This is an optimization exercise on Yosys and OpenROAD, whose aim is small area, a short achievable clock period and few clock cycles, not a production implementation.
The RTL was checked by simulation tests, not by an equivalence proof against the original design.
The series may have gaps, and a smaller design here may also do less where the tests do not look.
Power and IR drop assume default switching activity.

**design/flow/design.v**
```verilog
module frv_alu (
input               g_clk           ,  
input               g_resetn        ,  
input               alu_valid       ,  
input               alu_flush       ,  
output              alu_ready       ,  
input               alu_op_add      , 
input               alu_op_sub      , 
input               alu_op_xor      , 
input               alu_op_or       , 
input               alu_op_and      , 
input               alu_op_shf      , 
input               alu_op_shf_left , 
input               alu_op_shf_arith, 
input               alu_op_cmp      , 
input               alu_op_unsigned , 
output wire         alu_lt          ,  
output wire         alu_eq          ,  
output wire  [31:0] alu_add_result  ,  
input        [31:0] alu_lhs         ,  
input        [31:0] alu_rhs         ,  
output wire  [31:0] alu_result         
);
parameter  XLEN = 32        ;  
parameter  ILEN = 32        ;  
localparam XL   = XLEN-1    ;  
localparam IL   = ILEN-1    ;  
localparam REG_ZERO = 5'd0;
localparam REG_RA   = 5'd1;
localparam REG_SP   = 5'd2;
localparam P_FU_ALU     = 0;
localparam P_FU_MUL     = 1;
localparam P_FU_LSU     = 2;
localparam P_FU_CFU     = 3;
localparam P_FU_CSR     = 4;
localparam ALU_ADD      = {2'b00, 3'b001};
localparam ALU_SUB      = {2'b00, 3'b000};
localparam ALU_AND      = {2'b01, 3'b001};
localparam ALU_OR       = {2'b01, 3'b010};
localparam ALU_XOR      = {2'b01, 3'b100};
localparam ALU_SLT      = {2'b10, 3'b001};
localparam ALU_SLTU     = {2'b10, 3'b010};
localparam ALU_SRA      = {2'b11, 3'b001};
localparam ALU_SRL      = {2'b11, 3'b010};
localparam ALU_SLL      = {2'b11, 3'b100};
localparam CFU_BEQ      = {2'b00, 3'b001};
localparam CFU_BGE      = {2'b00, 3'b010};
localparam CFU_BGEU     = {2'b00, 3'b011};
localparam CFU_BLT      = {2'b00, 3'b100};
localparam CFU_BLTU     = {2'b00, 3'b101};
localparam CFU_BNE      = {2'b00, 3'b110};
localparam CFU_EBREAK   = {2'b01, 3'b001};
localparam CFU_ECALL    = {2'b01, 3'b010};
localparam CFU_MRET     = {2'b01, 3'b100};
localparam CFU_JALI     = {2'b10, 3'b010};
localparam CFU_JALR     = {2'b10, 3'b100};
localparam CFU_PT_C     = {2'b11, 3'b001};
localparam CFU_PT_W     = {2'b11, 3'b000};
localparam CFU_PNT_C    = {2'b11, 3'b010};
localparam CFU_PNT_W    = {2'b11, 3'b011};
localparam CFU_LINK     = {2'b11, 3'b111};
localparam CF_PREDICT_TAKEN     = 1'b1;
localparam CF_PREDICT_NOT_TAKEN = 1'b0;
localparam LSU_SIGNED   = 0;
localparam LSU_LOAD     = 3;
localparam LSU_STORE    = 4;
localparam LSU_BYTE     = 2'b01;
localparam LSU_HALF     = 2'b10;
localparam LSU_WORD     = 2'b11;
localparam MUL_DIV      = {2'b11, 3'b000};
localparam MUL_DIVU     = {2'b11, 3'b001};
localparam MUL_MUL      = {2'b01, 3'b000};
localparam MUL_MULH     = {2'b01, 3'b100};
localparam MUL_MULHSU   = {2'b01, 3'b111};
localparam MUL_MULHU    = {2'b01, 3'b101};
localparam MUL_REM      = {2'b10, 3'b000};
localparam MUL_REMU     = {2'b10, 3'b001};
localparam CSR_READ     = 4;
localparam CSR_WRITE    = 3;
localparam CSR_SET      = 2;
localparam CSR_CLEAR    = 1;
localparam CSR_SWAP     = 0;
localparam DIS_OPRA_RS1 = 0;   
localparam DIS_OPRA_PC  = 1;   
localparam DIS_OPRA_CSRI= 2;   
localparam DIS_OPRB_RS2 = 3;   
localparam DIS_OPRB_IMM = 4;   
localparam DIS_OPRC_RS2 = 5;   
localparam DIS_OPRC_CSRA= 6;   
localparam DIS_OPRC_PCIM= 7;   
localparam TRAP_NONE    = 6'b111111;
localparam TRAP_IALIGN  = 6'b0 ;
localparam TRAP_IACCESS = 6'b1 ;
localparam TRAP_IOPCODE = 6'd2 ;
localparam TRAP_BREAKPT = 6'd3 ;
localparam TRAP_LDALIGN = 6'd4 ;
localparam TRAP_LDACCESS= 6'd5 ;
localparam TRAP_STALIGN = 6'd6 ;
localparam TRAP_STACCESS= 6'd7 ;
localparam TRAP_ECALLM  = 6'd11;
localparam TRAP_INT_MSI = 6'd3 ;
localparam TRAP_INT_MTI = 6'd7 ;
localparam TRAP_INT_MEI = 6'd11;
assign alu_ready    = alu_valid;
wire [  XL:0] adder_lhs     = alu_lhs    ;
wire [  XL:0] adder_rhs     = alu_op_sub ? ~alu_rhs : alu_rhs;
wire [  XL:0] adder_ci      = {{XL{1'b0}},alu_op_sub};
wire [XLEN:0] adder_result  = adder_lhs + adder_rhs + adder_ci;
assign alu_add_result       = adder_result[31:0];
wire   alu_lt_signed        = $signed(alu_lhs) < $signed(alu_rhs);
wire   alu_lt_unsigned      = $unsigned(alu_lhs) < $unsigned(alu_rhs);
assign alu_lt               = alu_op_unsigned ? alu_lt_unsigned :
                                                alu_lt_signed   ;
assign alu_eq               = alu_lhs == alu_rhs;
wire            shift_arith   = alu_op_shf_arith && alu_lhs[XL];
wire [2*XLEN-1:0] shift_lhs     = {{XLEN{shift_arith}} , alu_lhs} ;
wire [     4:0] shift_rhs     = alu_rhs[4:0]  ;
wire [2*XLEN-1:0] shift_result  = alu_op_shf_left ? shift_lhs << shift_rhs :
                                                  shift_lhs >> shift_rhs ;
wire [  XL:0] bw_lhs        = alu_lhs;
wire [  XL:0] bw_rhs        = alu_rhs;
wire [  XL:0] bw_result     = {XLEN{alu_op_xor}} & (bw_lhs ^ bw_rhs) |
                              {XLEN{alu_op_or }} & (bw_lhs | bw_rhs) |
                              {XLEN{alu_op_and}} & (bw_lhs & bw_rhs) ;
wire out_adder  = (alu_op_add || alu_op_sub) && !alu_op_cmp;
wire out_shift  = alu_op_shf ;
wire out_bw     = alu_op_xor || alu_op_or || alu_op_and;
wire out_cmp    = alu_op_cmp ;
assign alu_result = 
    out_adder ? adder_result[31:0] :
    {XLEN{out_shift}} & shift_result[31:0]    |
    {XLEN{out_bw   }} & bw_result             | 
    {XLEN{out_cmp  }} & {31'b0, alu_lt}       ; 
endmodule
module frv_alu_mul_serial #(
parameter   LEN         =           4,
parameter   LI          =    LEN  - 1,
parameter   LO          = (2*LEN) - 1
)(
input  wire [ 0:0] clk      ,
input  wire [ 0:0] resetn   ,
input  wire [LI:0] lhs      ,
input  wire [LI:0] rhs      ,
input  wire [ 0:0] lhs_signed,
input  wire [ 0:0] rhs_signed,
output reg  [LO:0] out      ,
input  wire [ 0:0] valid    ,
output wire [ 0:0] done 
);
localparam  CL          = $clog2(LEN);
wire case_p_p = !lhs[LI] && !rhs[LI];
wire case_p_n = !lhs[LI] &&  rhs[LI];
wire case_n_p =  lhs[LI] && !rhs[LI];
wire case_n_n =  lhs[LI] &&  rhs[LI];
reg          en         ;
wire         n_en       = valid && !done;
reg  [ CL:0] count      ; 
wire [ CL:0] n_count    = count+1; 
wire         add_en     = rhs[count[CL-1:0]];
wire         sublast    = rhs[LI] && n_count == LEN && rhs_signed;
wire [LEN:0] add_lhs    = {lhs_signed && out[LO],out[LO:LEN]};
wire [LEN:0] add_rhs    = {LEN+1{add_en}} & {lhs_signed && lhs[LI],lhs};
wire [LEN:0] add_rhs1   = sublast ? ~add_rhs : add_rhs;
wire [LEN:0] add_out    = add_lhs + add_rhs1 + {{LEN{1'b0}}, sublast};
wire [ LO:0] n_out      = {add_out, out[LI:1]};
assign       done       = valid && count == LEN;
always @(posedge clk) begin
    if(!resetn) begin
        out <= 0;
    end else if(valid && !en) begin
        out <= 0;
    end else if(valid && n_en) begin
        out <= n_out;
    end
end
always @(posedge clk) begin
    if(!resetn) begin
        count <= 0;
    end else if(valid && !en) begin
        count <= 0;
    end else if(valid && en) begin
        count <= done ? 0 : n_count;
    end
end
always @(posedge clk) begin
    if(!resetn) begin
        en  <= 1'b0;
    end else begin
        en  <= n_en;
    end
end
endmodule
module frv_alu_muldiv(
input              g_clk        ,  
input              g_resetn     ,  
input  wire        exu_stall    ,  
input  wire        exu_flush    ,  
input  wire        pipe_progress,  
input  wire        imul_valid   ,  
input  wire        imul_mul     , 
input  wire        imul_mulh    , 
input  wire        imul_mulhu   , 
input  wire        imul_mulhsu  , 
input  wire        imul_div     , 
input  wire        imul_divu    , 
input  wire        imul_rem     , 
input  wire        imul_remu    , 
input  wire [31:0] imul_lhs     ,  
input  wire [31:0] imul_rhs     ,  
output wire        imul_ready   ,  
output wire [31:0] imul_result     
);
wire        i_mul       = imul_valid && imul_mul   ;
wire        i_mulh      = imul_valid && imul_mulh  ;
wire        i_mulhu     = imul_valid && imul_mulhu ;
wire        i_mulhsu    = imul_valid && imul_mulhsu;
wire        is_mul      = i_mul  || i_mulh  || i_mulhu || i_mulhsu;
wire        mul_hi      = i_mulh || i_mulhu || i_mulhsu;
wire [63:0] mul_result  ;
wire        mul_go      = is_mul && !mul_finished;
wire        mul_done    ;
wire        lhs_signed  = i_mul || i_mulh || i_mulhsu;
wire        rhs_signed  = i_mul || i_mulh;
reg         mul_finished;
always @(posedge g_clk) begin
    if(!g_resetn) begin
        mul_finished <= 1'b0;
    end else if(pipe_progress) begin
        mul_finished <= 1'b0;
    end else if(mul_go && mul_done) begin
        mul_finished <= 1'b1;
    end
end
frv_alu_mul_serial
#(
.LEN(32)
) i_mul_serial (
.clk       (g_clk     ),
.resetn    (g_resetn  ),
.lhs       (imul_lhs  ),
.rhs       (imul_rhs  ),
.lhs_signed(lhs_signed),
.rhs_signed(rhs_signed),
.out       (mul_result),
.valid     (mul_go    ),
.done      (mul_done  )
);
wire        i_div       = imul_valid && imul_div   ;
wire        i_divu      = imul_valid && imul_divu  ;
wire        i_rem       = imul_valid && imul_rem   ;
wire        i_remu      = imul_valid && imul_remu  ;
wire        r_div       = i_div || i_divu;
wire        r_rem       = i_rem || i_remu;
reg         div_run     ;
reg         div_done    ;
reg [4:0]   div_count   ;
wire        is_divrem   = i_div || i_divu || i_rem || i_remu;
wire        signed_lhs  = (i_div || i_rem) && imul_lhs[31];
wire        signed_rhs  = (i_div || i_rem) && imul_rhs[31];
wire        div_start   = is_divrem && !div_run && !div_done;
wire        div_finished= (div_run && div_count == 0) || div_done;
reg  [31:0] quotient    ;
reg  [31:0] dividend    ;
reg  [62:0] divisor     ;
reg         outsign     ;
wire [31:0] qmask       = 32'b1           << div_count;
wire        div_less    = divisor <= {31'b0,dividend};
always @(posedge g_clk) begin
    if(!g_resetn || exu_flush) begin
        div_done <= 1'b0;
        div_run  <= 1'b0;
        div_count<= 31;
        dividend <= 0;
        divisor  <= 0;
        quotient <= 0;
        outsign  <= 1'b0;
    end else if(div_done) begin
        div_done <= exu_stall;
    end else if(div_start) begin
        div_count<= 31;
        div_run  <= 1'b1;
        div_done <= 1'b0;
        dividend <= signed_lhs ? -imul_lhs : imul_lhs;
        divisor  <= (signed_rhs ? -{{31{imul_rhs[31]}},imul_rhs} :
                                    {31'b0,imul_rhs}               ) << 31;
        quotient <= 0;
        outsign  <= (i_div && (imul_lhs[31] != imul_rhs[31]) && |imul_rhs) ||
                    (i_rem && imul_lhs[31]);
    end else if(div_run) begin
        if(div_less) begin
            dividend <= dividend - divisor[31:0];
            quotient <= quotient | qmask  ;
        end
        if(div_finished) begin
            div_run  <= 1'b0;
            div_done <= 1'b1;
        end else begin
            div_count <= div_count - 1;
            divisor   <= divisor >> 1;
        end
    end
end
wire [31:0] dividend_out = outsign ? -dividend : dividend;
wire [31:0] quotient_out = outsign ? -quotient : quotient;
assign imul_result =
    {32{r_rem }} & dividend_out         |
    {32{r_div }} & quotient_out         |
    {32{mul_hi}} & mul_result[63:32]    |
    {32{i_mul }} & mul_result[31: 0]    ;
assign imul_ready  = (is_mul && mul_finished) || (is_divrem && (div_done));
endmodule
module frv_lsu (
input  wire        g_clk       ,  
input  wire        g_resetn    ,  
input  wire        lsu_valid   ,  
output wire        lsu_a_error ,  
output wire        lsu_ready   ,  
output wire        lsu_mmio    ,  
input  wire        pipe_prog   ,  
input  wire [31:0] lsu_addr    ,  
input  wire [31:0] lsu_wdata   ,  
input  wire        lsu_load    ,  
input  wire        lsu_store   ,  
input  wire        lsu_byte    ,  
input  wire        lsu_half    ,  
input  wire        lsu_word    ,  
input  wire        lsu_signed  ,  
input  wire        hold_lsu_req,  
output wire        mmio_en     ,  
output wire        mmio_wen    ,  
output wire [31:0] mmio_addr   ,  
output wire [31:0] mmio_wdata  ,  
output wire        dmem_req    ,  
output wire        dmem_wen    ,  
output wire [3:0]  dmem_strb   ,  
output wire [31:0] dmem_wdata  ,  
output wire [31:0] dmem_addr   ,  
input  wire        dmem_gnt       
);
parameter   MMIO_BASE_ADDR        = 32'h0000_1000;
parameter   MMIO_BASE_MASK        = 32'hFFFF_F000;
parameter  XLEN = 32        ;  
parameter  ILEN = 32        ;  
localparam XL   = XLEN-1    ;  
localparam IL   = ILEN-1    ;  
localparam REG_ZERO = 5'd0;
localparam REG_RA   = 5'd1;
localparam REG_SP   = 5'd2;
localparam P_FU_ALU     = 0;
localparam P_FU_MUL     = 1;
localparam P_FU_LSU     = 2;
localparam P_FU_CFU     = 3;
localparam P_FU_CSR     = 4;
localparam ALU_ADD      = {2'b00, 3'b001};
localparam ALU_SUB      = {2'b00, 3'b000};
localparam ALU_AND      = {2'b01, 3'b001};
localparam ALU_OR       = {2'b01, 3'b010};
localparam ALU_XOR      = {2'b01, 3'b100};
localparam ALU_SLT      = {2'b10, 3'b001};
localparam ALU_SLTU     = {2'b10, 3'b010};
localparam ALU_SRA      = {2'b11, 3'b001};
localparam ALU_SRL      = {2'b11, 3'b010};
localparam ALU_SLL      = {2'b11, 3'b100};
localparam CFU_BEQ      = {2'b00, 3'b001};
localparam CFU_BGE      = {2'b00, 3'b010};
localparam CFU_BGEU     = {2'b00, 3'b011};
localparam CFU_BLT      = {2'b00, 3'b100};
localparam CFU_BLTU     = {2'b00, 3'b101};
localparam CFU_BNE      = {2'b00, 3'b110};
localparam CFU_EBREAK   = {2'b01, 3'b001};
localparam CFU_ECALL    = {2'b01, 3'b010};
localparam CFU_MRET     = {2'b01, 3'b100};
localparam CFU_JALI     = {2'b10, 3'b010};
localparam CFU_JALR     = {2'b10, 3'b100};
localparam CFU_PT_C     = {2'b11, 3'b001};
localparam CFU_PT_W     = {2'b11, 3'b000};
localparam CFU_PNT_C    = {2'b11, 3'b010};
localparam CFU_PNT_W    = {2'b11, 3'b011};
localparam CFU_LINK     = {2'b11, 3'b111};
localparam CF_PREDICT_TAKEN     = 1'b1;
localparam CF_PREDICT_NOT_TAKEN = 1'b0;
localparam LSU_SIGNED   = 0;
localparam LSU_LOAD     = 3;
localparam LSU_STORE    = 4;
localparam LSU_BYTE     = 2'b01;
localparam LSU_HALF     = 2'b10;
localparam LSU_WORD     = 2'b11;
localparam MUL_DIV      = {2'b11, 3'b000};
localparam MUL_DIVU     = {2'b11, 3'b001};
localparam MUL_MUL      = {2'b01, 3'b000};
localparam MUL_MULH     = {2'b01, 3'b100};
localparam MUL_MULHSU   = {2'b01, 3'b111};
localparam MUL_MULHU    = {2'b01, 3'b101};
localparam MUL_REM      = {2'b10, 3'b000};
localparam MUL_REMU     = {2'b10, 3'b001};
localparam CSR_READ     = 4;
localparam CSR_WRITE    = 3;
localparam CSR_SET      = 2;
localparam CSR_CLEAR    = 1;
localparam CSR_SWAP     = 0;
localparam DIS_OPRA_RS1 = 0;   
localparam DIS_OPRA_PC  = 1;   
localparam DIS_OPRA_CSRI= 2;   
localparam DIS_OPRB_RS2 = 3;   
localparam DIS_OPRB_IMM = 4;   
localparam DIS_OPRC_RS2 = 5;   
localparam DIS_OPRC_CSRA= 6;   
localparam DIS_OPRC_PCIM= 7;   
localparam TRAP_NONE    = 6'b111111;
localparam TRAP_IALIGN  = 6'b0 ;
localparam TRAP_IACCESS = 6'b1 ;
localparam TRAP_IOPCODE = 6'd2 ;
localparam TRAP_BREAKPT = 6'd3 ;
localparam TRAP_LDALIGN = 6'd4 ;
localparam TRAP_LDACCESS= 6'd5 ;
localparam TRAP_STALIGN = 6'd6 ;
localparam TRAP_STACCESS= 6'd7 ;
localparam TRAP_ECALLM  = 6'd11;
localparam TRAP_INT_MSI = 6'd3 ;
localparam TRAP_INT_MTI = 6'd7 ;
localparam TRAP_INT_MEI = 6'd11;
assign      lsu_mmio   = lsu_valid && 
                         (lsu_addr & MMIO_BASE_MASK) == MMIO_BASE_ADDR;
reg         mmio_done;
wire        n_mmio_done= (mmio_done || mmio_en) && !pipe_prog;
always @(posedge g_clk) begin
    if(!g_resetn) begin
        mmio_done <= 1'b0;
    end else begin
        mmio_done <= n_mmio_done;
    end
end
assign      mmio_en    = lsu_mmio && !mmio_done && !hold_lsu_req;
assign      mmio_addr  = lsu_addr   ;
assign      mmio_wen   = lsu_store  ;
assign      mmio_wdata = lsu_wdata  ;
wire dmem_txn_done = !lsu_mmio && dmem_req && dmem_gnt  ||
                      lsu_mmio && mmio_en               ;
reg  lsu_finished;
wire n_lsu_finished = 
    (lsu_finished || ((lsu_valid && dmem_txn_done) || lsu_a_error)) &&
    !pipe_prog;
assign lsu_ready    = dmem_txn_done || lsu_finished;
always @(posedge g_clk) begin
    if(!g_resetn) begin
        lsu_finished <= 1'b0;
    end else begin
        lsu_finished <= n_lsu_finished;
    end
end
assign lsu_a_error = lsu_half &&  lsu_addr[  0] ||
                     lsu_word && |lsu_addr[1:0]  ;
assign dmem_req     = lsu_valid && !lsu_finished && !lsu_a_error &&
                      !hold_lsu_req && !lsu_mmio;
assign dmem_wen     = lsu_store ;
assign dmem_addr    = lsu_addr  & 32'hFFFF_FFFC;
assign dmem_wdata   = 
    {32{lsu_byte && lsu_addr[1:0]==2'b00}} & {24'b0, lsu_wdata[ 7:0]       } |
    {32{lsu_byte && lsu_addr[1:0]==2'b01}} & {16'b0, lsu_wdata[ 7:0],  8'b0} |
    {32{lsu_byte && lsu_addr[1:0]==2'b10}} & { 8'b0, lsu_wdata[ 7:0], 16'b0} |
    {32{lsu_byte && lsu_addr[1:0]==2'b11}} & {       lsu_wdata[ 7:0], 24'b0} |
    {32{lsu_half && lsu_addr[  1]==1'b1 }} & {       lsu_wdata[15:0], 16'b0} |
    {32{lsu_half && lsu_addr[  1]==1'b0 }} & {16'b0, lsu_wdata[15:0]       } |
    {32{lsu_word                        }} & {       lsu_wdata             } ;
assign dmem_strb[0] = lsu_byte &&  lsu_addr[1:0] == 2'b00 ||
                      lsu_half && !lsu_addr[  1]          ||
                      lsu_word                             ;
assign dmem_strb[1] = lsu_byte &&  lsu_addr[1:0] == 2'b01 ||
                      lsu_half && !lsu_addr[  1]          ||
                      lsu_word                             ;
assign dmem_strb[2] = lsu_byte &&  lsu_addr[1:0] == 2'b10 ||
                      lsu_half &&  lsu_addr[  1]          ||
                      lsu_word                             ;
assign dmem_strb[3] = lsu_byte &&  lsu_addr[1:0] == 2'b11 ||
                      lsu_half &&  lsu_addr[  1]          ||
                      lsu_word                             ;
endmodule
module frv_gprs (
input  wire         g_clk   , 
input  wire         g_resetn, 
input  wire [ 4:0]  rs1_addr,  
output wire [31:0]  rs1_data,  
input  wire [ 4:0]  rs2_addr,  
output wire [31:0]  rs2_data,  
input  wire         rd_wen  ,  
input  wire [ 4:0]  rd_addr ,  
input  wire [31:0]  rd_data    
);
parameter BRAM_REGFILE = 0;
generate begin if(BRAM_REGFILE) begin
    reg [31:0] gpr1 [31:0];
    reg [31:0] gpr2 [31:0];
    wire [31:0] z_rs1 = {32{rs1_addr != 0}};
    wire [31:0] z_rs2 = {32{rs2_addr != 0}};
    assign rs1_data = z_rs1 & gpr1[rs1_addr];
    assign rs2_data = z_rs2 & gpr2[rs2_addr];
    always @(posedge g_clk) begin
        if(rd_wen) begin
            gpr1[rd_addr] <= rd_data;
        end
    end
    always @(posedge g_clk) begin
        if(rd_wen) begin
            gpr2[rd_addr] <= rd_data;
        end
    end
end else begin  
    reg  [31:0] gprs [31:1];
    assign rs1_data = rs1_addr == 5'd0 ? 32'b0 : gprs[rs1_addr];
    assign rs2_data = rs2_addr == 5'd0 ? 32'b0 : gprs[rs2_addr];
    genvar i;
    for(i = 1; i < 32; i = i + 1) begin
        always @(posedge g_clk) begin
            if(!g_resetn) begin
                gprs[i] <= 0;
            end else if(rd_wen && rd_addr == i) begin
                gprs[i] <= rd_data;
            end
        end
    end 
end end endgenerate
endmodule
module frv_csrs (
input              g_clk            ,  
input              g_resetn         ,  
input              csr_en           ,  
input              csr_wr           ,  
input              csr_wr_set       ,  
input              csr_wr_clr       ,  
input       [11:0] csr_addr         ,  
input       [31:0] csr_wdata        ,  
output wire [31:0] csr_rdata        ,  
output wire [31:0] csr_mepc         ,  
output wire [31:0] csr_mtvec        ,  
input  wire        exec_mret        ,  
output wire        mstatus_mie      ,  
output reg         mie_meie         ,  
output reg         mie_mtie         ,  
output reg         mie_msie         ,  
input  wire        mip_meip         ,  
input  wire        mip_mtip         ,  
input  wire        mip_msip         ,  
input  wire [63:0] ctr_time         ,  
input  wire [63:0] ctr_cycle        ,  
input  wire [63:0] ctr_instret      ,  
output wire        inhibit_cy       ,  
output wire        inhibit_tm       ,  
output wire        inhibit_ir       ,  
input  wire        trap_cpu         ,  
input  wire        trap_int         ,  
input  wire [ 5:0] trap_cause       ,  
input  wire [31:0] trap_mtval       ,  
input  wire [31:0] trap_pc             
);
parameter  XLEN = 32        ;  
parameter  ILEN = 32        ;  
localparam XL   = XLEN-1    ;  
localparam IL   = ILEN-1    ;  
localparam REG_ZERO = 5'd0;
localparam REG_RA   = 5'd1;
localparam REG_SP   = 5'd2;
localparam P_FU_ALU     = 0;
localparam P_FU_MUL     = 1;
localparam P_FU_LSU     = 2;
localparam P_FU_CFU     = 3;
localparam P_FU_CSR     = 4;
localparam ALU_ADD      = {2'b00, 3'b001};
localparam ALU_SUB      = {2'b00, 3'b000};
localparam ALU_AND      = {2'b01, 3'b001};
localparam ALU_OR       = {2'b01, 3'b010};
localparam ALU_XOR      = {2'b01, 3'b100};
localparam ALU_SLT      = {2'b10, 3'b001};
localparam ALU_SLTU     = {2'b10, 3'b010};
localparam ALU_SRA      = {2'b11, 3'b001};
localparam ALU_SRL      = {2'b11, 3'b010};
localparam ALU_SLL      = {2'b11, 3'b100};
localparam CFU_BEQ      = {2'b00, 3'b001};
localparam CFU_BGE      = {2'b00, 3'b010};
localparam CFU_BGEU     = {2'b00, 3'b011};
localparam CFU_BLT      = {2'b00, 3'b100};
localparam CFU_BLTU     = {2'b00, 3'b101};
localparam CFU_BNE      = {2'b00, 3'b110};
localparam CFU_EBREAK   = {2'b01, 3'b001};
localparam CFU_ECALL    = {2'b01, 3'b010};
localparam CFU_MRET     = {2'b01, 3'b100};
localparam CFU_JALI     = {2'b10, 3'b010};
localparam CFU_JALR     = {2'b10, 3'b100};
localparam CFU_PT_C     = {2'b11, 3'b001};
localparam CFU_PT_W     = {2'b11, 3'b000};
localparam CFU_PNT_C    = {2'b11, 3'b010};
localparam CFU_PNT_W    = {2'b11, 3'b011};
localparam CFU_LINK     = {2'b11, 3'b111};
localparam CF_PREDICT_TAKEN     = 1'b1;
localparam CF_PREDICT_NOT_TAKEN = 1'b0;
localparam LSU_SIGNED   = 0;
localparam LSU_LOAD     = 3;
localparam LSU_STORE    = 4;
localparam LSU_BYTE     = 2'b01;
localparam LSU_HALF     = 2'b10;
localparam LSU_WORD     = 2'b11;
localparam MUL_DIV      = {2'b11, 3'b000};
localparam MUL_DIVU     = {2'b11, 3'b001};
localparam MUL_MUL      = {2'b01, 3'b000};
localparam MUL_MULH     = {2'b01, 3'b100};
localparam MUL_MULHSU   = {2'b01, 3'b111};
localparam MUL_MULHU    = {2'b01, 3'b101};
localparam MUL_REM      = {2'b10, 3'b000};
localparam MUL_REMU     = {2'b10, 3'b001};
localparam CSR_READ     = 4;
localparam CSR_WRITE    = 3;
localparam CSR_SET      = 2;
localparam CSR_CLEAR    = 1;
localparam CSR_SWAP     = 0;
localparam DIS_OPRA_RS1 = 0;   
localparam DIS_OPRA_PC  = 1;   
localparam DIS_OPRA_CSRI= 2;   
localparam DIS_OPRB_RS2 = 3;   
localparam DIS_OPRB_IMM = 4;   
localparam DIS_OPRC_RS2 = 5;   
localparam DIS_OPRC_CSRA= 6;   
localparam DIS_OPRC_PCIM= 7;   
localparam TRAP_NONE    = 6'b111111;
localparam TRAP_IALIGN  = 6'b0 ;
localparam TRAP_IACCESS = 6'b1 ;
localparam TRAP_IOPCODE = 6'd2 ;
localparam TRAP_BREAKPT = 6'd3 ;
localparam TRAP_LDALIGN = 6'd4 ;
localparam TRAP_LDACCESS= 6'd5 ;
localparam TRAP_STALIGN = 6'd6 ;
localparam TRAP_STACCESS= 6'd7 ;
localparam TRAP_ECALLM  = 6'd11;
localparam TRAP_INT_MSI = 6'd3 ;
localparam TRAP_INT_MTI = 6'd7 ;
localparam TRAP_INT_MEI = 6'd11;
parameter  CSR_MTVEC_RESET_VALUE= 32'hC0000000;
parameter  CSR_MVENDORID        = 32'b0;
parameter  CSR_MARCHID          = 32'b0;
parameter  CSR_MIMPID           = 32'b0;
parameter  CSR_MHARTID          = 32'b0;
localparam CSR_ADDR_CYCLE       = 12'hC00;
localparam CSR_ADDR_TIME        = 12'hC01;
localparam CSR_ADDR_INSTRET     = 12'hC02;
localparam CSR_ADDR_CYCLEH      = 12'hC80;
localparam CSR_ADDR_TIMEH       = 12'hC81;
localparam CSR_ADDR_INSTRETH    = 12'hC82;
localparam CSR_ADDR_MCYCLE      = 12'hB00;
localparam CSR_ADDR_MINSTRET    = 12'hB02;
localparam CSR_ADDR_MCYCLEH     = 12'hB80;
localparam CSR_ADDR_MINSTRETH   = 12'hB82;
localparam CSR_ADDR_MCOUNTIN    = 12'h320;
localparam CSR_ADDR_SATP        = 12'h180;
localparam CSR_ADDR_MSTATUS     = 12'h300;
localparam CSR_ADDR_MISA        = 12'h301;
localparam CSR_ADDR_MEDELEG     = 12'h302;
localparam CSR_ADDR_MIDELEG     = 12'h303;
localparam CSR_ADDR_MIE         = 12'h304;
localparam CSR_ADDR_MTVEC       = 12'h305;
localparam CSR_ADDR_MSCRATCH    = 12'h340;
localparam CSR_ADDR_MEPC        = 12'h341;
localparam CSR_ADDR_MCAUSE      = 12'h342;
localparam CSR_ADDR_MTVAL       = 12'h343;
localparam CSR_ADDR_MIP         = 12'h344;
localparam CSR_ADDR_MVENDORID   = 12'hF11;
localparam CSR_ADDR_MARCHID     = 12'hF12;
localparam CSR_ADDR_MIMPID      = 12'hF13;
localparam CSR_ADDR_MHARTID     = 12'hF14;
wire [ 1:0] reg_misa_mxl        = 2'b01;
wire [29:0] reg_misa_extensions = 30'b100000101;
wire [31:0] reg_misa = {
    reg_misa_mxl,
    reg_misa_extensions
};
wire [31:0] reg_mvendorid       = CSR_MVENDORID;
wire [31:0] reg_marchid         = CSR_MARCHID;
wire [31:0] reg_mimpid          = CSR_MIMPID;
wire [31:0] reg_mhartid         = CSR_MHARTID;
wire [31:0] reg_medeleg         = 32'b0;
wire [31:0] reg_mideleg         = 32'b0;
wire [31:0] reg_mip = {20'b0,mip_meip,3'b0,mip_mtip,3'b0,mip_msip,3'b0};
wire wen_mie = csr_en && csr_wr  && csr_addr == CSR_ADDR_MIE;
wire [31:0] reg_mie = {20'b0,mie_meie,3'b0,mie_mtie,3'b0,mie_msie,3'b0};
wire [31:0] n_reg_mie = 
    csr_wr_set ? reg_mie |  csr_wdata :
    csr_wr_clr ? reg_mie & ~csr_wdata :
                            csr_wdata ;
always @(posedge g_clk) begin
    if(!g_resetn) begin
        mie_meie <= 1'b0;
        mie_mtie <= 1'b0;
        mie_msie <= 1'b0;
    end else if(wen_mie) begin
        mie_meie <= n_reg_mie[11];
        mie_mtie <= n_reg_mie[ 7];
        mie_msie <= n_reg_mie[ 3];
    end
end
wire        reg_mstatus_sd      = 0;  
reg  [ 7:0] reg_mstatus_wpri1      ;
wire        reg_mstatus_tsr     = 0;  
wire        reg_mstatus_tw      = 0;  
wire        reg_mstatus_tvm     = 0;  
wire        reg_mstatus_mxr     = 0;  
wire        reg_mstatus_sum     = 0;  
wire        reg_mstatus_mprv    = 0;  
wire [ 1:0] reg_mstatus_xs      = 0;  
wire [ 1:0] reg_mstatus_fs      = 0;  
wire [ 1:0] reg_mstatus_mpp     = 0;  
reg  [ 1:0] reg_mstatus_wpri2      ;
wire        reg_mstatus_spp     = 0;  
reg         reg_mstatus_mpie       ;
reg         reg_mstatus_wpri3      ;
wire        reg_mstatus_spie    = 0;  
wire        reg_mstatus_upie    = 0;  
reg         reg_mstatus_mie        ;
reg         reg_mstatus_wpri4      ;
wire        reg_mstatus_sie     = 0;  
wire        reg_mstatus_uie     = 0;  
assign        mstatus_mie = reg_mstatus_mie;
wire [31:0] reg_mstatus         = {
    reg_mstatus_sd    ,
    reg_mstatus_wpri1 ,
    reg_mstatus_tsr   ,
    reg_mstatus_tw    ,
    reg_mstatus_tvm   ,
    reg_mstatus_mxr   ,
    reg_mstatus_sum   ,
    reg_mstatus_mprv  ,
    reg_mstatus_xs    ,
    reg_mstatus_fs    ,
    reg_mstatus_mpp   ,
    reg_mstatus_wpri2 ,
    reg_mstatus_spp   ,
    reg_mstatus_mpie  ,
    reg_mstatus_wpri3 ,
    reg_mstatus_spie  ,
    reg_mstatus_upie  ,
    reg_mstatus_mie   ,
    reg_mstatus_wpri4 ,
    reg_mstatus_sie   ,
    reg_mstatus_uie    
};
wire        wen_mstatus     = csr_wr && csr_addr == CSR_ADDR_MSTATUS;
wire        wen_mstatus_mie = wen_mstatus || trap_cpu || trap_int || exec_mret;
wire        wen_mstatus_mpie= wen_mstatus || trap_cpu || trap_int || exec_mret;
wire        n_mstatus_mie       =
    trap_int      ? 1'b0                                :
    trap_cpu      ? 1'b0                                :
    exec_mret     ? reg_mstatus_mpie                    :
    csr_wr_set    ? reg_mstatus_mie |  csr_wdata[3] :
    csr_wr_clr    ? reg_mstatus_mie & ~csr_wdata[3] :
                    csr_wdata[3]                ;
wire        n_mstatus_mpie      = 
    trap_int      ? reg_mstatus_mie                 :
    trap_cpu      ? reg_mstatus_mie                 :
    exec_mret     ? 0                               :
    csr_wr_set    ? reg_mstatus_mie |  csr_wdata[7] :
    csr_wr_clr    ? reg_mstatus_mie & ~csr_wdata[7] :
                    csr_wdata[7]                    ;
wire        n_mstatus_wpri4     = csr_wdata[ 2: 2];
wire        n_mstatus_wpri3     = csr_wdata[ 6: 6];
wire [ 1:0] n_mstatus_wpri2     = csr_wdata[10: 9];
wire [ 7:0] n_mstatus_wpri1     = csr_wdata[30:23];
always @(posedge g_clk) begin
    if(!g_resetn) begin
        reg_mstatus_mie  <= 0;
    end else if (wen_mstatus_mie) begin
        reg_mstatus_mie  <= n_mstatus_mie ;
    end
end
always @(posedge g_clk) begin
    if(!g_resetn) begin
        reg_mstatus_mpie  <= 0;
    end else if (wen_mstatus_mpie) begin
        reg_mstatus_mpie  <= n_mstatus_mpie ;
    end
end
always @(posedge g_clk) begin
    if(!g_resetn) begin
        reg_mstatus_wpri1 <= 0;
        reg_mstatus_wpri2 <= 0;
        reg_mstatus_wpri3 <= 0;
        reg_mstatus_wpri4 <= 0;
    end else if (wen_mstatus) begin
        reg_mstatus_wpri1 <= n_mstatus_wpri1;
        reg_mstatus_wpri2 <= n_mstatus_wpri2;
        reg_mstatus_wpri3 <= n_mstatus_wpri3;
        reg_mstatus_wpri4 <= n_mstatus_wpri4;
    end
end
reg  [29:0] reg_mtvec_base  ;
reg  [ 1:0] reg_mtvec_mode  = 2'b00;  
wire [31:0] reg_mtvec       = {
    reg_mtvec_base,
    reg_mtvec_mode
};
assign      csr_mtvec    = {reg_mtvec_base, 2'b00};
wire        wen_mtvec    = csr_wr && csr_addr == CSR_ADDR_MTVEC;
wire [29:0] n_mtvec_base = 
    csr_wr_set ? csr_mtvec[31:2] |  csr_wdata[31:2] :
    csr_wr_clr ? csr_mtvec[31:2] & ~csr_wdata[31:2] :
                 csr_wdata[31:2]                    ;
always @(posedge g_clk) begin
    if(!g_resetn) begin
        reg_mtvec_base <= CSR_MTVEC_RESET_VALUE[31:2];
    end else if(wen_mtvec) begin
        reg_mtvec_base <= n_mtvec_base;
    end
end
reg [31:0] reg_mscratch;
wire[31:0] n_reg_mscratch = 
    csr_wr_set ? reg_mscratch |  csr_wdata :
    csr_wr_clr ? reg_mscratch & ~csr_wdata :
                 csr_wdata                 ;
wire       wen_mscratch = csr_wr && csr_addr == CSR_ADDR_MSCRATCH;
always @(posedge g_clk) begin
    if(!g_resetn) begin
        reg_mscratch <= 0;
    end else if(wen_mscratch) begin
        reg_mscratch <= n_reg_mscratch;
    end
end
reg  [31:0] reg_mtval   ;
wire [31:0] n_reg_mtval =
    trap_cpu? trap_mtval            :
    csr_wr_set ? reg_mtval |  csr_wdata:
    csr_wr_clr ? reg_mtval & ~csr_wdata:
                 csr_wdata             ;
wire wen_mtval = csr_wr && csr_addr == CSR_ADDR_MTVAL;
always @(posedge g_clk) begin
    if(!g_resetn) begin
        reg_mtval <= 0          ;
    end else if(wen_mtval || trap_cpu) begin
        reg_mtval <= n_reg_mtval;
    end
end
reg  [30:0] reg_mepc_mepc;
wire        reg_mepc_warl = 1'b0;
wire [31:0] reg_mepc = {
    reg_mepc_mepc,
    reg_mepc_warl
};
assign      csr_mepc = {reg_mepc_mepc, 1'b0};
wire        wen_mepc = csr_wr  && csr_addr == CSR_ADDR_MEPC ||
                       trap_cpu                             ||
                       trap_int                             ;
wire [30:0] n_mepc   =
    trap_int || trap_cpu? trap_pc[31:1]                     :
    csr_wr_set          ? reg_mepc_mepc |  csr_wdata[31:1]  :
    csr_wr_clr          ? reg_mepc_mepc & ~csr_wdata[31:1]  :
                          csr_wdata[31:1]                   ;
always @(posedge g_clk) begin
    if(!g_resetn) begin
        reg_mepc_mepc <= 0;
    end else if(wen_mepc) begin
        reg_mepc_mepc <= n_mepc;
    end
end
reg         reg_mcause_interrupt ; 
reg  [30:0] reg_mcause_cause     ;
wire [31:0] reg_mcause = {
    reg_mcause_interrupt,
    reg_mcause_cause
};
wire        wen_mcause = csr_wr  && csr_addr == CSR_ADDR_MCAUSE ||
                         trap_cpu                               ||
                         trap_int                               ;
wire [30:0] n_mcause_cause =
    trap_int || trap_cpu ? {25'b0, trap_cause   }                :
    csr_wr_set           ? reg_mcause_cause |  csr_wdata[30:0]   :
    csr_wr_clr           ? reg_mcause_cause & ~csr_wdata[30:0]   :
                           csr_wdata[30:0]                       ;
wire        wen_valid_mcause = 
    csr_wdata == {26'b0,TRAP_IALIGN  } ||
    csr_wdata == {26'b0,TRAP_IACCESS } ||
    csr_wdata == {26'b0,TRAP_IOPCODE } ||
    csr_wdata == {26'b0,TRAP_BREAKPT } ||
    csr_wdata == {26'b0,TRAP_LDALIGN } ||
    csr_wdata == {26'b0,TRAP_LDACCESS} ||
    csr_wdata == {26'b0,TRAP_STALIGN } ||
    csr_wdata == {26'b0,TRAP_STACCESS} ||
    csr_wdata == {26'b0,TRAP_ECALLM  } ||
    csr_addr  != CSR_ADDR_MCAUSE             ;
always @(posedge g_clk) begin
    if(!g_resetn) begin
        reg_mcause_cause     <= 0; 
        reg_mcause_interrupt <= 0;
    end else if(wen_mcause && wen_valid_mcause) begin
        reg_mcause_cause     <= n_mcause_cause;
        reg_mcause_interrupt <= trap_int;
    end
end
reg mcountin_ir;
reg mcountin_tm;
reg mcountin_cy;
assign inhibit_ir = mcountin_ir;
assign inhibit_tm = mcountin_tm;
assign inhibit_cy = mcountin_cy;
wire wen_mcountin = csr_wr && csr_addr == CSR_ADDR_MCOUNTIN;
always @(posedge g_clk) begin
    if(!g_resetn) begin
        mcountin_ir <= 1'b0;
        mcountin_tm <= 1'b0;
        mcountin_cy <= 1'b0;
    end else if(wen_mcountin) begin
        mcountin_ir <= csr_wdata[2];
        mcountin_tm <= csr_wdata[1];
        mcountin_cy <= csr_wdata[0];
    end
end
wire [31:0] reg_mcountin = {
    29'b0, 
    mcountin_ir,
    mcountin_tm,
    mcountin_cy
};
wire   read_mstatus   = csr_en && csr_addr == CSR_ADDR_MSTATUS  ;
wire   read_misa      = csr_en && csr_addr == CSR_ADDR_MISA     ;
wire   read_medeleg   = csr_en && csr_addr == CSR_ADDR_MEDELEG  ;
wire   read_mideleg   = csr_en && csr_addr == CSR_ADDR_MIDELEG  ;
wire   read_mie       = csr_en && csr_addr == CSR_ADDR_MIE      ;
wire   read_mtvec     = csr_en && csr_addr == CSR_ADDR_MTVEC    ;
wire   read_mscratch  = csr_en && csr_addr == CSR_ADDR_MSCRATCH ;
wire   read_mepc      = csr_en && csr_addr == CSR_ADDR_MEPC     ;
wire   read_mcause    = csr_en && csr_addr == CSR_ADDR_MCAUSE   ;
wire   read_mtval     = csr_en && csr_addr == CSR_ADDR_MTVAL    ;
wire   read_mip       = csr_en && csr_addr == CSR_ADDR_MIP      ;
wire   read_mvendorid = csr_en && csr_addr == CSR_ADDR_MVENDORID;
wire   read_marchid   = csr_en && csr_addr == CSR_ADDR_MARCHID  ;
wire   read_mimpid    = csr_en && csr_addr == CSR_ADDR_MIMPID   ;
wire   read_mhartid   = csr_en && csr_addr == CSR_ADDR_MHARTID  ;
wire   read_cycle     = csr_en && csr_addr == CSR_ADDR_CYCLE    ;
wire   read_time      = csr_en && csr_addr == CSR_ADDR_TIME     ;
wire   read_instret   = csr_en && csr_addr == CSR_ADDR_INSTRET  ;
wire   read_cycleh    = csr_en && csr_addr == CSR_ADDR_CYCLEH   ;
wire   read_timeh     = csr_en && csr_addr == CSR_ADDR_TIMEH    ;
wire   read_instreth  = csr_en && csr_addr == CSR_ADDR_INSTRETH ;
wire   read_mcycle    = csr_en && csr_addr == CSR_ADDR_MCYCLE   ;
wire   read_minstret  = csr_en && csr_addr == CSR_ADDR_MINSTRET ;
wire   read_mcycleh   = csr_en && csr_addr == CSR_ADDR_MCYCLEH  ;
wire   read_minstreth = csr_en && csr_addr == CSR_ADDR_MINSTRETH;
wire   read_mcountin  = csr_en && csr_addr == CSR_ADDR_MCOUNTIN ;
wire   valid_addr     = 
    read_mstatus   ||
    read_misa      ||
    read_medeleg   ||
    read_mideleg   ||
    read_mie       ||
    read_mtvec     ||
    read_mscratch  ||
    read_mepc      ||
    read_mcause    ||
    read_mtval     ||
    read_mip       ||
    read_mvendorid ||
    read_marchid   ||
    read_mimpid    ||
    read_mhartid   ||
    read_cycle     ||
    read_time      ||
    read_instret   ||
    read_cycleh    ||
    read_timeh     ||
    read_instreth  ||
    read_mcycle    ||
    read_minstret  ||
    read_mcycleh   ||
    read_minstreth ||
    read_mcountin   ;
wire invalid_addr = !valid_addr;
assign csr_rdata =
    {32{read_mstatus  }} & reg_mstatus          |
    {32{read_misa     }} & reg_misa             |
    {32{read_medeleg  }} & reg_medeleg          |
    {32{read_mideleg  }} & reg_mideleg          |
    {32{read_mie      }} & reg_mie              |
    {32{read_mtvec    }} & reg_mtvec            |
    {32{read_mscratch }} & reg_mscratch         |
    {32{read_mepc     }} & reg_mepc             |
    {32{read_mcause   }} & reg_mcause           |
    {32{read_mtval    }} & reg_mtval            |
    {32{read_mip      }} & reg_mip              |
    {32{read_mvendorid}} & reg_mvendorid        |
    {32{read_marchid  }} & reg_marchid          |
    {32{read_mimpid   }} & reg_mimpid           |
    {32{read_mhartid  }} & reg_mhartid          |
    {32{read_cycle    }} & ctr_cycle    [31: 0] |
    {32{read_time     }} & ctr_time     [31: 0] |
    {32{read_instret  }} & ctr_instret  [31: 0] |
    {32{read_cycleh   }} & ctr_cycle    [63:32] |
    {32{read_timeh    }} & ctr_time     [63:32] |
    {32{read_instreth }} & ctr_instret  [63:32] |
    {32{read_mcycle   }} & ctr_cycle    [31: 0] |
    {32{read_minstret }} & ctr_instret  [31: 0] |
    {32{read_mcycleh  }} & ctr_cycle    [63:32] |
    {32{read_minstreth}} & ctr_instret  [63:32] |
    {32{read_mcountin }} & reg_mcountin         ;
endmodule
module frv_counters (
input              g_clk            ,  
input              g_resetn         ,  
input              instr_ret        ,  
output reg         timer_interrupt  ,  
output wire [63:0] ctr_time         ,  
output reg  [63:0] ctr_cycle        ,  
output reg  [63:0] ctr_instret      ,  
input  wire        inhibit_cy       ,  
input  wire        inhibit_tm       ,  
input  wire        inhibit_ir       ,  
input  wire        mmio_en          ,  
input  wire        mmio_wen         ,  
input  wire [31:0] mmio_addr        ,  
input  wire [31:0] mmio_wdata       ,  
output reg  [31:0] mmio_rdata       ,  
output reg         mmio_error          
);
parameter   MMIO_BASE_ADDR        = 32'h0000_1000;
parameter   MMIO_BASE_MASK        = 32'hFFFF_F000;
localparam  MMIO_MTIME_ADDR       = MMIO_BASE_ADDR;
localparam  MMIO_MTIME_ADDR_HI    = MMIO_MTIME_ADDR+4;
localparam  MMIO_MTIMECMP_ADDR    = MMIO_BASE_ADDR + 8;
localparam  MMIO_MTIMECMP_ADDR_HI = MMIO_MTIMECMP_ADDR+4;
parameter   MMIO_MTIMECMP_RESET   = -1;
wire    addr_mtime_lo    = mmio_en &&
    (mmio_addr& ~MMIO_BASE_MASK)==(MMIO_MTIME_ADDR & ~MMIO_BASE_MASK);
wire    addr_mtime_hi    = mmio_en &&
    (mmio_addr& ~MMIO_BASE_MASK)==(MMIO_MTIME_ADDR_HI & ~MMIO_BASE_MASK);
wire    addr_mtimecmp_lo = mmio_en &&
    (mmio_addr& ~MMIO_BASE_MASK)==(MMIO_MTIMECMP_ADDR & ~MMIO_BASE_MASK);
wire    addr_mtimecmp_hi = mmio_en &&
    (mmio_addr& ~MMIO_BASE_MASK)==(MMIO_MTIMECMP_ADDR_HI & ~MMIO_BASE_MASK);
reg  [63:0] mapped_mtime;
reg  [63:0] mapped_mtimecmp;
wire [63:0] n_mapped_mtime = mapped_mtime + 1;
wire n_timer_interrupt = mapped_mtime >= mapped_mtimecmp;
wire wr_mtime_hi = addr_mtime_hi && mmio_wen;
wire wr_mtime_lo = addr_mtime_lo && mmio_wen;
always @(posedge g_clk) begin
    if(!g_resetn) begin
        mapped_mtime <= 0;
    end else if(wr_mtime_hi) begin
        mapped_mtime <= {mmio_wdata, mapped_mtime[31:0]};
    end else if(wr_mtime_lo) begin
        mapped_mtime <= {mapped_mtime[63:32], mmio_wdata};
    end else if(!inhibit_tm) begin
        mapped_mtime <= n_mapped_mtime;
    end
end
always @(posedge g_clk) begin
    if(!g_resetn) begin
        timer_interrupt <= 0;
    end else begin
        timer_interrupt <= n_timer_interrupt;
    end
end
wire wr_mtimecmp_hi = addr_mtimecmp_hi && mmio_wen;
wire wr_mtimecmp_lo = addr_mtimecmp_lo && mmio_wen;
always @(posedge g_clk) begin
    if(!g_resetn) begin
        mapped_mtimecmp <= MMIO_MTIMECMP_RESET;
    end else if(wr_mtimecmp_hi) begin
        mapped_mtimecmp <= {mmio_wdata[31:0], mapped_mtimecmp[31:0]};
    end else if(wr_mtimecmp_lo) begin
        mapped_mtimecmp <= {mapped_mtimecmp[63:32], mmio_wdata[31:0]};
    end
end
wire [31:0] n_mmio_rdata =
    {32{addr_mtime_lo   }} & mapped_mtime   [31: 0] |
    {32{addr_mtime_hi   }} & mapped_mtime   [63:32] |
    {32{addr_mtimecmp_lo}} & mapped_mtimecmp[31: 0] |
    {32{addr_mtimecmp_hi}} & mapped_mtimecmp[63:32] ;
wire        n_mmio_error = mmio_en && !(
    addr_mtime_lo       ||
    addr_mtime_hi       ||
    addr_mtimecmp_lo    ||
    addr_mtimecmp_hi    
);
always @(posedge g_clk) begin
    if(!g_resetn) begin
        mmio_error <=  1'b0;
        mmio_rdata <= 32'b0;
    end else if(mmio_en) begin
        mmio_error <= n_mmio_error;
        mmio_rdata <= n_mmio_rdata;
    end
end
assign ctr_time = mapped_mtime;
wire [63:0] n_ctr_instret = ctr_instret + 1;
always @(posedge g_clk) begin
    if(!g_resetn) begin
        ctr_instret <= 0;
    end else if(instr_ret && !inhibit_ir) begin
        ctr_instret <= n_ctr_instret;
    end
end
wire [63:0] n_ctr_cycle = ctr_cycle + 1;
always @(posedge g_clk) begin
    if(!g_resetn) begin
        ctr_cycle <= 0;
    end else if(!inhibit_cy) begin
        ctr_cycle <= n_ctr_cycle;
    end
end
endmodule
module frv_interrupt (
input               g_clk           , 
input               g_resetn        , 
input               mstatus_mie     ,  
input               mie_meie        ,  
input               mie_mtie        ,  
input               mie_msie        ,  
input               ex_pending      ,  
input               ti_pending      ,  
input               sw_pending      ,  
output reg          mip_meip        ,  
output reg          mip_mtip        ,  
output reg          mip_msip        ,  
output wire         int_trap_req    ,  
output wire [ 5:0]  int_trap_cause  ,  
input  wire         int_trap_ack       
);
parameter  XLEN = 32        ;  
parameter  ILEN = 32        ;  
localparam XL   = XLEN-1    ;  
localparam IL   = ILEN-1    ;  
localparam REG_ZERO = 5'd0;
localparam REG_RA   = 5'd1;
localparam REG_SP   = 5'd2;
localparam P_FU_ALU     = 0;
localparam P_FU_MUL     = 1;
localparam P_FU_LSU     = 2;
localparam P_FU_CFU     = 3;
localparam P_FU_CSR     = 4;
localparam ALU_ADD      = {2'b00, 3'b001};
localparam ALU_SUB      = {2'b00, 3'b000};
localparam ALU_AND      = {2'b01, 3'b001};
localparam ALU_OR       = {2'b01, 3'b010};
localparam ALU_XOR      = {2'b01, 3'b100};
localparam ALU_SLT      = {2'b10, 3'b001};
localparam ALU_SLTU     = {2'b10, 3'b010};
localparam ALU_SRA      = {2'b11, 3'b001};
localparam ALU_SRL      = {2'b11, 3'b010};
localparam ALU_SLL      = {2'b11, 3'b100};
localparam CFU_BEQ      = {2'b00, 3'b001};
localparam CFU_BGE      = {2'b00, 3'b010};
localparam CFU_BGEU     = {2'b00, 3'b011};
localparam CFU_BLT      = {2'b00, 3'b100};
localparam CFU_BLTU     = {2'b00, 3'b101};
localparam CFU_BNE      = {2'b00, 3'b110};
localparam CFU_EBREAK   = {2'b01, 3'b001};
localparam CFU_ECALL    = {2'b01, 3'b010};
localparam CFU_MRET     = {2'b01, 3'b100};
localparam CFU_JALI     = {2'b10, 3'b010};
localparam CFU_JALR     = {2'b10, 3'b100};
localparam CFU_PT_C     = {2'b11, 3'b001};
localparam CFU_PT_W     = {2'b11, 3'b000};
localparam CFU_PNT_C    = {2'b11, 3'b010};
localparam CFU_PNT_W    = {2'b11, 3'b011};
localparam CFU_LINK     = {2'b11, 3'b111};
localparam CF_PREDICT_TAKEN     = 1'b1;
localparam CF_PREDICT_NOT_TAKEN = 1'b0;
localparam LSU_SIGNED   = 0;
localparam LSU_LOAD     = 3;
localparam LSU_STORE    = 4;
localparam LSU_BYTE     = 2'b01;
localparam LSU_HALF     = 2'b10;
localparam LSU_WORD     = 2'b11;
localparam MUL_DIV      = {2'b11, 3'b000};
localparam MUL_DIVU     = {2'b11, 3'b001};
localparam MUL_MUL      = {2'b01, 3'b000};
localparam MUL_MULH     = {2'b01, 3'b100};
localparam MUL_MULHSU   = {2'b01, 3'b111};
localparam MUL_MULHU    = {2'b01, 3'b101};
localparam MUL_REM      = {2'b10, 3'b000};
localparam MUL_REMU     = {2'b10, 3'b001};
localparam CSR_READ     = 4;
localparam CSR_WRITE    = 3;
localparam CSR_SET      = 2;
localparam CSR_CLEAR    = 1;
localparam CSR_SWAP     = 0;
localparam DIS_OPRA_RS1 = 0;   
localparam DIS_OPRA_PC  = 1;   
localparam DIS_OPRA_CSRI= 2;   
localparam DIS_OPRB_RS2 = 3;   
localparam DIS_OPRB_IMM = 4;   
localparam DIS_OPRC_RS2 = 5;   
localparam DIS_OPRC_CSRA= 6;   
localparam DIS_OPRC_PCIM= 7;   
localparam TRAP_NONE    = 6'b111111;
localparam TRAP_IALIGN  = 6'b0 ;
localparam TRAP_IACCESS = 6'b1 ;
localparam TRAP_IOPCODE = 6'd2 ;
localparam TRAP_BREAKPT = 6'd3 ;
localparam TRAP_LDALIGN = 6'd4 ;
localparam TRAP_LDACCESS= 6'd5 ;
localparam TRAP_STALIGN = 6'd6 ;
localparam TRAP_STACCESS= 6'd7 ;
localparam TRAP_ECALLM  = 6'd11;
localparam TRAP_INT_MSI = 6'd3 ;
localparam TRAP_INT_MTI = 6'd7 ;
localparam TRAP_INT_MEI = 6'd11;
always @(posedge g_clk) begin
    if(!g_resetn) begin
        mip_meip <= 1'b0      ;
        mip_mtip <= 1'b0      ;
        mip_msip <= 1'b0      ;
    end else begin
        mip_meip <= ex_pending;
        mip_mtip <= ti_pending;
        mip_msip <= sw_pending;
    end
end
wire   raise_mei    = mstatus_mie && mie_meie && mip_meip;
wire   raise_mti    = mstatus_mie && mie_mtie && mip_mtip;
wire   raise_msi    = mstatus_mie && mie_msie && mip_msip;
assign int_trap_req = raise_mei || raise_mti || raise_msi;
assign int_trap_cause = 
    raise_mei   ? TRAP_INT_MEI  :
    raise_mti   ? TRAP_INT_MTI  :
    raise_msi   ? TRAP_INT_MSI  :
                             0  ;
endmodule
module frv_core_fetch_buffer (
input              g_clk        ,  
input              g_resetn     ,  
input              flush        ,
input              f_4byte      ,  
input              f_2byte      ,  
input              f_err        ,  
input  [31:0]      f_in         ,  
output             f_ready      ,  
output [31:0]      buf_out      ,  
output             buf_out_2    ,  
output             buf_out_4    ,  
output             buf_err      ,  
output             buf_valid    ,  
input              buf_ready       
);
parameter  XLEN = 32        ;  
parameter  ILEN = 32        ;  
localparam XL   = XLEN-1    ;  
localparam IL   = ILEN-1    ;  
localparam REG_ZERO = 5'd0;
localparam REG_RA   = 5'd1;
localparam REG_SP   = 5'd2;
localparam P_FU_ALU     = 0;
localparam P_FU_MUL     = 1;
localparam P_FU_LSU     = 2;
localparam P_FU_CFU     = 3;
localparam P_FU_CSR     = 4;
localparam ALU_ADD      = {2'b00, 3'b001};
localparam ALU_SUB      = {2'b00, 3'b000};
localparam ALU_AND      = {2'b01, 3'b001};
localparam ALU_OR       = {2'b01, 3'b010};
localparam ALU_XOR      = {2'b01, 3'b100};
localparam ALU_SLT      = {2'b10, 3'b001};
localparam ALU_SLTU     = {2'b10, 3'b010};
localparam ALU_SRA      = {2'b11, 3'b001};
localparam ALU_SRL      = {2'b11, 3'b010};
localparam ALU_SLL      = {2'b11, 3'b100};
localparam CFU_BEQ      = {2'b00, 3'b001};
localparam CFU_BGE      = {2'b00, 3'b010};
localparam CFU_BGEU     = {2'b00, 3'b011};
localparam CFU_BLT      = {2'b00, 3'b100};
localparam CFU_BLTU     = {2'b00, 3'b101};
localparam CFU_BNE      = {2'b00, 3'b110};
localparam CFU_EBREAK   = {2'b01, 3'b001};
localparam CFU_ECALL    = {2'b01, 3'b010};
localparam CFU_MRET     = {2'b01, 3'b100};
localparam CFU_JALI     = {2'b10, 3'b010};
localparam CFU_JALR     = {2'b10, 3'b100};
localparam CFU_PT_C     = {2'b11, 3'b001};
localparam CFU_PT_W     = {2'b11, 3'b000};
localparam CFU_PNT_C    = {2'b11, 3'b010};
localparam CFU_PNT_W    = {2'b11, 3'b011};
localparam CFU_LINK     = {2'b11, 3'b111};
localparam CF_PREDICT_TAKEN     = 1'b1;
localparam CF_PREDICT_NOT_TAKEN = 1'b0;
localparam LSU_SIGNED   = 0;
localparam LSU_LOAD     = 3;
localparam LSU_STORE    = 4;
localparam LSU_BYTE     = 2'b01;
localparam LSU_HALF     = 2'b10;
localparam LSU_WORD     = 2'b11;
localparam MUL_DIV      = {2'b11, 3'b000};
localparam MUL_DIVU     = {2'b11, 3'b001};
localparam MUL_MUL      = {2'b01, 3'b000};
localparam MUL_MULH     = {2'b01, 3'b100};
localparam MUL_MULHSU   = {2'b01, 3'b111};
localparam MUL_MULHU    = {2'b01, 3'b101};
localparam MUL_REM      = {2'b10, 3'b000};
localparam MUL_REMU     = {2'b10, 3'b001};
localparam CSR_READ     = 4;
localparam CSR_WRITE    = 3;
localparam CSR_SET      = 2;
localparam CSR_CLEAR    = 1;
localparam CSR_SWAP     = 0;
localparam DIS_OPRA_RS1 = 0;   
localparam DIS_OPRA_PC  = 1;   
localparam DIS_OPRA_CSRI= 2;   
localparam DIS_OPRB_RS2 = 3;   
localparam DIS_OPRB_IMM = 4;   
localparam DIS_OPRC_RS2 = 5;   
localparam DIS_OPRC_CSRA= 6;   
localparam DIS_OPRC_PCIM= 7;   
localparam TRAP_NONE    = 6'b111111;
localparam TRAP_IALIGN  = 6'b0 ;
localparam TRAP_IACCESS = 6'b1 ;
localparam TRAP_IOPCODE = 6'd2 ;
localparam TRAP_BREAKPT = 6'd3 ;
localparam TRAP_LDALIGN = 6'd4 ;
localparam TRAP_LDACCESS= 6'd5 ;
localparam TRAP_STALIGN = 6'd6 ;
localparam TRAP_STACCESS= 6'd7 ;
localparam TRAP_ECALLM  = 6'd11;
localparam TRAP_INT_MSI = 6'd3 ;
localparam TRAP_INT_MTI = 6'd7 ;
localparam TRAP_INT_MEI = 6'd11;
reg [16:0] buffer    [2:0];
reg [16:0] n_buffer  [2:0];
reg [ 1:0] bdepth         ;
reg [ 1:0] n_bdepth       ;
assign f_ready = bdepth  < 2'd2                     ||
                 bdepth == 2'd2 && (eat_2 || eat_4) ||
                 bdepth == 2'd3 && (         eat_4) ;
assign buf_out   = {buffer[1][15:0], buffer[0][15:0]};
assign buf_err   =  buffer[0][16  ];
wire   buf_16    = buf_out[1:0] != 2'b11;
wire   buf_32    = buf_out[1:0] == 2'b11;
assign buf_out_2 = bdepth >= 2'd1 && buf_16;
assign buf_out_4 = bdepth >= 2'd2 && buf_32;
wire   eat_2     = buf_out_2 && buf_ready;
wire   eat_4     = buf_out_4 && buf_ready;
assign buf_valid = buf_out_2 || buf_out_4 ;
always @(*) begin
    n_bdepth      = bdepth   ;
    n_buffer[0]   = buffer[0];
    n_buffer[1]   = buffer[1];
    n_buffer[2]   = buffer[2];
    case(bdepth)
    0 : begin  
        if(f_4byte) begin
            n_buffer[0] = {f_err,f_in[15: 0]};
            n_buffer[1] = {f_err,f_in[31:16]};
            n_bdepth    = 2;
        end else if(f_2byte) begin
            n_buffer[0] = {f_err,f_in[31:16]};
            n_bdepth    = 1;
        end
    end
    1 : begin  
        if(f_4byte) begin
            if(eat_2) begin 
                n_buffer[0] = {f_err,f_in[15: 0]};
                n_buffer[1] = {f_err,f_in[31:16]};
                n_bdepth    = 2;
            end else begin           
                n_buffer[1] = {f_err,f_in[15: 0]};
                n_buffer[2] = {f_err,f_in[31:16]};
                n_bdepth    = 3;
            end
        end else begin               
            if(eat_2) begin 
                n_bdepth    = 0;
            end
        end
    end
    2 : begin  
        if(f_4byte) begin
            if(eat_4) begin          
                n_buffer[0] = {f_err,f_in[15: 0]};
                n_buffer[1] = {f_err,f_in[31:16]};
                n_bdepth    = 2;
            end else if(eat_2) begin 
                n_buffer[0] = buffer[1];
                n_buffer[1] = {f_err,f_in[15: 0]};
                n_buffer[2] = {f_err,f_in[31:16]};
                n_bdepth    = 3;
            end
        end else begin               
            if(eat_4) begin          
                n_bdepth    = 0;
            end else if(eat_2) begin 
                n_buffer[0] = buffer[1];
                n_bdepth    = 1;
            end
        end
    end
    3 : begin  
        if(f_4byte) begin
            if(eat_4) begin          
                n_buffer[0] = buffer[2];
                n_buffer[1] = {f_err,f_in[15: 0]};
                n_buffer[2] = {f_err,f_in[31:16]};
                n_bdepth    = 3;
            end
        end else begin               
            if(eat_4) begin          
                n_buffer[0] = buffer[2];
                n_bdepth    = 1;
            end else if(eat_2) begin 
                n_buffer[0] = buffer[1];
                n_buffer[1] = buffer[2];
                n_bdepth    = 2;
            end
        end
    end
    endcase
end
always @(posedge g_clk) begin
    if(!g_resetn || flush) begin
        bdepth      <= 0;
        buffer[0]   <= 0;
        buffer[1]   <= 0;
        buffer[2]   <= 0;
    end else begin
        bdepth      <= n_bdepth   ;
        buffer[0]   <= n_buffer[0];
        buffer[1]   <= n_buffer[1];
        buffer[2]   <= n_buffer[2];
    end
end
endmodule
module frv_pipeline_register (
input  wire             g_clk    ,  
input  wire             g_resetn ,  
input  wire [ RLEN-1:0] i_data   ,  
input  wire             i_valid  ,  
output wire             o_busy   ,  
output wire [ RLEN-1:0] mr_data  ,  
input  wire             flush    ,  
output reg  [ RLEN-1:0] o_data   ,  
output wire             o_valid  ,  
input  wire             i_busy      
);
parameter RLEN             = 8;  
parameter BUFFER_HANDSHAKE = 0;  
generate if(BUFFER_HANDSHAKE == 0) begin
    assign o_busy  = i_busy ;
    assign o_valid = i_valid;
    assign mr_data = o_data ;
    wire   progress= i_valid && !i_busy;
    always @(posedge g_clk) begin
        if(!g_resetn) begin
            o_data <= {RLEN{1'b0}};
        end else if(flush) begin
            o_data <= {RLEN{1'b0}};
        end else if(progress) begin
            o_data <= i_data;
        end
    end
end else begin
    reg [RLEN-1:0] b_data;
    reg            b_full;
    reg            ro_busy ;
    reg            ro_valid;
    assign o_busy  = ro_busy ;
    assign o_valid = ro_valid;
    assign mr_data = b_full ? b_data : o_data;
    always @(posedge g_clk) begin
        if(!g_resetn) begin
            b_full  <= 0;
            ro_busy  <= 0;
            ro_valid <= 0;
            o_data  <= 0;
        end else if(flush) begin
            b_full  <= 0;
            ro_busy  <= 0;
            ro_valid <= 0;
            o_data  <= 0;
        end else if(!i_busy) begin
            if(!b_full) begin
                ro_valid <= i_valid;
                o_data  <= i_data ;
            end else begin
                ro_valid <= 1'b1;
                o_data  <= b_data;
            end
            ro_busy <= 1'b0;
            b_full <= 1'b0;
        end else if(!ro_valid) begin
            ro_busy  <= 1'b0;
            ro_valid <= i_valid;
            o_data  <= i_data;
            b_full  <= 1'b0;
        end else if(i_valid && !ro_busy) begin
            b_full  <= i_valid && ro_valid;
            ro_busy  <= i_valid && ro_valid;
        end
    end
    always @(posedge g_clk) begin
        if(!g_resetn) begin
            b_data <= 0;
        end else if(!o_busy) begin
            b_data <= i_data;
        end
    end
end endgenerate
endmodule
module frv_pipeline_fetch (
input               g_clk           ,  
input               g_resetn        ,  
input  wire         cf_req          ,  
input  wire [31:0]  cf_target       ,  
output wire         cf_ack          ,  
output reg          imem_req        ,  
output wire         imem_wen        ,  
output wire [3:0]   imem_strb       ,  
output wire [31:0]  imem_wdata      ,  
output reg  [31:0]  imem_addr       ,  
input  wire         imem_gnt        ,  
output wire         imem_ack        ,  
input  wire         imem_recv       ,  
input  wire         imem_error      ,  
input  wire [31:0]  imem_rdata      ,  
input  wire         s0_flush        ,  
input  wire         s1_busy        ,  
output wire         s1_valid        ,  
output wire [31:0]  s1_data         ,  
output wire         s1_error 
);
parameter FRV_PC_RESET_VALUE = 32'h8000_0000;
parameter PREFETCH_REQS = 2;
parameter  XLEN = 32        ;  
parameter  ILEN = 32        ;  
localparam XL   = XLEN-1    ;  
localparam IL   = ILEN-1    ;  
localparam REG_ZERO = 5'd0;
localparam REG_RA   = 5'd1;
localparam REG_SP   = 5'd2;
localparam P_FU_ALU     = 0;
localparam P_FU_MUL     = 1;
localparam P_FU_LSU     = 2;
localparam P_FU_CFU     = 3;
localparam P_FU_CSR     = 4;
localparam ALU_ADD      = {2'b00, 3'b001};
localparam ALU_SUB      = {2'b00, 3'b000};
localparam ALU_AND      = {2'b01, 3'b001};
localparam ALU_OR       = {2'b01, 3'b010};
localparam ALU_XOR      = {2'b01, 3'b100};
localparam ALU_SLT      = {2'b10, 3'b001};
localparam ALU_SLTU     = {2'b10, 3'b010};
localparam ALU_SRA      = {2'b11, 3'b001};
localparam ALU_SRL      = {2'b11, 3'b010};
localparam ALU_SLL      = {2'b11, 3'b100};
localparam CFU_BEQ      = {2'b00, 3'b001};
localparam CFU_BGE      = {2'b00, 3'b010};
localparam CFU_BGEU     = {2'b00, 3'b011};
localparam CFU_BLT      = {2'b00, 3'b100};
localparam CFU_BLTU     = {2'b00, 3'b101};
localparam CFU_BNE      = {2'b00, 3'b110};
localparam CFU_EBREAK   = {2'b01, 3'b001};
localparam CFU_ECALL    = {2'b01, 3'b010};
localparam CFU_MRET     = {2'b01, 3'b100};
localparam CFU_JALI     = {2'b10, 3'b010};
localparam CFU_JALR     = {2'b10, 3'b100};
localparam CFU_PT_C     = {2'b11, 3'b001};
localparam CFU_PT_W     = {2'b11, 3'b000};
localparam CFU_PNT_C    = {2'b11, 3'b010};
localparam CFU_PNT_W    = {2'b11, 3'b011};
localparam CFU_LINK     = {2'b11, 3'b111};
localparam CF_PREDICT_TAKEN     = 1'b1;
localparam CF_PREDICT_NOT_TAKEN = 1'b0;
localparam LSU_SIGNED   = 0;
localparam LSU_LOAD     = 3;
localparam LSU_STORE    = 4;
localparam LSU_BYTE     = 2'b01;
localparam LSU_HALF     = 2'b10;
localparam LSU_WORD     = 2'b11;
localparam MUL_DIV      = {2'b11, 3'b000};
localparam MUL_DIVU     = {2'b11, 3'b001};
localparam MUL_MUL      = {2'b01, 3'b000};
localparam MUL_MULH     = {2'b01, 3'b100};
localparam MUL_MULHSU   = {2'b01, 3'b111};
localparam MUL_MULHU    = {2'b01, 3'b101};
localparam MUL_REM      = {2'b10, 3'b000};
localparam MUL_REMU     = {2'b10, 3'b001};
localparam CSR_READ     = 4;
localparam CSR_WRITE    = 3;
localparam CSR_SET      = 2;
localparam CSR_CLEAR    = 1;
localparam CSR_SWAP     = 0;
localparam DIS_OPRA_RS1 = 0;   
localparam DIS_OPRA_PC  = 1;   
localparam DIS_OPRA_CSRI= 2;   
localparam DIS_OPRB_RS2 = 3;   
localparam DIS_OPRB_IMM = 4;   
localparam DIS_OPRC_RS2 = 5;   
localparam DIS_OPRC_CSRA= 6;   
localparam DIS_OPRC_PCIM= 7;   
localparam TRAP_NONE    = 6'b111111;
localparam TRAP_IALIGN  = 6'b0 ;
localparam TRAP_IACCESS = 6'b1 ;
localparam TRAP_IOPCODE = 6'd2 ;
localparam TRAP_BREAKPT = 6'd3 ;
localparam TRAP_LDALIGN = 6'd4 ;
localparam TRAP_LDACCESS= 6'd5 ;
localparam TRAP_STALIGN = 6'd6 ;
localparam TRAP_STACCESS= 6'd7 ;
localparam TRAP_ECALLM  = 6'd11;
localparam TRAP_INT_MSI = 6'd3 ;
localparam TRAP_INT_MTI = 6'd7 ;
localparam TRAP_INT_MEI = 6'd11;
assign s1_valid = buf_valid;
assign cf_ack   = (!imem_req || imem_req && imem_gnt);
wire f_ready;    
wire f_4byte;    
wire f_2byte;    
wire buf_out_2 ;  
wire buf_out_4 ;  
wire buf_valid ;  
wire buf_ready = s1_valid && !s1_busy;  
reg  [2:0] ignore_rsps       ;
wire [2:0] n_ignore_rsps     ;
assign     n_ignore_rsps    = ignore_rsps - {2'b00, rsp_recv};
wire        drop_response   = |ignore_rsps;
reg  [2:0]   reqs_outstanding;
wire [2:0] n_reqs_outstanding = reqs_outstanding +
                                {2'b0,(imem_req && imem_gnt)} -
                                {2'b0,rsp_recv};
wire cf_change          = cf_req && cf_ack;
wire progress_imem_addr = imem_req && imem_gnt;
wire [31:0] n_imem_addr = imem_addr + 4;
wire reqs_out_ok = n_reqs_outstanding < PREFETCH_REQS;
wire        n_imem_req  = (s0_flush || f_ready || cf_change) &&
                          (reqs_out_ok || s0_flush);
always @(posedge g_clk) begin
    if(!g_resetn) begin
        imem_addr <= FRV_PC_RESET_VALUE;
    end else if(cf_change) begin
        imem_addr <= {cf_target[31:2],2'b00};
    end else if(progress_imem_addr) begin
        imem_addr <= n_imem_addr;
    end
end
always @(posedge g_clk) begin
    if(!g_resetn) begin
        imem_req    <= 1'b0;
    end else begin
        imem_req    <= n_imem_req;
    end
end
always @(posedge g_clk) begin
    if(!g_resetn) begin
        reqs_outstanding <= 3'b0;
    end else begin
        reqs_outstanding <= n_reqs_outstanding;
    end
end
always @(posedge g_clk) begin
    if(!g_resetn) begin
        ignore_rsps <= 3'b0;
    end else if(cf_change) begin
        ignore_rsps <= n_reqs_outstanding;
    end else if(|ignore_rsps) begin
        ignore_rsps <= n_ignore_rsps;
    end
end
reg  fetch_misaligned;
wire n_fetch_misaligned =
    ((cf_change && cf_target[1]) || (fetch_misaligned&&!cf_change &&
    !f_2byte));
always @(posedge g_clk) begin
    if(!g_resetn) begin
        fetch_misaligned <= 1'b0;
    end else begin
        fetch_misaligned <= n_fetch_misaligned;
    end
end
wire   rsp_recv= imem_recv && imem_ack;
assign f_4byte = rsp_recv && !fetch_misaligned && !drop_response;
assign f_2byte = rsp_recv &&  fetch_misaligned && !drop_response;
assign imem_ack= f_ready || s0_flush;
assign imem_wdata = 0;
assign imem_strb  = 0;
assign imem_wen   = 0;
frv_core_fetch_buffer i_core_fetch_buffer (
.g_clk    (g_clk        ),  
.g_resetn (g_resetn     ),  
.flush    (s0_flush     ),
.f_ready  (f_ready      ),
.f_4byte  (f_4byte      ),  
.f_2byte  (f_2byte      ),  
.f_err    (imem_error   ),  
.f_in     (imem_rdata   ),  
.buf_out  (s1_data      ),  
.buf_out_2(buf_out_2    ),  
.buf_out_4(buf_out_4    ),  
.buf_err  (s1_error     ),  
.buf_valid(buf_valid    ),  
.buf_ready(buf_ready    )   
);
endmodule
module frv_pipeline_decode(
input  wire        g_clk         ,  
input  wire        g_resetn      ,  
input  wire        s1_valid      ,  
output wire        s1_busy       ,  
input  wire [31:0] s1_data       ,  
input  wire        s1_error      ,  
input  wire        s1_flush      ,  
input  wire        s1_bubble     ,  
output wire [ 4:0] s1_rs1_addr   ,
output wire [ 4:0] s1_rs2_addr   ,
input  wire [31:0] s1_rs1_rdata  ,
input  wire [31:0] s1_rs2_rdata  ,
output wire        s1_cf_req     ,  
output wire [31:0] s1_cf_target  ,  
input  wire        s1_cf_ack     ,  
input  wire        cf_req        ,  
input  wire [31:0] cf_target     ,  
input  wire        cf_ack        ,  
output wire        s2_valid      ,  
input  wire        s2_busy       ,  
output wire [ 4:0] s2_rd         ,  
output wire [31:0] s2_opr_a      ,  
output wire [31:0] s2_opr_b      ,  
output wire [31:0] s2_opr_c      ,  
output wire        s2_cf_pred    ,  
output wire [ 4:0] s2_uop        ,  
output wire [ 4:0] s2_fu         ,  
output wire        s2_trap       ,  
output wire [ 1:0] s2_size       ,  
output wire [31:0] s2_instr         
);
parameter  XLEN = 32        ;  
parameter  ILEN = 32        ;  
localparam XL   = XLEN-1    ;  
localparam IL   = ILEN-1    ;  
localparam REG_ZERO = 5'd0;
localparam REG_RA   = 5'd1;
localparam REG_SP   = 5'd2;
localparam P_FU_ALU     = 0;
localparam P_FU_MUL     = 1;
localparam P_FU_LSU     = 2;
localparam P_FU_CFU     = 3;
localparam P_FU_CSR     = 4;
localparam ALU_ADD      = {2'b00, 3'b001};
localparam ALU_SUB      = {2'b00, 3'b000};
localparam ALU_AND      = {2'b01, 3'b001};
localparam ALU_OR       = {2'b01, 3'b010};
localparam ALU_XOR      = {2'b01, 3'b100};
localparam ALU_SLT      = {2'b10, 3'b001};
localparam ALU_SLTU     = {2'b10, 3'b010};
localparam ALU_SRA      = {2'b11, 3'b001};
localparam ALU_SRL      = {2'b11, 3'b010};
localparam ALU_SLL      = {2'b11, 3'b100};
localparam CFU_BEQ      = {2'b00, 3'b001};
localparam CFU_BGE      = {2'b00, 3'b010};
localparam CFU_BGEU     = {2'b00, 3'b011};
localparam CFU_BLT      = {2'b00, 3'b100};
localparam CFU_BLTU     = {2'b00, 3'b101};
localparam CFU_BNE      = {2'b00, 3'b110};
localparam CFU_EBREAK   = {2'b01, 3'b001};
localparam CFU_ECALL    = {2'b01, 3'b010};
localparam CFU_MRET     = {2'b01, 3'b100};
localparam CFU_JALI     = {2'b10, 3'b010};
localparam CFU_JALR     = {2'b10, 3'b100};
localparam CFU_PT_C     = {2'b11, 3'b001};
localparam CFU_PT_W     = {2'b11, 3'b000};
localparam CFU_PNT_C    = {2'b11, 3'b010};
localparam CFU_PNT_W    = {2'b11, 3'b011};
localparam CFU_LINK     = {2'b11, 3'b111};
localparam CF_PREDICT_TAKEN     = 1'b1;
localparam CF_PREDICT_NOT_TAKEN = 1'b0;
localparam LSU_SIGNED   = 0;
localparam LSU_LOAD     = 3;
localparam LSU_STORE    = 4;
localparam LSU_BYTE     = 2'b01;
localparam LSU_HALF     = 2'b10;
localparam LSU_WORD     = 2'b11;
localparam MUL_DIV      = {2'b11, 3'b000};
localparam MUL_DIVU     = {2'b11, 3'b001};
localparam MUL_MUL      = {2'b01, 3'b000};
localparam MUL_MULH     = {2'b01, 3'b100};
localparam MUL_MULHSU   = {2'b01, 3'b111};
localparam MUL_MULHU    = {2'b01, 3'b101};
localparam MUL_REM      = {2'b10, 3'b000};
localparam MUL_REMU     = {2'b10, 3'b001};
localparam CSR_READ     = 4;
localparam CSR_WRITE    = 3;
localparam CSR_SET      = 2;
localparam CSR_CLEAR    = 1;
localparam CSR_SWAP     = 0;
localparam DIS_OPRA_RS1 = 0;   
localparam DIS_OPRA_PC  = 1;   
localparam DIS_OPRA_CSRI= 2;   
localparam DIS_OPRB_RS2 = 3;   
localparam DIS_OPRB_IMM = 4;   
localparam DIS_OPRC_RS2 = 5;   
localparam DIS_OPRC_CSRA= 6;   
localparam DIS_OPRC_PCIM= 7;   
localparam TRAP_NONE    = 6'b111111;
localparam TRAP_IALIGN  = 6'b0 ;
localparam TRAP_IACCESS = 6'b1 ;
localparam TRAP_IOPCODE = 6'd2 ;
localparam TRAP_BREAKPT = 6'd3 ;
localparam TRAP_LDALIGN = 6'd4 ;
localparam TRAP_LDACCESS= 6'd5 ;
localparam TRAP_STALIGN = 6'd6 ;
localparam TRAP_STACCESS= 6'd7 ;
localparam TRAP_ECALLM  = 6'd11;
localparam TRAP_INT_MSI = 6'd3 ;
localparam TRAP_INT_MTI = 6'd7 ;
localparam TRAP_INT_MEI = 6'd11;
parameter FRV_PC_RESET_VALUE = 32'h8000_0000;
parameter TRACE_INSTR_WORD = 1'b1;
wire   p_s2_busy;
wire pipe_progress = s1_valid && !s1_busy;
assign s1_busy      = p_s2_busy || s1_bubble || pcf_stall;
wire   n_s2_valid   = (s1_valid || s1_bubble ) && !pcf_stall;
wire [ 4:0] n_s2_rd         ;  
wire [31:0] n_s2_opr_a      ;  
wire [31:0] n_s2_opr_b      ;  
wire [31:0] n_s2_opr_c      ;  
wire [31:0] n_s2_imm        ; 
wire [31:0] n_s2_pc_imm     ; 
wire [ 4:0] n_s2_uop        ;  
wire [ 4:0] n_s2_fu         ;  
wire        n_s2_trap       ;  
wire [ 1:0] n_s2_size       ;  
wire [31:0] n_s2_instr      ;  
wire [ 7:0] n_s2_opr_src    ;  
wire [31:0] d_data =  s1_data;
wire dec_lui        = d_data[6:2] == 5'h0D && d_data[1:0] == 2'd3;
wire dec_auipc      = d_data[6:2] == 5'h05 && d_data[1:0] == 2'd3;
wire dec_jal        = d_data[6:2] == 5'h1b && d_data[1:0] == 2'd3;
wire dec_jalr       = d_data[14:12] == 3'd0 && d_data[6:2] == 5'h19 && d_data[1:0] == 2'd3;
wire dec_beq        = d_data[14:12] == 3'd0 && d_data[6:2] == 5'h18 && d_data[1:0] == 2'd3;
wire dec_bne        = d_data[14:12] == 3'd1 && d_data[6:2] == 5'h18 && d_data[1:0] == 2'd3;
wire dec_blt        = d_data[14:12] == 3'd4 && d_data[6:2] == 5'h18 && d_data[1:0] == 2'd3;
wire dec_bge        = d_data[14:12] == 3'd5 && d_data[6:2] == 5'h18 && d_data[1:0] == 2'd3;
wire dec_bltu       = d_data[14:12] == 3'd6 && d_data[6:2] == 5'h18 && d_data[1:0] == 2'd3;
wire dec_bgeu       = d_data[14:12] == 3'd7 && d_data[6:2] == 5'h18 && d_data[1:0] == 2'd3;
wire dec_lb         = d_data[14:12] == 3'd0 && d_data[6:2] == 5'h00 && d_data[1:0] == 2'd3;
wire dec_lh         = d_data[14:12] == 3'd1 && d_data[6:2] == 5'h00 && d_data[1:0] == 2'd3;
wire dec_lw         = d_data[14:12] == 3'd2 && d_data[6:2] == 5'h00 && d_data[1:0] == 2'd3;
wire dec_lbu        = d_data[14:12] == 3'd4 && d_data[6:2] == 5'h00 && d_data[1:0] == 2'd3;
wire dec_lhu        = d_data[14:12] == 3'd5 && d_data[6:2] == 5'h00 && d_data[1:0] == 2'd3;
wire dec_sb         = d_data[14:12] == 3'd0 && d_data[6:2] == 5'h08 && d_data[1:0] == 2'd3;
wire dec_sh         = d_data[14:12] == 3'd1 && d_data[6:2] == 5'h08 && d_data[1:0] == 2'd3;
wire dec_sw         = d_data[14:12] == 3'd2 && d_data[6:2] == 5'h08 && d_data[1:0] == 2'd3;
wire dec_addi       = d_data[14:12] == 3'd0 && d_data[6:2] == 5'h04 && d_data[1:0] == 2'd3;
wire dec_slti       = d_data[14:12] == 3'd2 && d_data[6:2] == 5'h04 && d_data[1:0] == 2'd3;
wire dec_sltiu      = d_data[14:12] == 3'd3 && d_data[6:2] == 5'h04 && d_data[1:0] == 2'd3;
wire dec_xori       = d_data[14:12] == 3'd4 && d_data[6:2] == 5'h04 && d_data[1:0] == 2'd3;
wire dec_ori        = d_data[14:12] == 3'd6 && d_data[6:2] == 5'h04 && d_data[1:0] == 2'd3;
wire dec_andi       = d_data[14:12] == 3'd7 && d_data[6:2] == 5'h04 && d_data[1:0] == 2'd3;
wire dec_slli       = d_data[31:27] == 5'd0 && d_data[14:12] == 3'd1 && d_data[6:2] == 5'h04 && d_data[1:0] == 2'd3;
wire dec_srli       = d_data[31:27] == 5'd0 && d_data[14:12] == 3'd5 && d_data[6:2] == 5'h04 && d_data[1:0] == 2'd3;
wire dec_srai       = d_data[31:27] == 5'd8 && d_data[14:12] == 3'd5 && d_data[6:2] == 5'h04 && d_data[1:0] == 2'd3;
wire dec_add        = d_data[31:25] == 7'd0 && d_data[14:12] == 3'd0 && d_data[6:2] == 5'h0C && d_data[1:0] == 2'd3;
wire dec_sub        = d_data[31:25] == 7'd32 && d_data[14:12] == 3'd0 && d_data[6:2] == 5'h0C && d_data[1:0] == 2'd3;
wire dec_sll        = d_data[31:25] == 7'd0 && d_data[14:12] == 3'd1 && d_data[6:2] == 5'h0C && d_data[1:0] == 2'd3;
wire dec_slt        = d_data[31:25] == 7'd0 && d_data[14:12] == 3'd2 && d_data[6:2] == 5'h0C && d_data[1:0] == 2'd3;
wire dec_sltu       = d_data[31:25] == 7'd0 && d_data[14:12] == 3'd3 && d_data[6:2] == 5'h0C && d_data[1:0] == 2'd3;
wire dec_xor        = d_data[31:25] == 7'd0 && d_data[14:12] == 3'd4 && d_data[6:2] == 5'h0C && d_data[1:0] == 2'd3;
wire dec_srl        = d_data[31:25] == 7'd0 && d_data[14:12] == 3'd5 && d_data[6:2] == 5'h0C && d_data[1:0] == 2'd3;
wire dec_sra        = d_data[31:25] == 7'd32 && d_data[14:12] == 3'd5 && d_data[6:2] == 5'h0C && d_data[1:0] == 2'd3;
wire dec_or         = d_data[31:25] == 7'd0 && d_data[14:12] == 3'd6 && d_data[6:2] == 5'h0C && d_data[1:0] == 2'd3;
wire dec_and        = d_data[31:25] == 7'd0 && d_data[14:12] == 3'd7 && d_data[6:2] == 5'h0C && d_data[1:0] == 2'd3;
wire dec_fence      = d_data[14:12] == 3'd0 && d_data[6:2] == 5'h03 && d_data[1:0] == 2'd3;
wire dec_fence_i    = d_data[14:12] == 3'd1 && d_data[6:2] == 5'h03 && d_data[1:0] == 2'd3;
wire dec_mul        = d_data[31:25] == 7'd1 && d_data[14:12] == 3'd0 && d_data[6:2] == 5'h0C && d_data[1:0] == 2'd3;
wire dec_mulh       = d_data[31:25] == 7'd1 && d_data[14:12] == 3'd1 && d_data[6:2] == 5'h0C && d_data[1:0] == 2'd3;
wire dec_mulhsu     = d_data[31:25] == 7'd1 && d_data[14:12] == 3'd2 && d_data[6:2] == 5'h0C && d_data[1:0] == 2'd3;
wire dec_mulhu      = d_data[31:25] == 7'd1 && d_data[14:12] == 3'd3 && d_data[6:2] == 5'h0C && d_data[1:0] == 2'd3;
wire dec_div        = d_data[31:25] == 7'd1 && d_data[14:12] == 3'd4 && d_data[6:2] == 5'h0C && d_data[1:0] == 2'd3;
wire dec_divu       = d_data[31:25] == 7'd1 && d_data[14:12] == 3'd5 && d_data[6:2] == 5'h0C && d_data[1:0] == 2'd3;
wire dec_rem        = d_data[31:25] == 7'd1 && d_data[14:12] == 3'd6 && d_data[6:2] == 5'h0C && d_data[1:0] == 2'd3;
wire dec_remu       = d_data[31:25] == 7'd1 && d_data[14:12] == 3'd7 && d_data[6:2] == 5'h0C && d_data[1:0] == 2'd3;
wire dec_ecall      = d_data[11:7] == 5'd0 && d_data[19:15] == 5'd0 && d_data[31:20] == 12'h000 && d_data[14:12] == 3'd0 && d_data[6:2] == 5'h1C && d_data[1:0] == 2'd3;
wire dec_ebreak     = d_data[11:7] == 5'd0 && d_data[19:15] == 5'd0 && d_data[31:20] == 12'h001 && d_data[14:12] == 3'd0 && d_data[6:2] == 5'h1C && d_data[1:0] == 2'd3;
wire dec_mret       = d_data[11:7] == 5'd0 && d_data[19:15] == 5'd0 && d_data[31:20] == 12'h302 && d_data[14:12] == 3'd0 && d_data[6:2] == 5'h1C && d_data[1:0] == 2'd3;
wire dec_wfi        = d_data[11:7] == 5'd0 && d_data[19:15] == 5'd0 && d_data[31:20] == 12'h105 && d_data[14:12] == 3'd0 && d_data[6:2] == 5'h1C && d_data[1:0] == 2'd3;
wire dec_csrrw      = d_data[14:12] == 3'd1 && d_data[6:2] == 5'h1C && d_data[1:0] == 2'd3;
wire dec_csrrs      = d_data[14:12] == 3'd2 && d_data[6:2] == 5'h1C && d_data[1:0] == 2'd3;
wire dec_csrrc      = d_data[14:12] == 3'd3 && d_data[6:2] == 5'h1C && d_data[1:0] == 2'd3;
wire dec_csrrwi     = d_data[14:12] == 3'd5 && d_data[6:2] == 5'h1C && d_data[1:0] == 2'd3;
wire dec_csrrsi     = d_data[14:12] == 3'd6 && d_data[6:2] == 5'h1C && d_data[1:0] == 2'd3;
wire dec_csrrci     = d_data[14:12] == 3'd7 && d_data[6:2] == 5'h1C && d_data[1:0] == 2'd3;
wire dec_c_addi4spn = d_data[1:0] == 2'd0 && d_data[15:13] == 3'd0 && d_data[12:5] != 0;
wire dec_c_lw       = d_data[1:0] == 2'd0 && d_data[15:13] == 3'd2;
wire dec_c_sw       = d_data[1:0] == 2'd0 && d_data[15:13] == 3'd6;
wire dec_c_nop      = d_data[1:0] == 2'd1 && d_data[15:13] == 3'd0 && d_data[12:12] == 1'd0 && d_data[11:7] == 5'd0 && d_data[6:2] == 5'd0;
wire dec_c_addi     = d_data[1:0] == 2'd1 && d_data[15:13] == 3'd0;
wire dec_c_jal      = d_data[1:0] == 2'd1 && d_data[15:13] == 3'd1;
wire dec_c_li       = d_data[1:0] == 2'd1 && d_data[15:13] == 3'd2;
wire dec_c_addi16sp = d_data[1:0] == 2'd1 && d_data[15:13] == 3'd3 && d_data[11:7] == 5'd2;
wire dec_c_lui      = d_data[1:0] == 2'd1 && d_data[15:13] == 3'd3 && d_data[11:7] != 5'd2 && {d_data[12],d_data[6:2]} != 0;
wire dec_c_srli     = d_data[1:0] == 2'd1 && d_data[15:13] == 3'd4 && d_data[11:10] == 2'd0 && d_data[12] == 1'b0;
wire dec_c_srai     = d_data[1:0] == 2'd1 && d_data[15:13] == 3'd4 && d_data[11:10] == 2'd1 && d_data[12] == 1'b0;
wire dec_c_andi     = d_data[1:0] == 2'd1 && d_data[15:13] == 3'd4 && d_data[11:10] == 2'd2;
wire dec_c_sub      = d_data[1:0] == 2'd1 && d_data[15:13] == 3'd4 && d_data[12:12] == 1'd0 && d_data[11:10] == 2'd3 && d_data[6:5] == 2'd0;
wire dec_c_xor      = d_data[1:0] == 2'd1 && d_data[15:13] == 3'd4 && d_data[12:12] == 1'd0 && d_data[11:10] == 2'd3 && d_data[6:5] == 2'd1;
wire dec_c_or       = d_data[1:0] == 2'd1 && d_data[15:13] == 3'd4 && d_data[12:12] == 1'd0 && d_data[11:10] == 2'd3 && d_data[6:5] == 2'd2;
wire dec_c_and      = d_data[1:0] == 2'd1 && d_data[15:13] == 3'd4 && d_data[12:12] == 1'd0 && d_data[11:10] == 2'd3 && d_data[6:5] == 2'd3;
wire dec_c_j        = d_data[1:0] == 2'd1 && d_data[15:13] == 3'd5;
wire dec_c_beqz     = d_data[1:0] == 2'd1 && d_data[15:13] == 3'd6;
wire dec_c_bnez     = d_data[1:0] == 2'd1 && d_data[15:13] == 3'd7;
wire dec_c_slli     = d_data[1:0] == 2'd2 && d_data[15:13] == 3'd0 && d_data[12] == 1'b0;
wire dec_c_lwsp     = d_data[1:0] == 2'd2 && d_data[15:13] == 3'd2 && d_data[11:7] != 0;
wire dec_c_jr       = d_data[1:0] == 2'd2 && d_data[15:13] == 3'd4 && d_data[12:12] == 1'd0 && d_data[6:2] == 5'd0 && d_data[11:7] != 0;
wire dec_c_mv       = d_data[1:0] == 2'd2 && d_data[15:13] == 3'd4 && d_data[12:12] == 1'd0 && d_data[6:2] != 0;
wire dec_c_ebreak   = d_data[1:0] == 2'd2 && d_data[15:13] == 3'd4 && d_data[12:12] == 1'd1 && d_data[11:7] == 5'd0 && d_data[6:2] == 5'd0;
wire dec_c_jalr     = d_data[1:0] == 2'd2 && d_data[15:13] == 3'd4 && d_data[12:12] == 1'd1 && d_data[6:2] == 5'd0 && d_data[11:7] != 0;
wire dec_c_add      = d_data[1:0] == 2'd2 && d_data[15:13] == 3'd4 && d_data[12:12] == 1'd1 && d_data[6:2] != 5'd0;
wire dec_c_swsp     = d_data[1:0] == 2'd2 && d_data[15:13] == 3'd6;
wire invalid_instr = !(dec_lui       ||dec_auipc     ||dec_jal
||dec_jalr      ||dec_beq       ||dec_bne       ||dec_blt       ||dec_bge
||dec_bltu      ||dec_bgeu      ||dec_lb        ||dec_lh        ||dec_lw
||dec_lbu       ||dec_lhu       ||dec_sb        ||dec_sh        ||dec_sw
||dec_addi      ||dec_slti      ||dec_sltiu     ||dec_xori      ||dec_ori
||dec_andi      ||dec_slli      ||dec_srli      ||dec_srai      ||dec_add
||dec_sub       ||dec_sll       ||dec_slt       ||dec_sltu      ||dec_xor
||dec_srl       ||dec_sra       ||dec_or        ||dec_and       ||dec_fence
||dec_fence_i   ||dec_mul       ||dec_mulh      ||dec_mulhsu    ||dec_mulhu
||dec_div       ||dec_divu      ||dec_rem       ||dec_remu      
||dec_ecall     ||dec_ebreak    ||dec_mret      ||dec_wfi
||dec_csrrw     ||dec_csrrs     ||dec_csrrc     ||dec_csrrwi    ||dec_csrrsi
||dec_csrrci    ||dec_c_addi4spn||dec_c_lw      ||dec_c_sw      ||dec_c_nop
||dec_c_addi    ||dec_c_jal     ||dec_c_li      ||dec_c_addi16sp||dec_c_lui
||dec_c_srli    ||dec_c_srai    ||dec_c_andi    ||dec_c_sub     ||dec_c_xor
||dec_c_or      ||dec_c_and     ||dec_c_j       ||dec_c_beqz    ||dec_c_bnez
||dec_c_slli    ||dec_c_lwsp    ||dec_c_jr      ||dec_c_mv
||dec_c_ebreak  ||dec_c_jalr    ||dec_c_add     ||dec_c_swsp    );
assign n_s2_fu[P_FU_ALU] = 
    dec_add        || dec_addi       || dec_c_add      || dec_c_addi     ||
    dec_c_addi16sp || dec_c_addi4spn || dec_c_mv       || dec_auipc      ||
    dec_c_sub      || dec_sub        || dec_and        || dec_andi       ||
    dec_c_and      || dec_c_andi     || dec_lui        || dec_c_li       ||
    dec_c_lui      || dec_c_nop      || dec_or         || dec_ori        ||
    dec_c_or       || dec_c_xor      || dec_xor        || dec_xori       ||
    dec_slt        || dec_slti       || dec_sltu       || dec_sltiu      ||
    dec_sra        || dec_srai       || dec_c_srai     || dec_c_srli     ||
    dec_srl        || dec_srli       || dec_sll        || dec_slli       ||
    dec_c_slli     ;
assign n_s2_fu[P_FU_MUL] = 
    dec_div        || dec_divu       || dec_mul        || dec_mulh       ||
    dec_mulhsu     || dec_mulhu      || dec_rem        || dec_remu       ;
assign n_s2_fu[P_FU_CFU] = 
    dec_beq        || dec_c_beqz     || dec_bge        || dec_bgeu       ||
    dec_blt        || dec_bltu       || dec_bne        || dec_c_bnez     ||
    dec_c_ebreak   || dec_ebreak     || dec_ecall      || dec_c_j        ||
    dec_c_jr       || dec_c_jal      || dec_jal        || dec_c_jalr     ||
    dec_jalr       || dec_mret       ;
assign n_s2_fu[P_FU_LSU] = 
    dec_lb         || dec_lbu       || dec_lh          || dec_lhu        ||
    dec_lw         || dec_c_lw      || dec_c_lwsp      || dec_c_sw       ||
    dec_c_swsp     || dec_sb        || dec_sh          || dec_sw         ;
assign n_s2_fu[P_FU_CSR] =
    dec_csrrc      || dec_csrrci     || dec_csrrs      || dec_csrrsi     ||
    dec_csrrw      || dec_csrrwi     ;
wire [4:0] dec_rs1_32 = s1_data[19:15];
wire [4:0] dec_rs2_32 = s1_data[24:20];
wire [4:0] dec_rd_32  = s1_data[11: 7];
wire       instr_16bit= s1_data[1:0] != 2'b11;
wire       instr_32bit= s1_data[1:0] == 2'b11;
assign     n_s2_size[0]  = instr_16bit;
assign     n_s2_size[1]  = instr_32bit;
generate if (TRACE_INSTR_WORD) begin
    assign     n_s2_instr    = instr_16bit ? {16'b0, s1_data[15:0]} : s1_data ;
end else begin
    assign     n_s2_instr    = 32'b0;
end endgenerate
wire [4:0] uop_alu = 
    {5{dec_add       }} & ALU_ADD   |
    {5{dec_addi      }} & ALU_ADD   |
    {5{dec_c_add     }} & ALU_ADD   |
    {5{dec_c_addi    }} & ALU_ADD   |
    {5{dec_c_addi16sp}} & ALU_ADD   |
    {5{dec_c_addi4spn}} & ALU_ADD   |
    {5{dec_c_mv      }} & ALU_ADD   |
    {5{dec_auipc     }} & ALU_ADD   |
    {5{dec_c_sub     }} & ALU_SUB   |
    {5{dec_sub       }} & ALU_SUB   |
    {5{dec_and       }} & ALU_AND   |
    {5{dec_andi      }} & ALU_AND   |
    {5{dec_c_and     }} & ALU_AND   |
    {5{dec_c_andi    }} & ALU_AND   |
    {5{dec_lui       }} & ALU_OR    |
    {5{dec_c_li      }} & ALU_OR    |
    {5{dec_c_lui     }} & ALU_OR    |
    {5{dec_c_nop     }} & ALU_OR    |
    {5{dec_or        }} & ALU_OR    |
    {5{dec_ori       }} & ALU_OR    |
    {5{dec_c_or      }} & ALU_OR    |
    {5{dec_c_xor     }} & ALU_XOR   |
    {5{dec_xor       }} & ALU_XOR   |
    {5{dec_xori      }} & ALU_XOR   |
    {5{dec_slt       }} & ALU_SLT   |
    {5{dec_slti      }} & ALU_SLT   |
    {5{dec_sltu      }} & ALU_SLTU  |
    {5{dec_sltiu     }} & ALU_SLTU  |
    {5{dec_sra       }} & ALU_SRA   |
    {5{dec_srai      }} & ALU_SRA   |
    {5{dec_c_srai    }} & ALU_SRA   |
    {5{dec_c_srli    }} & ALU_SRL   |
    {5{dec_srl       }} & ALU_SRL   |
    {5{dec_srli      }} & ALU_SRL   |
    {5{dec_sll       }} & ALU_SLL   |
    {5{dec_slli      }} & ALU_SLL   |
    {5{dec_c_slli    }} & ALU_SLL   ;
wire [4:0] uop_cfu =
    {5{dec_beq       }} & CFU_BEQ   |
    {5{dec_c_beqz    }} & CFU_BEQ   |
    {5{dec_bge       }} & CFU_BGE   |
    {5{dec_bgeu      }} & CFU_BGEU  |
    {5{dec_blt       }} & CFU_BLT   |
    {5{dec_bltu      }} & CFU_BLTU  |
    {5{dec_bne       }} & CFU_BNE   |
    {5{dec_c_bnez    }} & CFU_BNE   |
    {5{dec_c_ebreak  }} & CFU_EBREAK|
    {5{dec_ebreak    }} & CFU_EBREAK|
    {5{dec_ecall     }} & CFU_ECALL |
    {5{dec_c_j       }} & CFU_JALI  |
    {5{dec_c_jr      }} & CFU_JALR  |
    {5{dec_c_jal     }} & CFU_JALI  |
    {5{dec_jal       }} & CFU_JALI  |
    {5{dec_c_jalr    }} & CFU_JALR  |
    {5{dec_jalr      }} & CFU_JALR  |
    {5{dec_mret      }} & CFU_MRET  ;
wire [1:0] lsu_width = 
    {2{dec_lb        }} & LSU_BYTE |
    {2{dec_lbu       }} & LSU_BYTE |
    {2{dec_lh        }} & LSU_HALF |
    {2{dec_lhu       }} & LSU_HALF |
    {2{dec_lw        }} & LSU_WORD |
    {2{dec_c_lw      }} & LSU_WORD |
    {2{dec_c_lwsp    }} & LSU_WORD |
    {2{dec_c_sw      }} & LSU_WORD |
    {2{dec_c_swsp    }} & LSU_WORD |
    {2{dec_sb        }} & LSU_BYTE |
    {2{dec_sh        }} & LSU_HALF |
    {2{dec_sw        }} & LSU_WORD ;
wire [4:0] uop_lsu;
assign uop_lsu[2:1]      = lsu_width;
assign uop_lsu[LSU_LOAD] = 
    dec_lb     ||
    dec_lbu    ||
    dec_lh     ||
    dec_lhu    ||
    dec_lw     ||
    dec_c_lw   ||
    dec_c_lwsp ;
assign uop_lsu[LSU_STORE] = 
    dec_sb     ||
    dec_sh     ||
    dec_sw     ||
    dec_c_sw   ||
    dec_c_swsp ;
assign uop_lsu[LSU_SIGNED] = 
    dec_lb     ||
    dec_lh     ; 
wire [4:0] uop_mul = 
    {5{dec_div   }} & MUL_DIV    |
    {5{dec_divu  }} & MUL_DIVU   |
    {5{dec_mul   }} & MUL_MUL    |
    {5{dec_mulh  }} & MUL_MULH   |
    {5{dec_mulhsu}} & MUL_MULHSU |
    {5{dec_mulhu }} & MUL_MULHU  |
    {5{dec_rem   }} & MUL_REM    |
    {5{dec_remu  }} & MUL_REMU   ;
wire [4:0] uop_csr;
wire       csr_op = 
    dec_csrrc  || dec_csrrci || dec_csrrs  || dec_csrrsi || dec_csrrw  ||
    dec_csrrwi ;
wire csr_no_write = ((dec_csrrs  || dec_csrrc ) && dec_rs1_32 == 0) ||
                    ((dec_csrrsi || dec_csrrci) && dec_rs1_32 == 0) ;
wire csr_no_read  = (dec_csrrw || dec_csrrwi) && dec_rd_32 == 0;
assign uop_csr[CSR_READ ] = csr_op && !csr_no_read ;
assign uop_csr[CSR_WRITE] = csr_op && !csr_no_write;
assign uop_csr[CSR_SET  ] = dec_csrrs || dec_csrrsi ;
assign uop_csr[CSR_CLEAR] = dec_csrrc || dec_csrrci ;
assign uop_csr[CSR_SWAP ] = dec_csrrw || dec_csrrwi ;
assign n_s2_uop =
    uop_alu |
    uop_cfu |
    uop_lsu |
    uop_mul |
    uop_csr ;
wire [4:0] dec_rs1_16 = 
    {5{dec_c_add     }} & {s1_data[11:7]      } |
    {5{dec_c_addi    }} & {s1_data[11:7]      } |
    {5{dec_c_jalr    }} & {s1_data[11:7]      } |
    {5{dec_c_jr      }} & {s1_data[11:7]      } |
    {5{dec_c_slli    }} & {s1_data[11:7]      } |
    {5{dec_c_swsp    }} & {REG_SP            } |
    {5{dec_c_addi16sp}} & {REG_SP            } |
    {5{dec_c_addi4spn}} & {REG_SP            } |
    {5{dec_c_lwsp    }} & {REG_SP            } |
    {5{dec_c_and     }} & {2'b01, s1_data[9:7]} |
    {5{dec_c_andi    }} & {2'b01, s1_data[9:7]} |
    {5{dec_c_beqz    }} & {2'b01, s1_data[9:7]} |
    {5{dec_c_bnez    }} & {2'b01, s1_data[9:7]} |
    {5{dec_c_lw      }} & {2'b01, s1_data[9:7]} |
    {5{dec_c_or      }} & {2'b01, s1_data[9:7]} |
    {5{dec_c_srai    }} & {2'b01, s1_data[9:7]} |
    {5{dec_c_srli    }} & {2'b01, s1_data[9:7]} |
    {5{dec_c_sub     }} & {2'b01, s1_data[9:7]} |
    {5{dec_c_sw      }} & {2'b01, s1_data[9:7]} |
    {5{dec_c_xor     }} & {2'b01, s1_data[9:7]} ;
wire [4:0] dec_rs2_16 = 
    {5{dec_c_beqz    }} & {       REG_ZERO   } |
    {5{dec_c_bnez    }} & {       REG_ZERO   } |
    {5{dec_c_add     }} & {       s1_data[6:2]} |
    {5{dec_c_mv      }} & {       s1_data[6:2]} |
    {5{dec_c_swsp    }} & {       s1_data[6:2]} |
    {5{dec_c_and     }} & {2'b01, s1_data[4:2]} |
    {5{dec_c_or      }} & {2'b01, s1_data[4:2]} |
    {5{dec_c_sub     }} & {2'b01, s1_data[4:2]} |
    {5{dec_c_sw      }} & {2'b01, s1_data[4:2]} |
    {5{dec_c_xor     }} & {2'b01, s1_data[4:2]} ;
wire [4:0] dec_rd_16 = 
    {5{dec_c_addi16sp}} & {REG_SP} |
    {5{dec_c_addi4spn}} & {2'b01, s1_data[4:2]} |
    {5{dec_c_and     }} & {2'b01, s1_data[9:7]} |
    {5{dec_c_andi    }} & {2'b01, s1_data[9:7]} |
    {5{dec_c_jal     }} & {REG_RA} |
    {5{dec_c_jalr    }} & {REG_RA} |
    {5{dec_c_add     }} & {s1_data[11:7]} |
    {5{dec_c_addi    }} & {s1_data[11:7]} |
    {5{dec_c_li      }} & {s1_data[11:7]} |
    {5{dec_c_lui     }} & {s1_data[11:7]} |
    {5{dec_c_lwsp    }} & {s1_data[11:7]} |
    {5{dec_c_mv      }} & {s1_data[11:7]} |
    {5{dec_c_slli    }} & {s1_data[11:7]} |
    {5{dec_c_lw      }} & {2'b01, s1_data[4:2]} |
    {5{dec_c_or      }} & {2'b01, s1_data[9:7]} |
    {5{dec_c_srai    }} & {2'b01, s1_data[9:7]} |
    {5{dec_c_srli    }} & {2'b01, s1_data[9:7]} |
    {5{dec_c_sub     }} & {2'b01, s1_data[9:7]} |
    {5{dec_c_xor     }} & {2'b01, s1_data[9:7]} ;
assign s1_rs1_addr = instr_16bit ? dec_rs1_16 : dec_rs1_32;
assign s1_rs2_addr = instr_16bit ? dec_rs2_16 : dec_rs2_32;
wire lsu_no_rd = uop_lsu[LSU_STORE] && n_s2_fu[P_FU_LSU];
wire cfu_no_rd = (uop_cfu!=CFU_JALI && uop_cfu!=CFU_JALR) &&
                n_s2_fu[P_FU_CFU];
assign n_s2_rd    = 
                 lsu_no_rd || cfu_no_rd ? 0  :
                    n_s2_trap           ? trap_cause[4:0]   :
                 {5{instr_16bit && |n_s2_fu}} & dec_rd_16 | 
                 {5{instr_32bit && |n_s2_fu}} & dec_rd_32 ;
wire [31:0] imm32_i = {{20{s1_data[31]}}, s1_data[31:20]};
wire [11:0] imm_csr_a = s1_data[31:20];
wire [31:0] imm32_s = {{20{s1_data[31]}}, s1_data[31:25], s1_data[11:7]};
wire [31:0] imm32_b = 
    {{19{s1_data[31]}},s1_data[31],s1_data[7],s1_data[30:25],s1_data[11:8],1'b0};
wire [31:0] imm32_u = {s1_data[31:12], 12'b0};
wire [31:0] imm32_j = 
    {{11{s1_data[31]}},s1_data[31],s1_data[19:12],s1_data[20],s1_data[30:21],1'b0};
wire [31:0] imm_addi16sp = {
    {23{s1_data[12]}},s1_data[4:3],s1_data[5],s1_data[2],s1_data[6],4'b0};
wire [31:0] imm_addi4spn = {
    22'b0, s1_data[10:7],s1_data[12:11],s1_data[5],s1_data[6],2'b00};
wire [31:0] imm_c_lsw = {
    25'b0,s1_data[5],s1_data[12:10], s1_data[6], 2'b00};
wire [31:0] imm_c_addi = {
    {27{s1_data[12]}}, s1_data[6:2]};
wire [31:0] imm_c_lui  = {
    {15{s1_data[12]}}, s1_data[6:2],12'b0};
wire [31:0] imm_c_shamt = {
    27'b0,s1_data[6:2]};
wire [31:0] imm_c_lwsp = {
    24'b0,s1_data[3:2], s1_data[12], s1_data[6:4], 2'b00};
wire [31:0] imm_c_swsp = {
    24'b0,s1_data[8:7], s1_data[12:9], 2'b0};
wire [31:0] imm_c_j = {
    {21{s1_data[12]}},  
    s1_data[8],  
    s1_data[10:9],  
    s1_data[6],  
    s1_data[7],  
    s1_data[2],  
    s1_data[11],  
    s1_data[5:3],  
    1'b00
};
wire [31:0] imm_c_bz = {
    {24{s1_data[12]}},s1_data[6:5],s1_data[2],s1_data[11:10],s1_data[4:3],1'b0
};
wire use_imm32_i = dec_andi || dec_slti   || dec_jalr   || dec_lb     ||
                   dec_lbu  || dec_lh     || dec_lhu    || dec_lw     ||
                   dec_ori  || dec_sltiu  || dec_xori   || dec_addi   ; 
wire use_imm32_j = dec_jal  ;
wire use_imm32_s = dec_sb   || dec_sh     || dec_sw     ;
wire use_imm32_u = dec_auipc|| dec_lui    ;
wire use_imm32_b = dec_beq  || dec_bge    || dec_bgeu   || dec_blt    ||
                   dec_bltu || dec_bne  ;
wire use_imm_csr = dec_csrrc || dec_csrrs || dec_csrrw;
wire use_imm_csri= dec_csrrci || dec_csrrsi || dec_csrrwi;
wire use_imm_shfi= dec_slli || dec_srli || dec_srai;
wire use_pc_imm  = use_imm32_b  || use_imm32_j  || dec_c_beqz   ||
                   dec_c_bnez   || dec_c_j      || dec_c_jal     ;
wire [31:0] n_s2_imm_pc = 
    {32{use_imm32_b   }} & imm32_b      |
    {32{use_imm32_j   }} & imm32_j      |
    {32{use_imm32_u   }} & imm32_u      |
    {32{dec_c_beqz    }} & imm_c_bz     |
    {32{dec_c_bnez    }} & imm_c_bz     |
    {32{dec_c_j       }} & imm_c_j      |
    {32{dec_c_jal     }} & imm_c_j      ;
assign n_s2_imm = 
                           n_s2_imm_pc     |
    {32{use_imm32_i   }} & imm32_i      |
    {32{use_imm32_s   }} & imm32_s      |
    {32{dec_c_addi    }} & imm_c_addi   |
    {32{dec_c_addi16sp}} & imm_addi16sp |
    {32{dec_c_addi4spn}} & imm_addi4spn |
    {32{dec_c_andi    }} & imm_c_addi   |
    {32{dec_c_li      }} & imm_c_addi   |
    {32{dec_c_lui     }} & imm_c_lui    |
    {32{dec_c_lw      }} & imm_c_lsw    |
    {32{dec_c_lwsp    }} & imm_c_lwsp   |
    {32{dec_c_slli    }} & imm_c_shamt  |
    {32{dec_c_srli    }} & imm_c_shamt  |
    {32{dec_c_srai    }} & imm_c_shamt  |
    {32{dec_c_sw      }} & imm_c_lsw    |
    {32{dec_c_swsp    }} & imm_c_swsp   |
    {32{use_imm_csri  }} & {imm_csr_a, 15'b0, s1_data[19:15]} |
    {32{use_imm_csr   }} & {imm_csr_a, 20'b0} |
    {32{dec_fence_i   }} & 32'd4        |
    {32{use_imm_shfi  }} & {27'b0, s1_data[24:20]} ;
assign n_s2_opr_src[DIS_OPRA_RS1 ] =  
    dec_add        || dec_addi       || dec_c_add      || dec_c_addi     ||
    dec_c_addi16sp || dec_c_addi4spn || dec_c_mv       || dec_c_sub      ||
    dec_sub        || dec_and        || dec_andi       || dec_c_and      ||
    dec_c_andi     || dec_or         || dec_ori        || dec_c_or       ||
    dec_c_xor      || dec_xor        || dec_xori       || dec_slt        ||
    dec_slti       || dec_sltu       || dec_sltiu      || dec_sra        ||
    dec_srai       || dec_c_srai     || dec_c_srli     || dec_srl        ||
    dec_srli       || dec_sll        || dec_slli       || dec_c_slli     ||
    dec_beq        || dec_c_beqz     || dec_bge        || dec_bgeu       ||
    dec_blt        || dec_bltu       || dec_bne        || dec_c_bnez     ||
    dec_c_jr                         || dec_c_jalr     || dec_jalr       ||
    dec_lb         || dec_lbu        || dec_lh         || dec_lhu        ||
    dec_lw         || dec_c_lw       || dec_c_lwsp     || dec_c_sw       ||
    dec_c_swsp     || dec_sb         || dec_sh         || dec_sw         ||
    dec_csrrc      || dec_csrrs      || dec_csrrw      || dec_div        ||
    dec_divu       || dec_mul        || dec_mulh       || dec_mulhsu     ||
    dec_mulhu      || dec_rem        || dec_remu       ;
assign n_s2_opr_src[DIS_OPRA_PC  ] =  
    dec_auipc       ;
assign n_s2_opr_src[DIS_OPRA_CSRI] =  
    dec_csrrci     || dec_csrrsi     || dec_csrrwi     ;
assign n_s2_opr_src[DIS_OPRB_RS2 ] =  
    dec_add        || dec_c_add      || 
    dec_c_sub      || dec_sub        || dec_and        || dec_c_and      ||
    dec_or         || dec_c_or       || dec_c_xor      || dec_xor        ||
    dec_slt        || dec_sltu       || dec_sra        || dec_srl        ||
    dec_sll        || dec_beq        || dec_c_beqz     || dec_bge        ||
    dec_bgeu       || dec_blt        || dec_bltu       || dec_bne        ||
    dec_c_bnez     || dec_div        || dec_divu       || dec_mul        ||
    dec_mulh       || dec_mulhsu     || dec_mulhu      || dec_rem        ||
    dec_remu       || dec_c_mv        ;
assign n_s2_opr_src[DIS_OPRB_IMM ] =  
    dec_addi       || dec_c_addi     || dec_andi       || dec_c_andi     ||
    dec_lui        || dec_c_li       || dec_c_lui      || dec_ori        ||
    dec_xori       || dec_slti       || dec_sltiu      || dec_srai       ||
    dec_c_srai     || dec_c_srli     || dec_srli       || dec_slli       ||
    dec_c_slli     || dec_auipc      || dec_jalr       || dec_lb         ||
    dec_lbu        || dec_lh         || dec_lhu        || dec_lw         ||
    dec_c_lw       || dec_c_lwsp     || dec_c_sw       || dec_c_swsp     ||
    dec_sb         || dec_sh         || dec_sw         || dec_c_addi16sp ||
    dec_c_addi4spn  ;
assign n_s2_opr_src[DIS_OPRC_RS2 ] =  
    dec_c_sw       || dec_c_swsp     || dec_sb         || dec_sh         ||
    dec_sw          ;
assign n_s2_opr_src[DIS_OPRC_CSRA] =  
    dec_csrrc      || dec_csrrci     || dec_csrrs      || dec_csrrsi     ||
    dec_csrrw      || dec_csrrwi      ;
assign n_s2_opr_src[DIS_OPRC_PCIM] =  
    dec_beq        || dec_c_beqz     || dec_bge        || dec_bgeu       ||
    dec_blt        || dec_bltu       || dec_bne        || dec_c_bnez     ||
    dec_c_j        || dec_c_jal      || dec_jal         ;
wire [5:0] trap_cause =
    invalid_instr   ? TRAP_IOPCODE  :
    s1_error         ? TRAP_IACCESS  :
                      0             ;
assign n_s2_trap         = s1_valid && (s1_error || invalid_instr);
wire [31:0] csr_addr = {20'b0, n_s2_imm[31:20]};
wire [31:0] csr_imm  = {27'b0, s1_rs1_addr    };
wire    pcf_conditional = 
    dec_beq        || dec_c_beqz     || dec_bge        || dec_bgeu       ||
    dec_blt        || dec_bltu       || dec_bne        || dec_c_bnez     ; 
wire    pcf_conditional_predict_taken =
    pcf_conditional && n_s2_imm_pc[31];
wire   pcf_always_taken  =
        dec_c_j     || dec_c_jal      || dec_jal       || dec_c_jr  ;
wire   pcf_predict_taken =
        pcf_conditional_predict_taken || pcf_always_taken;
wire   n_s2_cf_pred = pcf_predict_taken ? CF_PREDICT_TAKEN          :
                                          CF_PREDICT_NOT_TAKEN      ;
assign s1_cf_req    = pcf_predict_taken && !s1_bubble && !p_s2_busy;
assign s1_cf_target = dec_c_jr ? {s1_rs1_rdata[XL:1],1'b0} : pc_plus_imm;
wire   pcf_stall    = s1_cf_req && !s1_cf_ack;
reg  [31:0] program_counter;
wire [31:0] n_pc_offset       = {29'b0, n_s2_size,1'b0}   ;
wire [31:0] n_program_counter = program_counter + n_pc_offset;
always @(posedge g_clk) begin
    if(!g_resetn) begin
        program_counter <= FRV_PC_RESET_VALUE;
    end else if(cf_req && cf_ack) begin
        program_counter <= cf_target;
    end else if(s1_valid && !s1_busy) begin
        program_counter <= n_program_counter;
    end
end
wire [31:0] pc_plus_imm             ;  
assign      pc_plus_imm = program_counter + n_s2_imm_pc;
wire opra_src_rs1  = n_s2_opr_src[DIS_OPRA_RS1 ];
wire opra_src_pc   = n_s2_opr_src[DIS_OPRA_PC  ];
wire opra_src_csri = n_s2_opr_src[DIS_OPRA_CSRI];
assign n_s2_opr_a = 
    {XLEN{opra_src_rs1    }} & s1_rs1_rdata   |
    {XLEN{opra_src_pc     }} & program_counter|
    {XLEN{opra_src_csri   }} & csr_imm        ;
wire oprb_src_rs2  = n_s2_opr_src[DIS_OPRB_RS2 ];
wire oprb_src_imm  = n_s2_opr_src[DIS_OPRB_IMM ];
assign n_s2_opr_b =
    {XLEN{oprb_src_rs2    }} & s1_rs2_rdata   |
    {XLEN{oprb_src_imm    }} & n_s2_imm       ;
wire oprc_src_rs2  = n_s2_opr_src[DIS_OPRC_RS2 ];
wire oprc_src_csra = n_s2_opr_src[DIS_OPRC_CSRA];
wire oprc_src_pcim = n_s2_opr_src[DIS_OPRC_PCIM];
assign n_s2_opr_c = 
    {XLEN{oprc_src_rs2    }} & s1_rs2_rdata   |
    {XLEN{oprc_src_csra   }} & csr_addr       |
    {XLEN{oprc_src_pcim   }} & pc_plus_imm    ;
localparam RL = 147;
wire [RL-1:0] p_mr;
wire [RL-1:0] p_in = {
 s1_bubble ?  5'b0 : n_s2_rd   ,  
 n_s2_opr_a                ,  
 n_s2_opr_b                ,  
 n_s2_opr_c                ,  
 n_s2_cf_pred              ,  
 s1_bubble ?  5'b0 : n_s2_uop  ,  
 s1_bubble ?  5'b0 : n_s2_fu   ,  
 s1_bubble ?  1'b0 : n_s2_trap ,  
 s1_bubble ?  2'b0 : n_s2_size ,  
 s1_bubble ? 32'b0 : n_s2_instr   
};
wire [RL-1:0] p_out;
assign {
 s2_rd         ,  
 s2_opr_a      ,  
 s2_opr_b      ,  
 s2_opr_c      ,  
 s2_cf_pred    ,  
 s2_uop        ,  
 s2_fu         ,  
 s2_trap       ,  
 s2_size       ,  
 s2_instr         
} = p_out;
frv_pipeline_register #(
.BUFFER_HANDSHAKE(1'b0),
.RLEN(RL)
) i_decode_pipereg (
.g_clk    (g_clk        ),  
.g_resetn (g_resetn     ),  
.i_data   (p_in         ),  
.i_valid  (n_s2_valid   ),  
.o_busy   (p_s2_busy    ),  
.mr_data  (p_mr         ),  
.flush    (s1_flush     ),  
.o_data   (p_out        ),  
.o_valid  (s2_valid     ),  
.i_busy   (s2_busy      )   
);
endmodule
module frv_pipeline_execute (
input              g_clk           ,  
input              g_resetn        ,  
input  wire [ 4:0] s2_rd           ,  
input  wire [31:0] s2_opr_a        ,  
input  wire [31:0] s2_opr_b        ,  
input  wire [31:0] s2_opr_c        ,  
input  wire        s2_cf_pred      ,  
input  wire [ 4:0] s2_uop          ,  
input  wire [ 4:0] s2_fu           ,  
input  wire        s2_trap         ,  
input  wire [ 1:0] s2_size         ,  
input  wire [31:0] s2_instr        ,  
output wire        s2_busy         ,  
input  wire        s2_valid        ,  
input  wire        flush           ,  
output wire [ 4:0] fwd_s2_rd       ,  
output wire [31:0] fwd_s2_wdata    ,  
output wire        fwd_s2_load     ,  
output wire        fwd_s2_csr      ,  
output wire [ 4:0] s3_rd           ,  
output wire [31:0] s3_opr_a        ,  
output wire [31:0] s3_opr_b        ,  
output wire [ 4:0] s3_uop          ,  
output wire [ 4:0] s3_fu           ,  
output wire        s3_trap         ,  
output wire [ 1:0] s3_size         ,  
output wire [31:0] s3_instr        ,  
input  wire        s3_busy         ,  
output wire        s3_valid           
);
parameter  XLEN = 32        ;  
parameter  ILEN = 32        ;  
localparam XL   = XLEN-1    ;  
localparam IL   = ILEN-1    ;  
localparam REG_ZERO = 5'd0;
localparam REG_RA   = 5'd1;
localparam REG_SP   = 5'd2;
localparam P_FU_ALU     = 0;
localparam P_FU_MUL     = 1;
localparam P_FU_LSU     = 2;
localparam P_FU_CFU     = 3;
localparam P_FU_CSR     = 4;
localparam ALU_ADD      = {2'b00, 3'b001};
localparam ALU_SUB      = {2'b00, 3'b000};
localparam ALU_AND      = {2'b01, 3'b001};
localparam ALU_OR       = {2'b01, 3'b010};
localparam ALU_XOR      = {2'b01, 3'b100};
localparam ALU_SLT      = {2'b10, 3'b001};
localparam ALU_SLTU     = {2'b10, 3'b010};
localparam ALU_SRA      = {2'b11, 3'b001};
localparam ALU_SRL      = {2'b11, 3'b010};
localparam ALU_SLL      = {2'b11, 3'b100};
localparam CFU_BEQ      = {2'b00, 3'b001};
localparam CFU_BGE      = {2'b00, 3'b010};
localparam CFU_BGEU     = {2'b00, 3'b011};
localparam CFU_BLT      = {2'b00, 3'b100};
localparam CFU_BLTU     = {2'b00, 3'b101};
localparam CFU_BNE      = {2'b00, 3'b110};
localparam CFU_EBREAK   = {2'b01, 3'b001};
localparam CFU_ECALL    = {2'b01, 3'b010};
localparam CFU_MRET     = {2'b01, 3'b100};
localparam CFU_JALI     = {2'b10, 3'b010};
localparam CFU_JALR     = {2'b10, 3'b100};
localparam CFU_PT_C     = {2'b11, 3'b001};
localparam CFU_PT_W     = {2'b11, 3'b000};
localparam CFU_PNT_C    = {2'b11, 3'b010};
localparam CFU_PNT_W    = {2'b11, 3'b011};
localparam CFU_LINK     = {2'b11, 3'b111};
localparam CF_PREDICT_TAKEN     = 1'b1;
localparam CF_PREDICT_NOT_TAKEN = 1'b0;
localparam LSU_SIGNED   = 0;
localparam LSU_LOAD     = 3;
localparam LSU_STORE    = 4;
localparam LSU_BYTE     = 2'b01;
localparam LSU_HALF     = 2'b10;
localparam LSU_WORD     = 2'b11;
localparam MUL_DIV      = {2'b11, 3'b000};
localparam MUL_DIVU     = {2'b11, 3'b001};
localparam MUL_MUL      = {2'b01, 3'b000};
localparam MUL_MULH     = {2'b01, 3'b100};
localparam MUL_MULHSU   = {2'b01, 3'b111};
localparam MUL_MULHU    = {2'b01, 3'b101};
localparam MUL_REM      = {2'b10, 3'b000};
localparam MUL_REMU     = {2'b10, 3'b001};
localparam CSR_READ     = 4;
localparam CSR_WRITE    = 3;
localparam CSR_SET      = 2;
localparam CSR_CLEAR    = 1;
localparam CSR_SWAP     = 0;
localparam DIS_OPRA_RS1 = 0;   
localparam DIS_OPRA_PC  = 1;   
localparam DIS_OPRA_CSRI= 2;   
localparam DIS_OPRB_RS2 = 3;   
localparam DIS_OPRB_IMM = 4;   
localparam DIS_OPRC_RS2 = 5;   
localparam DIS_OPRC_CSRA= 6;   
localparam DIS_OPRC_PCIM= 7;   
localparam TRAP_NONE    = 6'b111111;
localparam TRAP_IALIGN  = 6'b0 ;
localparam TRAP_IACCESS = 6'b1 ;
localparam TRAP_IOPCODE = 6'd2 ;
localparam TRAP_BREAKPT = 6'd3 ;
localparam TRAP_LDALIGN = 6'd4 ;
localparam TRAP_LDACCESS= 6'd5 ;
localparam TRAP_STALIGN = 6'd6 ;
localparam TRAP_STACCESS= 6'd7 ;
localparam TRAP_ECALLM  = 6'd11;
localparam TRAP_INT_MSI = 6'd3 ;
localparam TRAP_INT_MTI = 6'd7 ;
localparam TRAP_INT_MEI = 6'd11;
wire pipe_progress = !s2_busy && s2_valid;
wire fu_alu = s2_fu[P_FU_ALU];
wire fu_mul = s2_fu[P_FU_MUL];
wire fu_lsu = s2_fu[P_FU_LSU];
wire fu_cfu = s2_fu[P_FU_CFU];
wire fu_csr = s2_fu[P_FU_CSR];
wire        alu_valid       = fu_alu    ;  
wire        alu_flush       = flush     ;  
wire        alu_ready                   ;  
wire        alu_op_add      = fu_alu && s2_uop == ALU_ADD;
wire        alu_op_sub      = fu_alu && s2_uop == ALU_SUB;
wire        alu_op_xor      = fu_alu && s2_uop == ALU_XOR;
wire        alu_op_or       = fu_alu && s2_uop == ALU_OR ;
wire        alu_op_and      = fu_alu && s2_uop == ALU_AND;
wire        alu_op_shf      = fu_alu && (s2_uop == ALU_SLL ||
                                         s2_uop == ALU_SRL ||
                                         s2_uop == ALU_SRA );
wire        alu_op_shf_left = fu_alu && s2_uop == ALU_SLL;
wire        alu_op_shf_arith= fu_alu && s2_uop == ALU_SRA;
wire        alu_op_cmp      = fu_alu && (s2_uop == ALU_SLT  ||
                                         s2_uop == ALU_SLTU )   ||
                              cfu_cond;
wire        alu_op_unsigned = fu_alu && (s2_uop == ALU_SLTU) ||
                              cond_bgeu || cond_bltu        ;
wire        alu_lt                      ;  
wire        alu_eq                      ;  
wire [31:0] alu_add_result              ;  
wire [31:0] alu_lhs         = s2_opr_a  ;  
wire [31:0] alu_rhs         = s2_opr_b  ;  
wire [31:0] alu_result                  ;  
wire [31:0] n_s3_opr_a_alu = alu_result;
wire [31:0] n_s3_opr_b_alu = 32'b0;
wire        imul_valid      = fu_mul;
wire        imul_div        = fu_mul && s2_uop == MUL_DIV   ;
wire        imul_divu       = fu_mul && s2_uop == MUL_DIVU  ;
wire        imul_mul        = fu_mul && s2_uop == MUL_MUL   ;
wire        imul_mulh       = fu_mul && s2_uop == MUL_MULH  ;
wire        imul_mulhsu     = fu_mul && s2_uop == MUL_MULHSU;
wire        imul_mulhu      = fu_mul && s2_uop == MUL_MULHU ;
wire        imul_rem        = fu_mul && s2_uop == MUL_REM   ;
wire        imul_remu       = fu_mul && s2_uop == MUL_REMU  ;
wire [31:0] imul_lhs        = s2_opr_a;
wire [31:0] imul_rhs        = s2_opr_b;
wire        imul_ready      ;
wire [31:0] imul_result     ;
wire [31:0] n_s3_opr_a_mul  = imul_result;
wire [31:0] n_s3_opr_b_mul  = 32'b0;
wire        lsu_valid  = fu_lsu         ;  
wire        lsu_a_error= 1'b0           ;  
wire        lsu_ready  = lsu_valid      ;  
wire        lsu_load   = fu_lsu && s2_uop[LSU_LOAD ];
wire        lsu_store  = fu_lsu && s2_uop[LSU_STORE];
wire [31:0] n_s3_opr_a_lsu = alu_add_result ;
wire [31:0] n_s3_opr_b_lsu = s2_opr_c       ;
wire        cfu_valid   = fu_cfu        ;  
wire        cfu_ready   = cfu_valid     ;  
wire        cfu_cond    = cfu_valid && s2_uop[4:3] == 2'b00;
wire        cfu_uncond  = cfu_valid && s2_uop[4:3] == 2'b10;
wire        cfu_jali    = cfu_valid && s2_uop      == CFU_JALI;
wire        cfu_jalr    = cfu_valid && s2_uop      == CFU_JALR;
wire        cond_beq    = cfu_valid && s2_uop == CFU_BEQ ;
wire        cond_bge    = cfu_valid && s2_uop == CFU_BGE ;
wire        cond_bgeu   = cfu_valid && s2_uop == CFU_BGEU;
wire        cond_blt    = cfu_valid && s2_uop == CFU_BLT ;
wire        cond_bltu   = cfu_valid && s2_uop == CFU_BLTU;
wire        cond_bne    = cfu_valid && s2_uop == CFU_BNE ;
wire        cfu_cond_taken =
    cond_beq  &&  alu_eq    ||
    cond_bge  && !alu_lt    ||   
    cond_bgeu && !alu_lt    ||   
    cond_blt  &&  alu_lt    ||
    cond_bltu &&  alu_lt    ||
    cond_bne  && !alu_eq    ;
wire        cfu_always_take   = cfu_jalr || cfu_jali;
wire        cfu_predict_taken = s2_cf_pred == CF_PREDICT_TAKEN;
wire        cfu_prediction_correct = 
    cfu_cond        && cfu_cond_taken == cfu_predict_taken ||
    cfu_always_take && cfu_predict_taken                   ;
wire [4:0]  cfu_pred_uop   =
    {5{ cfu_predict_taken &&  cfu_prediction_correct}} & CFU_PT_C   |
    {5{ cfu_predict_taken && !cfu_prediction_correct}} & CFU_PT_W   |
    {5{!cfu_predict_taken &&  cfu_prediction_correct}} & CFU_PNT_C  |
    {5{!cfu_predict_taken && !cfu_prediction_correct}} & CFU_PNT_W  ;
wire [4:0] cfu_always_uop =
    cfu_predict_taken ? CFU_LINK : s2_uop;
wire [4:0]  n_s3_uop_cfu   =
    cfu_cond        ? cfu_pred_uop  : cfu_always_uop;
wire [31:0] n_s3_opr_a_cfu = 
    cfu_jalr    ? {alu_add_result[XL:1],1'b0} :
                  {s2_opr_c      [XL:1],1'b0} ;
wire [31:0] n_s3_opr_b_cfu = 32'b0;
wire        csr_valid  = fu_csr         ;  
wire        csr_ready  = csr_valid      ;  
wire [31:0] n_s3_opr_a_csr = s2_opr_a;
wire [31:0] n_s3_opr_b_csr = s2_opr_c;
wire   p_valid   = s2_valid && !s2_busy;
assign s2_busy = p_busy                   ||
                 lsu_valid  && !lsu_ready ||
                 imul_valid && !imul_ready;
wire   p_busy    ;
frv_alu i_alu (
.g_clk           (g_clk           ),  
.g_resetn        (g_resetn        ),  
.alu_valid       (alu_valid       ),  
.alu_flush       (alu_flush       ),  
.alu_ready       (alu_ready       ),  
.alu_op_add      (alu_op_add      ), 
.alu_op_sub      (alu_op_sub      ), 
.alu_op_xor      (alu_op_xor      ), 
.alu_op_or       (alu_op_or       ), 
.alu_op_and      (alu_op_and      ), 
.alu_op_shf      (alu_op_shf      ), 
.alu_op_shf_left (alu_op_shf_left ), 
.alu_op_shf_arith(alu_op_shf_arith), 
.alu_op_cmp      (alu_op_cmp      ), 
.alu_op_unsigned (alu_op_unsigned ), 
.alu_lt          (alu_lt          ),  
.alu_eq          (alu_eq          ),  
.alu_add_result  (alu_add_result  ),  
.alu_lhs         (alu_lhs         ),  
.alu_rhs         (alu_rhs         ),  
.alu_result      (alu_result      )   
);
frv_alu_muldiv i_alu_muldiv(
.g_clk        (g_clk        ),  
.g_resetn     (g_resetn     ),  
.exu_stall    (s2_busy      ),  
.exu_flush    (flush        ),  
.pipe_progress(pipe_progress),  
.imul_valid   (imul_valid   ),  
.imul_mul     (imul_mul     ), 
.imul_mulh    (imul_mulh    ), 
.imul_mulhu   (imul_mulhu   ), 
.imul_mulhsu  (imul_mulhsu  ), 
.imul_div     (imul_div     ), 
.imul_divu    (imul_divu    ), 
.imul_rem     (imul_rem     ), 
.imul_remu    (imul_remu    ), 
.imul_lhs     (imul_lhs     ),  
.imul_rhs     (imul_rhs     ),  
.imul_ready   (imul_ready   ),  
.imul_result  (imul_result  )   
);
localparam PIPE_REG_W = 114;
wire [ 4:0] n_s3_rd    = s2_rd   ;  
wire [ 4:0] n_s3_fu    = s2_fu   ;  
wire [ 1:0] n_s3_size  = s2_size ;  
wire [31:0] n_s3_instr = s2_instr;  
wire [ 4:0] n_s3_uop   = cfu_valid ? n_s3_uop_cfu : s2_uop  ;  
wire        n_s3_trap  = s2_trap || 
                         fu_lsu && (lsu_a_error);
wire [5:0]  n_trap_cause =
    s2_trap                             ? {1'b0, s2_rd} :
    fu_lsu && lsu_a_error && lsu_load   ? TRAP_LDALIGN  :
    fu_lsu && lsu_a_error && lsu_store  ? TRAP_STALIGN  :
                                          6'b0          ;
wire [31:0] n_s3_opr_a = 
    {XLEN{fu_alu}} & n_s3_opr_a_alu |
    {XLEN{fu_mul}} & n_s3_opr_a_mul |
    {XLEN{fu_lsu}} & n_s3_opr_a_lsu |
    {XLEN{fu_cfu}} & n_s3_opr_a_cfu |
    {XLEN{fu_csr}} & n_s3_opr_a_csr ;
wire [31:0] n_s3_opr_b =
    n_s3_trap ? {26'b0,n_trap_cause} : (
        {XLEN{fu_alu}} & n_s3_opr_b_alu |
        {XLEN{fu_mul}} & n_s3_opr_b_mul |
        {XLEN{fu_lsu}} & n_s3_opr_b_lsu |
        {XLEN{fu_cfu}} & n_s3_opr_b_cfu |
        {XLEN{fu_csr}} & n_s3_opr_b_csr 
    );
assign fwd_s2_rd    = s2_rd             ;  
assign fwd_s2_wdata = alu_result | imul_result ;
assign fwd_s2_load  = fu_lsu && lsu_load;  
assign fwd_s2_csr   = fu_csr || fu_cfu  ;  
wire [PIPE_REG_W-1:0] pipe_reg_out;
wire [PIPE_REG_W-1:0] pipe_reg_in = {
    n_s3_rd           ,  
    n_s3_opr_a        ,  
    n_s3_opr_b        ,  
    n_s3_uop          ,  
    n_s3_fu           ,  
    n_s3_trap         ,  
    n_s3_size         ,  
    n_s3_instr           
};
assign {
    s3_rd             ,  
    s3_opr_a          ,  
    s3_opr_b          ,  
    s3_uop            ,  
    s3_fu             ,  
    s3_trap           ,  
    s3_size           ,  
    s3_instr             
} = pipe_reg_out;
frv_pipeline_register #(
.RLEN(PIPE_REG_W),
.BUFFER_HANDSHAKE(1'b0)
) i_execute_pipe_reg(
.g_clk    (g_clk            ),  
.g_resetn (g_resetn         ),  
.i_data   (pipe_reg_in      ),  
.i_valid  (p_valid          ),  
.o_busy   (p_busy           ),  
.mr_data  (                 ),  
.flush    (flush            ),  
.o_data   (pipe_reg_out     ),  
.o_valid  (s3_valid         ),  
.i_busy   (s3_busy          )   
);
endmodule
module frv_pipeline_memory(
input              g_clk           ,  
input              g_resetn        ,  
input  wire        flush           ,  
input  wire [ 4:0] s3_rd           ,  
input  wire [31:0] s3_opr_a        ,  
input  wire [31:0] s3_opr_b        ,  
input  wire [ 4:0] s3_uop          ,  
input  wire [ 4:0] s3_fu           ,  
input  wire        s3_trap         ,  
input  wire [ 1:0] s3_size         ,  
input  wire [31:0] s3_instr        ,  
output wire        s3_busy         ,  
input  wire        s3_valid        ,  
output wire [ 4:0] fwd_s3_rd       ,  
output wire [31:0] fwd_s3_wdata    ,  
output wire        fwd_s3_load     ,  
output wire        fwd_s3_csr      ,  
input  wire        hold_lsu_req    ,  
output wire        mmio_en         ,  
output wire        mmio_wen        ,  
output wire [31:0] mmio_addr       ,  
output wire [31:0] mmio_wdata      ,  
output wire        dmem_req        ,  
output wire        dmem_wen        ,  
output wire [3:0]  dmem_strb       ,  
output wire [31:0] dmem_wdata      ,  
output wire [31:0] dmem_addr       ,  
input  wire        dmem_gnt        ,  
output wire [ 4:0] s4_rd           ,  
output wire [31:0] s4_opr_a        ,  
output wire [31:0] s4_opr_b        ,  
output wire [ 4:0] s4_uop          ,  
output wire [ 4:0] s4_fu           ,  
output wire        s4_trap         ,  
output wire [ 1:0] s4_size         ,  
output wire [31:0] s4_instr        ,  
input  wire        s4_busy         ,  
output wire        s4_valid           
);
parameter   MMIO_BASE_ADDR        = 32'h0000_1000;
parameter   MMIO_BASE_MASK        = 32'hFFFF_F000;
parameter  XLEN = 32        ;  
parameter  ILEN = 32        ;  
localparam XL   = XLEN-1    ;  
localparam IL   = ILEN-1    ;  
localparam REG_ZERO = 5'd0;
localparam REG_RA   = 5'd1;
localparam REG_SP   = 5'd2;
localparam P_FU_ALU     = 0;
localparam P_FU_MUL     = 1;
localparam P_FU_LSU     = 2;
localparam P_FU_CFU     = 3;
localparam P_FU_CSR     = 4;
localparam ALU_ADD      = {2'b00, 3'b001};
localparam ALU_SUB      = {2'b00, 3'b000};
localparam ALU_AND      = {2'b01, 3'b001};
localparam ALU_OR       = {2'b01, 3'b010};
localparam ALU_XOR      = {2'b01, 3'b100};
localparam ALU_SLT      = {2'b10, 3'b001};
localparam ALU_SLTU     = {2'b10, 3'b010};
localparam ALU_SRA      = {2'b11, 3'b001};
localparam ALU_SRL      = {2'b11, 3'b010};
localparam ALU_SLL      = {2'b11, 3'b100};
localparam CFU_BEQ      = {2'b00, 3'b001};
localparam CFU_BGE      = {2'b00, 3'b010};
localparam CFU_BGEU     = {2'b00, 3'b011};
localparam CFU_BLT      = {2'b00, 3'b100};
localparam CFU_BLTU     = {2'b00, 3'b101};
localparam CFU_BNE      = {2'b00, 3'b110};
localparam CFU_EBREAK   = {2'b01, 3'b001};
localparam CFU_ECALL    = {2'b01, 3'b010};
localparam CFU_MRET     = {2'b01, 3'b100};
localparam CFU_JALI     = {2'b10, 3'b010};
localparam CFU_JALR     = {2'b10, 3'b100};
localparam CFU_PT_C     = {2'b11, 3'b001};
localparam CFU_PT_W     = {2'b11, 3'b000};
localparam CFU_PNT_C    = {2'b11, 3'b010};
localparam CFU_PNT_W    = {2'b11, 3'b011};
localparam CFU_LINK     = {2'b11, 3'b111};
localparam CF_PREDICT_TAKEN     = 1'b1;
localparam CF_PREDICT_NOT_TAKEN = 1'b0;
localparam LSU_SIGNED   = 0;
localparam LSU_LOAD     = 3;
localparam LSU_STORE    = 4;
localparam LSU_BYTE     = 2'b01;
localparam LSU_HALF     = 2'b10;
localparam LSU_WORD     = 2'b11;
localparam MUL_DIV      = {2'b11, 3'b000};
localparam MUL_DIVU     = {2'b11, 3'b001};
localparam MUL_MUL      = {2'b01, 3'b000};
localparam MUL_MULH     = {2'b01, 3'b100};
localparam MUL_MULHSU   = {2'b01, 3'b111};
localparam MUL_MULHU    = {2'b01, 3'b101};
localparam MUL_REM      = {2'b10, 3'b000};
localparam MUL_REMU     = {2'b10, 3'b001};
localparam CSR_READ     = 4;
localparam CSR_WRITE    = 3;
localparam CSR_SET      = 2;
localparam CSR_CLEAR    = 1;
localparam CSR_SWAP     = 0;
localparam DIS_OPRA_RS1 = 0;   
localparam DIS_OPRA_PC  = 1;   
localparam DIS_OPRA_CSRI= 2;   
localparam DIS_OPRB_RS2 = 3;   
localparam DIS_OPRB_IMM = 4;   
localparam DIS_OPRC_RS2 = 5;   
localparam DIS_OPRC_CSRA= 6;   
localparam DIS_OPRC_PCIM= 7;   
localparam TRAP_NONE    = 6'b111111;
localparam TRAP_IALIGN  = 6'b0 ;
localparam TRAP_IACCESS = 6'b1 ;
localparam TRAP_IOPCODE = 6'd2 ;
localparam TRAP_BREAKPT = 6'd3 ;
localparam TRAP_LDALIGN = 6'd4 ;
localparam TRAP_LDACCESS= 6'd5 ;
localparam TRAP_STALIGN = 6'd6 ;
localparam TRAP_STACCESS= 6'd7 ;
localparam TRAP_ECALLM  = 6'd11;
localparam TRAP_INT_MSI = 6'd3 ;
localparam TRAP_INT_MTI = 6'd7 ;
localparam TRAP_INT_MEI = 6'd11;
assign s3_busy = p_busy                   ||
                 lsu_valid  && !lsu_ready ;
wire   p_busy    ;
wire pipe_progress = !s3_busy && s3_valid;
wire   p_valid   = pipe_progress;
wire fu_lsu = s3_fu[P_FU_LSU];
wire fu_csr = s3_fu[P_FU_CSR];
wire fu_cfu = s3_fu[P_FU_CFU];
wire        lsu_valid  = fu_lsu         ;  
wire        lsu_a_error                 ;  
wire        lsu_ready                   ;  
wire        lsu_mmio                    ;  
wire        lsu_load   = s3_uop[LSU_LOAD ];
wire        lsu_store  = s3_uop[LSU_STORE];
wire [31:0] lsu_addr   = s3_opr_a;  
wire [31:0] lsu_wdata  = s3_opr_b;  
wire        lsu_byte   = s3_uop[2:1] == LSU_BYTE;
wire        lsu_half   = s3_uop[2:1] == LSU_HALF;
wire        lsu_word   = s3_uop[2:1] == LSU_WORD;
wire        lsu_signed = s3_uop[LSU_SIGNED]  ;
wire [5:0]  lsu_cause = 
           (   lsu_load&&lsu_a_error)? TRAP_LDALIGN  :
           (lsu_store  &&lsu_a_error)? TRAP_STALIGN  :
                                        0            ;
wire [31:0] n_s4_opr_a_lsu = {27'b0,lsu_mmio,dmem_strb};
wire [31:0] n_s4_opr_b_lsu = lsu_addr;
wire n_s4_trap   = s3_trap || (fu_lsu && lsu_a_error) ;  
wire[4:0] n_s4_rd     =     s3_trap  ? s3_rd         :
                   fu_lsu&&lsu_a_error ? lsu_cause[4:0]:
                                       s3_rd         ;
wire [31:0] n_s4_opr_a  = lsu_valid ? n_s4_opr_a_lsu : s3_opr_a;  
wire [31:0] n_s4_opr_b  = lsu_valid ? n_s4_opr_b_lsu : s3_opr_b;  
wire [ 4:0] n_s4_uop    = s3_uop  ;  
wire [ 4:0] n_s4_fu     = s3_fu   ;  
wire [ 1:0] n_s4_size   = s3_size ;  
wire [31:0] n_s4_instr  = s3_instr;  
assign fwd_s3_rd    = s3_rd             ;  
assign fwd_s3_wdata = s3_opr_a          ;
assign fwd_s3_load  = fu_lsu && lsu_load;  
assign fwd_s3_csr   = fu_csr || fu_cfu  ;  
frv_lsu #(
.MMIO_BASE_ADDR(MMIO_BASE_ADDR),
.MMIO_BASE_MASK(MMIO_BASE_MASK)
) i_lsu(
.g_clk       (g_clk       ),  
.g_resetn    (g_resetn    ),  
.lsu_valid   (lsu_valid   ),  
.lsu_a_error (lsu_a_error ),  
.lsu_ready   (lsu_ready   ),  
.lsu_mmio    (lsu_mmio    ),  
.pipe_prog   (pipe_progress), 
.lsu_addr    (lsu_addr    ),  
.lsu_wdata   (lsu_wdata   ),  
.lsu_load    (lsu_load    ),  
.lsu_store   (lsu_store   ),  
.lsu_byte    (lsu_byte    ),  
.lsu_half    (lsu_half    ),  
.lsu_word    (lsu_word    ),  
.lsu_signed  (lsu_signed  ),  
.hold_lsu_req(hold_lsu_req),  
.mmio_en     (mmio_en     ),  
.mmio_wen    (mmio_wen    ),  
.mmio_addr   (mmio_addr   ),  
.mmio_wdata  (mmio_wdata  ),  
.dmem_req    (dmem_req    ),  
.dmem_wen    (dmem_wen    ),  
.dmem_strb   (dmem_strb   ),  
.dmem_wdata  (dmem_wdata  ),  
.dmem_addr   (dmem_addr   ),  
.dmem_gnt    (dmem_gnt    )   
);
localparam RL = 114;
wire [RL-1:0] pipe_reg_out;
wire [RL-1:0] pipe_reg_in = {
    n_s4_rd           ,  
    n_s4_opr_a        ,  
    n_s4_opr_b        ,  
    n_s4_uop          ,  
    n_s4_fu           ,  
    n_s4_trap         ,  
    n_s4_size         ,  
    n_s4_instr           
};
assign {
    s4_rd             ,  
    s4_opr_a          ,  
    s4_opr_b          ,  
    s4_uop            ,  
    s4_fu             ,  
    s4_trap           ,  
    s4_size           ,  
    s4_instr             
} = pipe_reg_out;
frv_pipeline_register #(
.RLEN(RL),
.BUFFER_HANDSHAKE(1'b0)
) i_mem_pipereg(
.g_clk    (g_clk            ),  
.g_resetn (g_resetn         ),  
.i_data   (pipe_reg_in      ),  
.i_valid  (p_valid          ),  
.o_busy   (p_busy           ),  
.mr_data  (                 ),  
.flush    (flush            ),  
.o_data   (pipe_reg_out     ),  
.o_valid  (s4_valid         ),  
.i_busy   (s4_busy          )   
);
endmodule
module frv_pipeline_writeback (
input              g_clk           ,  
input              g_resetn        ,  
input  wire [ 4:0] s4_rd           ,  
input  wire [31:0] s4_opr_a        ,  
input  wire [31:0] s4_opr_b        ,  
input  wire [ 4:0] s4_uop          ,  
input  wire [ 4:0] s4_fu           ,  
input  wire        s4_trap         ,  
input  wire [ 1:0] s4_size         ,  
input  wire [31:0] s4_instr        ,  
output wire        s4_busy         ,  
input  wire        s4_valid        ,  
output wire [ 4:0] fwd_s4_rd       ,  
output wire [31:0] fwd_s4_wdata    ,  
output wire        fwd_s4_load     ,  
output wire        fwd_s4_csr      ,  
output wire        gpr_wen         ,  
output wire [ 4:0] gpr_rd          ,  
output wire [31:0] gpr_wdata       ,  
input  wire        int_trap_req    ,  
input  wire [ 5:0] int_trap_cause  ,  
output wire        int_trap_ack    ,  
output wire        trap_cpu        ,  
output wire        trap_int        ,  
output wire [ 5:0] trap_cause      ,  
output wire [31:0] trap_mtval      ,  
output wire [31:0] trap_pc         ,  
output wire        exec_mret       ,  
input  wire [31:0] csr_mepc        ,
input  wire [31:0] csr_mtvec       ,
output wire [31:0] trs_pc          ,  
output wire [31:0] trs_instr       ,  
output wire        trs_valid       ,  
output wire        csr_en          ,  
output wire        csr_wr          ,  
output wire        csr_wr_set      ,  
output wire        csr_wr_clr      ,  
output wire [11:0] csr_addr        ,  
output wire [31:0] csr_wdata       ,  
input  wire [31:0] csr_rdata       ,  
output wire        cf_req          ,  
output wire [31:0] cf_target       ,  
input  wire        cf_ack          ,  
output wire        hold_lsu_req    ,  
input  wire [31:0] mmio_rdata      ,  
input  wire        mmio_error      ,  
input  wire        dmem_recv       ,  
output wire        dmem_ack        ,  
input  wire        dmem_error      ,  
input  wire [31:0] dmem_rdata         
);
parameter  XLEN = 32        ;  
parameter  ILEN = 32        ;  
localparam XL   = XLEN-1    ;  
localparam IL   = ILEN-1    ;  
localparam REG_ZERO = 5'd0;
localparam REG_RA   = 5'd1;
localparam REG_SP   = 5'd2;
localparam P_FU_ALU     = 0;
localparam P_FU_MUL     = 1;
localparam P_FU_LSU     = 2;
localparam P_FU_CFU     = 3;
localparam P_FU_CSR     = 4;
localparam ALU_ADD      = {2'b00, 3'b001};
localparam ALU_SUB      = {2'b00, 3'b000};
localparam ALU_AND      = {2'b01, 3'b001};
localparam ALU_OR       = {2'b01, 3'b010};
localparam ALU_XOR      = {2'b01, 3'b100};
localparam ALU_SLT      = {2'b10, 3'b001};
localparam ALU_SLTU     = {2'b10, 3'b010};
localparam ALU_SRA      = {2'b11, 3'b001};
localparam ALU_SRL      = {2'b11, 3'b010};
localparam ALU_SLL      = {2'b11, 3'b100};
localparam CFU_BEQ      = {2'b00, 3'b001};
localparam CFU_BGE      = {2'b00, 3'b010};
localparam CFU_BGEU     = {2'b00, 3'b011};
localparam CFU_BLT      = {2'b00, 3'b100};
localparam CFU_BLTU     = {2'b00, 3'b101};
localparam CFU_BNE      = {2'b00, 3'b110};
localparam CFU_EBREAK   = {2'b01, 3'b001};
localparam CFU_ECALL    = {2'b01, 3'b010};
localparam CFU_MRET     = {2'b01, 3'b100};
localparam CFU_JALI     = {2'b10, 3'b010};
localparam CFU_JALR     = {2'b10, 3'b100};
localparam CFU_PT_C     = {2'b11, 3'b001};
localparam CFU_PT_W     = {2'b11, 3'b000};
localparam CFU_PNT_C    = {2'b11, 3'b010};
localparam CFU_PNT_W    = {2'b11, 3'b011};
localparam CFU_LINK     = {2'b11, 3'b111};
localparam CF_PREDICT_TAKEN     = 1'b1;
localparam CF_PREDICT_NOT_TAKEN = 1'b0;
localparam LSU_SIGNED   = 0;
localparam LSU_LOAD     = 3;
localparam LSU_STORE    = 4;
localparam LSU_BYTE     = 2'b01;
localparam LSU_HALF     = 2'b10;
localparam LSU_WORD     = 2'b11;
localparam MUL_DIV      = {2'b11, 3'b000};
localparam MUL_DIVU     = {2'b11, 3'b001};
localparam MUL_MUL      = {2'b01, 3'b000};
localparam MUL_MULH     = {2'b01, 3'b100};
localparam MUL_MULHSU   = {2'b01, 3'b111};
localparam MUL_MULHU    = {2'b01, 3'b101};
localparam MUL_REM      = {2'b10, 3'b000};
localparam MUL_REMU     = {2'b10, 3'b001};
localparam CSR_READ     = 4;
localparam CSR_WRITE    = 3;
localparam CSR_SET      = 2;
localparam CSR_CLEAR    = 1;
localparam CSR_SWAP     = 0;
localparam DIS_OPRA_RS1 = 0;   
localparam DIS_OPRA_PC  = 1;   
localparam DIS_OPRA_CSRI= 2;   
localparam DIS_OPRB_RS2 = 3;   
localparam DIS_OPRB_IMM = 4;   
localparam DIS_OPRC_RS2 = 5;   
localparam DIS_OPRC_CSRA= 6;   
localparam DIS_OPRC_PCIM= 7;   
localparam TRAP_NONE    = 6'b111111;
localparam TRAP_IALIGN  = 6'b0 ;
localparam TRAP_IACCESS = 6'b1 ;
localparam TRAP_IOPCODE = 6'd2 ;
localparam TRAP_BREAKPT = 6'd3 ;
localparam TRAP_LDALIGN = 6'd4 ;
localparam TRAP_LDACCESS= 6'd5 ;
localparam TRAP_STALIGN = 6'd6 ;
localparam TRAP_STACCESS= 6'd7 ;
localparam TRAP_ECALLM  = 6'd11;
localparam TRAP_INT_MSI = 6'd3 ;
localparam TRAP_INT_MTI = 6'd7 ;
localparam TRAP_INT_MEI = 6'd11;
parameter FRV_PC_RESET_VALUE = 32'h8000_0000;
wire  pipe_progress = s4_valid && !s4_busy;
assign s4_busy = fu_cfu && cfu_busy ||
                (cf_req && !cf_ack) ||
                 fu_lsu && lsu_busy ;
assign hold_lsu_req = cf_req || lsu_busy || trap_int;
reg  [31:0] s4_pc;
wire [31:0] pc_plus_isize = s4_pc + {29'b0, s4_size,1'b0};
wire [31:0] n_s4_pc       = cf_req && !trap_int ? cf_target      :
                                cfu_tgt_ld_opra ? s4_opr_a       :
                                                  pc_plus_isize  ;
always @(posedge g_clk) begin
    if(!g_resetn) begin
        s4_pc <= FRV_PC_RESET_VALUE;
    end else if(trap_int && cf_req && cf_ack) begin
        s4_pc <= cf_target;
    end else if(pipe_progress || (cf_req && cf_ack)) begin
        s4_pc <= n_s4_pc;
    end
end
wire fu_alu = s4_fu[P_FU_ALU];
wire fu_mul = s4_fu[P_FU_MUL];
wire fu_lsu = s4_fu[P_FU_LSU];
wire fu_cfu = s4_fu[P_FU_CFU];
wire fu_csr = s4_fu[P_FU_CSR];
wire        alu_gpr_wen     = fu_alu;
wire [31:0] alu_gpr_wdata   = s4_opr_a;
wire        mul_gpr_wen     = fu_mul;
wire [31:0] mul_gpr_wdata   = s4_opr_a;
reg csr_done;
wire n_csr_done = !pipe_progress && (csr_done || csr_en);
always @(posedge g_clk) begin
    if(!g_resetn) begin
        csr_done <= 1'b0;
    end else begin
        csr_done <= n_csr_done;
    end
end
assign      csr_en          = fu_csr && !csr_done;
assign      csr_wr          = fu_csr && s4_uop[CSR_WRITE];
assign      csr_wr_set      = fu_csr && s4_uop[CSR_SET  ];
assign      csr_wr_clr      = fu_csr && s4_uop[CSR_CLEAR];
assign      csr_addr        = s4_opr_b[11:0];
assign      csr_wdata       = s4_opr_a;
wire        csr_read        = fu_csr && s4_uop[CSR_READ];
wire        csr_gpr_wen     = csr_read && !csr_done;
wire [31:0] csr_gpr_wdata   = csr_rdata;
wire cfu_pt_c   = fu_cfu && s4_uop == CFU_PT_C ;  
wire cfu_pt_w   = fu_cfu && s4_uop == CFU_PT_W ;  
wire cfu_pnt_c  = fu_cfu && s4_uop == CFU_PNT_C;  
wire cfu_pnt_w  = fu_cfu && s4_uop == CFU_PNT_W;  
wire cfu_pred_wrong     = cfu_pt_w || cfu_pnt_w;
wire cfu_pred_correct   = cfu_pt_c || cfu_pnt_c;
wire cfu_uop_link   = fu_cfu && s4_uop == CFU_LINK;
wire cfu_tgt_reg    = fu_cfu && (s4_uop == CFU_JALR || s4_uop == CFU_LINK);
wire cfu_tgt_direct = fu_cfu &&  s4_uop == CFU_JALI ;
wire cfu_cf_taken   = cfu_pred_wrong || (cfu_tgt_reg && !cfu_uop_link);
wire cfu_tgt_ld_opra= cfu_tgt_reg || cfu_tgt_direct || cfu_pt_c || cfu_pnt_w;
wire cfu_tgt_ld_npc =                                  cfu_pt_w || cfu_pnt_c;
wire cfu_ebreak     = fu_cfu && s4_uop == CFU_EBREAK;
wire cfu_ecall      = fu_cfu && s4_uop == CFU_ECALL ;
wire cfu_trap       = cfu_ebreak || cfu_ecall;
wire cfu_mret       = fu_cfu &&  s4_uop == CFU_MRET ;
assign exec_mret    = cfu_mret && pipe_progress;
wire cfu_tgt_trap   = cfu_trap || s4_trap || lsu_trap || trap_int;
wire cfu_link       = fu_cfu && (s4_uop == CFU_JALI     ||
                                 s4_uop == CFU_JALR     ||
                                 s4_uop == CFU_LINK     );
wire   cf_req_noint = cfu_cf_taken || cfu_trap || cfu_mret || s4_trap ||
                      lsu_trap     ;
assign cf_req       = cf_req_noint || trap_int  ;
wire cfu_finish_now = cf_req && cf_ack;
wire [31:0] cf_target_noint = 
    {XLEN{cfu_tgt_ld_opra}}  & s4_opr_a      |
    {XLEN{cfu_tgt_ld_npc }}  & pc_plus_isize |
    {XLEN{cfu_tgt_reg    }}  & s4_opr_a      |
    {XLEN{cfu_mret       }}  & csr_mepc      ;
assign cf_target    = 
          cfu_tgt_trap    ? csr_mtvec : cf_target_noint;
reg     cfu_done;
wire    n_cfu_done = !pipe_progress && (cfu_done || cfu_finish_now) ;
wire    cfu_busy = fu_cfu && 
                   !(cfu_done || cfu_finish_now) &&
                   (cfu_cf_taken ||cfu_trap || cfu_mret);
always @(posedge g_clk) if(!g_resetn) begin
    cfu_done <= 1'b0;
end else begin
    cfu_done <= n_cfu_done;
end
wire cfu_gpr_wen = cfu_link;
wire [31:0] cfu_gpr_wdata = pc_plus_isize;
wire        lsu_mmio        = fu_lsu    && s4_opr_a[4];
wire        lsu_txn_recv    = lsu_load               &&
                              dmem_recv && dmem_ack  &&
                              lsu_rsp_expected       ;
wire        n_lsu_rsp_seen  = 
    !pipe_progress && (lsu_rsp_seen || lsu_mmio || (dmem_recv && dmem_ack));
reg         lsu_rsp_seen;
wire        lsu_rsp_expected= fu_lsu && !lsu_rsp_seen && !lsu_mmio;
assign      dmem_ack    = lsu_rsp_expected;
wire        lsu_gpr_wen     = (lsu_txn_recv && !dmem_error ||
                               lsu_mmio     && !mmio_error  ) &&
                              !lsu_rsp_seen &&  lsu_load       ;
wire [31:0] lsu_gpr_wdata   = lsu_rdata;
wire        lsu_load    = fu_lsu && s4_uop[LSU_LOAD];
wire        lsu_store   = fu_lsu && s4_uop[LSU_STORE]   ;
wire        lsu_byte    = s4_uop[2:1] == LSU_BYTE;
wire        lsu_half    = s4_uop[2:1] == LSU_HALF;
wire        lsu_word    = s4_uop[2:1] == LSU_WORD;
wire        lsu_signed  = s4_uop[LSU_SIGNED]  ;
wire [31:0] lsu_addr    = s4_opr_b;
wire [ 3:0] lsu_strb    = s4_opr_a[3:0];
wire        lsu_busy    =
    fu_lsu && !(
        lsu_rsp_seen || (dmem_recv && dmem_ack) || lsu_mmio
    );
wire [31:0] mem_rdata = lsu_mmio ? mmio_rdata : dmem_rdata;
wire [ 7: 0] rdata_b0 =
    {8{lsu_strb[0]                       }} & mem_rdata[ 7: 0] |
    {8{lsu_byte && lsu_addr[1:0] == 2'b01}} & mem_rdata[15: 8] |
    {8{lsu_byte && lsu_addr[1:0] == 2'b10}} & mem_rdata[23:16] |
    {8{lsu_half && lsu_addr[  1] == 1'b1 }} & mem_rdata[23:16] |
    {8{lsu_byte && lsu_addr[1:0] == 2'b11}} & mem_rdata[31:24] ;
wire [ 7: 0] rdata_b1 =
    {8{lsu_byte && lsu_signed            }} & {8{rdata_b0[7] }} |
    {8{lsu_half && lsu_addr[  1] == 1'b0 }} &  mem_rdata[15: 8] |
    {8{lsu_word                          }} &  mem_rdata[15: 8] |
    {8{lsu_half && lsu_addr[  1] == 1'b1 }} &  mem_rdata[31:24] ;
wire [15: 0] rdata_h1 =
    {16{lsu_byte && lsu_signed           }} & {16{rdata_b1[7]}} |
    {16{lsu_half && lsu_signed           }} & {16{rdata_b1[7]}} |
    {16{lsu_word                         }} &  mem_rdata[31:16] ;
wire [31:0] lsu_rdata   = {rdata_h1,rdata_b1,rdata_b0};
wire        lsu_b_error = lsu_rsp_expected && dmem_error && dmem_recv ||
                          fu_lsu           && lsu_err_seen            ||
                          lsu_mmio         && mmio_error              ;
reg         lsu_err_seen;
wire        n_lsu_err_seen = !pipe_progress && (lsu_err_seen ||
                             lsu_rsp_expected && dmem_error && dmem_recv);
always @(posedge g_clk) begin
    if(!g_resetn) begin
        lsu_err_seen <= 1'b0;
    end else begin
        lsu_err_seen <= n_lsu_err_seen;
    end
end
wire        lsu_trap    = lsu_b_error;
always @(posedge g_clk) begin
    if(!g_resetn) begin
        lsu_rsp_seen <= 1'b0;
    end else begin
        lsu_rsp_seen <= n_lsu_rsp_seen;
    end
end
assign gpr_rd   = s4_rd;
assign gpr_wen  = !s4_trap &&
    (csr_gpr_wen || alu_gpr_wen || lsu_gpr_wen ||
     cfu_gpr_wen || mul_gpr_wen );
assign gpr_wdata= {32{csr_gpr_wen}} & csr_gpr_wdata |
                  {32{alu_gpr_wen}} & alu_gpr_wdata |
                  {32{lsu_gpr_wen}} & lsu_gpr_wdata |
                  {32{cfu_gpr_wen}} & cfu_gpr_wdata |
                  {32{mul_gpr_wen}} & mul_gpr_wdata ;
assign fwd_s4_rd    = gpr_rd;
assign fwd_s4_wdata = gpr_wdata;
assign fwd_s4_load  = fu_lsu && lsu_load;
assign fwd_s4_csr   = fu_csr;
reg    trap_int_pending;
always @(posedge g_clk) begin
    if(!g_resetn) begin
        trap_int_pending <= 1'b0;
    end else if(trap_int_pending) begin
        trap_int_pending <= !(cf_req && cf_ack);
    end else begin
        trap_int_pending <= int_trap_req && !pipe_progress &&
                            !(trap_int && cf_req && cf_ack);
    end
end
assign int_trap_ack = 1'b0;
assign trap_cpu   = cfu_trap || lsu_trap || s4_trap;
assign trap_int   = (int_trap_req || trap_int_pending) &&
                    !trap_cpu && !lsu_rsp_expected;
assign trap_cause =  
    lsu_b_error && lsu_load     ? TRAP_LDACCESS :
    lsu_b_error && lsu_store    ? TRAP_STACCESS :
    cfu_ebreak                  ? TRAP_BREAKPT  :
    cfu_ecall                   ?   TRAP_ECALLM :
    trap_int                    ? int_trap_cause:
                                  s4_opr_a[5:0] ;
assign trap_mtval = 32'b0   ;  
assign trap_pc    = s4_pc   ;  
assign trs_pc   = s4_pc;
assign trs_instr= s4_instr;
assign trs_valid= 
    |s4_size && ((s4_valid && !s4_busy) || (cf_req && cf_ack && !cfu_done));
endmodule
module frv_pipeline (
input               g_clk           ,  
input               g_resetn        ,  
output wire [31:0]  trs_pc          ,  
output wire [31:0]  trs_instr       ,  
output wire         trs_valid       ,  
output wire         instr_ret       ,  
output wire         mstatus_mie     ,  
output wire         mie_meie        ,  
output wire         mie_mtie        ,  
output wire         mie_msie        ,  
input  wire         mip_meip        ,  
input  wire         mip_mtip        ,  
input  wire         mip_msip        ,  
input  wire [63:0]  ctr_time        ,  
input  wire [63:0]  ctr_cycle       ,  
input  wire [63:0]  ctr_instret     ,  
input  wire         int_trap_req    ,  
input  wire [ 5:0]  int_trap_cause  ,  
output wire         int_trap_ack    ,  
output wire         inhibit_cy      ,  
output wire         inhibit_tm      ,  
output wire         inhibit_ir      ,  
output wire         mmio_en         ,  
output wire         mmio_wen        ,  
output wire [31:0]  mmio_addr       ,  
output wire [31:0]  mmio_wdata      ,  
input  wire [31:0]  mmio_rdata      ,  
input  wire         mmio_error      ,  
output wire         imem_req        ,  
output wire         imem_wen        ,  
output wire [3:0]   imem_strb       ,  
output wire [31:0]  imem_wdata      ,  
output wire [31:0]  imem_addr       ,  
input  wire         imem_gnt        ,  
input  wire         imem_recv       ,  
output wire         imem_ack        ,  
input  wire         imem_error      ,  
input  wire [31:0]  imem_rdata      ,  
output wire         dmem_req        ,  
output wire         dmem_wen        ,  
output wire [3:0]   dmem_strb       ,  
output wire [31:0]  dmem_wdata      ,  
output wire [31:0]  dmem_addr       ,  
input  wire         dmem_gnt        ,  
input  wire         dmem_recv       ,  
output wire         dmem_ack        ,  
input  wire         dmem_error      ,  
input  wire [31:0]  dmem_rdata         
);
parameter FRV_PC_RESET_VALUE = 32'h8000_0000;
parameter BRAM_REGFILE = 0;
parameter   MMIO_BASE_ADDR        = 32'h0000_1000;
parameter   MMIO_BASE_MASK        = 32'hFFFF_F000;
parameter TRACE_INSTR_WORD = 1'b1;
parameter  XLEN = 32        ;  
parameter  ILEN = 32        ;  
localparam XL   = XLEN-1    ;  
localparam IL   = ILEN-1    ;  
localparam REG_ZERO = 5'd0;
localparam REG_RA   = 5'd1;
localparam REG_SP   = 5'd2;
localparam P_FU_ALU     = 0;
localparam P_FU_MUL     = 1;
localparam P_FU_LSU     = 2;
localparam P_FU_CFU     = 3;
localparam P_FU_CSR     = 4;
localparam ALU_ADD      = {2'b00, 3'b001};
localparam ALU_SUB      = {2'b00, 3'b000};
localparam ALU_AND      = {2'b01, 3'b001};
localparam ALU_OR       = {2'b01, 3'b010};
localparam ALU_XOR      = {2'b01, 3'b100};
localparam ALU_SLT      = {2'b10, 3'b001};
localparam ALU_SLTU     = {2'b10, 3'b010};
localparam ALU_SRA      = {2'b11, 3'b001};
localparam ALU_SRL      = {2'b11, 3'b010};
localparam ALU_SLL      = {2'b11, 3'b100};
localparam CFU_BEQ      = {2'b00, 3'b001};
localparam CFU_BGE      = {2'b00, 3'b010};
localparam CFU_BGEU     = {2'b00, 3'b011};
localparam CFU_BLT      = {2'b00, 3'b100};
localparam CFU_BLTU     = {2'b00, 3'b101};
localparam CFU_BNE      = {2'b00, 3'b110};
localparam CFU_EBREAK   = {2'b01, 3'b001};
localparam CFU_ECALL    = {2'b01, 3'b010};
localparam CFU_MRET     = {2'b01, 3'b100};
localparam CFU_JALI     = {2'b10, 3'b010};
localparam CFU_JALR     = {2'b10, 3'b100};
localparam CFU_PT_C     = {2'b11, 3'b001};
localparam CFU_PT_W     = {2'b11, 3'b000};
localparam CFU_PNT_C    = {2'b11, 3'b010};
localparam CFU_PNT_W    = {2'b11, 3'b011};
localparam CFU_LINK     = {2'b11, 3'b111};
localparam CF_PREDICT_TAKEN     = 1'b1;
localparam CF_PREDICT_NOT_TAKEN = 1'b0;
localparam LSU_SIGNED   = 0;
localparam LSU_LOAD     = 3;
localparam LSU_STORE    = 4;
localparam LSU_BYTE     = 2'b01;
localparam LSU_HALF     = 2'b10;
localparam LSU_WORD     = 2'b11;
localparam MUL_DIV      = {2'b11, 3'b000};
localparam MUL_DIVU     = {2'b11, 3'b001};
localparam MUL_MUL      = {2'b01, 3'b000};
localparam MUL_MULH     = {2'b01, 3'b100};
localparam MUL_MULHSU   = {2'b01, 3'b111};
localparam MUL_MULHU    = {2'b01, 3'b101};
localparam MUL_REM      = {2'b10, 3'b000};
localparam MUL_REMU     = {2'b10, 3'b001};
localparam CSR_READ     = 4;
localparam CSR_WRITE    = 3;
localparam CSR_SET      = 2;
localparam CSR_CLEAR    = 1;
localparam CSR_SWAP     = 0;
localparam DIS_OPRA_RS1 = 0;   
localparam DIS_OPRA_PC  = 1;   
localparam DIS_OPRA_CSRI= 2;   
localparam DIS_OPRB_RS2 = 3;   
localparam DIS_OPRB_IMM = 4;   
localparam DIS_OPRC_RS2 = 5;   
localparam DIS_OPRC_CSRA= 6;   
localparam DIS_OPRC_PCIM= 7;   
localparam TRAP_NONE    = 6'b111111;
localparam TRAP_IALIGN  = 6'b0 ;
localparam TRAP_IACCESS = 6'b1 ;
localparam TRAP_IOPCODE = 6'd2 ;
localparam TRAP_BREAKPT = 6'd3 ;
localparam TRAP_LDALIGN = 6'd4 ;
localparam TRAP_LDACCESS= 6'd5 ;
localparam TRAP_STALIGN = 6'd6 ;
localparam TRAP_STACCESS= 6'd7 ;
localparam TRAP_ECALLM  = 6'd11;
localparam TRAP_INT_MSI = 6'd3 ;
localparam TRAP_INT_MTI = 6'd7 ;
localparam TRAP_INT_MEI = 6'd11;
assign      instr_ret = trs_valid;
wire        s4_cf_req    ;  
wire [31:0] s4_cf_target ;  
wire        s4_cf_ack    = cf_ack  ;
wire        s4_cf_taken  = s4_cf_req && s4_cf_ack;
wire        s1_cf_req    ;  
wire [31:0] s1_cf_target ;  
wire        s1_cf_ack    = cf_ack && !s4_cf_req;
wire        s1_cf_taken  = s1_cf_req && s1_cf_ack;
wire        cf_req     = s4_cf_req || s1_cf_req;
wire [31:0] cf_target  = s4_cf_req ? s4_cf_target : s1_cf_target;
wire        cf_ack     ;
wire        cf_taken   = cf_req && cf_ack;
wire        csr_en     ;  
wire        csr_wr     ;  
wire        csr_wr_set ;  
wire        csr_wr_clr ;  
wire [11:0] csr_addr   ;  
wire [31:0] csr_wdata  ;  
wire [31:0] csr_rdata  ;  
wire [31:0] csr_mepc   ;  
wire [31:0] csr_mtvec  ;  
wire        exec_mret  ;  
wire        trap_cpu   ;  
wire        trap_int   ;  
wire [ 5:0] trap_cause ;  
wire [31:0] trap_mtval ;  
wire [31:0] trap_pc    ;  
wire        s0_flush   = s4_cf_taken || s1_cf_taken;
wire        s1_flush   = s4_cf_taken;
wire        s2_flush   = s4_cf_taken;
wire        s3_flush   = s4_cf_taken;
wire        s4_flush   = s4_cf_taken;
wire        s0_busy       ;  
wire        s1_valid      ;  
wire        s1_busy       ;  
wire [31:0] s1_data       ;  
wire        s1_error      ;
wire [ 4:0] s1_rs1_addr   ;
wire [ 4:0] s1_rs2_addr   ;
wire [31:0] s1_rs1_rdata  ;
wire [31:0] s1_rs2_rdata  ;
wire        s2_valid      ;  
wire        s2_busy       ;  
wire [ 4:0] s2_rd         ;  
wire [31:0] s2_opr_a      ;  
wire [31:0] s2_opr_b      ;  
wire [31:0] s2_opr_c      ;  
wire        s2_cf_pred    ;  
wire [ 4:0] s2_uop        ;  
wire [ 4:0] s2_fu         ;  
wire        s2_trap       ;  
wire [ 1:0] s2_size       ;  
wire [31:0] s2_instr      ;  
wire [ 4:0] fwd_s2_rd     ;  
wire [31:0] fwd_s2_wdata  ;  
wire        fwd_s2_load   ;  
wire        fwd_s2_csr    ;  
wire [ 4:0] s3_rd         ;  
wire [31:0] s3_opr_a      ;  
wire [31:0] s3_opr_b      ;  
wire [ 4:0] s3_uop        ;  
wire [ 4:0] s3_fu         ;  
wire        s3_trap       ;  
wire [ 1:0] s3_size       ;  
wire [31:0] s3_instr      ;  
wire        s3_busy       ;  
wire        s3_valid      ;  
wire [ 4:0] fwd_s3_rd     ;  
wire [31:0] fwd_s3_wdata  ;  
wire        fwd_s3_load   ;  
wire        fwd_s3_csr    ;  
wire [ 4:0] s4_rd         ;  
wire [31:0] s4_opr_a      ;  
wire [31:0] s4_opr_b      ;  
wire [ 4:0] s4_uop        ;  
wire [ 4:0] s4_fu         ;  
wire        s4_trap       ;  
wire [ 1:0] s4_size       ;  
wire [31:0] s4_instr      ;  
wire        s4_busy       ;  
wire        s4_valid      ;  
wire [ 4:0] fwd_s4_rd     ;  
wire [31:0] fwd_s4_wdata  ;  
wire        fwd_s4_load   ;  
wire        fwd_s4_csr    ;  
wire        gpr_wen       ;  
wire [ 4:0] gpr_rd        ;  
wire [31:0] gpr_wdata     ;  
wire        hold_lsu_req  ;  
wire nz_s1_rs1     = |s1_rs1_addr;
wire nz_s1_rs2     = |s1_rs2_addr;
wire hzd_rs1_s4 = s1_rs1_addr == fwd_s4_rd && nz_s1_rs1;
wire hzd_rs1_s3 = s1_rs1_addr == fwd_s3_rd && nz_s1_rs1;
wire hzd_rs1_s2 = s1_rs1_addr == fwd_s2_rd && nz_s1_rs1;
wire hzd_rs2_s4 = s1_rs2_addr == fwd_s4_rd && nz_s1_rs2;
wire hzd_rs2_s3 = s1_rs2_addr == fwd_s3_rd && nz_s1_rs2;
wire hzd_rs2_s2 = s1_rs2_addr == fwd_s2_rd && nz_s1_rs2;
wire   s1_bubble   =
    !s1_valid && !s2_busy                                        ||
    ((fwd_s4_load || fwd_s4_csr) && (hzd_rs1_s4 || hzd_rs2_s4))  ||
    ((fwd_s3_load || fwd_s3_csr) && (hzd_rs1_s3 || hzd_rs2_s3))  ||
    ((fwd_s2_load || fwd_s2_csr) && (hzd_rs1_s2 || hzd_rs2_s2))   ;
wire [31:0] fwd_rs1_rdata =
     hzd_rs1_s2 ? fwd_s2_wdata   :
     hzd_rs1_s3 ? fwd_s3_wdata   :
     hzd_rs1_s4 ? fwd_s4_wdata   :
                  s1_rs1_rdata   ;
wire [31:0] fwd_rs2_rdata =
     hzd_rs2_s2 ? fwd_s2_wdata   :
     hzd_rs2_s3 ? fwd_s3_wdata   :
     hzd_rs2_s4 ? fwd_s4_wdata   :
                  s1_rs2_rdata   ;
frv_pipeline_fetch #(
.FRV_PC_RESET_VALUE(FRV_PC_RESET_VALUE)
) i_pipeline_s0_fetch (
.g_clk              (g_clk              ),  
.g_resetn           (g_resetn           ),  
.cf_req             (cf_req             ),  
.cf_target          (cf_target          ),  
.cf_ack             (cf_ack             ),  
.imem_req           (imem_req           ),  
.imem_wen           (imem_wen           ),  
.imem_strb          (imem_strb          ),  
.imem_wdata         (imem_wdata         ),  
.imem_addr          (imem_addr          ),  
.imem_gnt           (imem_gnt           ),  
.imem_ack           (imem_ack           ),  
.imem_recv          (imem_recv          ),  
.imem_error         (imem_error         ),  
.imem_rdata         (imem_rdata         ),  
.s0_flush           (s0_flush           ),  
.s1_busy            (s1_busy            ),  
.s1_valid           (s1_valid           ),  
.s1_data            (s1_data            ),  
.s1_error           (s1_error           )
);
frv_pipeline_decode #(
.FRV_PC_RESET_VALUE(FRV_PC_RESET_VALUE),
.TRACE_INSTR_WORD(TRACE_INSTR_WORD)
) i_pipeline_s1_decode (
.g_clk              (g_clk              ),  
.g_resetn           (g_resetn           ),  
.s1_valid           (s1_valid           ),  
.s1_busy            (s1_busy            ),  
.s1_data            (s1_data            ),  
.s1_error           (s1_error           ),  
.s1_flush           (s1_flush           ),  
.s1_bubble          (s1_bubble          ),  
.s1_rs1_addr        (s1_rs1_addr        ),
.s1_rs2_addr        (s1_rs2_addr        ),
.s1_rs1_rdata       (fwd_rs1_rdata      ),
.s1_rs2_rdata       (fwd_rs2_rdata      ),
.cf_req             (cf_req             ),  
.cf_target          (cf_target          ),  
.cf_ack             (cf_ack             ),  
.s1_cf_req          (s1_cf_req          ),  
.s1_cf_target       (s1_cf_target       ),  
.s1_cf_ack          (s1_cf_ack          ),  
.s2_valid           (s2_valid           ),  
.s2_busy            (s2_busy            ),  
.s2_rd              (s2_rd              ),  
.s2_opr_a           (s2_opr_a           ),  
.s2_opr_b           (s2_opr_b           ),  
.s2_opr_c           (s2_opr_c           ),  
.s2_cf_pred         (s2_cf_pred         ),  
.s2_uop             (s2_uop             ),  
.s2_fu              (s2_fu              ),  
.s2_trap            (s2_trap            ),  
.s2_size            (s2_size            ),  
.s2_instr           (s2_instr           )   
);
frv_pipeline_execute i_pipeline_s2_execute (
.g_clk            (g_clk            ),  
.g_resetn         (g_resetn         ),  
.s2_rd            (s2_rd            ),  
.s2_opr_a         (s2_opr_a         ),  
.s2_opr_b         (s2_opr_b         ),  
.s2_opr_c         (s2_opr_c         ),  
.s2_cf_pred       (s2_cf_pred       ),  
.s2_uop           (s2_uop           ),  
.s2_fu            (s2_fu            ),  
.s2_trap          (s2_trap          ),  
.s2_size          (s2_size          ),  
.s2_instr         (s2_instr         ),  
.s2_busy          (s2_busy          ),  
.s2_valid         (s2_valid         ),  
.flush            (s2_flush         ),  
.fwd_s2_rd        (fwd_s2_rd        ),  
.fwd_s2_wdata     (fwd_s2_wdata     ),  
.fwd_s2_load      (fwd_s2_load      ),  
.fwd_s2_csr       (fwd_s2_csr       ),  
.s3_rd            (s3_rd            ),  
.s3_opr_a         (s3_opr_a         ),  
.s3_opr_b         (s3_opr_b         ),  
.s3_uop           (s3_uop           ),  
.s3_fu            (s3_fu            ),  
.s3_trap          (s3_trap          ),  
.s3_size          (s3_size          ),  
.s3_instr         (s3_instr         ),  
.s3_busy          (s3_busy          ),  
.s3_valid         (s3_valid         )   
);
frv_pipeline_memory #(
.MMIO_BASE_ADDR(MMIO_BASE_ADDR),
.MMIO_BASE_MASK(MMIO_BASE_MASK)
) i_pipeline_s3_memory(
.g_clk            (g_clk            ),  
.g_resetn         (g_resetn         ),  
.flush            (s3_flush         ),  
.s3_rd            (s3_rd            ),  
.s3_opr_a         (s3_opr_a         ),  
.s3_opr_b         (s3_opr_b         ),  
.s3_uop           (s3_uop           ),  
.s3_fu            (s3_fu            ),  
.s3_trap          (s3_trap          ),  
.s3_size          (s3_size          ),  
.s3_instr         (s3_instr         ),  
.s3_busy          (s3_busy          ),  
.s3_valid         (s3_valid         ),  
.fwd_s3_rd        (fwd_s3_rd        ),  
.fwd_s3_wdata     (fwd_s3_wdata     ),  
.fwd_s3_load      (fwd_s3_load      ),  
.fwd_s3_csr       (fwd_s3_csr       ),  
.hold_lsu_req     (hold_lsu_req     ),  
.mmio_en          (mmio_en          ),  
.mmio_wen         (mmio_wen         ),  
.mmio_addr        (mmio_addr        ),  
.mmio_wdata       (mmio_wdata       ),  
.dmem_req         (dmem_req         ),  
.dmem_wen         (dmem_wen         ),  
.dmem_strb        (dmem_strb        ),  
.dmem_wdata       (dmem_wdata       ),  
.dmem_addr        (dmem_addr        ),  
.dmem_gnt         (dmem_gnt         ),  
.s4_rd            (s4_rd            ),  
.s4_opr_a         (s4_opr_a         ),  
.s4_opr_b         (s4_opr_b         ),  
.s4_uop           (s4_uop           ),  
.s4_fu            (s4_fu            ),  
.s4_trap          (s4_trap          ),  
.s4_size          (s4_size          ),  
.s4_instr         (s4_instr         ),  
.s4_busy          (s4_busy          ),  
.s4_valid         (s4_valid         )   
);
frv_pipeline_writeback #(
.FRV_PC_RESET_VALUE(FRV_PC_RESET_VALUE)
) i_pipeline_s4_writeback(
.g_clk            (g_clk            ),  
.g_resetn         (g_resetn         ),  
.s4_rd            (s4_rd            ),  
.s4_opr_a         (s4_opr_a         ),  
.s4_opr_b         (s4_opr_b         ),  
.s4_uop           (s4_uop           ),  
.s4_fu            (s4_fu            ),  
.s4_trap          (s4_trap          ),  
.s4_size          (s4_size          ),  
.s4_instr         (s4_instr         ),  
.s4_busy          (s4_busy          ),  
.s4_valid         (s4_valid         ),  
.fwd_s4_rd        (fwd_s4_rd        ),  
.fwd_s4_wdata     (fwd_s4_wdata     ),  
.fwd_s4_load      (fwd_s4_load      ),  
.fwd_s4_csr       (fwd_s4_csr       ),  
.gpr_wen          (gpr_wen          ),  
.gpr_rd           (gpr_rd           ),  
.gpr_wdata        (gpr_wdata        ),  
.int_trap_req     (int_trap_req     ),  
.int_trap_cause   (int_trap_cause   ),  
.int_trap_ack     (int_trap_ack     ),  
.trap_cpu         (trap_cpu         ),  
.trap_int         (trap_int         ),  
.trap_cause       (trap_cause       ),  
.trap_mtval       (trap_mtval       ),  
.trap_pc          (trap_pc          ),  
.exec_mret        (exec_mret        ),  
.csr_mepc         (csr_mepc         ),
.csr_mtvec        (csr_mtvec        ),
.trs_pc           (trs_pc           ),  
.trs_instr        (trs_instr        ),  
.trs_valid        (trs_valid        ),  
.csr_en           (csr_en           ),  
.csr_wr           (csr_wr           ),  
.csr_wr_set       (csr_wr_set       ),  
.csr_wr_clr       (csr_wr_clr       ),  
.csr_addr         (csr_addr         ),  
.csr_wdata        (csr_wdata        ),  
.csr_rdata        (csr_rdata        ),  
.cf_req           (s4_cf_req        ),  
.cf_target        (s4_cf_target     ),  
.cf_ack           (s4_cf_ack        ),  
.hold_lsu_req     (hold_lsu_req     ),  
.mmio_rdata       (mmio_rdata       ),  
.mmio_error       (mmio_error       ),  
.dmem_recv        (dmem_recv        ),  
.dmem_ack         (dmem_ack         ),  
.dmem_error       (dmem_error       ),  
.dmem_rdata       (dmem_rdata       )   
);
frv_csrs i_csrs (
.g_clk            (g_clk            ),  
.g_resetn         (g_resetn         ),  
.csr_en           (csr_en           ),  
.csr_wr           (csr_wr           ),  
.csr_wr_set       (csr_wr_set       ),  
.csr_wr_clr       (csr_wr_clr       ),  
.csr_addr         (csr_addr         ),  
.csr_wdata        (csr_wdata        ),  
.csr_rdata        (csr_rdata        ),  
.csr_mepc         (csr_mepc         ),  
.csr_mtvec        (csr_mtvec        ),  
.exec_mret        (exec_mret        ),  
.mstatus_mie      (mstatus_mie      ),  
.mie_meie         (mie_meie         ),  
.mie_mtie         (mie_mtie         ),  
.mie_msie         (mie_msie         ),  
.mip_meip         (mip_meip         ),  
.mip_mtip         (mip_mtip         ),  
.mip_msip         (mip_msip         ),  
.ctr_time         (ctr_time         ),  
.ctr_cycle        (ctr_cycle        ),  
.ctr_instret      (ctr_instret      ),  
.inhibit_cy       (inhibit_cy       ),  
.inhibit_tm       (inhibit_tm       ),  
.inhibit_ir       (inhibit_ir       ),  
.trap_cpu         (trap_cpu && s4_cf_ack),  
.trap_int         (trap_int && s4_cf_ack),  
.trap_cause       (trap_cause       ),  
.trap_mtval       (trap_mtval       ),  
.trap_pc          (trap_pc          )   
);
frv_gprs #(
.BRAM_REGFILE(BRAM_REGFILE)
) i_gprs (
.g_clk      (g_clk          ), 
.g_resetn   (g_resetn       ), 
.rs1_addr   (s1_rs1_addr    ),  
.rs1_data   (s1_rs1_rdata   ),  
.rs2_addr   (s1_rs2_addr    ),  
.rs2_data   (s1_rs2_rdata   ),  
.rd_wen     (gpr_wen        ),  
.rd_addr    (gpr_rd         ),  
.rd_data    (gpr_wdata      )   
);
endmodule
module frv_core(
input               g_clk           ,  
input               g_resetn        ,  
output wire [31:0]  trs_pc          ,  
output wire [31:0]  trs_instr       ,  
output wire         trs_valid       ,  
input  wire         int_external    ,  
input  wire         int_software    ,  
output wire         imem_req        ,  
output wire         imem_wen        ,  
output wire [3:0]   imem_strb       ,  
output wire [31:0]  imem_wdata      ,  
output wire [31:0]  imem_addr       ,  
input  wire         imem_gnt        ,  
input  wire         imem_recv       ,  
output wire         imem_ack        ,  
input  wire         imem_error      ,  
input  wire [31:0]  imem_rdata      ,  
output wire         dmem_req        ,  
output wire         dmem_wen        ,  
output wire [3:0]   dmem_strb       ,  
output wire [31:0]  dmem_wdata      ,  
output wire [31:0]  dmem_addr       ,  
input  wire         dmem_gnt        ,  
input  wire         dmem_recv       ,  
output wire         dmem_ack        ,  
input  wire         dmem_error      ,  
input  wire [31:0]  dmem_rdata         
);
parameter   MMIO_BASE_ADDR   = 32'h0000_1000;
parameter   MMIO_BASE_MASK   = 32'hFFFF_F000;
parameter FRV_PC_RESET_VALUE = 32'h8000_0000;
parameter BRAM_REGFILE = 0;
parameter TRACE_INSTR_WORD = 1'b1;
parameter  XLEN = 32        ;  
parameter  ILEN = 32        ;  
localparam XL   = XLEN-1    ;  
localparam IL   = ILEN-1    ;  
localparam REG_ZERO = 5'd0;
localparam REG_RA   = 5'd1;
localparam REG_SP   = 5'd2;
localparam P_FU_ALU     = 0;
localparam P_FU_MUL     = 1;
localparam P_FU_LSU     = 2;
localparam P_FU_CFU     = 3;
localparam P_FU_CSR     = 4;
localparam ALU_ADD      = {2'b00, 3'b001};
localparam ALU_SUB      = {2'b00, 3'b000};
localparam ALU_AND      = {2'b01, 3'b001};
localparam ALU_OR       = {2'b01, 3'b010};
localparam ALU_XOR      = {2'b01, 3'b100};
localparam ALU_SLT      = {2'b10, 3'b001};
localparam ALU_SLTU     = {2'b10, 3'b010};
localparam ALU_SRA      = {2'b11, 3'b001};
localparam ALU_SRL      = {2'b11, 3'b010};
localparam ALU_SLL      = {2'b11, 3'b100};
localparam CFU_BEQ      = {2'b00, 3'b001};
localparam CFU_BGE      = {2'b00, 3'b010};
localparam CFU_BGEU     = {2'b00, 3'b011};
localparam CFU_BLT      = {2'b00, 3'b100};
localparam CFU_BLTU     = {2'b00, 3'b101};
localparam CFU_BNE      = {2'b00, 3'b110};
localparam CFU_EBREAK   = {2'b01, 3'b001};
localparam CFU_ECALL    = {2'b01, 3'b010};
localparam CFU_MRET     = {2'b01, 3'b100};
localparam CFU_JALI     = {2'b10, 3'b010};
localparam CFU_JALR     = {2'b10, 3'b100};
localparam CFU_PT_C     = {2'b11, 3'b001};
localparam CFU_PT_W     = {2'b11, 3'b000};
localparam CFU_PNT_C    = {2'b11, 3'b010};
localparam CFU_PNT_W    = {2'b11, 3'b011};
localparam CFU_LINK     = {2'b11, 3'b111};
localparam CF_PREDICT_TAKEN     = 1'b1;
localparam CF_PREDICT_NOT_TAKEN = 1'b0;
localparam LSU_SIGNED   = 0;
localparam LSU_LOAD     = 3;
localparam LSU_STORE    = 4;
localparam LSU_BYTE     = 2'b01;
localparam LSU_HALF     = 2'b10;
localparam LSU_WORD     = 2'b11;
localparam MUL_DIV      = {2'b11, 3'b000};
localparam MUL_DIVU     = {2'b11, 3'b001};
localparam MUL_MUL      = {2'b01, 3'b000};
localparam MUL_MULH     = {2'b01, 3'b100};
localparam MUL_MULHSU   = {2'b01, 3'b111};
localparam MUL_MULHU    = {2'b01, 3'b101};
localparam MUL_REM      = {2'b10, 3'b000};
localparam MUL_REMU     = {2'b10, 3'b001};
localparam CSR_READ     = 4;
localparam CSR_WRITE    = 3;
localparam CSR_SET      = 2;
localparam CSR_CLEAR    = 1;
localparam CSR_SWAP     = 0;
localparam DIS_OPRA_RS1 = 0;   
localparam DIS_OPRA_PC  = 1;   
localparam DIS_OPRA_CSRI= 2;   
localparam DIS_OPRB_RS2 = 3;   
localparam DIS_OPRB_IMM = 4;   
localparam DIS_OPRC_RS2 = 5;   
localparam DIS_OPRC_CSRA= 6;   
localparam DIS_OPRC_PCIM= 7;   
localparam TRAP_NONE    = 6'b111111;
localparam TRAP_IALIGN  = 6'b0 ;
localparam TRAP_IACCESS = 6'b1 ;
localparam TRAP_IOPCODE = 6'd2 ;
localparam TRAP_BREAKPT = 6'd3 ;
localparam TRAP_LDALIGN = 6'd4 ;
localparam TRAP_LDACCESS= 6'd5 ;
localparam TRAP_STALIGN = 6'd6 ;
localparam TRAP_STACCESS= 6'd7 ;
localparam TRAP_ECALLM  = 6'd11;
localparam TRAP_INT_MSI = 6'd3 ;
localparam TRAP_INT_MTI = 6'd7 ;
localparam TRAP_INT_MEI = 6'd11;
wire        instr_ret        ;  
wire [63:0] ctr_time         ;  
wire [63:0] ctr_cycle        ;  
wire [63:0] ctr_instret      ;  
wire        mstatus_mie      ;  
wire        mie_meie         ;  
wire        mie_mtie         ;  
wire        mie_msie         ;  
wire        ti_pending       ;  
wire        mip_meip         ;  
wire        mip_mtip         ;  
wire        mip_msip         ;  
wire        int_trap_req     ;  
wire [ 5:0] int_trap_cause   ;  
wire        int_trap_ack     ;  
wire        inhibit_cy       ;  
wire        inhibit_tm       ;  
wire        inhibit_ir       ;  
wire        mmio_en          ;  
wire        mmio_wen         ;  
wire [31:0] mmio_addr        ;  
wire [31:0] mmio_wdata       ;  
wire [31:0] mmio_rdata       ;  
wire        mmio_error       ;  
frv_pipeline #(
.FRV_PC_RESET_VALUE(FRV_PC_RESET_VALUE),
.BRAM_REGFILE(BRAM_REGFILE),
.TRACE_INSTR_WORD(TRACE_INSTR_WORD),
.MMIO_BASE_ADDR(MMIO_BASE_ADDR),
.MMIO_BASE_MASK(MMIO_BASE_MASK)
) i_pipeline(
.g_clk         (g_clk         ),  
.g_resetn      (g_resetn      ),  
.trs_pc        (trs_pc        ),  
.trs_instr     (trs_instr     ),  
.trs_valid     (trs_valid     ),  
.instr_ret      (instr_ret      ),  
.mstatus_mie    (mstatus_mie    ),  
.mie_meie       (mie_meie       ),  
.mie_mtie       (mie_mtie       ),  
.mie_msie       (mie_msie       ),  
.mip_meip       (mip_meip       ),  
.mip_mtip       (mip_mtip       ),  
.mip_msip       (mip_msip       ),  
.int_trap_req   (int_trap_req   ),  
.int_trap_cause (int_trap_cause ),  
.int_trap_ack   (int_trap_ack   ),  
.ctr_time       (ctr_time       ),  
.ctr_cycle      (ctr_cycle      ),  
.ctr_instret    (ctr_instret    ),  
.inhibit_cy     (inhibit_cy     ),  
.inhibit_tm     (inhibit_tm     ),  
.inhibit_ir     (inhibit_ir     ),  
.mmio_en        (mmio_en        ),  
.mmio_wen       (mmio_wen       ),  
.mmio_addr      (mmio_addr      ),  
.mmio_wdata     (mmio_wdata     ),  
.mmio_rdata     (mmio_rdata     ),  
.mmio_error     (mmio_error     ),  
.imem_req      (imem_req      ),  
.imem_wen      (imem_wen      ),  
.imem_strb     (imem_strb     ),  
.imem_wdata    (imem_wdata    ),  
.imem_addr     (imem_addr     ),  
.imem_gnt      (imem_gnt      ),  
.imem_recv     (imem_recv     ),  
.imem_ack      (imem_ack      ),  
.imem_error    (imem_error    ),  
.imem_rdata    (imem_rdata    ),  
.dmem_req      (dmem_req      ),  
.dmem_wen      (dmem_wen      ),  
.dmem_strb     (dmem_strb     ),  
.dmem_wdata    (dmem_wdata    ),  
.dmem_addr     (dmem_addr     ),  
.dmem_gnt      (dmem_gnt      ),  
.dmem_recv     (dmem_recv     ),  
.dmem_ack      (dmem_ack      ),  
.dmem_error    (dmem_error    ),  
.dmem_rdata    (dmem_rdata    )   
);
frv_interrupt i_interrupts (
.g_clk         (g_clk         ), 
.g_resetn      (g_resetn      ), 
.mstatus_mie   (mstatus_mie   ),  
.mie_meie      (mie_meie      ),  
.mie_mtie      (mie_mtie      ),  
.mie_msie      (mie_msie      ),  
.ex_pending    (int_external  ),  
.ti_pending    (ti_pending    ),  
.sw_pending    (int_software  ),  
.mip_meip      (mip_meip      ),  
.mip_mtip      (mip_mtip      ),  
.mip_msip      (mip_msip      ),  
.int_trap_req  (int_trap_req  ),  
.int_trap_cause(int_trap_cause),  
.int_trap_ack  (int_trap_ack  )   
);
frv_counters #(
.MMIO_BASE_ADDR(MMIO_BASE_ADDR),
.MMIO_BASE_MASK(MMIO_BASE_MASK)
) i_counters(
.g_clk          (g_clk          ),  
.g_resetn       (g_resetn       ),  
.instr_ret      (instr_ret      ),  
.timer_interrupt(ti_pending     ),  
.ctr_time       (ctr_time       ),  
.ctr_cycle      (ctr_cycle      ),  
.ctr_instret    (ctr_instret    ),  
.inhibit_cy     (inhibit_cy     ),  
.inhibit_tm     (inhibit_tm     ),  
.inhibit_ir     (inhibit_ir     ),  
.mmio_en        (mmio_en        ),  
.mmio_wen       (mmio_wen       ),  
.mmio_addr      (mmio_addr      ),  
.mmio_wdata     (mmio_wdata     ),  
.mmio_rdata     (mmio_rdata     ),  
.mmio_error     (mmio_error     )   
);
endmodule
```
**design/flow/run.sh**
```bash
#!/bin/bash
# synth_recipe.tcl (not shown) runs the flow's synth.tcl, then flattens the netlist and writes it again
# the make line also repeats each setting of config.mk as NAME=value (left out here)
make -C /OpenROAD-flow-scripts/flow DESIGN_CONFIG=/design/flow/config.mk WORK_HOME=/design/flow/orfs CLKGATE_MAP_FILE= SYNTH_SCRIPT=/design/flow/synth_recipe.tcl finish
```
**design/flow/config.mk**
```make
export PLATFORM = sky130hd
export DESIGN_NAME = frv_core
export DESIGN_NICKNAME = frv_core
export VERILOG_FILES = /design/flow/design.v
export SDC_FILE = /design/flow/constraint.sdc
export NUM_CORES = 4
export LEC_CHECK = 0
export CAP_MARGIN = 40
export CELL_PAD_IN_SITES_DETAIL_PLACEMENT = 2
export CELL_PAD_IN_SITES_GLOBAL_PLACEMENT = 2
export CORE_MARGIN = 2
export CORE_UTILIZATION = 35
export SLEW_MARGIN = 40
```
**design/flow/constraint.sdc**
```tcl
create_clock -name core_clock -period 16.0 [get_ports {g_clk}]
set_input_delay 3.2000 -clock core_clock [delete_from_list [all_inputs] [get_ports {g_clk}]]
set_output_delay 3.2000 -clock core_clock [all_outputs]
set_load 0.01 [all_outputs]
```
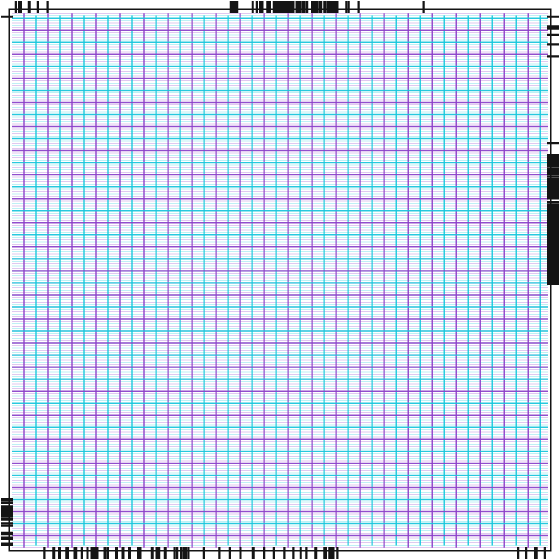
Run 1: PDN straps and rails
Pins as bars on the die edge.
colour	net
purple	VSS
cyan	VDD
met5 straps	44
met4 straps	44
met1 rails	223

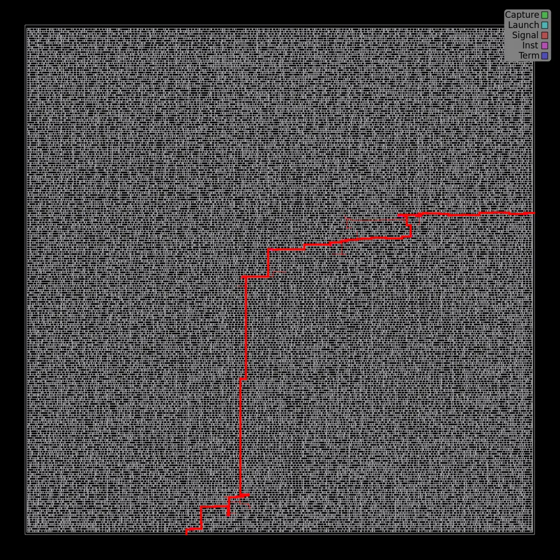
Run 1: critical path on the layout
minimum clock period: 11.68 ns
fin util: 40.53%
Post-Layout Cell Count: 21097

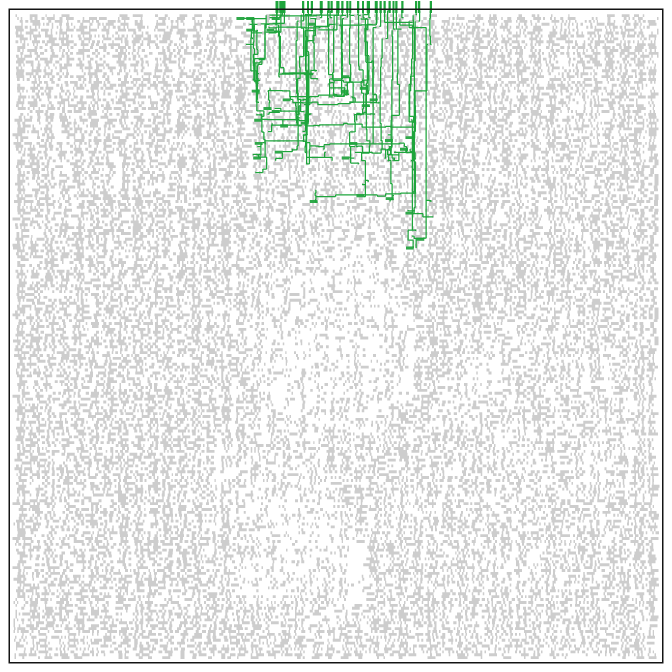
Run 1: wires at chosen ports, followed through buffers
colour	port	direction	edge	end cells	buffers	wire
green	trs_pc	output	top	32	34	6050 um
I/O pin count: 281
# port buffers: 239

==> run notes, run 1 <==
Worst Clk Skew 0.07955 ns; Design Area, Final 148300 um2; number of flip-flops in the largest register ~990; RSZ-0062 raised after global routing false; post-CTS setup buffer count 0; Detailed Route WL 893900 um; clock buffer count 380; final antenna-violating net count 0; dominant synthesized flop cell dfxtp_1; met2 WL post-DR about 370000 um; initial antenna violation count 92; crit path DAT 8.48 ns; Crit Path Max Fanout 9; clock-cell share of area under 10%; met2 Resource Use GR between 60 and 70%; Hold EP i_interrupts.mip_mtip$_SDFF_PN0_; post-synth cell types between 100 and 150; worst setup path endpoint imem_ack; Well Taps just under 5000; crit path max-delay cell type a211oi_4; nature of the critical path startpoint primary input; fraction of layout cells with a size suffix above 1 a little over a tenth; critical-path cell list clkdlybuf4s50_1 -> nand2_1 -> o21ai_1 -> a211oi_4 -> o2111ai_1 -> a221o_1 -> nor3_1 -> nand4_1 -> nand2_2 -> nor2_1 -> inv_2 -> clkdlybuf4s50_1; Syn-to-layout area delta 15.19%; count leader, synth nor2_1; min-delay worst type register to register; async set-reset flop share out of synthesis 0%; yosys warns 48; signal buffers share of area 5.537%; Die Ht 610.4 um; pwr/cell area 154.4 nW/um2; number of synthesized flops with an enable pin 0; Slew headroom 32.46%; M3 GR Usage approximately an eighth; GRT overflow 0; final hold vios 0; Crit path max-delay family simple AND/OR/NAND/NOR gates; fill count 40902; Worst Tran Pin Value 1.013 ns; Post-synth top cells nor2_1, dfxtp_1, nand2_1; total power approximately 23 mW; NumNets Final ~16000; max cap viols 0; data required time of the critical path 12.80 ns; gr busiest metal met2; Post-Syn Area 128700 um2; fraction of area in multi-input gates 53.52%; multi-input gate count 12296; #FFs+latches synth between 2000 and 2500; post-cts repair resize count 0; Die X 610.4 um; Final HPWL DP ~630000 um; sequential share of the synthesized area 34.00%; CTS tree yes; seq_cells around 2200; worst hold start i_counters.timer_interrupt$_SDFF_PN0_; WL met3 93070 um; Largest cell class multi-input gates; kind of critical path primary input to primary output; status no timing/DRC/antenna violations; first-pass GRT wire length 1223000 um; worst slack at placement 4.228 ns; Pleak 50.70 nW; Setup violations, final 0; DRT Pass-1 Iters 10; Buffers, non-clock slightly above 900; Post-Syn Instances between 15000 and 20000; initial core utilization 35.19%; Crit path depth 12; CP most frequent cell clkdlybuf4s50_1; most flop-heavy register i_pipeline.i_gprs.genblk0.genblk1.gprs; routed vias 148402; ranking of synthesized cells by area dfxtp_1, a211oi_1, nor2_1; Initial DRC Count 19368; wl on met1 340300 um; number of global-route vias before repair between 100k and 150k; total negative slack 0 ns; H-tree level count 5; Multi-input gate area 79360 um2; Seq area share between 20% and 30%; peak supply drop 189.9 uV; Die ar. 372600 um2; post-synth top area cell dfxtp_1; Final Worst Setup Slack 4.316 ns; FP Rows ~220; Worst setup EP type primary output; CTS clk-pin slew, worst paths 0.06 ns; Reg2Reg Setup Slack 7.66 ns; CTS Buffer Depth 4; Total GRT Usage between 40% and 50%; Largest regs i_pipeline.i_gprs.genblk0.genblk1.gprs (992), i_pipeline.i_pipeline_s1_decode.i_decode_pipereg.o_data (147), i_pipeline.i_pipeline_s2_execute.i_execute_pipe_reg.o_data (114); core footprint 365800 um2; max-slew violations 0; slowest stage delay, CP 0.63 ns; Period Utilization, post-route 73.03%; fmax 85.59 MHz; Register-to-Register Path Depth 20; antenna cells between 40 and 50; Inst Count DP 20545; root buffer cell clkbuf_16; routed vias/inst 7.034; crit path from dmem_recv; top sig layer met5; Placer Congestion between 1 and 1.5; hold slack 0.4506 ns; Yosys top cell area share 34.00%; worst path bufs/invs 3; largest net degree at the start of global routing 200; FF/Latch Area 43800 um2; Skew-Pair Late Insertion Delay between 1 and 1.5 ns; Wirelength per Cell 42.37 um; placed cell areas 138300 um2; synthesized area per cell 7.846 um2; cts-stage hold buffer count 0; CTS buffer count 280; DRC Markers 0; non-clock inverter count in the final layout ~330; met1 Resource Use GR 55.89%; clock sinks 2186; WHS Path Cells 1
Testbench counts for the RTL of run 1, summed over its fixed seeds: cycles 67,827.
[run 1: layout by cell type, fill, tap and decap left out, drive strengths merged, types with 76 or more instances in the layout]
cell type / count
o211ai: 157
nor4: 141
clkdlybuf4s50: 237
a31oi: 127
inv: 341
nor2: 2278
nand3: 422
a211oi: 1233
and3: 175
a221o: 76
mux2i: 188
dfxtp: 2186
mux4: 102
a222oi: 164
nand4: 224
ha: 339
and2: 106
a221oi: 209
a21o: 117
xnor2: 336
nor3: 293
clkbuf: 382
a22oi: 621
nand2: 1383
nand2b: 82
xor2: 183
o21ai: 779
a22o: 172
or3: 76
buf: 689
a21oi: 1201
[run 1: report_power, final]
group | switching, mW | internal (mW) | total, mW
Clock | 2.93 | 3.87 | 6.80
Combinational | 7.64 | 2.32 | 9.96
Sequential | 0.501 | 5.64 | 6.14
[run 1: kinds of logic (layout without fill, tap and decap cells)]
logic type | after synthesis | after routing | share of synthesized area [%]
simple gates | 5492 | 5492 | 19.27
compound gates | 5566 | 5566 | 30.02
mux | 332 | 332 | 3.614
flops | 2186 | 2186 | 34.00
other cells | 1 | 89 | 0.002913
xor+xnor | 519 | 519 | 3.531
buf+inv | 1963 | 1751 | 6.150
fa+ha+maj | 346 | 346 | 3.404
Run 1, pin placement:
Pins as bars across the die edge, other pins in grey.
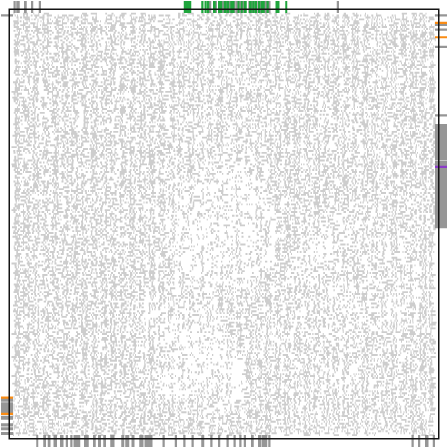

==> run 2: too many edits to list; what changed since run 1 <==
design/flow/design.v: 3966 -> 3859 lines; modules unchanged: 9
  frv_alu_muldiv: edited, 119 -> 163 lines
  frv_core_fetch_buffer: edited, 201 -> 69 lines
  frv_pipeline_fetch: edited, 194 -> 103 lines
  frv_pipeline_decode: edited, 679 -> 681 lines
  frv_pipeline_execute: edited, 322 -> 342 lines
  frv_pipeline_memory: edited, 231 -> 247 lines
  frv_pipeline_writeback: edited, 328 -> 342 lines
  frv_pipeline: edited, 481 -> 501 lines
==> module frv_pipeline_fetch as of run 2 <==
module frv_pipeline_fetch (
input               g_clk           ,  
input               g_resetn        ,  
input  wire         s4_cf_req       ,  
input  wire [31:0]  s4_cf_target    ,  
input  wire         s1_cf_req       ,  
input  wire [31:0]  s1_cf_target    ,  
output wire         cf_ack          ,  
output wire         imem_req        ,  
output wire         imem_wen        ,  
output wire [3:0]   imem_strb       ,  
output wire [31:0]  imem_wdata      ,  
output wire [31:0]  imem_addr       ,  
input  wire         imem_gnt        ,  
output wire         imem_ack        ,  
input  wire         imem_recv       ,  
input  wire         imem_error      ,  
input  wire [31:0]  imem_rdata      ,  
input  wire         s0_flush        ,  
input  wire         s1_busy        ,  
output wire         s1_valid        ,  
output wire [31:0]  s1_data         ,  
output wire         s1_error 
);
parameter FRV_PC_RESET_VALUE = 32'h8000_0000;
assign cf_ack     = 1'b1;
assign imem_wdata = 0;
assign imem_strb  = 0;
assign imem_wen   = 0;
reg  [31:0] addr_r   ;  
reg         req_r    ;  
reg  [ 2:0] out_cnt  ;  
reg  [ 2:0] ign_cnt  ;  
reg         mis_r    ;  
wire [ 2:0] bdepth   ;  
wire [ 2:0] n_bdepth ;  
wire        s1_redir = s1_cf_req && !s4_cf_req;
wire        redirect = s4_cf_req || s1_redir;
assign imem_addr = s4_cf_req ? {s4_cf_target[31:2], 2'b00} : addr_r;
assign imem_req  = s4_cf_req || req_r;
wire        accepted = imem_req && imem_gnt;
wire        rsp      = imem_recv && imem_ack;
wire        drop     = |ign_cnt;
assign imem_ack  = drop || s4_cf_req || bdepth <= 3'd3;
wire [ 2:0] n_out_cnt = out_cnt + {2'b0, accepted} - {2'b0, rsp};
wire        keep     = rsp && !drop && !redirect;
wire [ 2:0] n_ign_cnt =
    s4_cf_req ? out_cnt - {2'b0, rsp}             :
    s1_redir  ? n_out_cnt                         :
                ign_cnt - {2'b0, rsp && drop}     ;
wire        acc_nr    = req_r && imem_gnt;
wire [ 2:0] n_pending = out_cnt + {2'b0, acc_nr} - {2'b0, rsp} -
                        (ign_cnt - {2'b0, rsp && drop});
wire        keep_nr   = rsp && !drop;
wire [ 3:0] req_base  = {1'b0, bdepth} + {2'b0, keep_nr && !mis_r, keep_nr && mis_r} +
                        {n_pending, 1'b0};
wire        n_req_r   = buf_eat4 ? req_base <= 4'd7 :
                        buf_eat2 ? req_base <= 4'd6 :
                                   req_base <= 4'd5 ;
always @(posedge g_clk) begin
    if(!g_resetn) begin
        addr_r  <= FRV_PC_RESET_VALUE;
        req_r   <= 1'b0;
        out_cnt <= 3'd0;
        ign_cnt <= 3'd0;
        mis_r   <= 1'b0;
    end else begin
        out_cnt <= n_out_cnt;
        ign_cnt <= n_ign_cnt;
        if(s4_cf_req) begin
            addr_r  <= {s4_cf_target[31:2], 2'b00} + {29'b0, accepted, 2'b00};
            req_r   <= 1'b1;
            mis_r   <= s4_cf_target[1];
        end else if(s1_redir) begin
            addr_r  <= {s1_cf_target[31:2], 2'b00};
            req_r   <= 1'b1;
            mis_r   <= s1_cf_target[1];
        end else begin
            if(accepted) addr_r <= addr_r + 32'd4;
            req_r   <= n_req_r || (req_r && !accepted);
            if(keep) mis_r <= 1'b0;
        end
    end
end
wire buf_ready = s1_valid && !s1_busy;
wire buf_eat4  = buf_ready &&  (s1_data[1:0] == 2'b11);
wire buf_eat2  = buf_ready && !(s1_data[1:0] == 2'b11);
frv_core_fetch_buffer i_core_fetch_buffer (
.g_clk    (g_clk        ),  
.g_resetn (g_resetn     ),  
.flush    (s0_flush     ),
.f_valid  (keep         ),  
.f_2byte  (mis_r        ),  
.f_err    (imem_error   ),  
.f_in     (imem_rdata   ),  
.bdepth   (bdepth       ),
.n_bdepth (n_bdepth     ),
.buf_out  (s1_data      ),  
.buf_err  (s1_error     ),  
.buf_valid(s1_valid     ),  
.buf_ready(buf_ready    )   
);
endmodule
==> module frv_pipeline_memory as of run 2 <==
module frv_pipeline_memory(
input              g_clk           ,  
input              g_resetn        ,  
input  wire        flush           ,  
input  wire [ 4:0] s3_rd           ,  
input  wire [31:0] s3_opr_a        ,  
input  wire [31:0] s3_opr_b        ,  
input  wire [ 4:0] s3_uop          ,  
input  wire [ 4:0] s3_fu           ,  
input  wire        s3_trap         ,  
input  wire [ 1:0] s3_size         ,  
input  wire [31:0] s3_instr        ,  
output wire        s3_busy         ,  
input  wire        s3_valid        ,  
output wire [ 4:0] fwd_s3_rd       ,  
output wire [31:0] fwd_s3_wdata    ,  
output wire        fwd_s3_load     ,  
output wire        fwd_s3_csr      ,  
input  wire        hold_lsu_req    ,  
output wire        mmio_en         ,  
output wire        mmio_wen        ,  
output wire [31:0] mmio_addr       ,  
output wire [31:0] mmio_wdata      ,  
output wire        dmem_req        ,  
output wire        dmem_wen        ,  
output wire [3:0]  dmem_strb       ,  
output wire [31:0] dmem_wdata      ,  
output wire [31:0] dmem_addr       ,  
input  wire        dmem_gnt        ,  
output wire [ 4:0] s4_rd           ,  
output wire [31:0] s4_opr_a        ,  
output wire [31:0] s4_opr_b        ,  
output wire [ 4:0] s4_uop          ,  
output wire [ 4:0] s4_fu           ,  
output wire        s4_trap         ,  
output wire [ 1:0] s4_size         ,  
output wire [31:0] s4_instr        ,  
output wire [ 4:0] s4_pre          ,  
input  wire        s4_busy         ,  
output wire        s4_valid           
);
parameter   MMIO_BASE_ADDR        = 32'h0000_1000;
parameter   MMIO_BASE_MASK        = 32'hFFFF_F000;
parameter  XLEN = 32        ;  
parameter  ILEN = 32        ;  
localparam XL   = XLEN-1    ;  
localparam IL   = ILEN-1    ;  
localparam REG_ZERO = 5'd0;
localparam REG_RA   = 5'd1;
localparam REG_SP   = 5'd2;
localparam P_FU_ALU     = 0;
localparam P_FU_MUL     = 1;
localparam P_FU_LSU     = 2;
localparam P_FU_CFU     = 3;
localparam P_FU_CSR     = 4;
localparam ALU_ADD      = {2'b00, 3'b001};
localparam ALU_SUB      = {2'b00, 3'b000};
localparam ALU_AND      = {2'b01, 3'b001};
localparam ALU_OR       = {2'b01, 3'b010};
localparam ALU_XOR      = {2'b01, 3'b100};
localparam ALU_SLT      = {2'b10, 3'b001};
localparam ALU_SLTU     = {2'b10, 3'b010};
localparam ALU_SRA      = {2'b11, 3'b001};
localparam ALU_SRL      = {2'b11, 3'b010};
localparam ALU_SLL      = {2'b11, 3'b100};
localparam CFU_BEQ      = {2'b00, 3'b001};
localparam CFU_BGE      = {2'b00, 3'b010};
localparam CFU_BGEU     = {2'b00, 3'b011};
localparam CFU_BLT      = {2'b00, 3'b100};
localparam CFU_BLTU     = {2'b00, 3'b101};
localparam CFU_BNE      = {2'b00, 3'b110};
localparam CFU_EBREAK   = {2'b01, 3'b001};
localparam CFU_ECALL    = {2'b01, 3'b010};
localparam CFU_MRET     = {2'b01, 3'b100};
localparam CFU_JALI     = {2'b10, 3'b010};
localparam CFU_JALR     = {2'b10, 3'b100};
localparam CFU_PT_C     = {2'b11, 3'b001};
localparam CFU_PT_W     = {2'b11, 3'b000};
localparam CFU_PNT_C    = {2'b11, 3'b010};
localparam CFU_PNT_W    = {2'b11, 3'b011};
localparam CFU_LINK     = {2'b11, 3'b111};
localparam CF_PREDICT_TAKEN     = 1'b1;
localparam CF_PREDICT_NOT_TAKEN = 1'b0;
localparam LSU_SIGNED   = 0;
localparam LSU_LOAD     = 3;
localparam LSU_STORE    = 4;
localparam LSU_BYTE     = 2'b01;
localparam LSU_HALF     = 2'b10;
localparam LSU_WORD     = 2'b11;
localparam MUL_DIV      = {2'b11, 3'b000};
localparam MUL_DIVU     = {2'b11, 3'b001};
localparam MUL_MUL      = {2'b01, 3'b000};
localparam MUL_MULH     = {2'b01, 3'b100};
localparam MUL_MULHSU   = {2'b01, 3'b111};
localparam MUL_MULHU    = {2'b01, 3'b101};
localparam MUL_REM      = {2'b10, 3'b000};
localparam MUL_REMU     = {2'b10, 3'b001};
localparam CSR_READ     = 4;
localparam CSR_WRITE    = 3;
localparam CSR_SET      = 2;
localparam CSR_CLEAR    = 1;
localparam CSR_SWAP     = 0;
localparam DIS_OPRA_RS1 = 0;   
localparam DIS_OPRA_PC  = 1;   
localparam DIS_OPRA_CSRI= 2;   
localparam DIS_OPRB_RS2 = 3;   
localparam DIS_OPRB_IMM = 4;   
localparam DIS_OPRC_RS2 = 5;   
localparam DIS_OPRC_CSRA= 6;   
localparam DIS_OPRC_PCIM= 7;   
localparam TRAP_NONE    = 6'b111111;
localparam TRAP_IALIGN  = 6'b0 ;
localparam TRAP_IACCESS = 6'b1 ;
localparam TRAP_IOPCODE = 6'd2 ;
localparam TRAP_BREAKPT = 6'd3 ;
localparam TRAP_LDALIGN = 6'd4 ;
localparam TRAP_LDACCESS= 6'd5 ;
localparam TRAP_STALIGN = 6'd6 ;
localparam TRAP_STACCESS= 6'd7 ;
localparam TRAP_ECALLM  = 6'd11;
localparam TRAP_INT_MSI = 6'd3 ;
localparam TRAP_INT_MTI = 6'd7 ;
localparam TRAP_INT_MEI = 6'd11;
assign s3_busy = p_busy                   ||
                 lsu_valid  && !lsu_ready ;
wire   p_busy    ;
wire pipe_progress = !s3_busy && s3_valid;
wire   p_valid   = pipe_progress;
wire fu_lsu = s3_fu[P_FU_LSU];
wire fu_csr = s3_fu[P_FU_CSR];
wire fu_cfu = s3_fu[P_FU_CFU];
wire        lsu_valid  = fu_lsu         ;  
wire        lsu_a_error                 ;  
wire        lsu_ready                   ;  
wire        lsu_mmio                    ;  
wire        lsu_load   = s3_uop[LSU_LOAD ];
wire        lsu_store  = s3_uop[LSU_STORE];
wire [31:0] lsu_addr   = s3_opr_a;  
wire [31:0] lsu_wdata  = s3_opr_b;  
wire        lsu_byte   = s3_uop[2:1] == LSU_BYTE;
wire        lsu_half   = s3_uop[2:1] == LSU_HALF;
wire        lsu_word   = s3_uop[2:1] == LSU_WORD;
wire        lsu_signed = s3_uop[LSU_SIGNED]  ;
wire [5:0]  lsu_cause = 
           (   lsu_load&&lsu_a_error)? TRAP_LDALIGN  :
           (lsu_store  &&lsu_a_error)? TRAP_STALIGN  :
                                        0            ;
wire [31:0] n_s4_opr_a_lsu = {27'b0,lsu_mmio,dmem_strb};
wire [31:0] n_s4_opr_b_lsu = lsu_addr;
wire n_s4_trap   = s3_trap || (fu_lsu && lsu_a_error) ;  
wire[4:0] n_s4_rd     =     s3_trap  ? s3_rd         :
                   fu_lsu&&lsu_a_error ? lsu_cause[4:0]:
                                       s3_rd         ;
wire [31:0] n_s4_opr_a  = lsu_valid ? n_s4_opr_a_lsu : s3_opr_a;  
wire [31:0] n_s4_opr_b  = lsu_valid ? n_s4_opr_b_lsu : s3_opr_b;  
wire [ 4:0] n_s4_uop    = s3_uop  ;  
wire [ 4:0] n_s4_fu     = s3_fu   ;  
wire [ 1:0] n_s4_size   = s3_size ;  
wire [31:0] n_s4_instr  = s3_instr;  
assign fwd_s3_rd    = s3_rd             ;  
assign fwd_s3_wdata = s3_opr_a          ;
assign fwd_s3_load  = fu_lsu && lsu_load;  
assign fwd_s3_csr   = fu_csr || fu_cfu  ;  
frv_lsu #(
.MMIO_BASE_ADDR(MMIO_BASE_ADDR),
.MMIO_BASE_MASK(MMIO_BASE_MASK)
) i_lsu(
.g_clk       (g_clk       ),  
.g_resetn    (g_resetn    ),  
.lsu_valid   (lsu_valid   ),  
.lsu_a_error (lsu_a_error ),  
.lsu_ready   (lsu_ready   ),  
.lsu_mmio    (lsu_mmio    ),  
.pipe_prog   (pipe_progress), 
.lsu_addr    (lsu_addr    ),  
.lsu_wdata   (lsu_wdata   ),  
.lsu_load    (lsu_load    ),  
.lsu_store   (lsu_store   ),  
.lsu_byte    (lsu_byte    ),  
.lsu_half    (lsu_half    ),  
.lsu_word    (lsu_word    ),  
.lsu_signed  (lsu_signed  ),  
.hold_lsu_req(hold_lsu_req),  
.mmio_en     (mmio_en     ),  
.mmio_wen    (mmio_wen    ),  
.mmio_addr   (mmio_addr   ),  
.mmio_wdata  (mmio_wdata  ),  
.dmem_req    (dmem_req    ),  
.dmem_wen    (dmem_wen    ),  
.dmem_strb   (dmem_strb   ),  
.dmem_wdata  (dmem_wdata  ),  
.dmem_addr   (dmem_addr   ),  
.dmem_gnt    (dmem_gnt    )   
);
localparam RL = 119;
wire       s3_cfu   = s3_fu[P_FU_CFU];
wire       s3_ecbk  = s3_cfu && (s3_uop == CFU_EBREAK || s3_uop == CFU_ECALL);
wire       s3_mret  = s3_cfu &&  s3_uop == CFU_MRET;
wire       s3_wrong = s3_cfu && (s3_uop == CFU_PT_W || s3_uop == CFU_PNT_W ||
                                 s3_uop == CFU_JALR);
wire [4:0] n_s4_pre = {
    s3_wrong || s3_ecbk || s3_mret || n_s4_trap,
    s3_ecbk  || n_s4_trap,
    s3_cfu   && (s3_uop == CFU_JALR || s3_uop == CFU_LINK || s3_uop == CFU_JALI ||
                 s3_uop == CFU_PT_C || s3_uop == CFU_PNT_W),
    s3_cfu   && (s3_uop == CFU_PT_W || s3_uop == CFU_PNT_C),
    s3_mret
};
wire [RL-1:0] pipe_reg_out;
wire [RL-1:0] pipe_reg_in = {
    n_s4_rd           ,  
    n_s4_opr_a        ,  
    n_s4_opr_b        ,  
    n_s4_uop          ,  
    n_s4_fu           ,  
    n_s4_trap         ,  
    n_s4_size         ,  
    n_s4_instr        ,  
    n_s4_pre
};
assign {
    s4_rd             ,  
    s4_opr_a          ,  
    s4_opr_b          ,  
    s4_uop            ,  
    s4_fu             ,  
    s4_trap           ,  
    s4_size           ,  
    s4_instr          ,  
    s4_pre
} = pipe_reg_out;
frv_pipeline_register #(
.RLEN(RL),
.BUFFER_HANDSHAKE(1'b0)
) i_mem_pipereg(
.g_clk    (g_clk            ),  
.g_resetn (g_resetn         ),  
.i_data   (pipe_reg_in      ),  
.i_valid  (p_valid          ),  
.o_busy   (p_busy           ),  
.mr_data  (                 ),  
.flush    (flush            ),  
.o_data   (pipe_reg_out     ),  
.o_valid  (s4_valid         ),  
.i_busy   (s4_busy          )   
);
endmodule
==> module frv_core_fetch_buffer as of run 2 <==
module frv_core_fetch_buffer (
input              g_clk        ,  
input              g_resetn     ,  
input              flush        ,
input              f_valid      ,  
input              f_2byte      ,  
input              f_err        ,  
input  [31:0]      f_in         ,  
output reg [2:0]   bdepth       ,  
output     [2:0]   n_bdepth     ,  
output [31:0]      buf_out      ,  
output             buf_err      ,  
output             buf_valid    ,  
input              buf_ready       
);
reg  [16:0] b0, b1, b2, b3, b4;
assign buf_out   = {b1[15:0], b0[15:0]};
assign buf_err   = b0[16];
wire   buf_32    = b0[1:0] == 2'b11;
assign buf_valid = buf_32 ? bdepth >= 3'd2 : bdepth >= 3'd1;
wire   eat_2     = buf_valid && buf_ready && !buf_32;
wire   eat_4     = buf_valid && buf_ready &&  buf_32;
wire [16:0] in_lo = f_2byte ? {f_err, f_in[31:16]} : {f_err, f_in[15:0]};
wire [16:0] in_hi = {f_err, f_in[31:16]};
wire        two   = !f_2byte;
wire        add1  = f_valid && !two;
wire        add2  = f_valid &&  two;
wire [16:0] q [0:4];
assign q[0] = b0; assign q[1] = b1; assign q[2] = b2; assign q[3] = b3; assign q[4] = b4;
function [16:0] nxt;
    input [2:0] i;       
    input [2:0] e;       
    reg   [2:0] d;
    begin
        d = bdepth - e;
        if     (f_valid && i == d)              nxt = in_lo;
        else if(add2    && i == d + 3'd1)       nxt = in_hi;
        else if(i + e <= 3'd4)                  nxt = q[i + e];
        else                                    nxt = b4;
    end
endfunction
wire [16:0] n_e0 [0:4];
wire [16:0] n_e1 [0:4];
wire [16:0] n_e2 [0:4];
genvar gi;
generate for(gi = 0; gi < 5; gi = gi + 1) begin : g_nxt
    assign n_e0[gi] = nxt(gi, 3'd0);
    assign n_e1[gi] = nxt(gi, 3'd1);
    assign n_e2[gi] = nxt(gi, 3'd2);
end endgenerate
wire [2:0] bd_add = bdepth + {1'b0, add2, add1};
assign n_bdepth = flush ? 3'd0 :
                  eat_4 ? bd_add - 3'd2 :
                  eat_2 ? bd_add - 3'd1 :
                          bd_add;
always @(posedge g_clk) begin
    if(!g_resetn || flush) begin
        bdepth <= 3'd0;
        b0 <= 17'd0; b1 <= 17'd0; b2 <= 17'd0; b3 <= 17'd0; b4 <= 17'd0;
    end else begin
        bdepth <= n_bdepth;
        b0 <= eat_4 ? n_e2[0] : eat_2 ? n_e1[0] : n_e0[0];
        b1 <= eat_4 ? n_e2[1] : eat_2 ? n_e1[1] : n_e0[1];
        b2 <= eat_4 ? n_e2[2] : eat_2 ? n_e1[2] : n_e0[2];
        b3 <= eat_4 ? n_e2[3] : eat_2 ? n_e1[3] : n_e0[3];
        b4 <= eat_4 ? n_e2[4] : eat_2 ? n_e1[4] : n_e0[4];
    end
end
endmodule
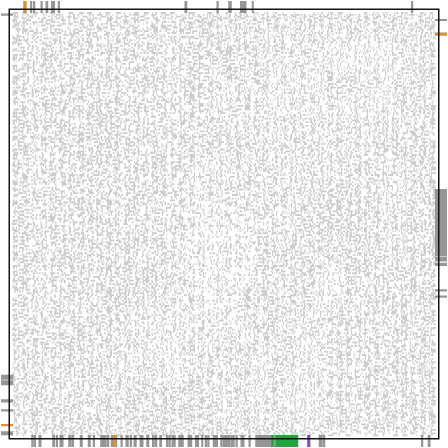
Run 2: pin placement
Pins as bars across the die edge, other pins in grey.
colour	port	pins	direction	edge
purple	dmem_error	1	input	bottom
green	trs_pc	32	output	bottom
orange	imem_strb	4	output	1 left, 1 right, 1 top, 1 bottom
Die Ht: 639.6 um
Die X: 639.6 um

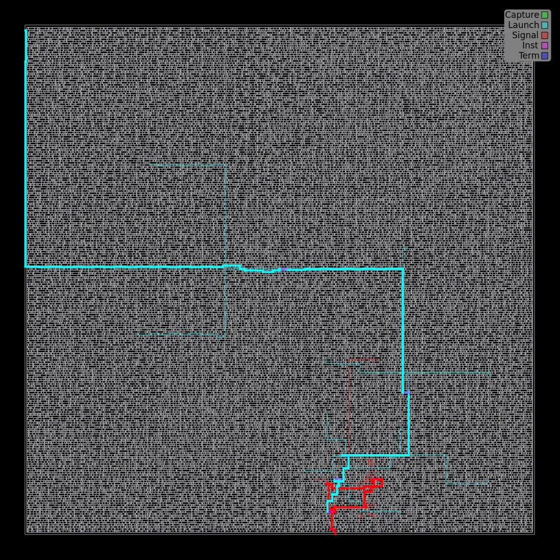
Run 2: critical path on the layout
Post-Layout Cell Count: 23586
Final Worst Setup Slack: 6.910 ns

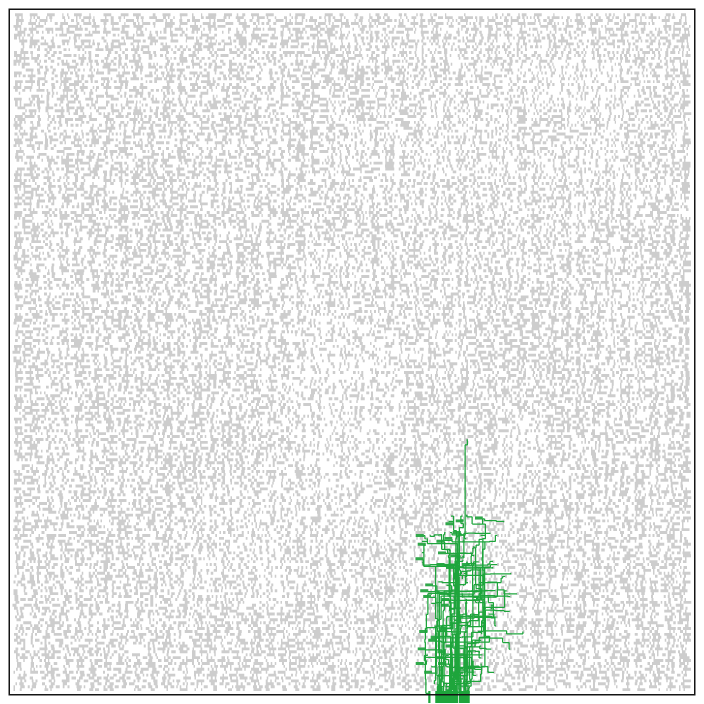
Run 2: wires at chosen ports, followed through buffers
colour	port	direction	edge	end cells	buffers	wire
green	trs_pc	output	bottom	32	35	6240 um

==> run notes, run 2 <==
FF/Latch Area 42650 um2 (was 43800 um2); switching pwr 14.63 mW (was 11.07 mW); final antenna-violating net count 0 (unchanged); DRT Pass-1 Iters 9 (was 10); CTS tree yes (unchanged); cts-stage hold buffer count 0 (unchanged); H-tree level count 5 (unchanged); crit path DAT 5.89 ns (was 8.48 ns); register share of total power 22.0% (was 26.8%); CTS buffer count 283 (was 280); most flop-heavy register i_pipeline.i_gprs.genblk0.genblk1.gprs (unchanged); Worst Clk Skew 0.1170 ns (was 0.07955 ns); routed vias/inst 7.115 (was 7.034); crit path max-delay cell type or4_1 (was a211oi_4); synthesized area per cell 7.666 um2 (was 7.846 um2); Wirelength per Cell 43.12 um (was 42.37 um); post-cts repair resize count 0 (unchanged); critical-path cell list nand3_1 -> or4_1 -> or3_1 -> nor2_1 -> xor2_1 -> nor2_1 -> o311ai_0 -> o21ai_0 -> or2_2 -> nand2_1 -> clkdlybuf4s50_1 (was clkdlybuf4s50_1 -> nand2_1 -> o21ai_1 -> a211oi_4 -> o2111ai_1 -> a221o_1 -> nor3_1 -> nand4_1 -> nand2_2 -> nor2_1 -> inv_2 -> clkdlybuf4s50_1); yosys warns 47 (was 48); worst slack at placement 7.306 ns (was 4.228 ns); Setup violations, final 0 (unchanged); kind of critical path register to primary output (was primary input to primary output); Crit path max-delay family simple AND/OR/NAND/NOR gates (unchanged); Final HPWL DP 726600 um (was 627000 um); Period Utilization, post-route 56.81% (was 73.03%); combinational power 15.0 mW (was 9.96 mW); worst path bufs/invs 1 (was 3); Int Pwr 13.43 mW (was 11.83 mW); final hold vios 0 (unchanged); sequential share of the synthesized area 30.15% (was 34.00%); most common cell after layout, fill and taps aside nor2_1 (unchanged); dominant synthesized flop cell dfxtp_1 (unchanged); Die ar. 409000 um2 (was 372600 um2); WL met3 105900 um (was 93070 um); # port buffers 239 (unchanged); status no timing/DRC/antenna violations (unchanged); async set-reset flop share out of synthesis 0% (unchanged); Skew-Pair Late Insertion Delay 1.04 ns (was 1.01 ns); fill count 45746 (was 40902); #FFs+latches synth 2129 (was 2186); CP most frequent cell nor2_1 (was clkdlybuf4s50_1); Yosys top cell area share 30.15% (was 34.00%); initial antenna violation count 127 (was 92); Multi-input gate area 92260 um2 (was 79360 um2); fraction of layout cells with a size suffix above 1 11.75% (was 10.96%); fmax 110.0 MHz (was 85.59 MHz); Post-Syn Instances 18442 (was 16405); max cap viols 0 (unchanged); Slew headroom 31.25% (was 32.46%); Post-synth top cells nor2_1, dfxtp_1, nand2_1 (unchanged); met2 Resource Use GR 70.07% (was 67.62%); Simple-Gate Fraction of Synth Area 19.47% (was 19.27%); sequential power 6.17 mW (was 6.14 mW); initial core utilization 35.14% (was 35.19%); met1 Resource Use GR 58.07% (was 55.89%); largest net degree at the start of global routing 147 (was 200); wl on met1 386400 um (was 340300 um); RSZ-0062 raised after global routing false (unchanged); largest family of logic cells by synthesized area compound AO/OA/AOI/OAI gates (unchanged); Worst setup EP type primary output (unchanged); first-pass GRT wire length 1387000 um (was 1223000 um); Synth Area in XOR/XNOR 3.184% (was 3.531%); post-synth top area cell dfxtp_1 (unchanged); most frequent cells in the layout nor2_1, dfxtp_1, nand2_1, a211oi_1, a21oi_1 (unchanged); total negative slack 0 ns (unchanged); number of global-route vias before repair 163088 (was 149307); CTS clk-pin slew, worst paths 0.06 ns (about the same); data required time of the critical path 12.80 ns (about the same); peak supply drop 227.7 uV (was 189.9 uV); Crit Path Max Fanout 11 (was 9); FP Rows 233 (was 222); met2 WL post-DR 420000 um (was 370500 um); placed cell areas 152400 um2 (was 138300 um2); combinational share of power 53.5% (was 43.5%); ranking of synthesized cells by area dfxtp_1, a211oi_1, nor2_1 (unchanged); total power 28.06 mW (was 22.90 mW); Net Sw Frac 52.14% (was 48.34%); max-slew violations 0 (unchanged); post-CTS setup buffer count 0 (unchanged); post-synth cell types 113 (was 117); nature of the critical path startpoint register (was primary input); Clock net power 6.89 mW (was 6.80 mW); number of synthesized flops with an enable pin 0 (unchanged); M3 GR Usage 13.11% (was 12.47%); Worst Tran Pin Value 1.003 ns (was 1.013 ns); count leader, synth nor2_1 (unchanged); gr busiest metal met2 (unchanged); minimum clock period 9.090 ns (was 11.68 ns); Initial DRC Count 22311 (was 19368); Pleak 56.25 nW (was 50.70 nW); DRC Markers 0 (unchanged); Clock power frac 24.5% (was 29.7%); hold slack 0.4445 ns (was 0.4506 ns); pwr/cell area 172.6 nW/um2 (was 154.4 nW/um2); mux contribution to synthesized area 5.267% (was 3.614%); NumNets Final 18571 (was 16444); min-delay worst type register to register (unchanged); Post-Syn Area 141400 um2 (was 128700 um2); slowest stage delay, CP 0.72 ns (was 0.63 ns); Reg2Reg Setup Slack 7.30 ns (was 7.66 ns); post-synthesis compound-gate area fraction 30.33% (was 30.02%); routed vias 167815 (was 148402); I/O pin count 281 (unchanged); Design Area, Final 162600 um2 (was 148300 um2); top sig layer met5 (unchanged); root buffer cell clkbuf_16 (unchanged); core footprint 402300 um2 (was 365800 um2); number of flip-flops in the largest register 992 (unchanged); Total GRT Usage 47.80% (was 45.99%); Placer Congestion 1.061 (was 1.004); CTS Buffer Depth 4 (unchanged); clock sinks 2129 (was 2186); Pwr top combinational cells (unchanged); Detailed Route WL 1017000 um (was 893900 um); Largest regs i_pipeline.i_gprs.genblk0.genblk1.gprs (992), i_pipeline.i_pipeline_s1_decode.i_decode_pipereg.o_data (147), i_pipeline.i_pipeline_s2_execute.i_execute_pipe_reg.o_data (114) (unchanged); Syn-to-layout area delta 14.99% (was 15.19%); adder-cell area share of the yosys netlist 4.898% (was 3.404%); GRT overflow 0 (unchanged)
Testbench counts for the RTL of run 2, summed over its fixed seeds: cycles 46,257.
-- run 2: cell types whose count changed after synthesis, sizes merged, moves of 125 or more --
cell    before   now
inv        331   550
o21ai      779  1098
mux2i      188   313
nand2     1383  1681
clkbuf    1330  1561
mux2        42   199
-- run 2: area by class of cell --
class / instances / share of cell area (%)
Clock inverter: 102 / 0.7781
Sequential cell: 2129 / 26.23
Clock buffer: 396 / 5.111
Timing Repair Buffer: 1080 / 5.659
Multi-Input combinational cell: 13962 / 56.75
Antenna cell: 74 / 0.1139
Tap cell: 5287 / 4.069
Inverter: 556 / 1.288
-- run 2: worst paths after layout --
path                                                                   from  cells after the start       endpoint
setup reg to reg                                                   register                     20       register
setup / recovery  i_pipeline.i_pipeline_s4_writeback.s4_pc[12]$_SDFFE_PN0P_                     11  imem_addr[31]
hold / removal                                                     register                      2       register
hold reg to reg                                                    register                      2       register
-- run 2: metrics by stage --
stage,instances,util (%)
global placement,22961,37.58
floorplan,18482,-
global route,23526,40.37
detailed placement,23001,37.88
CTS,23499,40.26
finish,23586,40.41

[what the ideal ports hide]
Ports are ideal in the flow. The routed layouts listed here were re-timed in OpenROAD. Step 1 (the two cells are an assumption about what drives the block):
set clk [get_ports {g_clk}]
set_driving_cell -lib_cell sky130_fd_sc_hd__clkbuf_16 $clk
set_driving_cell -lib_cell sky130_fd_sc_hd__buf_2 [delete_from_list [all_inputs] $clk]
Step 2 also shifts input and output timing later by t, the mid clock arrival at the registers, as if the neighbouring blocks saw the same clock. Slacks: ideal / step 1 / step 2; pairs: ideal / step 1.
run | shift t [ns] | slack for setup (ns) | hold slack, ns | slew at the worst register clock pin (ns) | worst slew at a driven data input, ns
run 1 | 1.099 | 4.316 / 4.289 / 4.289 | 0.451 / 0.451 / 0.451 | 0.07 / 0.07 | 0.05
run 2 | 1.113 | 6.910 / 6.777 / 7.005 | 0.445 / 0.445 / 0.445 | 0.07 / 0.07 | 0.09
After both steps setup and hold are still met in every run listed. For run 1, which loses most, drivers alone change the setup slack by -0.027 ns; drivers and shift together by -0.027 ns.
